Background: an optimization exercise with open tools, aiming at small area. Do not read the settings as production practice.
In this exercise RTL edits were held to simulation tests only and were not proved equivalent to the original.
The series may have gaps, and a smaller design here may also do less where the tests do not look.

run_1/final_worst_path.png
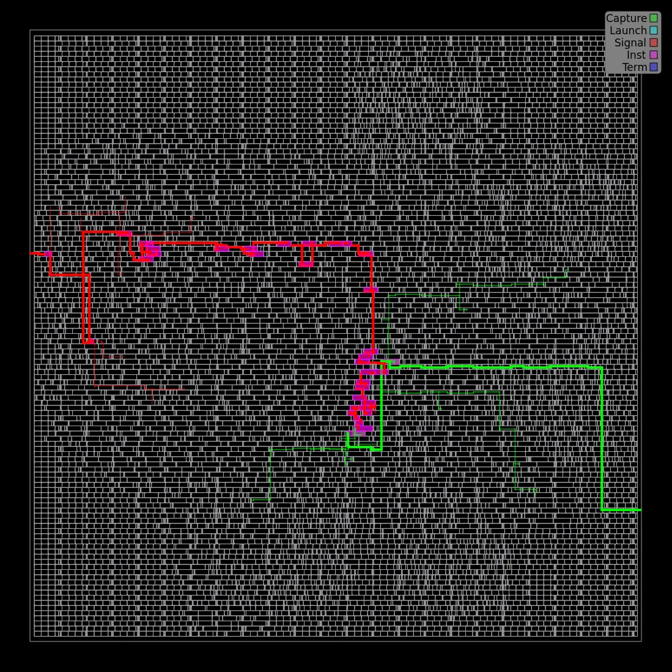
run_1/final_routing.png
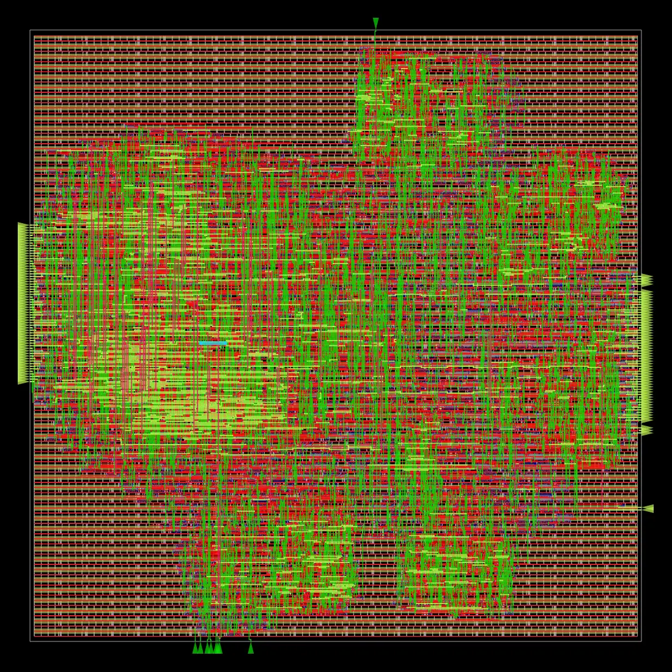
run_1/metal_stack.png
Bar = 100 um. Only two layers are drawn.
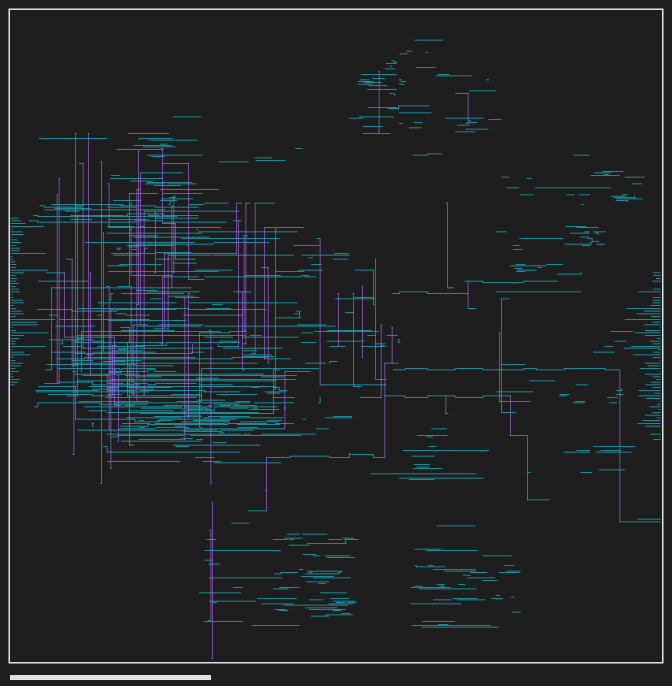
==> flow/design.v <==
module DENSE (
    input  wire [13:0] h_1, h_2, h_3, h_4, h_5,
    output wire [13:0] p_1, p_2, p_3, p_4
);
wire n0;
wire n1;
wire n2;
wire n3;
wire n4;
wire n5;
wire n6;
wire n7;
wire n8;
wire n9;
wire n10;
wire n11;
wire n12;
wire n13;
wire n14;
wire n15;
wire n16;
wire n17;
wire n18;
wire n19;
wire n20;
wire n21;
wire n22;
wire n23;
wire n24;
wire n25;
wire n26;
wire n27;
wire n28;
wire n29;
wire n30;
wire n31;
wire n32;
wire n33;
wire n34;
wire n35;
wire n36;
wire n37;
wire n38;
wire n39;
wire n40;
wire n41;
wire n42;
wire n43;
wire n44;
wire n45;
wire n46;
wire n47;
wire n48;
wire n49;
wire n50;
wire n51;
wire n52;
wire n53;
wire n54;
wire n55;
wire n56;
wire n57;
wire n58;
wire n59;
wire n60;
wire n61;
wire n62;
wire n63;
wire n64;
wire n65;
wire n66;
wire n67;
wire n68;
wire n69;
wire n70;
wire n71;
wire n72;
wire n73;
wire n74;
wire n75;
wire n76;
wire n77;
wire n78;
wire n79;
wire n80;
wire n81;
wire n82;
wire n83;
wire n84;
wire n85;
wire n86;
wire n87;
wire n88;
wire n89;
wire n90;
wire n91;
wire n92;
wire n93;
wire n94;
wire n95;
wire n96;
wire n97;
wire n98;
wire n99;
wire n100;
wire n101;
wire n102;
wire n103;
wire n104;
wire n105;
wire n106;
wire n107;
wire n108;
wire n109;
wire n110;
wire n111;
wire n112;
wire n113;
wire n114;
wire n115;
wire n116;
wire n117;
wire n118;
wire n119;
wire n120;
wire n121;
wire n122;
wire n123;
wire n124;
wire n125;
wire n126;
wire n127;
wire n128;
wire n129;
wire n130;
wire n131;
wire n132;
wire n133;
wire n134;
wire n135;
wire n136;
wire n137;
wire n138;
wire n139;
wire n140;
wire n141;
wire n142;
wire n143;
wire n144;
wire n145;
wire n146;
wire n147;
wire n148;
wire n149;
wire n150;
wire n151;
wire n152;
wire n153;
wire n154;
wire n155;
wire n156;
wire n157;
wire n158;
wire n159;
wire n160;
wire n161;
wire n162;
wire n163;
wire n164;
wire n165;
wire n166;
wire n167;
wire n168;
wire n169;
wire n170;
wire n171;
wire n172;
wire n173;
wire n174;
wire n175;
wire n176;
wire n177;
wire n178;
wire n179;
wire n180;
wire n181;
wire n182;
wire n183;
wire n184;
wire n185;
wire n186;
wire n187;
wire n188;
wire n189;
wire n190;
wire n191;
wire n192;
wire n193;
wire n194;
wire n195;
wire n196;
wire n197;
wire n198;
wire n199;
wire n200;
wire n201;
wire n202;
wire n203;
wire n204;
wire n205;
wire n206;
wire n207;
wire n208;
wire n209;
wire n210;
wire n211;
wire n212;
wire n213;
wire n214;
wire n215;
wire n216;
wire n217;
wire n218;
wire n219;
wire n220;
wire n221;
wire n222;
wire n223;
wire n224;
wire n225;
wire n226;
wire n227;
wire n228;
wire n229;
wire n230;
wire n231;
wire n232;
wire n233;
wire n234;
wire n235;
wire n236;
wire n237;
wire n238;
wire n239;
wire n240;
wire n241;
wire n242;
wire n243;
wire n244;
wire n245;
wire n246;
wire n247;
wire n248;
wire n249;
wire n250;
wire n251;
wire n252;
wire n253;
wire n254;
wire n255;
wire n256;
wire n257;
wire n258;
wire n259;
wire n260;
wire n261;
wire n262;
wire n263;
wire n264;
wire n265;
wire n266;
wire n267;
wire n268;
wire n269;
wire n270;
wire n271;
wire n272;
wire n273;
wire n274;
wire n275;
wire n276;
wire n277;
wire n278;
wire n279;
wire n280;
wire n281;
wire n282;
wire n283;
wire n284;
wire n285;
wire n286;
wire n287;
wire n288;
wire n289;
wire n290;
wire n291;
wire n292;
wire n293;
wire n294;
wire n295;
wire n296;
wire n297;
wire n298;
wire n299;
wire n300;
wire n301;
wire n302;
wire n303;
wire n304;
wire n305;
wire n306;
wire n307;
wire n308;
wire n309;
wire n310;
wire n311;
wire n312;
wire n313;
wire n314;
wire n315;
wire n316;
wire n317;
wire n318;
wire n319;
wire n320;
wire n321;
wire n322;
wire n323;
wire n324;
wire n325;
wire n326;
wire n327;
wire n328;
wire n329;
wire n330;
wire n331;
wire n332;
wire n333;
wire n334;
wire n335;
wire n336;
wire n337;
wire n338;
wire n339;
wire n340;
wire n341;
wire n342;
wire n343;
wire n344;
wire n345;
wire n346;
wire n347;
wire n348;
wire n349;
wire n350;
wire n351;
wire n352;
wire n353;
wire n354;
wire n355;
wire n356;
wire n357;
wire n358;
wire n359;
wire n360;
wire n361;
wire n362;
wire n363;
wire n364;
wire n365;
wire n366;
wire n367;
wire n368;
wire n369;
wire n370;
wire n371;
wire n372;
wire n373;
wire n374;
wire n375;
wire n376;
wire n377;
wire n378;
wire n379;
wire n380;
wire n381;
wire n382;
wire n383;
wire n384;
wire n385;
wire n386;
wire n387;
wire n388;
wire n389;
wire n390;
wire n391;
wire n392;
wire n393;
wire n394;
wire n395;
wire n396;
wire n397;
wire n398;
wire n399;
wire n400;
wire n401;
wire n402;
wire n403;
wire n404;
wire n405;
wire n406;
wire n407;
wire n408;
wire n409;
wire n410;
wire n411;
wire n412;
wire n413;
wire n414;
wire n415;
wire n416;
wire n417;
wire n418;
wire n419;
wire n420;
wire n421;
wire n422;
wire n423;
wire n424;
wire n425;
wire n426;
wire n427;
wire n428;
wire n429;
wire n430;
wire n431;
wire n432;
wire n433;
wire n434;
wire n435;
wire n436;
wire n437;
wire n438;
wire n439;
wire n440;
wire n441;
wire n442;
wire n443;
wire n444;
wire n445;
wire n446;
wire n447;
wire n448;
wire n449;
wire n450;
wire n451;
wire n452;
wire n453;
wire n454;
wire n455;
wire n456;
wire n457;
wire n458;
wire n459;
wire n460;
wire n461;
wire n462;
wire n463;
wire n464;
wire n465;
wire n466;
wire n467;
wire n468;
wire n469;
wire n470;
wire n471;
wire n472;
wire n473;
wire n474;
wire n475;
wire n476;
wire n477;
wire n478;
wire n479;
wire n480;
wire n481;
wire n482;
wire n483;
wire n484;
wire n485;
wire n486;
wire n487;
wire n488;
wire n489;
wire n490;
wire n491;
wire n492;
wire n493;
wire n494;
wire n495;
wire n496;
wire n497;
wire n498;
wire n499;
wire n500;
wire n501;
wire n502;
wire n503;
wire n504;
wire n505;
wire n506;
wire n507;
wire n508;
wire n509;
wire n510;
wire n511;
wire n512;
wire n513;
wire n514;
wire n515;
wire n516;
wire n517;
wire n518;
wire n519;
wire n520;
wire n521;
wire n522;
wire n523;
wire n524;
wire n525;
wire n526;
wire n527;
wire n528;
wire n529;
wire n530;
wire n531;
wire n532;
wire n533;
wire n534;
wire n535;
wire n536;
wire n537;
wire n538;
wire n539;
wire n540;
wire n541;
wire n542;
wire n543;
wire n544;
wire n545;
wire n546;
wire n547;
wire n548;
wire n549;
wire n550;
wire n551;
wire n552;
wire n553;
wire n554;
wire n555;
wire n556;
wire n557;
wire n558;
wire n559;
wire n560;
wire n561;
wire n562;
wire n563;
wire n564;
wire n565;
wire n566;
wire n567;
wire n568;
wire n569;
wire n570;
wire n571;
wire n572;
wire n573;
wire n574;
wire n575;
wire n576;
wire n577;
wire n578;
wire n579;
wire n580;
wire n581;
wire n582;
wire n583;
wire n584;
wire n585;
wire n586;
wire n587;
wire n588;
wire n589;
wire n590;
wire n591;
wire n592;
wire n593;
wire n594;
wire n595;
wire n596;
wire n597;
wire n598;
wire n599;
wire n600;
wire n601;
wire n602;
wire n603;
wire n604;
wire n605;
wire n606;
wire n607;
wire n608;
wire n609;
wire n610;
wire n611;
wire n612;
wire n613;
wire n614;
wire n615;
wire n616;
wire n617;
wire n618;
wire n619;
wire n620;
wire n621;
wire n622;
wire n623;
wire n624;
wire n625;
wire n626;
wire n627;
wire n628;
wire n629;
wire n630;
wire n631;
wire n632;
wire n633;
wire n634;
wire n635;
wire n636;
wire n637;
wire n638;
wire n639;
wire n640;
wire n641;
wire n642;
wire n643;
wire n644;
wire n645;
wire n646;
wire n647;
wire n648;
wire n649;
wire n650;
wire n651;
wire n652;
wire n653;
wire n654;
wire n655;
wire n656;
wire n657;
wire n658;
wire n659;
wire n660;
wire n661;
wire n662;
wire n663;
wire n664;
wire n665;
wire n666;
wire n667;
wire n668;
wire n669;
wire n670;
wire n671;
wire n672;
wire n673;
wire n674;
wire n675;
wire n676;
wire n677;
wire n678;
wire n679;
wire n680;
wire n681;
wire n682;
wire n683;
wire n684;
wire n685;
wire n686;
wire n687;
wire n688;
wire n689;
wire n690;
wire n691;
wire n692;
wire n693;
wire n694;
wire n695;
wire n696;
wire n697;
wire n698;
wire n699;
wire n700;
wire n701;
wire n702;
wire n703;
wire n704;
wire n705;
wire n706;
wire n707;
wire n708;
wire n709;
wire n710;
wire n711;
wire n712;
wire n713;
wire n714;
wire n715;
wire n716;
wire n717;
wire n718;
wire n719;
wire n720;
wire n721;
wire n722;
wire n723;
wire n724;
wire n725;
wire n726;
wire n727;
wire n728;
wire n729;
wire n730;
wire n731;
wire n732;
wire n733;
wire n734;
wire n735;
wire n736;
wire n737;
wire n738;
wire n739;
wire n740;
wire n741;
wire n742;
wire n743;
wire n744;
wire n745;
wire n746;
wire n747;
wire n748;
wire n749;
wire n750;
wire n751;
wire n752;
wire n753;
wire n754;
wire n755;
wire n756;
wire n757;
wire n758;
wire n759;
wire n760;
wire n761;
wire n762;
wire n763;
wire n764;
wire n765;
wire n766;
wire n767;
wire n768;
wire n769;
wire n770;
wire n771;
wire n772;
wire n773;
wire n774;
wire n775;
wire n776;
wire n777;
wire n778;
wire n779;
wire n780;
wire n781;
wire n782;
wire n783;
wire n784;
wire n785;
wire n786;
wire n787;
wire n788;
wire n789;
wire n790;
wire n791;
wire n792;
wire n793;
wire n794;
wire n795;
wire n796;
wire n797;
wire n798;
wire n799;
wire n800;
wire n801;
wire n802;
wire n803;
wire n804;
wire n805;
wire n806;
wire n807;
wire n808;
wire n809;
wire n810;
wire n811;
wire n812;
wire n813;
wire n814;
wire n815;
wire n816;
wire n817;
wire n818;
wire n819;
wire n820;
wire n821;
wire n822;
wire n823;
wire n824;
wire n825;
wire n826;
wire n827;
wire n828;
wire n829;
wire n830;
wire n831;
wire n832;
wire n833;
wire n834;
wire n835;
wire n836;
wire n837;
wire n838;
wire n839;
wire n840;
wire n841;
wire n842;
wire n843;
wire n844;
wire n845;
wire n846;
wire n847;
wire n848;
wire n849;
wire n850;
wire n851;
wire n852;
wire n853;
wire n854;
wire n855;
wire n856;
wire n857;
wire n858;
wire n859;
wire n860;
wire n861;
wire n862;
wire n863;
wire n864;
wire n865;
wire n866;
wire n867;
wire n868;
wire n869;
wire n870;
wire n871;
wire n872;
wire n873;
wire n874;
wire n875;
wire n876;
wire n877;
wire n878;
wire n879;
wire n880;
wire n881;
wire n882;
wire n883;
wire n884;
wire n885;
wire n886;
wire n887;
wire n888;
wire n889;
wire n890;
wire n891;
wire n892;
wire n893;
wire n894;
wire n895;
wire n896;
wire n897;
wire n898;
wire n899;
wire n900;
wire n901;
wire n902;
wire n903;
wire n904;
wire n905;
wire n906;
wire n907;
wire n908;
wire n909;
wire n910;
wire n911;
wire n912;
wire n913;
wire n914;
wire n915;
wire n916;
wire n917;
wire n918;
wire n919;
wire n920;
wire n921;
wire n922;
wire n923;
wire n924;
wire n925;
wire n926;
wire n927;
wire n928;
wire n929;
wire n930;
wire n931;
wire n932;
wire n933;
wire n934;
wire n935;
wire n936;
wire n937;
wire n938;
wire n939;
wire n940;
wire n941;
wire n942;
wire n943;
wire n944;
wire n945;
wire n946;
wire n947;
wire n948;
wire n949;
wire n950;
wire n951;
wire n952;
wire n953;
wire n954;
wire n955;
wire n956;
wire n957;
wire n958;
wire n959;
wire n960;
wire n961;
wire n962;
wire n963;
wire n964;
wire n965;
wire n966;
wire n967;
wire n968;
wire n969;
wire n970;
wire n971;
wire n972;
wire n973;
wire n974;
wire n975;
wire n976;
wire n977;
wire n978;
wire n979;
wire n980;
wire n981;
wire n982;
wire n983;
wire n984;
wire n985;
wire n986;
wire n987;
wire n988;
wire n989;
wire n990;
wire n991;
wire n992;
wire n993;
wire n994;
wire n995;
wire n996;
wire n997;
wire n998;
wire n999;
wire n1000;
wire n1001;
wire n1002;
wire n1003;
wire n1004;
wire n1005;
wire n1006;
wire n1007;
wire n1008;
wire n1009;
wire n1010;
wire n1011;
wire n1012;
wire n1013;
wire n1014;
wire n1015;
wire n1016;
wire n1017;
wire n1018;
wire n1019;
wire n1020;
wire n1021;
wire n1022;
wire n1023;
wire n1024;
wire n1025;
wire n1026;
wire n1027;
wire n1028;
wire n1029;
wire n1030;
wire n1031;
wire n1032;
wire n1033;
wire n1034;
wire n1035;
wire n1036;
wire n1037;
wire n1038;
wire n1039;
wire n1040;
wire n1041;
wire n1042;
wire n1043;
wire n1044;
wire n1045;
wire n1046;
wire n1047;
wire n1048;
wire n1049;
wire n1050;
wire n1051;
wire n1052;
wire n1053;
wire n1054;
wire n1055;
wire n1056;
wire n1057;
wire n1058;
wire n1059;
wire n1060;
wire n1061;
wire n1062;
wire n1063;
wire n1064;
wire n1065;
wire n1066;
wire n1067;
wire n1068;
wire n1069;
wire n1070;
wire n1071;
wire n1072;
wire n1073;
wire n1074;
wire n1075;
wire n1076;
wire n1077;
wire n1078;
wire n1079;
wire n1080;
wire n1081;
wire n1082;
wire n1083;
wire n1084;
wire n1085;
wire n1086;
wire n1087;
wire n1088;
wire n1089;
wire n1090;
wire n1091;
wire n1092;
wire n1093;
wire n1094;
wire n1095;
wire n1096;
wire n1097;
wire n1098;
wire n1099;
wire n1100;
wire n1101;
wire n1102;
wire n1103;
wire n1104;
wire n1105;
wire n1106;
wire n1107;
wire n1108;
wire n1109;
wire n1110;
wire n1111;
wire n1112;
wire n1113;
wire n1114;
wire n1115;
wire n1116;
wire n1117;
wire n1118;
wire n1119;
wire n1120;
wire n1121;
wire n1122;
wire n1123;
wire n1124;
wire n1125;
wire n1126;
wire n1127;
wire n1128;
wire n1129;
wire n1130;
wire n1131;
wire n1132;
wire n1133;
wire n1134;
wire n1135;
wire n1136;
wire n1137;
wire n1138;
wire n1139;
wire n1140;
wire n1141;
wire n1142;
wire n1143;
wire n1144;
wire n1145;
wire n1146;
wire n1147;
wire n1148;
wire n1149;
wire n1150;
wire n1151;
wire n1152;
wire n1153;
wire n1154;
wire n1155;
wire n1156;
wire n1157;
wire n1158;
wire n1159;
wire n1160;
wire n1161;
wire n1162;
wire n1163;
wire n1164;
wire n1165;
wire n1166;
wire n1167;
wire n1168;
wire n1169;
wire n1170;
wire n1171;
wire n1172;
wire n1173;
wire n1174;
wire n1175;
wire n1176;
wire n1177;
wire n1178;
wire n1179;
wire n1180;
wire n1181;
wire n1182;
wire n1183;
wire n1184;
wire n1185;
wire n1186;
wire n1187;
wire n1188;
wire n1189;
wire n1190;
wire n1191;
wire n1192;
wire n1193;
wire n1194;
wire n1195;
wire n1196;
wire n1197;
wire n1198;
wire n1199;
wire n1200;
wire n1201;
wire n1202;
wire n1203;
wire n1204;
wire n1205;
wire n1206;
wire n1207;
wire n1208;
wire n1209;
wire n1210;
wire n1211;
wire n1212;
wire n1213;
wire n1214;
wire n1215;
wire n1216;
wire n1217;
wire n1218;
wire n1219;
wire n1220;
wire n1221;
wire n1222;
wire n1223;
wire n1224;
wire n1225;
wire n1226;
wire n1227;
wire n1228;
wire n1229;
wire n1230;
wire n1231;
wire n1232;
wire n1233;
wire n1234;
wire n1235;
wire n1236;
wire n1237;
wire n1238;
wire n1239;
wire n1240;
wire n1241;
wire n1242;
wire n1243;
wire n1244;
wire n1245;
wire n1246;
wire n1247;
wire n1248;
wire n1249;
wire n1250;
wire n1251;
wire n1252;
wire n1253;
wire n1254;
wire n1255;
wire n1256;
wire n1257;
wire n1258;
wire n1259;
wire n1260;
wire n1261;
wire n1262;
wire n1263;
wire n1264;
wire n1265;
wire n1266;
wire n1267;
wire n1268;
wire n1269;
wire n1270;
wire n1271;
wire n1272;
wire n1273;
wire n1274;
wire n1275;
wire n1276;
wire n1277;
wire n1278;
wire n1279;
wire n1280;
wire n1281;
wire n1282;
wire n1283;
wire n1284;
wire n1285;
wire n1286;
wire n1287;
wire n1288;
wire n1289;
wire n1290;
wire n1291;
wire n1292;
wire n1293;
wire n1294;
wire n1295;
wire n1296;
wire n1297;
wire n1298;
wire n1299;
wire n1300;
wire n1301;
wire n1302;
wire n1303;
wire n1304;
wire n1305;
wire n1306;
wire n1307;
wire n1308;
wire n1309;
wire n1310;
wire n1311;
wire n1312;
wire n1313;
wire n1314;
wire n1315;
wire n1316;
wire n1317;
wire n1318;
wire n1319;
wire n1320;
wire n1321;
wire n1322;
wire n1323;
wire n1324;
wire n1325;
wire n1326;
wire n1327;
wire n1328;
wire n1329;
wire n1330;
wire n1331;
wire n1332;
wire n1333;
wire n1334;
wire n1335;
wire n1336;
wire n1337;
wire n1338;
wire n1339;
wire n1340;
wire n1341;
wire n1342;
wire n1343;
wire n1344;
wire n1345;
wire n1346;
wire n1347;
wire n1348;
wire n1349;
wire n1350;
wire n1351;
wire n1352;
wire n1353;
wire n1354;
wire n1355;
wire n1356;
wire n1357;
wire n1358;
wire n1359;
wire n1360;
wire n1361;
wire n1362;
wire n1363;
wire n1364;
wire n1365;
wire n1366;
wire n1367;
wire n1368;
wire n1369;
wire n1370;
wire n1371;
wire n1372;
wire n1373;
wire n1374;
wire n1375;
wire n1376;
wire n1377;
wire n1378;
wire n1379;
wire n1380;
wire n1381;
wire n1382;
wire n1383;
wire n1384;
wire n1385;
wire n1386;
wire n1387;
wire n1388;
wire n1389;
wire n1390;
wire n1391;
wire n1392;
wire n1393;
wire n1394;
wire n1395;
wire n1396;
wire n1397;
wire n1398;
wire n1399;
wire n1400;
wire n1401;
wire n1402;
wire n1403;
wire n1404;
wire n1405;
wire n1406;
wire n1407;
wire n1408;
wire n1409;
wire n1410;
wire n1411;
wire n1412;
wire n1413;
wire n1414;
wire n1415;
wire n1416;
wire n1417;
wire n1418;
wire n1419;
wire n1420;
wire n1421;
wire n1422;
wire n1423;
wire n1424;
wire n1425;
wire n1426;
wire n1427;
wire n1428;
wire n1429;
wire n1430;
wire n1431;
wire n1432;
wire n1433;
wire n1434;
wire n1435;
wire n1436;
wire n1437;
wire n1438;
wire n1439;
wire n1440;
wire n1441;
wire n1442;
wire n1443;
wire n1444;
wire n1445;
wire n1446;
wire n1447;
wire n1448;
wire n1449;
wire n1450;
wire n1451;
wire n1452;
wire n1453;
wire n1454;
wire n1455;
wire n1456;
wire n1457;
wire n1458;
wire n1459;
wire n1460;
wire n1461;
wire n1462;
wire n1463;
wire n1464;
wire n1465;
wire n1466;
wire n1467;
wire n1468;
wire n1469;
wire n1470;
wire n1471;
wire n1472;
wire n1473;
wire n1474;
wire n1475;
wire n1476;
wire n1477;
wire n1478;
wire n1479;
wire n1480;
wire n1481;
wire n1482;
wire n1483;
wire n1484;
wire n1485;
wire n1486;
wire n1487;
wire n1488;
wire n1489;
wire n1490;
wire n1491;
wire n1492;
wire n1493;
wire n1494;
wire n1495;
wire n1496;
wire n1497;
wire n1498;
wire n1499;
wire n1500;
wire n1501;
wire n1502;
wire n1503;
wire n1504;
wire n1505;
wire n1506;
wire n1507;
wire n1508;
wire n1509;
wire n1510;
wire n1511;
wire n1512;
wire n1513;
wire n1514;
wire n1515;
wire n1516;
wire n1517;
wire n1518;
wire n1519;
wire n1520;
wire n1521;
wire n1522;
wire n1523;
wire n1524;
wire n1525;
wire n1526;
wire n1527;
wire n1528;
wire n1529;
wire n1530;
wire n1531;
wire n1532;
wire n1533;
wire n1534;
wire n1535;
wire n1536;
wire n1537;
wire n1538;
wire n1539;
wire n1540;
wire n1541;
wire n1542;
wire n1543;
wire n1544;
wire n1545;
wire n1546;
wire n1547;
wire n1548;
wire n1549;
wire n1550;
wire n1551;
wire n1552;
wire n1553;
wire n1554;
wire n1555;
wire n1556;
wire n1557;
wire n1558;
wire n1559;
wire n1560;
wire n1561;
wire n1562;
wire n1563;
wire n1564;
wire n1565;
wire n1566;
wire n1567;
wire n1568;
wire n1569;
wire n1570;
wire n1571;
wire n1572;
wire n1573;
wire n1574;
wire n1575;
wire n1576;
wire n1577;
wire n1578;
wire n1579;
wire n1580;
wire n1581;
wire n1582;
wire n1583;
wire n1584;
wire n1585;
wire n1586;
wire n1587;
wire n1588;
wire n1589;
wire n1590;
wire n1591;
wire n1592;
wire n1593;
wire n1594;
wire n1595;
wire n1596;
wire n1597;
wire n1598;
wire n1599;
wire n1600;
wire n1601;
wire n1602;
wire n1603;
wire n1604;
wire n1605;
wire n1606;
wire n1607;
wire n1608;
wire n1609;
wire n1610;
wire n1611;
wire n1612;
wire n1613;
wire n1614;
wire n1615;
wire n1616;
wire n1617;
wire n1618;
wire n1619;
wire n1620;
wire n1621;
wire n1622;
wire n1623;
wire n1624;
wire n1625;
wire n1626;
wire n1627;
wire n1628;
wire n1629;
wire n1630;
wire n1631;
wire n1632;
wire n1633;
wire n1634;
wire n1635;
wire n1636;
wire n1637;
wire n1638;
wire n1639;
wire n1640;
wire n1641;
wire n1642;
wire n1643;
wire n1644;
wire n1645;
wire n1646;
wire n1647;
wire n1648;
wire n1649;
wire n1650;
wire n1651;
wire n1652;
wire n1653;
wire n1654;
wire n1655;
wire n1656;
wire n1657;
wire n1658;
wire n1659;
wire n1660;
wire n1661;
wire n1662;
wire n1663;
wire n1664;
wire n1665;
wire n1666;
wire n1667;
wire n1668;
wire n1669;
wire n1670;
wire n1671;
wire n1672;
wire n1673;
wire n1674;
wire n1675;
wire n1676;
wire n1677;
wire n1678;
wire n1679;
wire n1680;
wire n1681;
wire n1682;
wire n1683;
wire n1684;
wire n1685;
wire n1686;
wire n1687;
wire n1688;
wire n1689;
wire n1690;
wire n1691;
wire n1692;
wire n1693;
wire n1694;
wire n1695;
wire n1696;
wire n1697;
wire n1698;
wire n1699;
wire n1700;
wire n1701;
wire n1702;
wire n1703;
wire n1704;
wire n1705;
wire n1706;
wire n1707;
wire n1708;
wire n1709;
wire n1710;
wire n1711;
wire n1712;
wire n1713;
wire n1714;
wire n1715;
wire n1716;
wire n1717;
wire n1718;
wire n1719;
wire n1720;
wire n1721;
wire n1722;
wire n1723;
wire n1724;
wire n1725;
wire n1726;
wire n1727;
wire n1728;
wire n1729;
wire n1730;
wire n1731;
wire n1732;
wire n1733;
wire n1734;
wire n1735;
wire n1736;
wire n1737;
wire n1738;
wire n1739;
wire n1740;
wire n1741;
wire n1742;
wire n1743;
wire n1744;
wire n1745;
wire n1746;
wire n1747;
wire n1748;
wire n1749;
wire n1750;
wire n1751;
wire n1752;
wire n1753;
wire n1754;
wire n1755;
wire n1756;
wire n1757;
wire n1758;
wire n1759;
wire n1760;
wire n1761;
wire n1762;
wire n1763;
wire n1764;
wire n1765;
wire n1766;
wire n1767;
wire n1768;
wire n1769;
wire n1770;
wire n1771;
wire n1772;
wire n1773;
wire n1774;
wire n1775;
wire n1776;
wire n1777;
wire n1778;
wire n1779;
wire n1780;
wire n1781;
wire n1782;
wire n1783;
wire n1784;
wire n1785;
wire n1786;
wire n1787;
wire n1788;
wire n1789;
wire n1790;
wire n1791;
wire n1792;
wire n1793;
wire n1794;
wire n1795;
wire n1796;
wire n1797;
wire n1798;
wire n1799;
wire n1800;
wire n1801;
wire n1802;
wire n1803;
wire n1804;
wire n1805;
wire n1806;
wire n1807;
wire n1808;
wire n1809;
wire n1810;
wire n1811;
wire n1812;
wire n1813;
wire n1814;
wire n1815;
wire n1816;
wire n1817;
wire n1818;
wire n1819;
wire n1820;
wire n1821;
wire n1822;
wire n1823;
wire n1824;
wire n1825;
wire n1826;
wire n1827;
wire n1828;
wire n1829;
wire n1830;
wire n1831;
wire n1832;
wire n1833;
wire n1834;
wire n1835;
wire n1836;
wire n1837;
wire n1838;
wire n1839;
wire n1840;
wire n1841;
wire n1842;
wire n1843;
wire n1844;
wire n1845;
wire n1846;
wire n1847;
wire n1848;
wire n1849;
wire n1850;
wire n1851;
wire n1852;
wire n1853;
wire n1854;
wire n1855;
wire n1856;
wire n1857;
wire n1858;
wire n1859;
wire n1860;
wire n1861;
wire n1862;
wire n1863;
wire n1864;
wire n1865;
wire n1866;
wire n1867;
wire n1868;
wire n1869;
wire n1870;
wire n1871;
wire n1872;
wire n1873;
wire n1874;
wire n1875;
wire n1876;
wire n1877;
wire n1878;
wire n1879;
wire n1880;
wire n1881;
wire n1882;
wire n1883;
wire n1884;
wire n1885;
wire n1886;
wire n1887;
wire n1888;
wire n1889;
wire n1890;
wire n1891;
wire n1892;
wire n1893;
wire n1894;
wire n1895;
wire n1896;
wire n1897;
wire n1898;
wire n1899;
wire n1900;
wire n1901;
wire n1902;
wire n1903;
wire n1904;
wire n1905;
wire n1906;
wire n1907;
wire n1908;
wire n1909;
wire n1910;
wire n1911;
wire n1912;
wire n1913;
wire n1914;
wire n1915;
wire n1916;
wire n1917;
wire n1918;
wire n1919;
wire n1920;
wire n1921;
wire n1922;
wire n1923;
wire n1924;
wire n1925;
wire n1926;
wire n1927;
wire n1928;
wire n1929;
wire n1930;
wire n1931;
wire n1932;
wire n1933;
wire n1934;
wire n1935;
wire n1936;
wire n1937;
wire n1938;
wire n1939;
wire n1940;
wire n1941;
wire n1942;
wire n1943;
wire n1944;
wire n1945;
wire n1946;
wire n1947;
wire n1948;
wire n1949;
wire n1950;
wire n1951;
wire n1952;
wire n1953;
wire n1954;
wire n1955;
wire n1956;
wire n1957;
wire n1958;
wire n1959;
wire n1960;
wire n1961;
wire n1962;
wire n1963;
wire n1964;
wire n1965;
wire n1966;
wire n1967;
wire n1968;
wire n1969;
wire n1970;
wire n1971;
wire n1972;
wire n1973;
wire n1974;
wire n1975;
wire n1976;
wire n1977;
wire n1978;
wire n1979;
wire n1980;
HA un0 (.a(h_1[3]), .b(h_1[0]), .s(n0), .co(n1));
FA un2 (.a(h_1[4]), .b(h_1[1]), .c(n1), .s(n2), .co(n3));
FA un4 (.a(h_1[5]), .b(h_1[2]), .c(n3), .s(n4), .co(n5));
FA un6 (.a(h_1[6]), .b(h_1[3]), .c(n5), .s(n6), .co(n7));
FA un8 (.a(h_1[7]), .b(h_1[4]), .c(n7), .s(n8), .co(n9));
FA un10 (.a(h_1[8]), .b(h_1[5]), .c(n9), .s(n10), .co(n11));
FA un12 (.a(h_1[9]), .b(h_1[6]), .c(n11), .s(n12), .co(n13));
FA un14 (.a(h_1[10]), .b(h_1[7]), .c(n13), .s(n14), .co(n15));
FA un16 (.a(h_1[11]), .b(h_1[8]), .c(n15), .s(n16), .co(n17));
FA un18 (.a(h_1[12]), .b(h_1[9]), .c(n17), .s(n18), .co(n19));
FA un21 (.a(n20), .b(h_1[10]), .c(n19), .s(n21), .co(n22));
FA un23 (.a(h_1[11]), .b(n22), .c(n21), .s(n23), .co(n24));
FA un25 (.a(h_1[12]), .b(n24), .c(n23), .s(n25), .co(n26));
FA un27 (.a(n20), .b(n26), .c(n25), .s(n27), .co(n28));
HA un29 (.a(h_2[2]), .b(h_2[0]), .s(n29), .co(n30));
FA un31 (.a(h_2[3]), .b(h_2[1]), .c(n30), .s(n31), .co(n32));
FA un33 (.a(h_2[4]), .b(h_2[2]), .c(n32), .s(n33), .co(n34));
FA un35 (.a(h_2[5]), .b(h_2[3]), .c(n34), .s(n35), .co(n36));
FA un37 (.a(h_2[6]), .b(h_2[4]), .c(n36), .s(n37), .co(n38));
FA un39 (.a(h_2[7]), .b(h_2[5]), .c(n38), .s(n39), .co(n40));
FA un41 (.a(h_2[8]), .b(h_2[6]), .c(n40), .s(n41), .co(n42));
FA un43 (.a(h_2[9]), .b(h_2[7]), .c(n42), .s(n43), .co(n44));
FA un45 (.a(h_2[10]), .b(h_2[8]), .c(n44), .s(n45), .co(n46));
FA un47 (.a(h_2[11]), .b(h_2[9]), .c(n46), .s(n47), .co(n48));
FA un49 (.a(h_2[12]), .b(h_2[10]), .c(n48), .s(n49), .co(n50));
FA un52 (.a(n51), .b(h_2[11]), .c(n50), .s(n52), .co(n53));
FA un54 (.a(h_2[12]), .b(n53), .c(n52), .s(n54), .co(n55));
FA un56 (.a(n51), .b(n55), .c(n54), .s(n56), .co(n57));
HA un58 (.a(h_3[2]), .b(h_3[0]), .s(n58), .co(n59));
FA un60 (.a(h_3[3]), .b(h_3[1]), .c(n59), .s(n60), .co(n61));
FA un62 (.a(h_3[4]), .b(h_3[2]), .c(n61), .s(n62), .co(n63));
FA un64 (.a(h_3[5]), .b(h_3[3]), .c(n63), .s(n64), .co(n65));
FA un66 (.a(h_3[6]), .b(h_3[4]), .c(n65), .s(n66), .co(n67));
FA un68 (.a(h_3[7]), .b(h_3[5]), .c(n67), .s(n68), .co(n69));
FA un70 (.a(h_3[8]), .b(h_3[6]), .c(n69), .s(n70), .co(n71));
FA un72 (.a(h_3[9]), .b(h_3[7]), .c(n71), .s(n72), .co(n73));
FA un74 (.a(h_3[10]), .b(h_3[8]), .c(n73), .s(n74), .co(n75));
FA un76 (.a(h_3[11]), .b(h_3[9]), .c(n75), .s(n76), .co(n77));
FA un78 (.a(h_3[12]), .b(h_3[10]), .c(n77), .s(n78), .co(n79));
FA un81 (.a(n80), .b(h_3[11]), .c(n79), .s(n81), .co(n82));
FA un83 (.a(h_3[12]), .b(n82), .c(n81), .s(n83), .co(n84));
FA un85 (.a(n80), .b(n84), .c(n83), .s(n85), .co(n86));
HA un87 (.a(h_3[3]), .b(h_3[0]), .s(n87), .co(n88));
FA un89 (.a(h_3[4]), .b(h_3[1]), .c(n88), .s(n89), .co(n90));
FA un91 (.a(h_3[5]), .b(h_3[2]), .c(n90), .s(n91), .co(n92));
FA un93 (.a(h_3[6]), .b(h_3[3]), .c(n92), .s(n93), .co(n94));
FA un95 (.a(h_3[7]), .b(h_3[4]), .c(n94), .s(n95), .co(n96));
FA un97 (.a(h_3[8]), .b(h_3[5]), .c(n96), .s(n97), .co(n98));
FA un99 (.a(h_3[9]), .b(h_3[6]), .c(n98), .s(n99), .co(n100));
FA un101 (.a(h_3[10]), .b(h_3[7]), .c(n100), .s(n101), .co(n102));
FA un103 (.a(h_3[11]), .b(h_3[8]), .c(n102), .s(n103), .co(n104));
FA un105 (.a(h_3[12]), .b(h_3[9]), .c(n104), .s(n105), .co(n106));
FA un107 (.a(n80), .b(h_3[10]), .c(n106), .s(n107), .co(n108));
FA un109 (.a(h_3[11]), .b(n108), .c(n107), .s(n109), .co(n110));
FA un111 (.a(h_3[12]), .b(n110), .c(n109), .s(n111), .co(n112));
FA un113 (.a(n80), .b(n112), .c(n111), .s(n113), .co(n114));
HA un115 (.a(h_4[5]), .b(h_4[0]), .s(n115), .co(n116));
FA un117 (.a(h_4[6]), .b(h_4[1]), .c(n116), .s(n117), .co(n118));
FA un119 (.a(h_4[7]), .b(h_4[2]), .c(n118), .s(n119), .co(n120));
FA un121 (.a(h_4[8]), .b(h_4[3]), .c(n120), .s(n121), .co(n122));
FA un123 (.a(h_4[9]), .b(h_4[4]), .c(n122), .s(n123), .co(n124));
FA un125 (.a(h_4[10]), .b(h_4[5]), .c(n124), .s(n125), .co(n126));
FA un127 (.a(h_4[11]), .b(h_4[6]), .c(n126), .s(n127), .co(n128));
FA un129 (.a(h_4[12]), .b(h_4[7]), .c(n128), .s(n129), .co(n130));
FA un132 (.a(n131), .b(h_4[8]), .c(n130), .s(n132), .co(n133));
FA un134 (.a(h_4[9]), .b(n133), .c(n132), .s(n134), .co(n135));
FA un136 (.a(h_4[10]), .b(n135), .c(n134), .s(n136), .co(n137));
FA un138 (.a(h_4[11]), .b(n137), .c(n136), .s(n138), .co(n139));
FA un140 (.a(h_4[12]), .b(n139), .c(n138), .s(n140), .co(n141));
FA un142 (.a(n131), .b(n141), .c(n140), .s(n142), .co(n143));
HA un144 (.a(h_5[1]), .b(h_5[0]), .s(n144), .co(n145));
FA un146 (.a(h_5[2]), .b(n145), .c(n144), .s(n146), .co(n147));
FA un152 (.a(h_5[3]), .b(n151), .c(n147), .s(n152), .co(n153));
FA un158 (.a(h_5[4]), .b(n157), .c(n153), .s(n158), .co(n159));
FA un164 (.a(h_5[5]), .b(n163), .c(n159), .s(n164), .co(n165));
FA un170 (.a(h_5[6]), .b(n169), .c(n165), .s(n170), .co(n171));
FA un176 (.a(h_5[7]), .b(n175), .c(n171), .s(n176), .co(n177));
FA un182 (.a(h_5[8]), .b(n181), .c(n177), .s(n182), .co(n183));
FA un188 (.a(h_5[9]), .b(n187), .c(n183), .s(n188), .co(n189));
FA un194 (.a(h_5[10]), .b(n193), .c(n189), .s(n194), .co(n195));
FA un200 (.a(h_5[11]), .b(n199), .c(n195), .s(n200), .co(n201));
FA un206 (.a(h_5[12]), .b(n205), .c(n201), .s(n206), .co(n207));
FA un211 (.a(h_5[13]), .b(h_5[11]), .c(n210), .s(n211), .co(n212));
HA un214 (.a(n207), .b(n213), .s(n214), .co(n215));
FA un217 (.a(h_5[12]), .b(n212), .c(n216), .s(n217), .co(n218));
HA un220 (.a(n214), .b(n219), .s(n220), .co(n221));
FA un307 (.a(h_3[1]), .b(h_4[1]), .c(h_5[1]), .s(n307), .co(n308));
FA un309 (.a(n225), .b(n226), .c(n306), .s(n309), .co(n310));
FA un312 (.a(h_3[2]), .b(h_4[2]), .c(h_5[2]), .s(n312), .co(n313));
FA un314 (.a(n227), .b(n228), .c(n308), .s(n314), .co(n315));
FA un316 (.a(n312), .b(n310), .c(n314), .s(n316), .co(n317));
FA un319 (.a(h_2[0]), .b(h_4[3]), .c(h_5[3]), .s(n319), .co(n320));
FA un321 (.a(n229), .b(n230), .c(n231), .s(n321), .co(n322));
FA un323 (.a(n87), .b(n313), .c(n319), .s(n323), .co(n324));
FA un325 (.a(n321), .b(n315), .c(n323), .s(n325), .co(n326));
FA un327 (.a(n317), .b(n325), .c(n318), .s(n327), .co(n328));
FA un329 (.a(h_2[1]), .b(h_4[4]), .c(h_5[4]), .s(n329), .co(n330));
FA un331 (.a(n233), .b(n234), .c(n235), .s(n331), .co(n332));
FA un333 (.a(n232), .b(n320), .c(n329), .s(n333), .co(n334));
FA un335 (.a(n322), .b(n331), .c(n89), .s(n335), .co(n336));
FA un337 (.a(n324), .b(n333), .c(n335), .s(n337), .co(n338));
FA un339 (.a(n326), .b(n337), .c(n328), .s(n339), .co(n340));
FA un342 (.a(h_3[0]), .b(h_5[5]), .c(n237), .s(n342), .co(n343));
FA un344 (.a(n238), .b(n29), .c(n115), .s(n344), .co(n345));
FA un346 (.a(n239), .b(n330), .c(n332), .s(n346), .co(n347));
FA un348 (.a(n342), .b(n344), .c(n236), .s(n348), .co(n349));
FA un350 (.a(n334), .b(n346), .c(n91), .s(n350), .co(n351));
FA un352 (.a(n336), .b(n348), .c(n350), .s(n352), .co(n353));
FA un354 (.a(n338), .b(n352), .c(n340), .s(n354), .co(n355));
FA un357 (.a(h_3[1]), .b(h_5[6]), .c(n241), .s(n357), .co(n358));
FA un359 (.a(n242), .b(n343), .c(n357), .s(n359), .co(n360));
FA un361 (.a(n345), .b(n31), .c(n117), .s(n361), .co(n362));
FA un363 (.a(n347), .b(n359), .c(n149), .s(n363), .co(n364));
FA un365 (.a(n361), .b(n240), .c(n349), .s(n365), .co(n366));
FA un367 (.a(n351), .b(n93), .c(n363), .s(n367), .co(n368));
FA un369 (.a(n365), .b(n353), .c(n367), .s(n369), .co(n370));
FA un372 (.a(h_3[2]), .b(h_5[7]), .c(n225), .s(n372), .co(n373));
FA un374 (.a(n244), .b(n245), .c(n358), .s(n374), .co(n375));
FA un376 (.a(n372), .b(n360), .c(n374), .s(n376), .co(n377));
FA un378 (.a(n33), .b(n119), .c(n362), .s(n378), .co(n379));
FA un380 (.a(n376), .b(n364), .c(n155), .s(n380), .co(n381));
FA un382 (.a(n378), .b(n366), .c(n243), .s(n382), .co(n383));
FA un384 (.a(n95), .b(n368), .c(n380), .s(n384), .co(n385));
FA un386 (.a(n382), .b(n370), .c(n384), .s(n386), .co(n387));
FA un389 (.a(h_5[8]), .b(n227), .c(n226), .s(n389), .co(n390));
FA un391 (.a(n247), .b(n87), .c(n248), .s(n391), .co(n392));
FA un393 (.a(n373), .b(n389), .c(n391), .s(n393), .co(n394));
FA un395 (.a(n375), .b(n393), .c(n377), .s(n395), .co(n396));
FA un397 (.a(n379), .b(n35), .c(n121), .s(n397), .co(n398));
FA un399 (.a(n395), .b(n161), .c(n381), .s(n399), .co(n400));
FA un401 (.a(n397), .b(n246), .c(n383), .s(n401), .co(n402));
FA un403 (.a(n97), .b(n385), .c(n399), .s(n403), .co(n404));
FA un405 (.a(n401), .b(n387), .c(n403), .s(n405), .co(n406));
FA un408 (.a(h_5[9]), .b(n229), .c(n225), .s(n408), .co(n409));
FA un410 (.a(n228), .b(n250), .c(n390), .s(n410), .co(n411));
FA un412 (.a(n408), .b(n89), .c(n392), .s(n412), .co(n413));
FA un414 (.a(n251), .b(n410), .c(n394), .s(n414), .co(n415));
FA un416 (.a(n412), .b(n414), .c(n396), .s(n416), .co(n417));
FA un418 (.a(n37), .b(n123), .c(n398), .s(n418), .co(n419));
FA un420 (.a(n416), .b(n167), .c(n400), .s(n420), .co(n421));
FA un422 (.a(n418), .b(n249), .c(n402), .s(n422), .co(n423));
FA un424 (.a(n99), .b(n404), .c(n420), .s(n424), .co(n425));
FA un426 (.a(n422), .b(n406), .c(n424), .s(n426), .co(n427));
FA un429 (.a(h_5[10]), .b(h_5[0]), .c(n253), .s(n429), .co(n430));
FA un431 (.a(n227), .b(n255), .c(n254), .s(n431), .co(n432));
FA un433 (.a(n409), .b(n429), .c(n431), .s(n433), .co(n434));
FA un435 (.a(n411), .b(n91), .c(n413), .s(n435), .co(n436));
FA un437 (.a(n256), .b(n433), .c(n415), .s(n437), .co(n438));
FA un439 (.a(n435), .b(n437), .c(n417), .s(n439), .co(n440));
FA un441 (.a(n39), .b(n125), .c(n419), .s(n441), .co(n442));
FA un443 (.a(n439), .b(n173), .c(n421), .s(n443), .co(n444));
FA un445 (.a(n441), .b(n252), .c(n423), .s(n445), .co(n446));
FA un447 (.a(n101), .b(n425), .c(n443), .s(n447), .co(n448));
FA un449 (.a(n445), .b(n427), .c(n447), .s(n449), .co(n450));
HA un451 (.a(n449), .b(n428), .s(n451), .co(n452));
FA un453 (.a(h_5[11]), .b(h_5[1]), .c(n258), .s(n453), .co(n454));
FA un455 (.a(n229), .b(n260), .c(n430), .s(n455), .co(n456));
FA un457 (.a(n453), .b(n432), .c(n259), .s(n457), .co(n458));
FA un459 (.a(n455), .b(n434), .c(n457), .s(n459), .co(n460));
FA un461 (.a(n93), .b(n436), .c(n261), .s(n461), .co(n462));
FA un463 (.a(n459), .b(n438), .c(n461), .s(n463), .co(n464));
FA un465 (.a(n440), .b(n463), .c(n41), .s(n465), .co(n466));
FA un467 (.a(n127), .b(n442), .c(n179), .s(n467), .co(n468));
FA un469 (.a(n444), .b(n465), .c(n257), .s(n469), .co(n470));
FA un471 (.a(n446), .b(n103), .c(n448), .s(n471), .co(n472));
FA un473 (.a(n467), .b(n469), .c(n450), .s(n473), .co(n474));
FA un475 (.a(n471), .b(n473), .c(n452), .s(n475), .co(n476));
FA un477 (.a(h_2[0]), .b(h_5[12]), .c(h_5[2]), .s(n477), .co(n478));
FA un479 (.a(n263), .b(n253), .c(n265), .s(n479), .co(n480));
FA un481 (.a(n477), .b(n454), .c(n479), .s(n481), .co(n482));
FA un483 (.a(n456), .b(n481), .c(n264), .s(n483), .co(n484));
FA un485 (.a(n458), .b(n483), .c(n460), .s(n485), .co(n486));
FA un487 (.a(n95), .b(n266), .c(n462), .s(n487), .co(n488));
FA un489 (.a(n485), .b(n464), .c(n487), .s(n489), .co(n490));
FA un491 (.a(n489), .b(n43), .c(n129), .s(n491), .co(n492));
FA un493 (.a(n466), .b(n185), .c(n468), .s(n493), .co(n494));
FA un495 (.a(n491), .b(n262), .c(n470), .s(n495), .co(n496));
FA un497 (.a(n105), .b(n472), .c(n493), .s(n497), .co(n498));
FA un499 (.a(n495), .b(n497), .c(n474), .s(n499), .co(n500));
FA un501 (.a(n499), .b(n476), .c(n475), .s(n501), .co(n502));
FA un503 (.a(h_2[1]), .b(h_5[3]), .c(n268), .s(n503), .co(n504));
FA un505 (.a(n258), .b(n270), .c(n274), .s(n505), .co(n506));
FA un507 (.a(n478), .b(n480), .c(n503), .s(n507), .co(n508));
FA un509 (.a(n505), .b(n482), .c(n507), .s(n509), .co(n510));
FA un511 (.a(n509), .b(n484), .c(n269), .s(n511), .co(n512));
FA un513 (.a(n486), .b(n511), .c(n97), .s(n513), .co(n514));
FA un515 (.a(n273), .b(n488), .c(n513), .s(n515), .co(n516));
FA un517 (.a(n490), .b(n515), .c(n45), .s(n517), .co(n518));
FA un519 (.a(n492), .b(n272), .c(n191), .s(n519), .co(n520));
FA un521 (.a(n494), .b(n517), .c(n267), .s(n521), .co(n522));
FA un523 (.a(n496), .b(n498), .c(n519), .s(n523), .co(n524));
FA un525 (.a(n271), .b(n521), .c(n523), .s(n525), .co(n526));
FA un527 (.a(n500), .b(n525), .c(n502), .s(n527), .co(n528));
FA un531 (.a(h_2[13]), .b(h_2[2]), .c(h_5[4]), .s(n531), .co(n532));
FA un533 (.a(n275), .b(n263), .c(n531), .s(n533), .co(n534));
FA un535 (.a(n504), .b(n506), .c(n533), .s(n535), .co(n536));
FA un537 (.a(n508), .b(n535), .c(n510), .s(n537), .co(n538));
FA un539 (.a(n537), .b(n276), .c(n512), .s(n539), .co(n540));
FA un541 (.a(n539), .b(n99), .c(n514), .s(n541), .co(n542));
FA un543 (.a(n279), .b(n516), .c(n541), .s(n543), .co(n544));
FA un545 (.a(n543), .b(n47), .c(n518), .s(n545), .co(n546));
FA un547 (.a(n278), .b(n197), .c(n520), .s(n547), .co(n548));
FA un549 (.a(n21), .b(n545), .c(n522), .s(n549), .co(n550));
FA un551 (.a(n524), .b(n547), .c(n277), .s(n551), .co(n552));
FA un553 (.a(n549), .b(n526), .c(n551), .s(n553), .co(n554));
FA un555 (.a(n553), .b(n528), .c(n530), .s(n555), .co(n556));
FA un557 (.a(h_2[3]), .b(h_5[5]), .c(n280), .s(n557), .co(n558));
FA un559 (.a(n268), .b(n532), .c(n557), .s(n559), .co(n560));
FA un561 (.a(n534), .b(n559), .c(n536), .s(n561), .co(n562));
FA un563 (.a(n561), .b(n538), .c(n281), .s(n563), .co(n564));
FA un565 (.a(n540), .b(n563), .c(n101), .s(n565), .co(n566));
FA un567 (.a(n542), .b(n284), .c(n544), .s(n567), .co(n568));
FA un569 (.a(n565), .b(n567), .c(n49), .s(n569), .co(n570));
FA un571 (.a(n546), .b(n283), .c(n203), .s(n571), .co(n572));
FA un573 (.a(n548), .b(n23), .c(n569), .s(n573), .co(n574));
FA un575 (.a(n550), .b(n571), .c(n573), .s(n575), .co(n576));
FA un577 (.a(n552), .b(n282), .c(n575), .s(n577), .co(n578));
FA un579 (.a(n554), .b(n577), .c(n556), .s(n579), .co(n580));
FA un583 (.a(h_2[4]), .b(h_5[6]), .c(n285), .s(n583), .co(n584));
FA un585 (.a(n275), .b(n558), .c(n583), .s(n585), .co(n586));
FA un587 (.a(n560), .b(n585), .c(n562), .s(n587), .co(n588));
FA un589 (.a(n587), .b(n287), .c(n564), .s(n589), .co(n590));
FA un591 (.a(n589), .b(n103), .c(n132), .s(n591), .co(n592));
FA un593 (.a(n566), .b(n568), .c(n591), .s(n593), .co(n594));
FA un595 (.a(n593), .b(n570), .c(n286), .s(n595), .co(n596));
FA un597 (.a(n288), .b(n209), .c(n572), .s(n597), .co(n598));
FA un599 (.a(n574), .b(n25), .c(n595), .s(n599), .co(n600));
FA un601 (.a(n597), .b(n576), .c(n113), .s(n601), .co(n602));
FA un603 (.a(n599), .b(n578), .c(n601), .s(n603), .co(n604));
FA un605 (.a(n603), .b(n580), .c(n582), .s(n605), .co(n606));
FA un607 (.a(h_2[5]), .b(h_5[7]), .c(n290), .s(n607), .co(n608));
FA un609 (.a(n280), .b(n584), .c(n607), .s(n609), .co(n610));
FA un611 (.a(n586), .b(n609), .c(n588), .s(n611), .co(n612));
FA un613 (.a(n611), .b(n292), .c(n590), .s(n613), .co(n614));
FA un615 (.a(n613), .b(n105), .c(n592), .s(n615), .co(n616));
FA un617 (.a(n134), .b(n615), .c(n594), .s(n617), .co(n618));
FA un619 (.a(n617), .b(n596), .c(n291), .s(n619), .co(n620));
FA un621 (.a(n293), .b(n598), .c(n114), .s(n621), .co(n622));
FA un623 (.a(n600), .b(n619), .c(n289), .s(n623), .co(n624));
FA un625 (.a(n294), .b(n602), .c(n621), .s(n625), .co(n626));
FA un627 (.a(n623), .b(n604), .c(n625), .s(n627), .co(n628));
FA un631 (.a(h_2[6]), .b(h_5[8]), .c(n296), .s(n631), .co(n632));
FA un633 (.a(n285), .b(n608), .c(n631), .s(n633), .co(n634));
FA un635 (.a(n610), .b(n633), .c(n612), .s(n635), .co(n636));
FA un637 (.a(n635), .b(n297), .c(n614), .s(n637), .co(n638));
FA un639 (.a(n637), .b(n616), .c(n271), .s(n639), .co(n640));
FA un641 (.a(n136), .b(n618), .c(n639), .s(n641), .co(n642));
FA un643 (.a(n641), .b(n56), .c(n620), .s(n643), .co(n644));
FA un645 (.a(n295), .b(n142), .c(n622), .s(n645), .co(n646));
FA un647 (.a(n643), .b(n624), .c(n626), .s(n647), .co(n648));
FA un649 (.a(n645), .b(n298), .c(n628), .s(n649), .co(n650));
FA un651 (.a(n647), .b(n649), .c(n630), .s(n651), .co(n652));
FA un653 (.a(h_2[7]), .b(h_5[9]), .c(n299), .s(n653), .co(n654));
FA un655 (.a(n290), .b(n632), .c(n653), .s(n655), .co(n656));
FA un657 (.a(n634), .b(n655), .c(n636), .s(n657), .co(n658));
FA un659 (.a(n657), .b(n300), .c(n638), .s(n659), .co(n660));
FA un661 (.a(n659), .b(n640), .c(n277), .s(n661), .co(n662));
FA un663 (.a(n138), .b(n642), .c(n661), .s(n663), .co(n664));
FA un665 (.a(n57), .b(n143), .c(n663), .s(n665), .co(n666));
FA un667 (.a(n644), .b(n665), .c(n646), .s(n667), .co(n668));
FA un669 (.a(n648), .b(n667), .c(n650), .s(n669), .co(n670));
FA un671 (.a(n301), .b(n669), .c(n652), .s(n671), .co(n672));
FA un673 (.a(h_1[13]), .b(h_2[8]), .c(h_5[10]), .s(n673), .co(n674));
FA un675 (.a(n296), .b(n673), .c(n654), .s(n675), .co(n676));
FA un677 (.a(n656), .b(n675), .c(n658), .s(n677), .co(n678));
FA un679 (.a(n677), .b(n302), .c(n660), .s(n679), .co(n680));
FA un681 (.a(n679), .b(n662), .c(n282), .s(n681), .co(n682));
FA un683 (.a(n140), .b(n664), .c(n681), .s(n683), .co(n684));
FA un685 (.a(n666), .b(n683), .c(n668), .s(n685), .co(n686));
FA un687 (.a(n685), .b(n670), .c(n672), .s(n687), .co(n688));
FA un689 (.a(h_2[9]), .b(h_5[11]), .c(n299), .s(n689), .co(n690));
FA un691 (.a(n674), .b(n689), .c(n676), .s(n691), .co(n692));
FA un693 (.a(n691), .b(n678), .c(n52), .s(n693), .co(n694));
FA un695 (.a(n680), .b(n693), .c(n113), .s(n695), .co(n696));
FA un697 (.a(n682), .b(n303), .c(n695), .s(n697), .co(n698));
FA un699 (.a(n684), .b(n697), .c(n686), .s(n699), .co(n700));
FA un701 (.a(n699), .b(n688), .c(n687), .s(n701), .co(n702));
FA un703 (.a(h_1[13]), .b(h_2[10]), .c(h_5[12]), .s(n703), .co(n704));
FA un705 (.a(n703), .b(n690), .c(n692), .s(n705), .co(n706));
FA un707 (.a(n705), .b(n694), .c(n54), .s(n707), .co(n708));
FA un709 (.a(n114), .b(n707), .c(n304), .s(n709), .co(n710));
FA un711 (.a(n696), .b(n709), .c(n698), .s(n711), .co(n712));
FA un713 (.a(n711), .b(n700), .c(n702), .s(n713), .co(n714));
FA un745 (.a(h_3[0]), .b(h_5[0]), .c(n225), .s(n745), .co(n746));
FA un748 (.a(h_3[1]), .b(h_5[1]), .c(n227), .s(n748), .co(n749));
FA un750 (.a(n228), .b(n746), .c(n748), .s(n750), .co(n751));
FA un753 (.a(h_2[0]), .b(h_3[2]), .c(h_5[2]), .s(n753), .co(n754));
FA un755 (.a(n229), .b(n230), .c(n231), .s(n755), .co(n756));
FA un757 (.a(n753), .b(n749), .c(n755), .s(n757), .co(n758));
FA un759 (.a(n751), .b(n757), .c(n752), .s(n759), .co(n760));
FA un761 (.a(h_2[1]), .b(h_3[3]), .c(h_5[3]), .s(n761), .co(n762));
FA un763 (.a(n253), .b(n233), .c(n234), .s(n763), .co(n764));
FA un765 (.a(n754), .b(n761), .c(n756), .s(n765), .co(n766));
FA un767 (.a(n763), .b(n758), .c(n765), .s(n767), .co(n768));
FA un770 (.a(h_2[2]), .b(h_3[4]), .c(h_5[4]), .s(n770), .co(n771));
FA un772 (.a(n258), .b(n237), .c(n728), .s(n772), .co(n773));
FA un774 (.a(n238), .b(n231), .c(n235), .s(n774), .co(n775));
FA un776 (.a(n762), .b(n770), .c(n764), .s(n776), .co(n777));
FA un778 (.a(n772), .b(n774), .c(n766), .s(n778), .co(n779));
FA un780 (.a(n776), .b(n768), .c(n778), .s(n780), .co(n781));
FA un783 (.a(h_2[3]), .b(h_3[5]), .c(h_5[5]), .s(n783), .co(n784));
FA un785 (.a(n263), .b(n241), .c(n226), .s(n785), .co(n786));
FA un787 (.a(n731), .b(n242), .c(n234), .s(n787), .co(n788));
FA un789 (.a(n151), .b(n771), .c(n783), .s(n789), .co(n790));
FA un791 (.a(n773), .b(n775), .c(n785), .s(n791), .co(n792));
FA un793 (.a(n787), .b(n777), .c(n789), .s(n793), .co(n794));
FA un795 (.a(n791), .b(n779), .c(n793), .s(n795), .co(n796));
FA un798 (.a(h_2[4]), .b(h_3[6]), .c(h_5[6]), .s(n798), .co(n799));
FA un800 (.a(n268), .b(n244), .c(n228), .s(n800), .co(n801));
FA un802 (.a(n734), .b(n245), .c(n238), .s(n802), .co(n803));
FA un804 (.a(n157), .b(n784), .c(n798), .s(n804), .co(n805));
FA un806 (.a(n786), .b(n788), .c(n800), .s(n806), .co(n807));
FA un808 (.a(n802), .b(n790), .c(n804), .s(n808), .co(n809));
FA un810 (.a(n792), .b(n806), .c(n794), .s(n810), .co(n811));
FA un812 (.a(n808), .b(n796), .c(n810), .s(n812), .co(n813));
FA un815 (.a(h_1[0]), .b(h_2[5]), .c(h_3[7]), .s(n815), .co(n816));
FA un817 (.a(h_5[7]), .b(n275), .c(n247), .s(n817), .co(n818));
FA un819 (.a(n230), .b(n719), .c(n720), .s(n819), .co(n820));
FA un821 (.a(n242), .b(n163), .c(n799), .s(n821), .co(n822));
FA un823 (.a(n815), .b(n801), .c(n803), .s(n823), .co(n824));
FA un825 (.a(n817), .b(n819), .c(n805), .s(n825), .co(n826));
FA un827 (.a(n821), .b(n807), .c(n823), .s(n827), .co(n828));
FA un829 (.a(n809), .b(n825), .c(n827), .s(n829), .co(n830));
FA un831 (.a(n811), .b(n829), .c(n813), .s(n831), .co(n832));
FA un834 (.a(h_1[1]), .b(h_2[6]), .c(h_3[8]), .s(n834), .co(n835));
FA un836 (.a(h_5[8]), .b(n280), .c(n250), .s(n836), .co(n837));
FA un838 (.a(n233), .b(n721), .c(n722), .s(n838), .co(n839));
FA un840 (.a(n245), .b(n169), .c(n816), .s(n840), .co(n841));
FA un842 (.a(n834), .b(n818), .c(n820), .s(n842), .co(n843));
FA un844 (.a(n836), .b(n838), .c(n822), .s(n844), .co(n845));
FA un846 (.a(n840), .b(n824), .c(n842), .s(n846), .co(n847));
FA un848 (.a(n826), .b(n844), .c(n828), .s(n848), .co(n849));
FA un850 (.a(n846), .b(n848), .c(n830), .s(n850), .co(n851));
FA un853 (.a(h_1[2]), .b(h_2[7]), .c(h_3[9]), .s(n853), .co(n854));
FA un855 (.a(h_5[9]), .b(h_5[0]), .c(n285), .s(n855), .co(n856));
FA un857 (.a(n255), .b(n237), .c(n723), .s(n857), .co(n858));
FA un859 (.a(n724), .b(n720), .c(n175), .s(n859), .co(n860));
FA un861 (.a(n835), .b(n853), .c(n837), .s(n861), .co(n862));
FA un863 (.a(n839), .b(n855), .c(n857), .s(n863), .co(n864));
FA un865 (.a(n859), .b(n841), .c(n843), .s(n865), .co(n866));
FA un867 (.a(n861), .b(n863), .c(n845), .s(n867), .co(n868));
FA un869 (.a(n847), .b(n865), .c(n867), .s(n869), .co(n870));
FA un871 (.a(n849), .b(n869), .c(n851), .s(n871), .co(n872));
FA un874 (.a(h_2[8]), .b(h_3[10]), .c(h_5[10]), .s(n874), .co(n875));
FA un876 (.a(h_5[1]), .b(n290), .c(n260), .s(n876), .co(n877));
FA un878 (.a(n241), .b(n226), .c(n725), .s(n878), .co(n879));
FA un880 (.a(n726), .b(n722), .c(n231), .s(n880), .co(n881));
FA un882 (.a(n181), .b(n0), .c(n854), .s(n882), .co(n883));
FA un884 (.a(n874), .b(n856), .c(n858), .s(n884), .co(n885));
FA un886 (.a(n860), .b(n876), .c(n878), .s(n886), .co(n887));
FA un888 (.a(n880), .b(n882), .c(n862), .s(n888), .co(n889));
FA un890 (.a(n864), .b(n884), .c(n886), .s(n890), .co(n891));
FA un892 (.a(n866), .b(n888), .c(n890), .s(n892), .co(n893));
FA un894 (.a(n868), .b(n892), .c(n870), .s(n894), .co(n895));
FA un896 (.a(n894), .b(n872), .c(n873), .s(n896), .co(n897));
FA un898 (.a(h_2[9]), .b(h_3[11]), .c(h_5[11]), .s(n898), .co(n899));
FA un900 (.a(h_5[2]), .b(n296), .c(n265), .s(n900), .co(n901));
FA un902 (.a(n244), .b(n228), .c(n727), .s(n902), .co(n903));
FA un904 (.a(n728), .b(n729), .c(n724), .s(n904), .co(n905));
FA un906 (.a(n234), .b(n187), .c(n875), .s(n906), .co(n907));
FA un908 (.a(n898), .b(n877), .c(n879), .s(n908), .co(n909));
FA un910 (.a(n881), .b(n900), .c(n902), .s(n910), .co(n911));
FA un912 (.a(n904), .b(n2), .c(n883), .s(n912), .co(n913));
FA un914 (.a(n906), .b(n885), .c(n887), .s(n914), .co(n915));
FA un916 (.a(n908), .b(n910), .c(n912), .s(n916), .co(n917));
FA un918 (.a(n889), .b(n891), .c(n914), .s(n918), .co(n919));
FA un920 (.a(n916), .b(n893), .c(n918), .s(n920), .co(n921));
FA un922 (.a(n920), .b(n895), .c(n897), .s(n922), .co(n923));
HA un924 (.a(n896), .b(n922), .s(n924), .co(n925));
FA un926 (.a(h_2[10]), .b(h_3[12]), .c(h_5[12]), .s(n926), .co(n927));
FA un928 (.a(h_5[3]), .b(n299), .c(n270), .s(n928), .co(n929));
FA un930 (.a(n247), .b(n230), .c(n730), .s(n930), .co(n931));
FA un932 (.a(n731), .b(n732), .c(n726), .s(n932), .co(n933));
FA un934 (.a(n238), .b(n193), .c(n899), .s(n934), .co(n935));
FA un936 (.a(n926), .b(n901), .c(n903), .s(n936), .co(n937));
FA un938 (.a(n905), .b(n928), .c(n930), .s(n938), .co(n939));
FA un940 (.a(n932), .b(n907), .c(n934), .s(n940), .co(n941));
FA un942 (.a(n909), .b(n911), .c(n936), .s(n942), .co(n943));
FA un944 (.a(n938), .b(n4), .c(n913), .s(n944), .co(n945));
FA un946 (.a(n940), .b(n915), .c(n942), .s(n946), .co(n947));
FA un948 (.a(n917), .b(n944), .c(n919), .s(n948), .co(n949));
FA un950 (.a(n946), .b(n921), .c(n948), .s(n950), .co(n951));
FA un952 (.a(n950), .b(n923), .c(n925), .s(n952), .co(n953));
FA un954 (.a(h_1[13]), .b(h_2[13]), .c(h_2[11]), .s(n954), .co(n955));
FA un956 (.a(h_5[4]), .b(n250), .c(n233), .s(n956), .co(n957));
FA un958 (.a(n80), .b(n733), .c(n734), .s(n958), .co(n959));
FA un960 (.a(n735), .b(n729), .c(n242), .s(n960), .co(n961));
FA un962 (.a(n274), .b(n199), .c(n927), .s(n962), .co(n963));
FA un964 (.a(n954), .b(n929), .c(n931), .s(n964), .co(n965));
FA un966 (.a(n933), .b(n956), .c(n958), .s(n966), .co(n967));
FA un968 (.a(n960), .b(n935), .c(n962), .s(n968), .co(n969));
FA un970 (.a(n937), .b(n939), .c(n964), .s(n970), .co(n971));
FA un972 (.a(n966), .b(n941), .c(n968), .s(n972), .co(n973));
FA un974 (.a(n943), .b(n970), .c(n6), .s(n974), .co(n975));
FA un976 (.a(n945), .b(n972), .c(n947), .s(n976), .co(n977));
FA un978 (.a(n974), .b(n949), .c(n976), .s(n978), .co(n979));
FA un980 (.a(n951), .b(n978), .c(n953), .s(n980), .co(n981));
FA un984 (.a(h_2[12]), .b(h_5[5]), .c(n255), .s(n984), .co(n985));
FA un986 (.a(n237), .b(n736), .c(n719), .s(n986), .co(n987));
FA un988 (.a(n737), .b(n732), .c(n245), .s(n988), .co(n989));
FA un990 (.a(n205), .b(n955), .c(n957), .s(n990), .co(n991));
FA un992 (.a(n959), .b(n961), .c(n984), .s(n992), .co(n993));
FA un994 (.a(n986), .b(n988), .c(n963), .s(n994), .co(n995));
FA un996 (.a(n965), .b(n967), .c(n990), .s(n996), .co(n997));
FA un998 (.a(n992), .b(n969), .c(n994), .s(n998), .co(n999));
FA un1000 (.a(n971), .b(n996), .c(n998), .s(n1000), .co(n1001));
FA un1002 (.a(n973), .b(n8), .c(n975), .s(n1002), .co(n1003));
FA un1004 (.a(n1000), .b(n977), .c(n1002), .s(n1004), .co(n1005));
FA un1006 (.a(n979), .b(n1004), .c(n981), .s(n1006), .co(n1007));
HA un1008 (.a(n983), .b(n1006), .s(n1008), .co(n1009));
FA un1010 (.a(h_4[13]), .b(h_5[6]), .c(n51), .s(n1010), .co(n1011));
FA un1012 (.a(n260), .b(n241), .c(n738), .s(n1012), .co(n1013));
FA un1014 (.a(n721), .b(n735), .c(n720), .s(n1014), .co(n1015));
FA un1016 (.a(n739), .b(n985), .c(n987), .s(n1016), .co(n1017));
FA un1018 (.a(n989), .b(n1010), .c(n1012), .s(n1018), .co(n1019));
FA un1020 (.a(n1014), .b(n991), .c(n993), .s(n1020), .co(n1021));
FA un1022 (.a(n1016), .b(n1018), .c(n995), .s(n1022), .co(n1023));
FA un1024 (.a(n997), .b(n1020), .c(n999), .s(n1024), .co(n1025));
FA un1026 (.a(n1022), .b(n1001), .c(n1024), .s(n1026), .co(n1027));
FA un1028 (.a(n10), .b(n1003), .c(n1026), .s(n1028), .co(n1029));
FA un1030 (.a(n1005), .b(n1028), .c(n1007), .s(n1030), .co(n1031));
FA un1034 (.a(h_5[7]), .b(n265), .c(n244), .s(n1034), .co(n1035));
FA un1036 (.a(n740), .b(n723), .c(n737), .s(n1036), .co(n1037));
FA un1038 (.a(n722), .b(n741), .c(n1011), .s(n1038), .co(n1039));
FA un1040 (.a(n1013), .b(n1015), .c(n1034), .s(n1040), .co(n1041));
FA un1042 (.a(n1036), .b(n1017), .c(n1019), .s(n1042), .co(n1043));
FA un1044 (.a(n1038), .b(n1040), .c(n1021), .s(n1044), .co(n1045));
FA un1046 (.a(n1042), .b(n1023), .c(n1044), .s(n1046), .co(n1047));
FA un1048 (.a(n1025), .b(n1046), .c(n1027), .s(n1048), .co(n1049));
FA un1050 (.a(n12), .b(n1029), .c(n1048), .s(n1050), .co(n1051));
FA un1052 (.a(n1050), .b(n1031), .c(n1033), .s(n1052), .co(n1053));
FA un1054 (.a(h_3[13]), .b(h_4[13]), .c(h_5[13]), .s(n1054), .co(n1055));
FA un1056 (.a(h_5[8]), .b(n270), .c(n247), .s(n1056), .co(n1057));
FA un1058 (.a(n725), .b(n724), .c(n1054), .s(n1058), .co(n1059));
FA un1060 (.a(n1035), .b(n1037), .c(n1056), .s(n1060), .co(n1061));
FA un1062 (.a(n1039), .b(n1058), .c(n1041), .s(n1062), .co(n1063));
FA un1064 (.a(n1060), .b(n1043), .c(n1062), .s(n1064), .co(n1065));
FA un1066 (.a(n1045), .b(n1064), .c(n1047), .s(n1066), .co(n1067));
FA un1068 (.a(n1066), .b(n1049), .c(n14), .s(n1068), .co(n1069));
FA un1070 (.a(n1051), .b(n1068), .c(n1053), .s(n1070), .co(n1071));
HA un1072 (.a(n1052), .b(n1070), .s(n1072), .co(n1073));
FA un1074 (.a(h_2[13]), .b(h_5[9]), .c(n250), .s(n1074), .co(n1075));
FA un1076 (.a(n727), .b(n726), .c(n1055), .s(n1076), .co(n1077));
FA un1078 (.a(n1057), .b(n1074), .c(n1059), .s(n1078), .co(n1079));
FA un1080 (.a(n1076), .b(n1061), .c(n1078), .s(n1080), .co(n1081));
FA un1082 (.a(n1063), .b(n1080), .c(n1065), .s(n1082), .co(n1083));
FA un1084 (.a(n1082), .b(n1067), .c(n16), .s(n1084), .co(n1085));
FA un1086 (.a(n1069), .b(n1084), .c(n1071), .s(n1086), .co(n1087));
HA un1088 (.a(n1073), .b(n1086), .s(n1088), .co(n1089));
FA un1090 (.a(h_5[10]), .b(n255), .c(n730), .s(n1090), .co(n1091));
FA un1092 (.a(n729), .b(n1075), .c(n1090), .s(n1092), .co(n1093));
FA un1094 (.a(n1077), .b(n1092), .c(n1079), .s(n1094), .co(n1095));
FA un1096 (.a(n1094), .b(n1081), .c(n1083), .s(n1096), .co(n1097));
FA un1098 (.a(n1096), .b(n18), .c(n1085), .s(n1098), .co(n1099));
FA un1100 (.a(n1098), .b(n1087), .c(n1089), .s(n1100), .co(n1101));
FA un1102 (.a(h_5[11]), .b(n260), .c(n733), .s(n1102), .co(n1103));
FA un1104 (.a(n732), .b(n1091), .c(n1102), .s(n1104), .co(n1105));
FA un1106 (.a(n1093), .b(n1104), .c(n1095), .s(n1106), .co(n1107));
FA un1108 (.a(n1106), .b(n1097), .c(n1099), .s(n1108), .co(n1109));
FA un1110 (.a(n742), .b(n1108), .c(n1101), .s(n1110), .co(n1111));
HA un1112 (.a(n1100), .b(n1110), .s(n1112), .co(n1113));
FA un1114 (.a(h_5[12]), .b(n265), .c(n736), .s(n1114), .co(n1115));
FA un1116 (.a(n735), .b(n1103), .c(n1114), .s(n1116), .co(n1117));
FA un1118 (.a(n1105), .b(n1116), .c(n1107), .s(n1118), .co(n1119));
FA un1120 (.a(n1118), .b(n1109), .c(n743), .s(n1120), .co(n1121));
FA un1122 (.a(n1120), .b(n1111), .c(n1113), .s(n1122), .co(n1123));
FA un1124 (.a(n270), .b(n738), .c(n737), .s(n1124), .co(n1125));
FA un1126 (.a(n274), .b(n1115), .c(n1124), .s(n1126), .co(n1127));
FA un1128 (.a(n1117), .b(n1126), .c(n1119), .s(n1128), .co(n1129));
FA un1130 (.a(n1128), .b(n1121), .c(n744), .s(n1130), .co(n1131));
FA un1132 (.a(n1130), .b(n1123), .c(n1122), .s(n1132), .co(n1133));
FA un1164 (.a(n225), .b(n728), .c(n231), .s(n1164), .co(n1165));
FA un1166 (.a(h_5[0]), .b(n227), .c(n226), .s(n1166), .co(n1167));
FA un1168 (.a(n731), .b(n234), .c(n1165), .s(n1168), .co(n1169));
FA un1171 (.a(n229), .b(n228), .c(n238), .s(n1171), .co(n1172));
FA un1173 (.a(n144), .b(n1138), .c(n1167), .s(n1173), .co(n1174));
FA un1175 (.a(n1171), .b(n1169), .c(n1173), .s(n1175), .co(n1176));
FA un1178 (.a(h_1[0]), .b(n253), .c(n230), .s(n1178), .co(n1179));
FA un1180 (.a(n242), .b(n1172), .c(n1178), .s(n1180), .co(n1181));
FA un1182 (.a(n1139), .b(n1174), .c(n1180), .s(n1182), .co(n1183));
FA un1184 (.a(n1140), .b(n1176), .c(n1182), .s(n1184), .co(n1185));
FA un1187 (.a(h_1[1]), .b(h_2[0]), .c(n258), .s(n1187), .co(n1188));
FA un1189 (.a(n233), .b(n245), .c(n1179), .s(n1189), .co(n1190));
FA un1191 (.a(n1187), .b(n1181), .c(n1189), .s(n1191), .co(n1192));
FA un1193 (.a(n1141), .b(n1183), .c(n1191), .s(n1193), .co(n1194));
FA un1195 (.a(n1142), .b(n1185), .c(n1193), .s(n1195), .co(n1196));
FA un1198 (.a(h_1[2]), .b(h_2[1]), .c(n263), .s(n1198), .co(n1199));
FA un1200 (.a(n237), .b(n728), .c(n720), .s(n1200), .co(n1201));
FA un1202 (.a(n1188), .b(n1198), .c(n1200), .s(n1202), .co(n1203));
FA un1204 (.a(n1190), .b(n1202), .c(n1192), .s(n1204), .co(n1205));
FA un1206 (.a(n1143), .b(n1204), .c(n1194), .s(n1206), .co(n1207));
FA un1208 (.a(n1144), .b(n1196), .c(n1206), .s(n1208), .co(n1209));
FA un1211 (.a(h_1[3]), .b(h_5[0]), .c(n268), .s(n1211), .co(n1212));
FA un1213 (.a(n225), .b(n241), .c(n731), .s(n1213), .co(n1214));
FA un1215 (.a(n722), .b(n29), .c(n1199), .s(n1215), .co(n1216));
FA un1217 (.a(n1201), .b(n1211), .c(n1213), .s(n1217), .co(n1218));
FA un1219 (.a(n1203), .b(n1215), .c(n1217), .s(n1219), .co(n1220));
FA un1221 (.a(n1219), .b(n1205), .c(n1145), .s(n1221), .co(n1222));
FA un1223 (.a(n1207), .b(n1146), .c(n1221), .s(n1223), .co(n1224));
FA un1225 (.a(n1209), .b(n1223), .c(n1210), .s(n1225), .co(n1226));
FA un1227 (.a(h_1[4]), .b(h_3[0]), .c(h_4[0]), .s(n1227), .co(n1228));
FA un1229 (.a(n275), .b(n227), .c(n244), .s(n1229), .co(n1230));
FA un1231 (.a(n734), .b(n724), .c(n144), .s(n1231), .co(n1232));
FA un1233 (.a(n1227), .b(n1212), .c(n1214), .s(n1233), .co(n1234));
FA un1235 (.a(n1229), .b(n31), .c(n1231), .s(n1235), .co(n1236));
FA un1237 (.a(n1216), .b(n1218), .c(n1233), .s(n1237), .co(n1238));
FA un1239 (.a(n1235), .b(n1220), .c(n1237), .s(n1239), .co(n1240));
FA un1241 (.a(n1239), .b(n1222), .c(n1147), .s(n1241), .co(n1242));
FA un1243 (.a(n1148), .b(n1224), .c(n1241), .s(n1243), .co(n1244));
FA un1246 (.a(h_1[5]), .b(h_3[1]), .c(h_4[1]), .s(n1246), .co(n1247));
FA un1248 (.a(n280), .b(n229), .c(n247), .s(n1248), .co(n1249));
FA un1250 (.a(n719), .b(n726), .c(n1228), .s(n1250), .co(n1251));
FA un1252 (.a(n1246), .b(n1230), .c(n1248), .s(n1252), .co(n1253));
FA un1254 (.a(n1232), .b(n1250), .c(n1234), .s(n1254), .co(n1255));
FA un1256 (.a(n1252), .b(n33), .c(n1236), .s(n1256), .co(n1257));
FA un1258 (.a(n1140), .b(n1238), .c(n1254), .s(n1258), .co(n1259));
FA un1260 (.a(n1256), .b(n1258), .c(n1240), .s(n1260), .co(n1261));
FA un1262 (.a(n1260), .b(n1149), .c(n1242), .s(n1262), .co(n1263));
FA un1264 (.a(n1150), .b(n1244), .c(n1262), .s(n1264), .co(n1265));
FA un1267 (.a(h_1[6]), .b(h_4[2]), .c(n285), .s(n1267), .co(n1268));
FA un1269 (.a(n253), .b(n250), .c(n721), .s(n1269), .co(n1270));
FA un1271 (.a(n729), .b(n58), .c(n1247), .s(n1271), .co(n1272));
FA un1273 (.a(n1249), .b(n1267), .c(n1269), .s(n1273), .co(n1274));
FA un1275 (.a(n1251), .b(n1271), .c(n1253), .s(n1275), .co(n1276));
FA un1277 (.a(n1273), .b(n1255), .c(n1275), .s(n1277), .co(n1278));
FA un1279 (.a(n1257), .b(n35), .c(n1142), .s(n1279), .co(n1280));
FA un1281 (.a(n1259), .b(n1277), .c(n1279), .s(n1281), .co(n1282));
FA un1283 (.a(n1261), .b(n1281), .c(n1151), .s(n1283), .co(n1284));
FA un1285 (.a(n1263), .b(n1152), .c(n1265), .s(n1285), .co(n1286));
FA un1287 (.a(n1283), .b(n1285), .c(n1266), .s(n1287), .co(n1288));
FA un1289 (.a(h_1[7]), .b(h_4[3]), .c(n290), .s(n1289), .co(n1290));
FA un1291 (.a(n258), .b(n255), .c(n723), .s(n1291), .co(n1292));
FA un1293 (.a(n732), .b(n1268), .c(n1270), .s(n1293), .co(n1294));
FA un1295 (.a(n1289), .b(n1291), .c(n60), .s(n1295), .co(n1296));
FA un1297 (.a(n1272), .b(n1274), .c(n1293), .s(n1297), .co(n1298));
FA un1299 (.a(n1295), .b(n1276), .c(n1297), .s(n1299), .co(n1300));
FA un1301 (.a(n1278), .b(n1299), .c(n37), .s(n1301), .co(n1302));
FA un1303 (.a(n1144), .b(n1280), .c(n1301), .s(n1303), .co(n1304));
FA un1305 (.a(n1282), .b(n1303), .c(n1153), .s(n1305), .co(n1306));
FA un1307 (.a(n1284), .b(n1154), .c(n1286), .s(n1307), .co(n1308));
FA un1309 (.a(n1305), .b(n1307), .c(n1288), .s(n1309), .co(n1310));
HA un1311 (.a(n1287), .b(n1309), .s(n1311), .co(n1312));
FA un1313 (.a(h_1[8]), .b(h_4[4]), .c(n296), .s(n1313), .co(n1314));
FA un1315 (.a(n263), .b(n225), .c(n260), .s(n1315), .co(n1316));
FA un1317 (.a(n226), .b(n725), .c(n735), .s(n1317), .co(n1318));
FA un1319 (.a(n1290), .b(n1292), .c(n1313), .s(n1319), .co(n1320));
FA un1321 (.a(n1315), .b(n1317), .c(n1294), .s(n1321), .co(n1322));
FA un1323 (.a(n1319), .b(n62), .c(n1296), .s(n1323), .co(n1324));
FA un1325 (.a(n1298), .b(n1321), .c(n1323), .s(n1325), .co(n1326));
FA un1327 (.a(n1300), .b(n1325), .c(n39), .s(n1327), .co(n1328));
FA un1329 (.a(n1302), .b(n1146), .c(n1304), .s(n1329), .co(n1330));
FA un1331 (.a(n1327), .b(n1329), .c(n1155), .s(n1331), .co(n1332));
FA un1333 (.a(n1306), .b(n1156), .c(n1331), .s(n1333), .co(n1334));
FA un1335 (.a(n1308), .b(n1333), .c(n1310), .s(n1335), .co(n1336));
HA un1337 (.a(n1312), .b(n1335), .s(n1337), .co(n1338));
FA un1339 (.a(h_1[9]), .b(h_4[5]), .c(n299), .s(n1339), .co(n1340));
FA un1341 (.a(n268), .b(n227), .c(n265), .s(n1341), .co(n1342));
FA un1343 (.a(n228), .b(n727), .c(n737), .s(n1343), .co(n1344));
FA un1345 (.a(n1314), .b(n1316), .c(n1318), .s(n1345), .co(n1346));
FA un1347 (.a(n1339), .b(n1341), .c(n1343), .s(n1347), .co(n1348));
FA un1349 (.a(n1320), .b(n1345), .c(n1347), .s(n1349), .co(n1350));
FA un1351 (.a(n1322), .b(n1349), .c(n1324), .s(n1351), .co(n1352));
FA un1353 (.a(n64), .b(n1351), .c(n1326), .s(n1353), .co(n1354));
FA un1355 (.a(n1353), .b(n41), .c(n1328), .s(n1355), .co(n1356));
FA un1357 (.a(n1148), .b(n1330), .c(n1355), .s(n1357), .co(n1358));
FA un1359 (.a(n1357), .b(n1157), .c(n1332), .s(n1359), .co(n1360));
FA un1361 (.a(n1158), .b(n1334), .c(n1359), .s(n1361), .co(n1362));
FA un1363 (.a(n1361), .b(n1336), .c(n1338), .s(n1363), .co(n1364));
FA un1365 (.a(h_1[13]), .b(h_1[10]), .c(h_4[13]), .s(n1365), .co(n1366));
FA un1367 (.a(h_4[6]), .b(n275), .c(n229), .s(n1367), .co(n1368));
FA un1369 (.a(n270), .b(n230), .c(n730), .s(n1369), .co(n1370));
FA un1371 (.a(n1365), .b(n1340), .c(n1342), .s(n1371), .co(n1372));
FA un1373 (.a(n1344), .b(n1367), .c(n1369), .s(n1373), .co(n1374));
FA un1375 (.a(n1346), .b(n1348), .c(n1371), .s(n1375), .co(n1376));
FA un1377 (.a(n1373), .b(n1350), .c(n1375), .s(n1377), .co(n1378));
FA un1379 (.a(n1377), .b(n1352), .c(n66), .s(n1379), .co(n1380));
FA un1381 (.a(n1354), .b(n1379), .c(n43), .s(n1381), .co(n1382));
FA un1383 (.a(n1356), .b(n1150), .c(n1358), .s(n1383), .co(n1384));
FA un1385 (.a(n1381), .b(n1383), .c(n81), .s(n1385), .co(n1386));
FA un1387 (.a(n1360), .b(n1385), .c(n1159), .s(n1387), .co(n1388));
FA un1389 (.a(n1362), .b(n1387), .c(n1364), .s(n1389), .co(n1390));
FA un1393 (.a(h_1[11]), .b(h_2[13]), .c(h_4[7]), .s(n1393), .co(n1394));
FA un1395 (.a(n280), .b(n253), .c(n233), .s(n1395), .co(n1396));
FA un1397 (.a(n733), .b(n1366), .c(n1393), .s(n1397), .co(n1398));
FA un1399 (.a(n1368), .b(n1370), .c(n1395), .s(n1399), .co(n1400));
FA un1401 (.a(n1372), .b(n1397), .c(n1374), .s(n1401), .co(n1402));
FA un1403 (.a(n1399), .b(n1376), .c(n1401), .s(n1403), .co(n1404));
FA un1405 (.a(n1378), .b(n1403), .c(n68), .s(n1405), .co(n1406));
FA un1407 (.a(n1380), .b(n1405), .c(n45), .s(n1407), .co(n1408));
FA un1409 (.a(n1382), .b(n1152), .c(n1384), .s(n1409), .co(n1410));
FA un1411 (.a(n1407), .b(n1409), .c(n1386), .s(n1411), .co(n1412));
FA un1413 (.a(n83), .b(n1411), .c(n1388), .s(n1413), .co(n1414));
FA un1415 (.a(n214), .b(n1413), .c(n1390), .s(n1415), .co(n1416));
FA un1419 (.a(h_1[12]), .b(h_4[8]), .c(n285), .s(n1419), .co(n1420));
FA un1421 (.a(n258), .b(n237), .c(n736), .s(n1421), .co(n1422));
FA un1423 (.a(n1394), .b(n1396), .c(n1419), .s(n1423), .co(n1424));
FA un1425 (.a(n1421), .b(n1398), .c(n1400), .s(n1425), .co(n1426));
FA un1427 (.a(n1423), .b(n1402), .c(n1425), .s(n1427), .co(n1428));
FA un1429 (.a(n1404), .b(n1427), .c(n70), .s(n1429), .co(n1430));
FA un1431 (.a(n1406), .b(n1429), .c(n47), .s(n1431), .co(n1432));
FA un1433 (.a(n1408), .b(n1154), .c(n1431), .s(n1433), .co(n1434));
FA un1435 (.a(n1410), .b(n1433), .c(n1412), .s(n1435), .co(n1436));
FA un1437 (.a(n1160), .b(n1435), .c(n1414), .s(n1437), .co(n1438));
FA un1439 (.a(n1437), .b(n220), .c(n1416), .s(n1439), .co(n1440));
FA un1443 (.a(h_4[9]), .b(n20), .c(n290), .s(n1443), .co(n1444));
FA un1445 (.a(n263), .b(n241), .c(n738), .s(n1445), .co(n1446));
FA un1447 (.a(n1420), .b(n1422), .c(n1443), .s(n1447), .co(n1448));
FA un1449 (.a(n1445), .b(n1424), .c(n1447), .s(n1449), .co(n1450));
FA un1451 (.a(n1426), .b(n1449), .c(n1428), .s(n1451), .co(n1452));
FA un1453 (.a(n1451), .b(n72), .c(n1430), .s(n1453), .co(n1454));
FA un1455 (.a(n1453), .b(n49), .c(n1432), .s(n1455), .co(n1456));
FA un1457 (.a(n1156), .b(n1434), .c(n1455), .s(n1457), .co(n1458));
FA un1459 (.a(n1457), .b(n1161), .c(n1436), .s(n1459), .co(n1460));
FA un1461 (.a(n1459), .b(n1438), .c(n1440), .s(n1461), .co(n1462));
FA un1463 (.a(n1442), .b(n224), .c(n1461), .s(n1463), .co(n1464));
FA un1465 (.a(h_4[10]), .b(n296), .c(n268), .s(n1465), .co(n1466));
FA un1467 (.a(n244), .b(n740), .c(n1444), .s(n1467), .co(n1468));
FA un1469 (.a(n1446), .b(n1465), .c(n1448), .s(n1469), .co(n1470));
FA un1471 (.a(n1467), .b(n1450), .c(n1469), .s(n1471), .co(n1472));
FA un1473 (.a(n1471), .b(n1452), .c(n74), .s(n1473), .co(n1474));
FA un1475 (.a(n1454), .b(n1473), .c(n1456), .s(n1475), .co(n1476));
FA un1477 (.a(n1158), .b(n286), .c(n1458), .s(n1477), .co(n1478));
FA un1479 (.a(n1475), .b(n1477), .c(n1460), .s(n1479), .co(n1480));
FA un1481 (.a(n1479), .b(n1462), .c(n1464), .s(n1481), .co(n1482));
HA un1483 (.a(n1463), .b(n1481), .s(n1483), .co(n1484));
FA un1485 (.a(h_3[13]), .b(h_4[11]), .c(n299), .s(n1485), .co(n1486));
FA un1487 (.a(n275), .b(n247), .c(n1466), .s(n1487), .co(n1488));
FA un1489 (.a(n1485), .b(n1468), .c(n1487), .s(n1489), .co(n1490));
FA un1491 (.a(n1470), .b(n1489), .c(n1472), .s(n1491), .co(n1492));
FA un1493 (.a(n1491), .b(n76), .c(n1474), .s(n1493), .co(n1494));
FA un1495 (.a(n1493), .b(n1476), .c(n1159), .s(n1495), .co(n1496));
FA un1497 (.a(n291), .b(n1478), .c(n1495), .s(n1497), .co(n1498));
FA un1499 (.a(n1497), .b(n1480), .c(n1482), .s(n1499), .co(n1500));
FA un1503 (.a(h_1[13]), .b(h_4[12]), .c(n280), .s(n1503), .co(n1504));
FA un1505 (.a(n250), .b(n1486), .c(n1503), .s(n1505), .co(n1506));
FA un1507 (.a(n1488), .b(n1505), .c(n1490), .s(n1507), .co(n1508));
FA un1509 (.a(n1507), .b(n1492), .c(n78), .s(n1509), .co(n1510));
FA un1511 (.a(n1494), .b(n1509), .c(n1496), .s(n1511), .co(n1512));
FA un1513 (.a(n56), .b(n214), .c(n1498), .s(n1513), .co(n1514));
FA un1515 (.a(n1511), .b(n1513), .c(n1500), .s(n1515), .co(n1516));
FA un1519 (.a(n285), .b(n255), .c(n131), .s(n1519), .co(n1520));
FA un1521 (.a(n1504), .b(n1519), .c(n1506), .s(n1521), .co(n1522));
FA un1523 (.a(n1521), .b(n1508), .c(n1510), .s(n1523), .co(n1524));
FA un1525 (.a(n1162), .b(n1523), .c(n57), .s(n1525), .co(n1526));
FA un1527 (.a(n1512), .b(n1525), .c(n1514), .s(n1527), .co(n1528));
FA un1529 (.a(n220), .b(n1527), .c(n1516), .s(n1529), .co(n1530));
HA un1531 (.a(n1518), .b(n1529), .s(n1531), .co(n1532));
FA un1533 (.a(n290), .b(n260), .c(n1520), .s(n1533), .co(n1534));
FA un1535 (.a(n1533), .b(n1522), .c(n1524), .s(n1535), .co(n1536));
FA un1537 (.a(n1163), .b(n1535), .c(n1526), .s(n1537), .co(n1538));
FA un1539 (.a(n1537), .b(n1528), .c(n224), .s(n1539), .co(n1540));
FA un1541 (.a(n1539), .b(n1530), .c(n1532), .s(n1541), .co(n1542));
FA un1543 (.a(n296), .b(n265), .c(n1534), .s(n1543), .co(n1544));
FA un1545 (.a(n1543), .b(n1536), .c(n85), .s(n1545), .co(n1546));
FA un1547 (.a(n1545), .b(n1538), .c(n1540), .s(n1547), .co(n1548));
FA un1549 (.a(n1547), .b(n1542), .c(n1541), .s(n1549), .co(n1550));
FA un1567 (.a(h_2[1]), .b(h_4[1]), .c(n225), .s(n1567), .co(n1568));
FA un1570 (.a(h_4[2]), .b(n227), .c(n728), .s(n1570), .co(n1571));
FA un1572 (.a(n151), .b(n29), .c(n1568), .s(n1572), .co(n1573));
FA un1575 (.a(h_4[3]), .b(h_4[0]), .c(n229), .s(n1575), .co(n1576));
FA un1577 (.a(n731), .b(n157), .c(n235), .s(n1577), .co(n1578));
FA un1579 (.a(n1571), .b(n1575), .c(n1577), .s(n1579), .co(n1580));
FA un1581 (.a(n31), .b(n1573), .c(n1579), .s(n1581), .co(n1582));
FA un1584 (.a(h_4[4]), .b(h_4[1]), .c(n163), .s(n1584), .co(n1585));
FA un1586 (.a(n151), .b(n232), .c(n1138), .s(n1586), .co(n1587));
FA un1588 (.a(n1576), .b(n1578), .c(n1584), .s(n1588), .co(n1589));
FA un1590 (.a(n1586), .b(n1580), .c(n1588), .s(n1590), .co(n1591));
FA un1592 (.a(n33), .b(n1582), .c(n1590), .s(n1592), .co(n1593));
FA un1595 (.a(h_4[5]), .b(h_4[2]), .c(n231), .s(n1595), .co(n1596));
FA un1597 (.a(n169), .b(n157), .c(n1585), .s(n1597), .co(n1598));
FA un1599 (.a(n1595), .b(n1587), .c(n236), .s(n1599), .co(n1600));
FA un1601 (.a(n1139), .b(n1589), .c(n1597), .s(n1601), .co(n1602));
FA un1603 (.a(n1599), .b(n1591), .c(n1601), .s(n1603), .co(n1604));
FA un1605 (.a(n35), .b(n1593), .c(n1603), .s(n1605), .co(n1606));
FA un1608 (.a(h_2[0]), .b(h_4[6]), .c(h_4[3]), .s(n1608), .co(n1609));
FA un1610 (.a(n728), .b(n234), .c(n235), .s(n1610), .co(n1611));
FA un1612 (.a(n175), .b(n163), .c(n1608), .s(n1612), .co(n1613));
FA un1614 (.a(n1596), .b(n1610), .c(n1598), .s(n1614), .co(n1615));
FA un1616 (.a(n1612), .b(n240), .c(n1141), .s(n1616), .co(n1617));
FA un1618 (.a(n1600), .b(n1602), .c(n1614), .s(n1618), .co(n1619));
FA un1620 (.a(n1616), .b(n1618), .c(n1604), .s(n1620), .co(n1621));
FA un1622 (.a(n37), .b(n1606), .c(n1620), .s(n1622), .co(n1623));
FA un1625 (.a(h_2[1]), .b(h_4[7]), .c(h_4[4]), .s(n1625), .co(n1626));
FA un1627 (.a(n731), .b(n238), .c(n181), .s(n1627), .co(n1628));
FA un1629 (.a(n169), .b(n239), .c(n1609), .s(n1629), .co(n1630));
FA un1631 (.a(n1625), .b(n1611), .c(n1627), .s(n1631), .co(n1632));
FA un1633 (.a(n1613), .b(n1629), .c(n1631), .s(n1633), .co(n1634));
FA un1635 (.a(n1615), .b(n1633), .c(n1617), .s(n1635), .co(n1636));
FA un1637 (.a(n243), .b(n1143), .c(n1619), .s(n1637), .co(n1638));
FA un1639 (.a(n1635), .b(n1621), .c(n1637), .s(n1639), .co(n1640));
FA un1641 (.a(n39), .b(n1623), .c(n1639), .s(n1641), .co(n1642));
FA un1644 (.a(h_4[8]), .b(h_4[5]), .c(n734), .s(n1644), .co(n1645));
FA un1646 (.a(n242), .b(n187), .c(n175), .s(n1646), .co(n1647));
FA un1648 (.a(n29), .b(n1626), .c(n1628), .s(n1648), .co(n1649));
FA un1650 (.a(n1644), .b(n1646), .c(n1630), .s(n1650), .co(n1651));
FA un1652 (.a(n1632), .b(n1648), .c(n149), .s(n1652), .co(n1653));
FA un1654 (.a(n1650), .b(n1634), .c(n1652), .s(n1654), .co(n1655));
FA un1656 (.a(n246), .b(n1145), .c(n1636), .s(n1656), .co(n1657));
FA un1658 (.a(n1654), .b(n1638), .c(n1656), .s(n1658), .co(n1659));
FA un1660 (.a(n1640), .b(n41), .c(n1658), .s(n1660), .co(n1661));
FA un1663 (.a(h_4[9]), .b(h_4[6]), .c(n245), .s(n1663), .co(n1664));
FA un1665 (.a(n193), .b(n181), .c(n1554), .s(n1665), .co(n1666));
FA un1667 (.a(n1645), .b(n1647), .c(n1663), .s(n1667), .co(n1668));
FA un1669 (.a(n31), .b(n1665), .c(n1649), .s(n1669), .co(n1670));
FA un1671 (.a(n1667), .b(n1651), .c(n1669), .s(n1671), .co(n1672));
FA un1673 (.a(n1653), .b(n155), .c(n1671), .s(n1673), .co(n1674));
FA un1675 (.a(n1655), .b(n1673), .c(n1657), .s(n1675), .co(n1676));
FA un1677 (.a(n249), .b(n1147), .c(n1659), .s(n1677), .co(n1678));
FA un1679 (.a(n1675), .b(n43), .c(n1661), .s(n1679), .co(n1680));
FA un1681 (.a(n1677), .b(n1662), .c(n1679), .s(n1681), .co(n1682));
FA un1683 (.a(h_1[0]), .b(h_4[10]), .c(h_4[7]), .s(n1683), .co(n1684));
FA un1685 (.a(n226), .b(n199), .c(n187), .s(n1685), .co(n1686));
FA un1687 (.a(n248), .b(n1683), .c(n1664), .s(n1687), .co(n1688));
FA un1689 (.a(n1685), .b(n1666), .c(n1555), .s(n1689), .co(n1690));
FA un1691 (.a(n1668), .b(n1687), .c(n33), .s(n1691), .co(n1692));
FA un1693 (.a(n1689), .b(n1670), .c(n1691), .s(n1693), .co(n1694));
FA un1695 (.a(n1672), .b(n161), .c(n1693), .s(n1695), .co(n1696));
FA un1697 (.a(n1674), .b(n1695), .c(n1676), .s(n1697), .co(n1698));
FA un1699 (.a(n252), .b(n1149), .c(n1678), .s(n1699), .co(n1700));
FA un1701 (.a(n1697), .b(n45), .c(n1680), .s(n1701), .co(n1702));
FA un1703 (.a(n1699), .b(n1701), .c(n1682), .s(n1703), .co(n1704));
FA un1707 (.a(h_1[1]), .b(h_4[11]), .c(h_4[8]), .s(n1707), .co(n1708));
FA un1709 (.a(n228), .b(n205), .c(n193), .s(n1709), .co(n1710));
FA un1711 (.a(n235), .b(n1684), .c(n1707), .s(n1711), .co(n1712));
FA un1713 (.a(n1686), .b(n1709), .c(n251), .s(n1713), .co(n1714));
FA un1715 (.a(n1688), .b(n1711), .c(n1556), .s(n1715), .co(n1716));
FA un1717 (.a(n1690), .b(n1713), .c(n1692), .s(n1717), .co(n1718));
FA un1719 (.a(n35), .b(n1715), .c(n1717), .s(n1719), .co(n1720));
FA un1721 (.a(n1694), .b(n167), .c(n1696), .s(n1721), .co(n1722));
FA un1723 (.a(n1719), .b(n1721), .c(n1698), .s(n1723), .co(n1724));
FA un1725 (.a(n257), .b(n1151), .c(n1700), .s(n1725), .co(n1726));
FA un1727 (.a(n1723), .b(n47), .c(n1702), .s(n1727), .co(n1728));
FA un1729 (.a(n1725), .b(n1727), .c(n1704), .s(n1729), .co(n1730));
FA un1733 (.a(h_1[2]), .b(h_4[12]), .c(h_4[9]), .s(n1733), .co(n1734));
FA un1735 (.a(h_4[0]), .b(n230), .c(n739), .s(n1735), .co(n1736));
FA un1737 (.a(n199), .b(n151), .c(n1708), .s(n1737), .co(n1738));
FA un1739 (.a(n1733), .b(n1710), .c(n1735), .s(n1739), .co(n1740));
FA un1741 (.a(n1712), .b(n1737), .c(n1739), .s(n1741), .co(n1742));
FA un1743 (.a(n256), .b(n1714), .c(n1741), .s(n1743), .co(n1744));
FA un1745 (.a(n1716), .b(n1557), .c(n1743), .s(n1745), .co(n1746));
FA un1747 (.a(n1718), .b(n37), .c(n1745), .s(n1747), .co(n1748));
FA un1749 (.a(n1720), .b(n173), .c(n1747), .s(n1749), .co(n1750));
FA un1751 (.a(n1722), .b(n1749), .c(n1724), .s(n1751), .co(n1752));
FA un1753 (.a(n262), .b(n1153), .c(n1751), .s(n1753), .co(n1754));
FA un1755 (.a(n1726), .b(n49), .c(n1753), .s(n1755), .co(n1756));
FA un1757 (.a(n1728), .b(n1755), .c(n1730), .s(n1757), .co(n1758));
FA un1761 (.a(h_1[3]), .b(h_4[10]), .c(h_4[1]), .s(n1761), .co(n1762));
FA un1763 (.a(n233), .b(n131), .c(n741), .s(n1763), .co(n1764));
FA un1765 (.a(n205), .b(n157), .c(n1734), .s(n1765), .co(n1766));
FA un1767 (.a(n1761), .b(n1736), .c(n1763), .s(n1767), .co(n1768));
FA un1769 (.a(n1738), .b(n1765), .c(n1740), .s(n1769), .co(n1770));
FA un1771 (.a(n1767), .b(n1742), .c(n1769), .s(n1771), .co(n1772));
FA un1773 (.a(n261), .b(n1744), .c(n1771), .s(n1773), .co(n1774));
FA un1775 (.a(n1558), .b(n1746), .c(n1773), .s(n1775), .co(n1776));
FA un1777 (.a(n39), .b(n1748), .c(n1775), .s(n1777), .co(n1778));
FA un1779 (.a(n179), .b(n1750), .c(n1777), .s(n1779), .co(n1780));
FA un1781 (.a(n1779), .b(n267), .c(n1155), .s(n1781), .co(n1782));
FA un1783 (.a(n1752), .b(n1754), .c(n1781), .s(n1783), .co(n1784));
FA un1785 (.a(n286), .b(n1756), .c(n1783), .s(n1785), .co(n1786));
FA un1787 (.a(n1785), .b(n1758), .c(n1760), .s(n1787), .co(n1788));
FA un1789 (.a(h_1[4]), .b(h_4[11]), .c(h_4[2]), .s(n1789), .co(n1790));
FA un1791 (.a(h_5[13]), .b(n237), .c(n739), .s(n1791), .co(n1792));
FA un1793 (.a(n163), .b(n1762), .c(n1789), .s(n1793), .co(n1794));
FA un1795 (.a(n1764), .b(n1791), .c(n1766), .s(n1795), .co(n1796));
FA un1797 (.a(n1793), .b(n1768), .c(n1795), .s(n1797), .co(n1798));
FA un1799 (.a(n1770), .b(n1797), .c(n1772), .s(n1799), .co(n1800));
FA un1801 (.a(n266), .b(n1774), .c(n1799), .s(n1801), .co(n1802));
FA un1803 (.a(n1559), .b(n1776), .c(n1801), .s(n1803), .co(n1804));
FA un1805 (.a(n41), .b(n1778), .c(n1803), .s(n1805), .co(n1806));
FA un1807 (.a(n185), .b(n1780), .c(n1805), .s(n1807), .co(n1808));
FA un1809 (.a(n1807), .b(n21), .c(n1157), .s(n1809), .co(n1810));
FA un1811 (.a(n1782), .b(n1784), .c(n1809), .s(n1811), .co(n1812));
FA un1813 (.a(n291), .b(n1786), .c(n1811), .s(n1813), .co(n1814));
FA un1815 (.a(n1813), .b(n1788), .c(n1787), .s(n1815), .co(n1816));
FA un1817 (.a(h_1[5]), .b(h_4[12]), .c(h_4[3]), .s(n1817), .co(n1818));
FA un1819 (.a(n241), .b(n741), .c(n169), .s(n1819), .co(n1820));
FA un1821 (.a(n1790), .b(n1817), .c(n1792), .s(n1821), .co(n1822));
FA un1823 (.a(n1819), .b(n1794), .c(n1821), .s(n1823), .co(n1824));
FA un1825 (.a(n1796), .b(n1823), .c(n1798), .s(n1825), .co(n1826));
FA un1827 (.a(n1825), .b(n1800), .c(n273), .s(n1827), .co(n1828));
FA un1829 (.a(n1802), .b(n1560), .c(n1827), .s(n1829), .co(n1830));
FA un1831 (.a(n1804), .b(n43), .c(n1829), .s(n1831), .co(n1832));
FA un1833 (.a(n1806), .b(n1831), .c(n191), .s(n1833), .co(n1834));
FA un1835 (.a(n1808), .b(n1833), .c(n81), .s(n1835), .co(n1836));
FA un1837 (.a(n23), .b(n1810), .c(n1835), .s(n1837), .co(n1838));
FA un1839 (.a(n1812), .b(n56), .c(n1837), .s(n1839), .co(n1840));
FA un1841 (.a(n1814), .b(n1839), .c(n1816), .s(n1841), .co(n1842));
FA un1843 (.a(h_1[6]), .b(h_4[4]), .c(h_5[13]), .s(n1843), .co(n1844));
FA un1845 (.a(n244), .b(n131), .c(n175), .s(n1845), .co(n1846));
FA un1847 (.a(n1818), .b(n1843), .c(n1820), .s(n1847), .co(n1848));
FA un1849 (.a(n1845), .b(n1822), .c(n1847), .s(n1849), .co(n1850));
FA un1851 (.a(n1824), .b(n1849), .c(n1826), .s(n1851), .co(n1852));
FA un1853 (.a(n1851), .b(n279), .c(n1828), .s(n1853), .co(n1854));
FA un1855 (.a(n1561), .b(n1830), .c(n1853), .s(n1855), .co(n1856));
FA un1857 (.a(n45), .b(n1832), .c(n1855), .s(n1857), .co(n1858));
FA un1859 (.a(n1857), .b(n197), .c(n1834), .s(n1859), .co(n1860));
FA un1861 (.a(n1859), .b(n1836), .c(n83), .s(n1861), .co(n1862));
FA un1863 (.a(n25), .b(n57), .c(n1838), .s(n1863), .co(n1864));
FA un1865 (.a(n1861), .b(n1840), .c(n1863), .s(n1865), .co(n1866));
HA un1867 (.a(n1865), .b(n1842), .s(n1867), .co(n1868));
FA un1869 (.a(h_1[7]), .b(h_4[5]), .c(n247), .s(n1869), .co(n1870));
FA un1871 (.a(n181), .b(n1844), .c(n1846), .s(n1871), .co(n1872));
FA un1873 (.a(n1869), .b(n1848), .c(n1871), .s(n1873), .co(n1874));
FA un1875 (.a(n1850), .b(n1873), .c(n1852), .s(n1875), .co(n1876));
FA un1877 (.a(n1875), .b(n284), .c(n1854), .s(n1877), .co(n1878));
FA un1879 (.a(n1562), .b(n1856), .c(n1877), .s(n1879), .co(n1880));
FA un1881 (.a(n47), .b(n1879), .c(n1858), .s(n1881), .co(n1882));
FA un1883 (.a(n1881), .b(n203), .c(n1860), .s(n1883), .co(n1884));
FA un1885 (.a(n1883), .b(n1862), .c(n1160), .s(n1885), .co(n1886));
FA un1887 (.a(n289), .b(n1864), .c(n1885), .s(n1887), .co(n1888));
FA un1889 (.a(n1866), .b(n1887), .c(n1868), .s(n1889), .co(n1890));
FA un1891 (.a(h_1[8]), .b(h_4[6]), .c(n250), .s(n1891), .co(n1892));
FA un1893 (.a(n187), .b(n1870), .c(n1891), .s(n1893), .co(n1894));
FA un1895 (.a(n1872), .b(n1893), .c(n1874), .s(n1895), .co(n1896));
FA un1897 (.a(n1895), .b(n1876), .c(n132), .s(n1897), .co(n1898));
FA un1899 (.a(n1878), .b(n1897), .c(n1563), .s(n1899), .co(n1900));
FA un1901 (.a(n1880), .b(n49), .c(n1899), .s(n1901), .co(n1902));
FA un1903 (.a(n1882), .b(n1901), .c(n209), .s(n1903), .co(n1904));
FA un1905 (.a(n1884), .b(n1903), .c(n1161), .s(n1905), .co(n1906));
FA un1907 (.a(n295), .b(n1886), .c(n1905), .s(n1907), .co(n1908));
FA un1909 (.a(n1888), .b(n1907), .c(n1890), .s(n1909), .co(n1910));
FA un1911 (.a(h_1[9]), .b(h_4[7]), .c(n255), .s(n1911), .co(n1912));
FA un1913 (.a(n193), .b(n1892), .c(n1911), .s(n1913), .co(n1914));
FA un1915 (.a(n1894), .b(n1913), .c(n1896), .s(n1915), .co(n1916));
FA un1917 (.a(n1915), .b(n1898), .c(n134), .s(n1917), .co(n1918));
FA un1919 (.a(n107), .b(n1900), .c(n1917), .s(n1919), .co(n1920));
FA un1921 (.a(n286), .b(n1902), .c(n1919), .s(n1921), .co(n1922));
FA un1923 (.a(n1921), .b(n1904), .c(n294), .s(n1923), .co(n1924));
FA un1925 (.a(n1906), .b(n1923), .c(n1908), .s(n1925), .co(n1926));
HA un1927 (.a(n1925), .b(n1910), .s(n1927), .co(n1928));
FA un1929 (.a(h_1[10]), .b(h_4[8]), .c(n260), .s(n1929), .co(n1930));
FA un1931 (.a(n199), .b(n1912), .c(n1929), .s(n1931), .co(n1932));
FA un1933 (.a(n1914), .b(n1931), .c(n1916), .s(n1933), .co(n1934));
FA un1935 (.a(n1933), .b(n1918), .c(n136), .s(n1935), .co(n1936));
FA un1937 (.a(n109), .b(n1920), .c(n1935), .s(n1937), .co(n1938));
FA un1939 (.a(n291), .b(n1922), .c(n1937), .s(n1939), .co(n1940));
FA un1941 (.a(n1939), .b(n1924), .c(n1926), .s(n1941), .co(n1942));
FA un1943 (.a(n298), .b(n1941), .c(n1928), .s(n1943), .co(n1944));
FA un1945 (.a(h_1[11]), .b(h_4[9]), .c(n265), .s(n1945), .co(n1946));
FA un1947 (.a(n205), .b(n1930), .c(n1945), .s(n1947), .co(n1948));
FA un1949 (.a(n1932), .b(n1947), .c(n1934), .s(n1949), .co(n1950));
FA un1951 (.a(n1949), .b(n1936), .c(n138), .s(n1951), .co(n1952));
FA un1953 (.a(n111), .b(n1938), .c(n1951), .s(n1953), .co(n1954));
FA un1955 (.a(n56), .b(n1940), .c(n1953), .s(n1955), .co(n1956));
FA un1957 (.a(n1955), .b(n1942), .c(n301), .s(n1957), .co(n1958));
FA un1961 (.a(h_1[12]), .b(h_4[10]), .c(n270), .s(n1961), .co(n1962));
FA un1963 (.a(n739), .b(n1946), .c(n1961), .s(n1963), .co(n1964));
FA un1965 (.a(n1948), .b(n1963), .c(n1950), .s(n1965), .co(n1966));
FA un1967 (.a(n1965), .b(n1952), .c(n140), .s(n1967), .co(n1968));
FA un1969 (.a(n57), .b(n1954), .c(n1564), .s(n1969), .co(n1970));
FA un1971 (.a(n1967), .b(n1956), .c(n1969), .s(n1971), .co(n1972));
FA un1973 (.a(n1971), .b(n1958), .c(n1960), .s(n1973), .co(n1974));
assign n20 = ~h_1[13];
assign n51 = ~h_2[13];
assign n80 = ~h_3[13];
assign n131 = ~h_4[13];
assign n148 = ~n146;
assign n149 = h_5[0] ^ n148;
assign n150 = h_5[0] | n148;
assign n151 = ~h_5[1];
assign n154 = ~n152;
assign n155 = n150 ^ n154;
assign n156 = n150 | n154;
assign n157 = ~h_5[2];
assign n160 = ~n158;
assign n161 = n156 ^ n160;
assign n162 = n156 | n160;
assign n163 = ~h_5[3];
assign n166 = ~n164;
assign n167 = n162 ^ n166;
assign n168 = n162 | n166;
assign n169 = ~h_5[4];
assign n172 = ~n170;
assign n173 = n168 ^ n172;
assign n174 = n168 | n172;
assign n175 = ~h_5[5];
assign n178 = ~n176;
assign n179 = n174 ^ n178;
assign n180 = n174 | n178;
assign n181 = ~h_5[6];
assign n184 = ~n182;
assign n185 = n180 ^ n184;
assign n186 = n180 | n184;
assign n187 = ~h_5[7];
assign n190 = ~n188;
assign n191 = n186 ^ n190;
assign n192 = n186 | n190;
assign n193 = ~h_5[8];
assign n196 = ~n194;
assign n197 = n192 ^ n196;
assign n198 = n192 | n196;
assign n199 = ~h_5[9];
assign n202 = ~n200;
assign n203 = n198 ^ n202;
assign n204 = n198 | n202;
assign n205 = ~h_5[10];
assign n208 = ~n206;
assign n209 = n204 ^ n208;
assign n210 = n204 | n208;
assign n213 = ~n211;
assign n216 = ~n215;
assign n219 = ~n217;
assign n222 = h_5[13] ^ n221 ^ n220;
assign n223 = ~n222;
assign n224 = n218 ^ n223;
assign n225 = ~h_1[0];
assign n226 = ~h_2[0];
assign n227 = ~h_1[1];
assign n228 = ~h_2[1];
assign n229 = ~h_1[2];
assign n230 = ~h_2[2];
assign n231 = ~h_4[0];
assign n232 = ~n0;
assign n233 = ~h_2[3];
assign n234 = ~h_4[1];
assign n235 = ~h_5[0];
assign n236 = ~n2;
assign n237 = ~h_2[4];
assign n238 = ~h_4[2];
assign n239 = ~n144;
assign n240 = ~n4;
assign n241 = ~h_2[5];
assign n242 = ~h_4[3];
assign n243 = ~n6;
assign n244 = ~h_2[6];
assign n245 = ~h_4[4];
assign n246 = ~n8;
assign n247 = ~h_2[7];
assign n248 = ~n115;
assign n249 = ~n10;
assign n250 = ~h_2[8];
assign n251 = ~n117;
assign n252 = ~n12;
assign n253 = ~h_1[3];
assign n254 = ~n29;
assign n255 = ~h_2[9];
assign n256 = ~n119;
assign n257 = ~n14;
assign n258 = ~h_1[4];
assign n259 = ~n31;
assign n260 = ~h_2[10];
assign n261 = ~n121;
assign n262 = ~n16;
assign n263 = ~h_1[5];
assign n264 = ~n33;
assign n265 = ~h_2[11];
assign n266 = ~n123;
assign n267 = ~n18;
assign n268 = ~h_1[6];
assign n269 = ~n35;
assign n270 = ~h_2[12];
assign n271 = ~n107;
assign n272 = ~n132;
assign n273 = ~n125;
assign n274 = ~h_5[13];
assign n275 = ~h_1[7];
assign n276 = ~n37;
assign n277 = ~n109;
assign n278 = ~n134;
assign n279 = ~n127;
assign n280 = ~h_1[8];
assign n281 = ~n39;
assign n282 = ~n111;
assign n283 = ~n136;
assign n284 = ~n129;
assign n285 = ~h_1[9];
assign n286 = ~n52;
assign n287 = ~n41;
assign n288 = ~n138;
assign n289 = ~n27;
assign n290 = ~h_1[10];
assign n291 = ~n54;
assign n292 = ~n43;
assign n293 = ~n140;
assign n294 = ~n214;
assign n295 = ~n28;
assign n296 = ~h_1[11];
assign n297 = ~n45;
assign n298 = ~n220;
assign n299 = ~h_1[12];
assign n300 = ~n47;
assign n301 = ~n224;
assign n302 = ~n49;
assign n303 = ~n142;
assign n304 = ~n143;
assign n305 = ~n56;
assign n306 = (h_3[0] & h_4[0]) | (h_3[0] & h_5[0]) | (h_4[0] & h_5[0]);
assign n311 = n307 & n309;
assign n318 = n311 | n316;
assign n341 = n327 | n339;
assign n356 = n341 & n354;
assign n371 = (n369 & n355) | (n369 & n356) | (n355 & n356);
assign n388 = n386 | n371;
assign n407 = n405 | n388;
assign n428 = n426 & n407;
assign n529 = n501 ^ n527;
assign n530 = n501 | n527;
assign n581 = n555 ^ n579;
assign n582 = n555 | n579;
assign n629 = n627 ^ n606;
assign n630 = n627 | n606;
assign n715 = h_2[11] ^ n274 ^ n704;
assign n716 = n715 ^ n706 ^ n708;
assign n717 = n305 ^ n716 ^ n710;
assign n718 = n717 ^ n712 ^ n714;
assign n719 = ~h_3[3];
assign n720 = ~h_4[5];
assign n721 = ~h_3[4];
assign n722 = ~h_4[6];
assign n723 = ~h_3[5];
assign n724 = ~h_4[7];
assign n725 = ~h_3[6];
assign n726 = ~h_4[8];
assign n727 = ~h_3[7];
assign n728 = ~h_3[0];
assign n729 = ~h_4[9];
assign n730 = ~h_3[8];
assign n731 = ~h_3[1];
assign n732 = ~h_4[10];
assign n733 = ~h_3[9];
assign n734 = ~h_3[2];
assign n735 = ~h_4[11];
assign n736 = ~h_3[10];
assign n737 = ~h_4[12];
assign n738 = ~h_3[11];
assign n739 = ~h_5[11];
assign n740 = ~h_3[12];
assign n741 = ~h_5[12];
assign n742 = ~n21;
assign n743 = ~n23;
assign n744 = ~n25;
assign n747 = n226 & n745;
assign n752 = n747 | n750;
assign n769 = (n767 & n760) | (n767 & n759) | (n760 & n759);
assign n782 = n780 | n769;
assign n797 = (n781 & n795) | (n781 & n782) | (n795 & n782);
assign n814 = n812 | n797;
assign n833 = n831 & n814;
assign n852 = (n850 & n832) | (n850 & n833) | (n832 & n833);
assign n873 = n871 | n852;
assign n982 = n952 ^ n980;
assign n983 = n952 | n980;
assign n1032 = n1009 ^ n1030;
assign n1033 = n1009 | n1030;
assign n1134 = h_2[13] ^ h_4[13] ^ n740;
assign n1135 = n1125 ^ n1134 ^ n1127;
assign n1136 = n1135 ^ n1129 ^ n27;
assign n1137 = n1131 ^ n1136 ^ n1133;
assign n1138 = ~n58;
assign n1139 = ~n60;
assign n1140 = ~n149;
assign n1141 = ~n62;
assign n1142 = ~n155;
assign n1143 = ~n64;
assign n1144 = ~n161;
assign n1145 = ~n66;
assign n1146 = ~n167;
assign n1147 = ~n68;
assign n1148 = ~n173;
assign n1149 = ~n70;
assign n1150 = ~n179;
assign n1151 = ~n72;
assign n1152 = ~n185;
assign n1153 = ~n74;
assign n1154 = ~n191;
assign n1155 = ~n76;
assign n1156 = ~n197;
assign n1157 = ~n78;
assign n1158 = ~n203;
assign n1159 = ~n209;
assign n1160 = ~n85;
assign n1161 = ~n86;
assign n1162 = ~n81;
assign n1163 = ~n83;
assign n1170 = (n1164 & n1166) | (n1164 & n1168) | (n1166 & n1168);
assign n1177 = n1170 | n1175;
assign n1186 = n1177 & n1184;
assign n1197 = n1186 & n1195;
assign n1210 = n1197 | n1208;
assign n1245 = (n1243 & n1226) | (n1243 & n1225) | (n1226 & n1225);
assign n1266 = n1264 & n1245;
assign n1391 = n1363 ^ n1389;
assign n1392 = n1363 | n1389;
assign n1417 = n1392 ^ n1415;
assign n1418 = n1392 | n1415;
assign n1441 = n1418 ^ n1439;
assign n1442 = n1418 | n1439;
assign n1501 = n1484 ^ n1499;
assign n1502 = n1484 | n1499;
assign n1517 = n1502 ^ n1515;
assign n1518 = n1502 | n1515;
assign n1551 = n299 ^ n270 ^ n1544;
assign n1552 = n1551 ^ n86 ^ n1546;
assign n1553 = n1552 ^ n1548 ^ n1550;
assign n1554 = ~n87;
assign n1555 = ~n89;
assign n1556 = ~n91;
assign n1557 = ~n93;
assign n1558 = ~n95;
assign n1559 = ~n97;
assign n1560 = ~n99;
assign n1561 = ~n101;
assign n1562 = ~n103;
assign n1563 = ~n105;
assign n1564 = ~n113;
assign n1565 = ~n114;
assign n1566 = h_2[0] & h_4[0];
assign n1569 = (n235 & n1566) | (n235 & n1567) | (n1566 & n1567);
assign n1574 = (n1570 & n1569) | (n1570 & n1572) | (n1569 & n1572);
assign n1583 = n1574 & n1581;
assign n1594 = n1583 | n1592;
assign n1607 = n1594 | n1605;
assign n1624 = n1607 & n1622;
assign n1643 = n1624 | n1641;
assign n1662 = (n1642 & n1643) | (n1642 & n1660) | (n1643 & n1660);
assign n1705 = n1681 ^ n1703;
assign n1706 = n1681 | n1703;
assign n1731 = n1706 ^ n1729;
assign n1732 = n1706 | n1729;
assign n1759 = n1732 ^ n1757;
assign n1760 = n1732 | n1757;
assign n1959 = n1957 ^ n1944;
assign n1960 = n1957 | n1944;
assign n1975 = h_2[13] ^ h_4[11] ^ n20;
assign n1976 = n741 ^ n1962 ^ n1975;
assign n1977 = n1964 ^ n1976 ^ n1966;
assign n1978 = n1977 ^ n1565 ^ n1968;
assign n1979 = n303 ^ n1970 ^ n1978;
assign n1980 = n1972 ^ n1979 ^ n1974;
assign p_1[0] = n451;
assign p_1[1] = n475;
assign p_1[2] = n501;
assign p_1[3] = n529;
assign p_1[4] = n555;
assign p_1[5] = n581;
assign p_1[6] = n605;
assign p_1[7] = n629;
assign p_1[8] = n651;
assign p_1[9] = n671;
assign p_1[10] = n687;
assign p_1[11] = n701;
assign p_1[12] = n713;
assign p_1[13] = n718;
assign p_2[0] = n896;
assign p_2[1] = n924;
assign p_2[2] = n952;
assign p_2[3] = n982;
assign p_2[4] = n1008;
assign p_2[5] = n1032;
assign p_2[6] = n1052;
assign p_2[7] = n1072;
assign p_2[8] = n1088;
assign p_2[9] = n1100;
assign p_2[10] = n1112;
assign p_2[11] = n1122;
assign p_2[12] = n1132;
assign p_2[13] = n1137;
assign p_3[0] = n1311;
assign p_3[1] = n1337;
assign p_3[2] = n1363;
assign p_3[3] = n1391;
assign p_3[4] = n1417;
assign p_3[5] = n1441;
assign p_3[6] = n1463;
assign p_3[7] = n1483;
assign p_3[8] = n1501;
assign p_3[9] = n1517;
assign p_3[10] = n1531;
assign p_3[11] = n1541;
assign p_3[12] = n1549;
assign p_3[13] = n1553;
assign p_4[0] = n1705;
assign p_4[1] = n1731;
assign p_4[2] = n1759;
assign p_4[3] = n1787;
assign p_4[4] = n1815;
assign p_4[5] = n1841;
assign p_4[6] = n1867;
assign p_4[7] = n1889;
assign p_4[8] = n1909;
assign p_4[9] = n1927;
assign p_4[10] = n1943;
assign p_4[11] = n1959;
assign p_4[12] = n1973;
assign p_4[13] = n1980;
endmodule
module FA (input wire a, b, c, output wire s, co);
assign s = a ^ b ^ c;
assign co = (a & b) | (a & c) | (b & c);
endmodule
module HA (input wire a, b, output wire s, co);
assign s = a ^ b;
assign co = a & b;
endmodule
module SIGMOID #(parameter [13:0] M = 14'd0) (
    input  wire [13:0] y,    
    output wire [11:0] s
);
wire [13:0] o = y ^ M;
wire neg = o[13];
wire [12:0] x = o[12:0] ^ {13{neg}};
reg [8:0] st;
reg [21:0] kt;
always @(*) begin
    case ({a12, a11, a10, a9, a8, a7})
        6'd0: begin st = 9'd256; kt = 22'd524800; end
        6'd1: begin st = 9'd254; kt = 22'd557312; end
        6'd2: begin st = 9'd250; kt = 22'd589824; end
        6'd3: begin st = 9'd244; kt = 22'd621568; end
        6'd4: begin st = 9'd237; kt = 22'd653312; end
        6'd5: begin st = 9'd228; kt = 22'd684032; end
        6'd6: begin st = 9'd218; kt = 22'd712704; end
        6'd7: begin st = 9'd207; kt = 22'd740992; end
        6'd8: begin st = 9'd195; kt = 22'd766464; end
        6'd9: begin st = 9'd183; kt = 22'd791936; end
        6'd10: begin st = 9'd171; kt = 22'd815360; end
        6'd11: begin st = 9'd159; kt = 22'd837760; end
        6'd12: begin st = 9'd147; kt = 22'd858112; end
        6'd13: begin st = 9'd135; kt = 22'd876416; end
        6'd14: begin st = 9'd124; kt = 22'd894464; end
        6'd15: begin st = 9'd113; kt = 22'd909696; end
        6'd16: begin st = 9'd103; kt = 22'd925184; end
        6'd17: begin st = 9'd93; kt = 22'd937088; end
        6'd18: begin st = 9'd84; kt = 22'd948736; end
        6'd19: begin st = 9'd76; kt = 22'd960512; end
        6'd20: begin st = 9'd68; kt = 22'd969216; end
        6'd21: begin st = 9'd61; kt = 22'd977536; end
        6'd22: begin st = 9'd55; kt = 22'd986880; end
        6'd23: begin st = 9'd49; kt = 22'd993664; end
        6'd24: begin st = 9'd44; kt = 22'd999936; end
        6'd25: begin st = 9'd39; kt = 22'd1004928; end
        6'd26: begin st = 9'd35; kt = 22'd1010944; end
        6'd27: begin st = 9'd31; kt = 22'd1014912; end
        6'd28: begin st = 9'd27; kt = 22'd1016832; end
        6'd29: begin st = 9'd24; kt = 22'd1020416; end
        6'd30: begin st = 9'd22; kt = 22'd1026048; end
        6'd31: begin st = 9'd19; kt = 22'd1027200; end
        6'd32: begin st = 9'd17; kt = 22'd1029632; end
        6'd33: begin st = 9'd15; kt = 22'd1031552; end
        6'd34: begin st = 9'd13; kt = 22'd1032960; end
        6'd35: begin st = 9'd12; kt = 22'd1036288; end
        6'd36: begin st = 9'd10; kt = 22'd1035776; end
        6'd37: begin st = 9'd9; kt = 22'd1037440; end
        6'd38: begin st = 9'd8; kt = 22'd1038848; end
        6'd39: begin st = 9'd7; kt = 22'd1040000; end
        6'd40: begin st = 9'd6; kt = 22'd1039872; end
        6'd41: begin st = 9'd6; kt = 22'd1044736; end
        6'd42: begin st = 9'd5; kt = 22'd1043200; end
        6'd43: begin st = 9'd4; kt = 22'd1042432; end
        6'd44: begin st = 9'd4; kt = 22'd1044992; end
        6'd45: begin st = 9'd3; kt = 22'd1042944; end
        6'd46: begin st = 9'd3; kt = 22'd1045248; end
        6'd47: begin st = 9'd3; kt = 22'd1048064; end
        6'd48: begin st = 9'd2; kt = 22'd1043968; end
        6'd49: begin st = 9'd2; kt = 22'd1046016; end
        6'd50: begin st = 9'd2; kt = 22'd1047552; end
        6'd51: begin st = 9'd2; kt = 22'd1050112; end
        6'd52: begin st = 9'd1; kt = 22'd1044480; end
        6'd53: begin st = 9'd1; kt = 22'd1046016; end
        6'd54: begin st = 9'd1; kt = 22'd1047040; end
        6'd55: begin st = 9'd1; kt = 22'd1048064; end
        6'd56: begin st = 9'd1; kt = 22'd1049088; end
        6'd57: begin st = 9'd1; kt = 22'd1050112; end
        6'd58: begin st = 9'd1; kt = 22'd1050112; end
        6'd59: begin st = 9'd1; kt = 22'd1051136; end
        6'd60: begin st = 9'd1; kt = 22'd1051648; end
        6'd61: begin st = 9'd0; kt = 22'd1044992; end
        6'd62: begin st = 9'd0; kt = 22'd1044992; end
        6'd63: begin st = 9'd0; kt = 22'd1044992; end
        default: begin st = 9'd0; kt = 22'd0; end
    endcase
end
wire a0;
wire c1;
wire a1;
wire c2;
wire a2;
wire c3;
wire a3;
wire c4;
wire a4;
wire c5;
wire a5;
wire c6;
wire a6;
wire c7;
wire a7;
wire c8;
wire a8;
wire c9;
wire a9;
wire c10;
wire a10;
wire c11;
wire a11;
wire c12;
wire a12;
wire c13;
wire pp0_0;
wire pp0_1;
wire pp0_2;
wire pp0_3;
wire pp0_4;
wire pp0_5;
wire pp0_6;
wire pp0_7;
wire pp0_8;
wire pp1_0;
wire pp1_1;
wire pp1_2;
wire pp1_3;
wire pp1_4;
wire pp1_5;
wire pp1_6;
wire pp1_7;
wire pp1_8;
wire pp2_0;
wire pp2_1;
wire pp2_2;
wire pp2_3;
wire pp2_4;
wire pp2_5;
wire pp2_6;
wire pp2_7;
wire pp2_8;
wire pp3_0;
wire pp3_1;
wire pp3_2;
wire pp3_3;
wire pp3_4;
wire pp3_5;
wire pp3_6;
wire pp3_7;
wire pp3_8;
wire pp4_0;
wire pp4_1;
wire pp4_2;
wire pp4_3;
wire pp4_4;
wire pp4_5;
wire pp4_6;
wire pp4_7;
wire pp4_8;
wire pp5_0;
wire pp5_1;
wire pp5_2;
wire pp5_3;
wire pp5_4;
wire pp5_5;
wire pp5_6;
wire pp5_7;
wire pp5_8;
wire pp6_0;
wire pp6_1;
wire pp6_2;
wire pp6_3;
wire pp6_4;
wire pp6_5;
wire pp6_6;
wire pp6_7;
wire pp6_8;
wire n0;
wire n1;
wire n2;
wire n3;
wire n4;
wire n5;
wire n6;
wire n7;
wire n8;
wire n9;
wire n10;
wire n11;
wire n12;
wire n13;
wire n14;
wire n15;
wire n16;
wire n17;
wire n18;
wire n19;
wire n20;
wire n21;
wire n22;
wire n23;
wire n24;
wire n25;
wire n26;
wire n27;
wire n28;
wire n29;
wire n30;
wire n31;
wire n32;
wire n33;
wire n34;
wire n35;
wire n36;
wire n37;
wire n38;
wire n39;
wire n40;
wire n41;
wire n42;
wire n43;
wire n44;
wire n45;
wire n46;
wire n47;
wire n48;
wire n49;
wire n50;
wire n51;
wire n52;
wire n53;
wire n54;
wire n55;
wire n56;
wire n57;
wire n58;
wire n59;
wire n60;
wire n61;
wire n62;
wire n63;
wire n64;
wire n65;
wire n66;
wire n67;
wire n68;
wire n69;
wire n70;
wire n71;
wire n72;
wire n73;
wire n74;
wire n75;
wire n76;
wire n77;
wire n78;
wire n79;
wire n80;
wire n81;
wire n82;
wire n83;
wire n84;
wire n85;
wire n86;
wire n87;
wire n88;
wire n89;
wire n90;
wire n91;
wire n92;
wire n93;
wire n94;
wire n95;
wire n96;
wire n97;
wire n98;
wire n99;
wire n100;
wire n101;
wire n102;
wire n103;
wire n104;
wire n105;
wire n106;
wire n107;
wire n108;
wire n109;
wire n110;
wire n111;
wire n112;
wire n113;
wire n114;
wire n115;
wire n116;
wire n117;
wire n118;
wire n119;
wire n120;
wire n121;
wire n122;
wire n123;
wire n124;
wire n125;
wire n126;
wire n127;
wire n128;
wire n129;
wire n130;
wire n131;
wire n132;
wire n133;
wire n134;
wire n135;
wire n136;
wire n137;
wire n138;
wire n139;
wire n140;
wire n141;
wire n142;
wire n143;
wire n144;
wire n145;
wire n146;
wire n147;
wire n148;
wire n149;
wire n150;
wire n151;
HA ua0 (.a(x[0]), .b(neg), .s(a0), .co(c1));
HA ua1 (.a(x[1]), .b(c1), .s(a1), .co(c2));
HA ua2 (.a(x[2]), .b(c2), .s(a2), .co(c3));
HA ua3 (.a(x[3]), .b(c3), .s(a3), .co(c4));
HA ua4 (.a(x[4]), .b(c4), .s(a4), .co(c5));
HA ua5 (.a(x[5]), .b(c5), .s(a5), .co(c6));
HA ua6 (.a(x[6]), .b(c6), .s(a6), .co(c7));
HA ua7 (.a(x[7]), .b(c7), .s(a7), .co(c8));
HA ua8 (.a(x[8]), .b(c8), .s(a8), .co(c9));
HA ua9 (.a(x[9]), .b(c9), .s(a9), .co(c10));
HA ua10 (.a(x[10]), .b(c10), .s(a10), .co(c11));
HA ua11 (.a(x[11]), .b(c11), .s(a11), .co(c12));
HA ua12 (.a(x[12]), .b(c12), .s(a12), .co(c13));
assign pp0_0 = a0 & st[0];
assign pp0_1 = a0 & st[1];
assign pp0_2 = a0 & st[2];
assign pp0_3 = a0 & st[3];
assign pp0_4 = a0 & st[4];
assign pp0_5 = a0 & st[5];
assign pp0_6 = a0 & st[6];
assign pp0_7 = a0 & st[7];
assign pp0_8 = a0 & st[8];
assign pp1_0 = a1 & st[0];
assign pp1_1 = a1 & st[1];
assign pp1_2 = a1 & st[2];
assign pp1_3 = a1 & st[3];
assign pp1_4 = a1 & st[4];
assign pp1_5 = a1 & st[5];
assign pp1_6 = a1 & st[6];
assign pp1_7 = a1 & st[7];
assign pp1_8 = a1 & st[8];
assign pp2_0 = a2 & st[0];
assign pp2_1 = a2 & st[1];
assign pp2_2 = a2 & st[2];
assign pp2_3 = a2 & st[3];
assign pp2_4 = a2 & st[4];
assign pp2_5 = a2 & st[5];
assign pp2_6 = a2 & st[6];
assign pp2_7 = a2 & st[7];
assign pp2_8 = a2 & st[8];
assign pp3_0 = a3 & st[0];
assign pp3_1 = a3 & st[1];
assign pp3_2 = a3 & st[2];
assign pp3_3 = a3 & st[3];
assign pp3_4 = a3 & st[4];
assign pp3_5 = a3 & st[5];
assign pp3_6 = a3 & st[6];
assign pp3_7 = a3 & st[7];
assign pp3_8 = a3 & st[8];
assign pp4_0 = a4 & st[0];
assign pp4_1 = a4 & st[1];
assign pp4_2 = a4 & st[2];
assign pp4_3 = a4 & st[3];
assign pp4_4 = a4 & st[4];
assign pp4_5 = a4 & st[5];
assign pp4_6 = a4 & st[6];
assign pp4_7 = a4 & st[7];
assign pp4_8 = a4 & st[8];
assign pp5_0 = a5 & st[0];
assign pp5_1 = a5 & st[1];
assign pp5_2 = a5 & st[2];
assign pp5_3 = a5 & st[3];
assign pp5_4 = a5 & st[4];
assign pp5_5 = a5 & st[5];
assign pp5_6 = a5 & st[6];
assign pp5_7 = a5 & st[7];
assign pp5_8 = a5 & st[8];
assign pp6_0 = a6 & st[0];
assign pp6_1 = a6 & st[1];
assign pp6_2 = a6 & st[2];
assign pp6_3 = a6 & st[3];
assign pp6_4 = a6 & st[4];
assign pp6_5 = a6 & st[5];
assign pp6_6 = a6 & st[6];
assign pp6_7 = a6 & st[7];
assign pp6_8 = a6 & st[8];
assign n0 = ~neg;
assign n1 = pp0_0 | n0;
FA un2 (.a(pp0_1), .b(pp1_0), .c(n1), .s(n2), .co(n3));
FA un4 (.a(pp0_2), .b(pp1_1), .c(pp2_0), .s(n4), .co(n5));
FA un6 (.a(n4), .b(n3), .c(n2), .s(n6), .co(n7));
FA un8 (.a(pp0_3), .b(pp1_2), .c(pp2_1), .s(n8), .co(n9));
FA un10 (.a(pp3_0), .b(n5), .c(n8), .s(n10), .co(n11));
FA un12 (.a(n10), .b(n7), .c(n6), .s(n12), .co(n13));
FA un14 (.a(pp0_4), .b(pp1_3), .c(pp2_2), .s(n14), .co(n15));
FA un16 (.a(pp3_1), .b(pp4_0), .c(n9), .s(n16), .co(n17));
FA un18 (.a(n14), .b(n11), .c(n16), .s(n18), .co(n19));
FA un20 (.a(n18), .b(n13), .c(n12), .s(n20), .co(n21));
FA un22 (.a(pp0_5), .b(pp1_4), .c(pp2_3), .s(n22), .co(n23));
FA un24 (.a(pp3_2), .b(pp4_1), .c(pp5_0), .s(n24), .co(n25));
FA un26 (.a(n15), .b(n22), .c(n24), .s(n26), .co(n27));
FA un28 (.a(n17), .b(n26), .c(n19), .s(n28), .co(n29));
FA un30 (.a(n28), .b(n21), .c(n20), .s(n30), .co(n31));
FA un32 (.a(pp0_6), .b(pp1_5), .c(pp2_4), .s(n32), .co(n33));
FA un34 (.a(pp3_3), .b(pp4_2), .c(pp5_1), .s(n34), .co(n35));
FA un36 (.a(pp6_0), .b(n23), .c(n25), .s(n36), .co(n37));
FA un38 (.a(n32), .b(n34), .c(n27), .s(n38), .co(n39));
FA un40 (.a(n36), .b(n38), .c(n29), .s(n40), .co(n41));
FA un42 (.a(n40), .b(n31), .c(n30), .s(n42), .co(n43));
FA un44 (.a(pp0_7), .b(pp1_6), .c(pp2_5), .s(n44), .co(n45));
FA un46 (.a(pp3_4), .b(pp4_3), .c(pp5_2), .s(n46), .co(n47));
FA un48 (.a(pp6_1), .b(kt[7]), .c(n33), .s(n48), .co(n49));
FA un50 (.a(n35), .b(n44), .c(n46), .s(n50), .co(n51));
FA un52 (.a(n37), .b(n48), .c(n50), .s(n52), .co(n53));
FA un54 (.a(n39), .b(n52), .c(n41), .s(n54), .co(n55));
FA un56 (.a(n54), .b(n43), .c(n42), .s(n56), .co(n57));
FA un58 (.a(pp0_8), .b(pp1_7), .c(pp2_6), .s(n58), .co(n59));
FA un60 (.a(pp3_5), .b(pp4_4), .c(pp5_3), .s(n60), .co(n61));
FA un62 (.a(pp6_2), .b(kt[8]), .c(n45), .s(n62), .co(n63));
FA un64 (.a(n47), .b(n58), .c(n60), .s(n64), .co(n65));
FA un66 (.a(n49), .b(n51), .c(n62), .s(n66), .co(n67));
FA un68 (.a(n64), .b(n53), .c(n66), .s(n68), .co(n69));
FA un70 (.a(n68), .b(n55), .c(n57), .s(n70), .co(n71));
assign n72 = n56 | n70;
FA un73 (.a(pp1_8), .b(pp2_7), .c(pp3_6), .s(n73), .co(n74));
FA un75 (.a(pp4_5), .b(pp5_4), .c(pp6_3), .s(n75), .co(n76));
FA un77 (.a(kt[9]), .b(n59), .c(n61), .s(n77), .co(n78));
FA un79 (.a(n73), .b(n75), .c(n63), .s(n79), .co(n80));
FA un81 (.a(n65), .b(n77), .c(n67), .s(n81), .co(n82));
FA un83 (.a(n79), .b(n81), .c(n69), .s(n83), .co(n84));
FA un85 (.a(n83), .b(n71), .c(n72), .s(n85), .co(n86));
FA un87 (.a(pp2_8), .b(pp3_7), .c(pp4_6), .s(n87), .co(n88));
FA un89 (.a(pp5_5), .b(pp6_4), .c(kt[10]), .s(n89), .co(n90));
FA un91 (.a(n74), .b(n76), .c(n87), .s(n91), .co(n92));
FA un93 (.a(n89), .b(n78), .c(n91), .s(n93), .co(n94));
FA un95 (.a(n80), .b(n93), .c(n82), .s(n95), .co(n96));
FA un97 (.a(n0), .b(n84), .c(n95), .s(n97), .co(n98));
FA un99 (.a(n97), .b(n86), .c(n85), .s(n99), .co(n100));
FA un101 (.a(pp3_8), .b(pp4_7), .c(pp5_6), .s(n101), .co(n102));
FA un103 (.a(pp6_5), .b(kt[11]), .c(n88), .s(n103), .co(n104));
FA un105 (.a(n90), .b(n101), .c(n92), .s(n105), .co(n106));
FA un107 (.a(n103), .b(n94), .c(n105), .s(n107), .co(n108));
FA un109 (.a(n107), .b(n96), .c(n98), .s(n109), .co(n110));
assign n111 = n109 ^ n100;
assign n112 = n109 | n100;
FA un113 (.a(pp4_8), .b(pp5_7), .c(pp6_6), .s(n113), .co(n114));
FA un115 (.a(kt[12]), .b(n102), .c(n113), .s(n115), .co(n116));
FA un117 (.a(n104), .b(n115), .c(n106), .s(n117), .co(n118));
FA un119 (.a(n117), .b(n108), .c(n110), .s(n119), .co(n120));
assign n121 = n119 ^ n112;
assign n122 = n119 | n112;
FA un123 (.a(pp5_8), .b(pp6_7), .c(kt[13]), .s(n123), .co(n124));
FA un125 (.a(n114), .b(n123), .c(n116), .s(n125), .co(n126));
FA un127 (.a(n125), .b(n118), .c(n120), .s(n127), .co(n128));
assign n129 = n127 ^ n122;
assign n130 = n127 | n122;
FA un131 (.a(pp6_8), .b(kt[14]), .c(n124), .s(n131), .co(n132));
FA un133 (.a(n131), .b(n126), .c(n128), .s(n133), .co(n134));
assign n135 = n133 ^ n130;
assign n136 = n133 | n130;
FA un137 (.a(kt[15]), .b(n132), .c(n134), .s(n137), .co(n138));
assign n139 = n137 ^ n136;
assign n140 = n137 | n136;
FA un141 (.a(kt[16]), .b(n138), .c(n140), .s(n141), .co(n142));
FA un143 (.a(kt[17]), .b(n142), .c(n141), .s(n143), .co(n144));
FA un145 (.a(kt[18]), .b(n144), .c(n143), .s(n145), .co(n146));
FA un147 (.a(kt[19]), .b(n146), .c(n145), .s(n147), .co(n148));
FA un149 (.a(kt[20]), .b(n148), .c(n147), .s(n149), .co(n150));
assign n151 = n150 ^ n149;
wire [11:0] r = {~n151, ~n149, ~n147, ~n145, ~n143, ~n141, ~n139, ~n135, ~n129, ~n121, ~n111, n99};
wire [11:0] sx = {r[11] ^ (neg & r[10]), r[10], r[9:0] ^ {10{neg}}};
assign s = sx ^ ({12{c13}} & 12'd2048);    
endmodule
module GE13 (
    input  wire [12:0] x,
    input  wire [12:0] y,
    output wire        ge
);
wire [13:0] c;
assign c[0] = 1'b1;
genvar i;
generate for (i = 0; i < 13; i = i + 1) begin : rc
    assign c[i+1] = (x[i] & ~y[i]) | (x[i] & c[i]) | (~y[i] & c[i]);
end endgenerate
assign ge = c[13];
endmodule
module ARGMAX (
    input  wire [11:0] s1, s2, s3, s4,
    output wire [1:0]  sel
);
wire [12:0] k1 = {~(s1[11] & s1[10]), s1};
wire [12:0] k2 = {~(s2[11] & s2[10]), s2};
wire [12:0] k3 = {~(s3[11] & s3[10]), s3};
wire [12:0] k4 = {~(s4[11] & s4[10]), s4};
wire g12, g13, g14, g23, g32, g24, g42, g34, g43;
GE13 c12 (k1, k2, g12);
GE13 c13 (k1, k3, g13);
GE13 c14 (k1, k4, g14);
GE13 c23 (k2, k3, g23);
GE13 c32 (k3, k2, g32);
GE13 c24 (k2, k4, g24);
GE13 c42 (k4, k2, g42);
GE13 c34 (k3, k4, g34);
GE13 c43 (k4, k3, g43);
wire m0 = g12 & g13 & g14;
wire m1 = g23 & g24;
wire m2 = g32 & g34;
wire m3 = g42 & g43;
assign sel = (m0 & ~m1 & ~m2 & ~m3) ? 2'd0 :
             (~m0 & m1 & ~m2 & ~m3) ? 2'd1 :
             (~m0 & ~m1 & m2 & ~m3) ? 2'd2 :
             (~m0 & ~m1 & ~m2 & m3) ? 2'd3 : 2'd0;
endmodule
module LSTM_HEAD (
    input  wire        clk,
    input  wire        rst,
    input  wire        valid,
    input  wire [13:0] h_1,
    input  wire [13:0] h_2,
    input  wire [13:0] h_3,
    input  wire [13:0] h_4,
    input  wire [13:0] h_5,
    output reg  [1:0]  OUTX,
    output wire [13:0] SCORE_1,
    output wire [13:0] SCORE_2,
    output wire [13:0] SCORE_3,
    output wire [13:0] SCORE_4
);
localparam [13:0] M1 = 14'd9406;    
localparam [13:0] RY1 = 14'd9451;   
localparam [11:0] RZ1 = 12'd533;   
localparam [13:0] M2 = 14'd10861;    
localparam [13:0] RY2 = 14'd5924;   
localparam [11:0] RZ2 = 12'd344;   
localparam [13:0] M3 = 14'd2940;    
localparam [13:0] RY3 = 14'd13348;   
localparam [11:0] RZ3 = 12'd470;   
localparam [13:0] M4 = 14'd2063;    
localparam [13:0] RY4 = 14'd2795;   
localparam [11:0] RZ4 = 12'd690;   
wire [13:0] p_1, p_2, p_3, p_4;
DENSE dense (.h_1(h_1), .h_2(h_2), .h_3(h_3), .h_4(h_4), .h_5(h_5),
             .p_1(p_1), .p_2(p_2), .p_3(p_3), .p_4(p_4));
reg [13:0] y_1, y_2, y_3, y_4;
always @(posedge clk or negedge rst) begin
    if (!rst) begin
        y_1 <= RY1; y_2 <= RY2; y_3 <= RY3; y_4 <= RY4;
    end else if (valid) begin
        y_1 <= p_1; y_2 <= p_2; y_3 <= p_3; y_4 <= p_4;
    end
end
wire [11:0] s_1, s_2, s_3, s_4;
SIGMOID #(.M(M1)) sg1 (.y(y_1), .s(s_1));
SIGMOID #(.M(M2)) sg2 (.y(y_2), .s(s_2));
SIGMOID #(.M(M3)) sg3 (.y(y_3), .s(s_3));
SIGMOID #(.M(M4)) sg4 (.y(y_4), .s(s_4));
reg [11:0] z1_1, z1_2, z1_3, z1_4;
reg [11:0] z2_1, z2_2, z2_3, z2_4;
always @(posedge clk or negedge rst) begin
    if (!rst) begin
        z1_1 <= RZ1; z1_2 <= RZ2; z1_3 <= RZ3; z1_4 <= RZ4;
        z2_1 <= 12'd512; z2_2 <= 12'd512; z2_3 <= 12'd512; z2_4 <= 12'd512;
    end else begin
        z1_1 <= s_1; z1_2 <= s_2; z1_3 <= s_3; z1_4 <= s_4;
        z2_1 <= z1_1; z2_2 <= z1_2; z2_3 <= z1_3; z2_4 <= z1_4;
    end
end
assign SCORE_1 = {{2{z2_1[11] & z2_1[10]}}, z2_1};
assign SCORE_2 = {{2{z2_2[11] & z2_2[10]}}, z2_2};
assign SCORE_3 = {{2{z2_3[11] & z2_3[10]}}, z2_3};
assign SCORE_4 = {{2{z2_4[11] & z2_4[10]}}, z2_4};
wire [1:0] sel;
ARGMAX am (.s1(z2_1), .s2(z2_2), .s3(z2_3), .s4(z2_4), .sel(sel));
always @(posedge clk or negedge rst) begin
    if (!rst) OUTX <= 2'd0;
    else      OUTX <= sel;
end
endmodule
==> flow/run.sh <==
#!/bin/bash
# synth_recipe.tcl (not shown) runs the flow's synth.tcl, then flattens the netlist and writes it again
# the make line also repeats each setting of config.mk as NAME=value (left out here)
make -C /OpenROAD-flow-scripts/flow DESIGN_CONFIG=/design/flow/config.mk WORK_HOME=/design/flow/orfs CLKGATE_MAP_FILE= SYNTH_SCRIPT=/design/flow/synth_recipe.tcl finish
==> flow/config.mk <==
export PLATFORM = sky130hd
export DESIGN_NAME = LSTM_HEAD
export DESIGN_NICKNAME = LSTM_HEAD
export VERILOG_FILES = /design/flow/design.v
export SDC_FILE = /design/flow/constraint.sdc
export NUM_CORES = 4
export LEC_CHECK = 0
export CAP_MARGIN = 20
export CORE_MARGIN = 2
export CORE_UTILIZATION = 40
export SLEW_MARGIN = 20
export SYNTH_HIERARCHICAL = 1
export SYNTH_MINIMUM_KEEP_SIZE = 0
==> flow/constraint.sdc <==
create_clock -name core_clock -period 20.0 [get_ports {clk}]
set_input_delay 4.0000 -clock core_clock [delete_from_list [all_inputs] [get_ports {clk}]]
set_output_delay 4.0000 -clock core_clock [all_outputs]
set_load 0.01 [all_outputs]
==> results.sh, run 1 <==
export IMPL_outcome="complete, no violations"
export IMPL_seqCellArea_mm2=0.00392
export IMPL_coreArea_mm2=0.102
export IMPL_clock_tree_root_cell="clkbuf_16"
export IMPL_cts_setup_buffers=0
export IMPL_grt_pass1_wl_um=191000
export IMPL_maxSlewViolCount=0
export IMPL_critical_path_top_delay_family="adder cells"
export IMPL_synth_top_family_by_area="adder cells"
export IMPL_fin_crit_sh_pct=83.3
export IMPL_synth_seq_cells=154
export IMPL_preCtsSetupSlack_ns=2.94
export IMPL_critPathMaxStageDelay_ns=0.94
export IMPL_viasPerCell=5.63
export IMPL_worstMarginPinSlew_ns=0.926
export IMPL_min_to="z2_1[8]$_DFF_PN0_"
export IMPL_cp_max_fo=9
export IMPL_synth_ff_type="dfrtp_1"
export IMPL_r2r_end="z1_3[11]$_DFF_PN0_"
export IMPL_cp_start_kind="input port"
export IMPL_nonClockInverterCount=374
export IMPL_first_global_vias=29347
export IMPL_drt_met1_wl_um=53600
export IMPL_crit_type="in2reg"
export IMPL_post_route_cells_drive_above_1_share_pct=8.37
export IMPL_rrSetupSlack_ns=5.63
export IMPL_seqAreaFraction_pct=8.96
export IMPL_path_depth=32
export IMPL_clk_path_buf_depth=2
export IMPL_num_vias=27092
export IMPL_wl_per_cell_um=26.1
export IMPL_fp_dieH_um=324
export IMPL_drcViolationCount=0
export IMPL_synth_compound_area_share_pct=9.21
export IMPL_synth_cell_types=104
export IMPL_synth_area_per_cell_um2=12.0
export IMPL_yosysSeqAreaShare_pct=9.56
export IMPL_globalRouteMet1Util_pct=34.5
export IMPL_drv_cap=0
export IMPL_multi_input_area_share_pct=78.9
export IMPL_buffers=172
export IMPL_hp_class="reg2reg"
export IMPL_crit_slowest_cell="clkdlybuf4s50_1"
export IMPL_cts_hold_buf=0
export IMPL_final_cell_mix="fa_1, inv_1, ha_1, clkdlybuf4s50_1, nor2_1"
export IMPL_multi_input_comb_cells=2708
export IMPL_die_x_um=324
export IMPL_yosysTopAreaCellShare_pct=54.1
export IMPL_taps=1368
export IMPL_antenna_cells=4
export IMPL_hold_slack_ns=0.348
export IMPL_dp_cells=4776
export IMPL_finalSetupTns_ns=0
export IMPL_syn2layout_area_growth_pct=6.65
export IMPL_critPathBufInv=2
export IMPL_drt_iter0_markers=2672
export IMPL_seq_cells=154
export IMPL_grt_max_degree=98
export IMPL_synthCells=3427
export IMPL_setup_ws_ns=3.35
export IMPL_relSlewSlack_pct=38.3
export IMPL_min_path_cells=0
export IMPL_floorplan_die_area_mm2=0.105
export IMPL_hp_start="z1_1[8]$_DFF_PN0_"
export IMPL_synth_adder_area_share_pct=60.0
export IMPL_cts_htree_levels=4
export IMPL_crit_arrival_ns=17.02
export IMPL_cp_end_kind="flop"
export IMPL_dr_wl_met3_um=10500
export IMPL_netlist_area_mm2=0.0410
export IMPL_start_util_pct=40.3
export IMPL_finalCriticalPeriod_ns=16.65
export IMPL_synthesis_nets=4759
export IMPL_synth_edf_count=0
export IMPL_top_area_cell_class="multi-input gates"
export IMPL_multi_input_area_mm2=0.0345
export IMPL_cts_buffers=17
export IMPL_cts_resized=0
export IMPL_cts_tree="yes"
export IMPL_synthArstFlopShare_pct=100
export IMPL_dr_pass1_iters=8
export IMPL_crit_end="y_3[13]$_DFFE_PN1P_"
export IMPL_antenna_found_initial=5
export IMPL_r2r_start="y_3[13]$_DFFE_PN1P_"
export IMPL_synth_simple_area_share_pct=8.74
export IMPL_ys_warn_count=11
export IMPL_ant_nets=0
export IMPL_nFillCells=9540
export IMPL_final_nonclk_buf_share_pct=3.70
export IMPL_fin_nets=4759
export IMPL_synth_top_area_cell="fa_1"
export IMPL_rr_worst_depth=41
export IMPL_worst_path_most_repeated_cell="fa_1"
export IMPL_clk_pin_slew_ns=0.07
export IMPL_port_buffers=130
export IMPL_timing_fmax_mhz=60.0
export IMPL_dpl_hpwl_um=104000
export IMPL_num_rows=117
export IMPL_clk_share_pct=1.30
export IMPL_synthTopCellsByArea="fa_1, dfrtp_1, ha_1, inv_1, dfstp_2"
export IMPL_nClkBuffers=19
export IMPL_required_ns=20.37
export IMPL_cts_sinks=154
export IMPL_placed_cell_area_mm2=0.0431
export IMPL_ios=131
export IMPL_yosys_cell_count_top_type="fa_1"
export IMPL_grt_busiest_layer="met2"
export IMPL_place_gp_congestion=1.02
export IMPL_critPathLaunch="h_2[0]"
export IMPL_rsz0062_at_grt="no"
export IMPL_use_met2_pct=39.0
export IMPL_grt_use_met3_pct=5.13
export IMPL_finalSetupViolations=0
export IMPL_final_setup_skew_ns=0.0156
export IMPL_clk_insertion_delay_late_ns=0.46
export IMPL_synth_top_cells_by_count="fa_1, inv_1, ha_1"
export IMPL_finalHoldViolations=0
export IMPL_final_common_cell="fa_1"
export IMPL_synthMuxAreaShare_pct=3.18
export IMPL_gr_total_overflow=0
export IMPL_final_area_mm2=0.0437
export IMPL_synthXorXnorAreaFrac_pct=3.01
Back to the opening pictures, final_worst_path.png:
Final Non-Filler Cells: 4812
final design utilization: 43.0%

Back to the opening pictures, final_routing.png:
Routed WL: 126000 um
metal2 WL: 57800 um
All-Layer GR Usage: 24.7%
top sig layer: met5

Back to the opening pictures, metal_stack.png:
met4 -> purple  # wire length 3940 um
met3 -> cyan  # wire length 10500 um

run_1/wire_density.png
32 x 32 tiles, from white (low) to dark blue (high), scaled to the fullest tile. Values are wire area over tile area, all layers added.
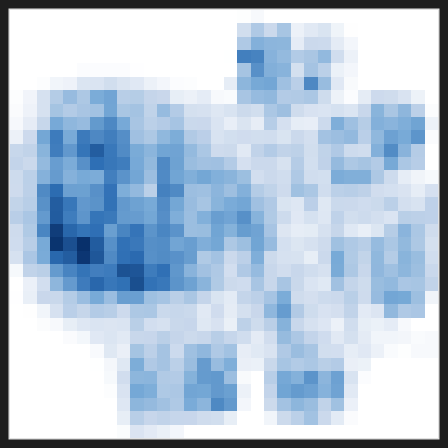

## Run 2: large edit since run 1, in outline
flow/design.v: 3766 -> 3770 lines; modules unchanged: 5
  MX: new, 3 lines
  LSTM_HEAD: edited, 65 -> 3237 lines
  removed: DENSE
==> module MX as of run 2 <==
module MX (input wire a0, a1, s, output wire y);
assign y = s ? a1 : a0;
endmodule
==> flow/flow/run.sh (new file) <==
#!/bin/bash
# Own layout flow: the standard flow, except that Yosys's ABC maps the
# combinational logic for area (strash; dch; map -a) instead of for speed.
# Registers are mapped before ABC runs, so they keep the standard names and cells.
set -euo pipefail
here=$(pwd)
rm -rf "$here/scripts_area"
mkdir -p "$here/scripts_area"
cp -r "$FLOW_HOME/scripts/." "$here/scripts_area/"
cp "$here/flow/abc_area.script" "$here/scripts_area/abc_area.script"
bash standard.sh finish ABC_AREA=1 SCRIPTS_DIR="$here/scripts_area" > "$here/orfs_make.log" 2>&1 || { tail -50 "$here/orfs_make.log"; exit 1; }
tail -5 "$here/orfs_make.log"
==> flow/flow/abc_area.script (new file) <==
strash
dch
map -a
==> flow/standard.sh (new file) <==
#!/bin/bash
# synth_recipe.tcl (not shown) runs the flow's synth.tcl, then flattens the netlist and writes it again
# the make line also repeats each setting of config.mk as NAME=value (left out here)
make -C /OpenROAD-flow-scripts/flow DESIGN_CONFIG=/design/flow/config.mk WORK_HOME=/design/flow/orfs CLKGATE_MAP_FILE= SYNTH_SCRIPT=/design/flow/synth_recipe.tcl "${@:-finish}"
--- a/flow/config.mk
+++ b/flow/config.mk
@@ -6,4 +6,5 @@
 export NUM_CORES = 4
 export LEC_CHECK = 0
+export ABC_AREA = 1
 export CAP_MARGIN = 20
 export CORE_MARGIN = 2
removed: flow/run.sh
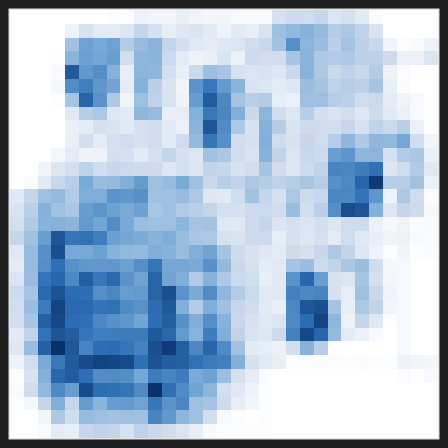
run_2/wire_density.png
31 x 31 tiles, from white (low) to dark blue (high), scaled to the fullest tile. Values are wire area over tile area, all layers added.
tiles over half the peak = 22%
mean over tiles = 0.21
fullest tile = 0.69

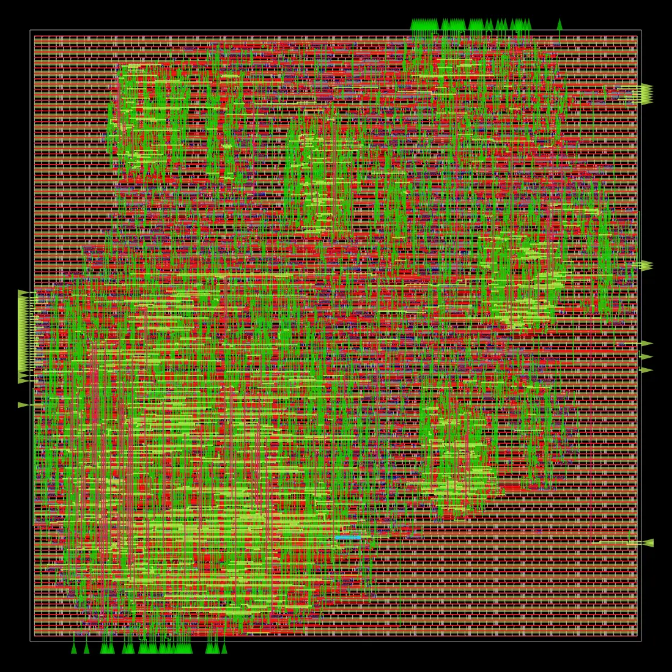
run_2/final_routing.png
via count: 26306
All-Layer GR Usage: 26.2%
met3 wire length: 10700 um
Routed WL: 119000 um

==> results.sh, run 2 <==
export IMPL_outcome="complete, no violations"
export IMPL_top_area_cell_class="multi-input gates"
export IMPL_dp_cells=4705
export IMPL_clock_tree_root_cell="clkbuf_16"
export IMPL_synthXorXnorAreaFrac_pct=3.20
export IMPL_gr_total_overflow=0
export IMPL_hold_slack_ns=0.350
export IMPL_num_rows=112
export IMPL_synthMuxAreaShare_pct=1.68
export IMPL_synth_ff_type="dfrtp_1"
export IMPL_final_cell_mix="fa_1, clkinv_1, nor2_1, nand2_1, ha_1"
export IMPL_r2r_end="z1_3[11]$_DFF_PN0_"
export IMPL_cp_end_kind="flop"
export IMPL_timing_fmax_mhz=59.4
export IMPL_start_util_pct=40.3
export IMPL_placed_cell_area_mm2=0.0406
export IMPL_syn2layout_area_growth_pct=9.79
export IMPL_taps=1254
export IMPL_hp_start="z1_2[10]$_DFF_PN0_"
export IMPL_cts_tree="yes"
export IMPL_cts_resized=0
export IMPL_dpl_hpwl_um=101000
export IMPL_ios=131
export IMPL_port_buffers=130
export IMPL_path_depth=32
export IMPL_critical_path_top_delay_family="adder cells"
export IMPL_crit_type="in2reg"
export IMPL_synth_simple_area_share_pct=7.25
export IMPL_worst_path_most_repeated_cell="fa_1"
export IMPL_nonClockInverterCount=490
export IMPL_grt_pass1_wl_um=184000
export IMPL_final_nonclk_buf_share_pct=3.75
export IMPL_r2r_start="y_3[13]$_DFF_PN1_"
export IMPL_clk_path_buf_depth=2
export IMPL_finalCriticalPeriod_ns=16.84
export IMPL_synth_adder_area_share_pct=64.1
export IMPL_grt_use_met3_pct=5.97
export IMPL_clk_share_pct=1.44
export IMPL_hp_class="reg2reg"
export IMPL_yosysTopAreaCellShare_pct=59.1
export IMPL_globalRouteMet1Util_pct=36.0
export IMPL_buffers=163
export IMPL_cts_htree_levels=4
export IMPL_min_path_cells=0
export IMPL_synthCells=3292
export IMPL_synthArstFlopShare_pct=100
export IMPL_seqCellArea_mm2=0.00392
export IMPL_final_setup_skew_ns=0.0224
export IMPL_dr_pass1_iters=6
export IMPL_floorplan_die_area_mm2=0.0963
export IMPL_seqAreaFraction_pct=9.50
export IMPL_relSlewSlack_pct=34.9
export IMPL_synth_seq_cells=154
export IMPL_cp_max_fo=8
export IMPL_critPathBufInv=2
export IMPL_crit_arrival_ns=17.22
export IMPL_synth_area_per_cell_um2=11.4
export IMPL_first_global_vias=29275
export IMPL_rrSetupSlack_ns=5.31
export IMPL_multi_input_comb_cells=2644
export IMPL_post_route_cells_drive_above_1_share_pct=5.46
export IMPL_seq_cells=154
export IMPL_required_ns=20.38
export IMPL_fin_nets=4802

[separate check: timing with driven ports]
How much do the figures lean on ideal ports? The routed layouts below were timed once more, with nothing changed but the port constraints.
Step 1 sets driving cells, clkbuf_16 on the clock port and buf_2 on the other inputs (assumed; they add their load-dependent delay and slew).
Step 2 also shifts input and output timing later by t, the mid clock arrival at the registers, as if the neighbouring blocks saw the same clock.
Three values: ideal ports, drivers, drivers and shift; two values: the first two.
run | t, ns | slack for setup (ns) | worst slew at a driven data input, ns
run 1 | 0.510 | 3.347 / 3.382 / 2.872 | 0.10
run 2 | 0.522 | 3.158 / 3.202 / 2.680 | 0.06
After both steps setup and hold are still met in every run listed. The setup slack of run 2, which loses most, moves by +0.044 ns with the drivers and by -0.478 ns with both steps.
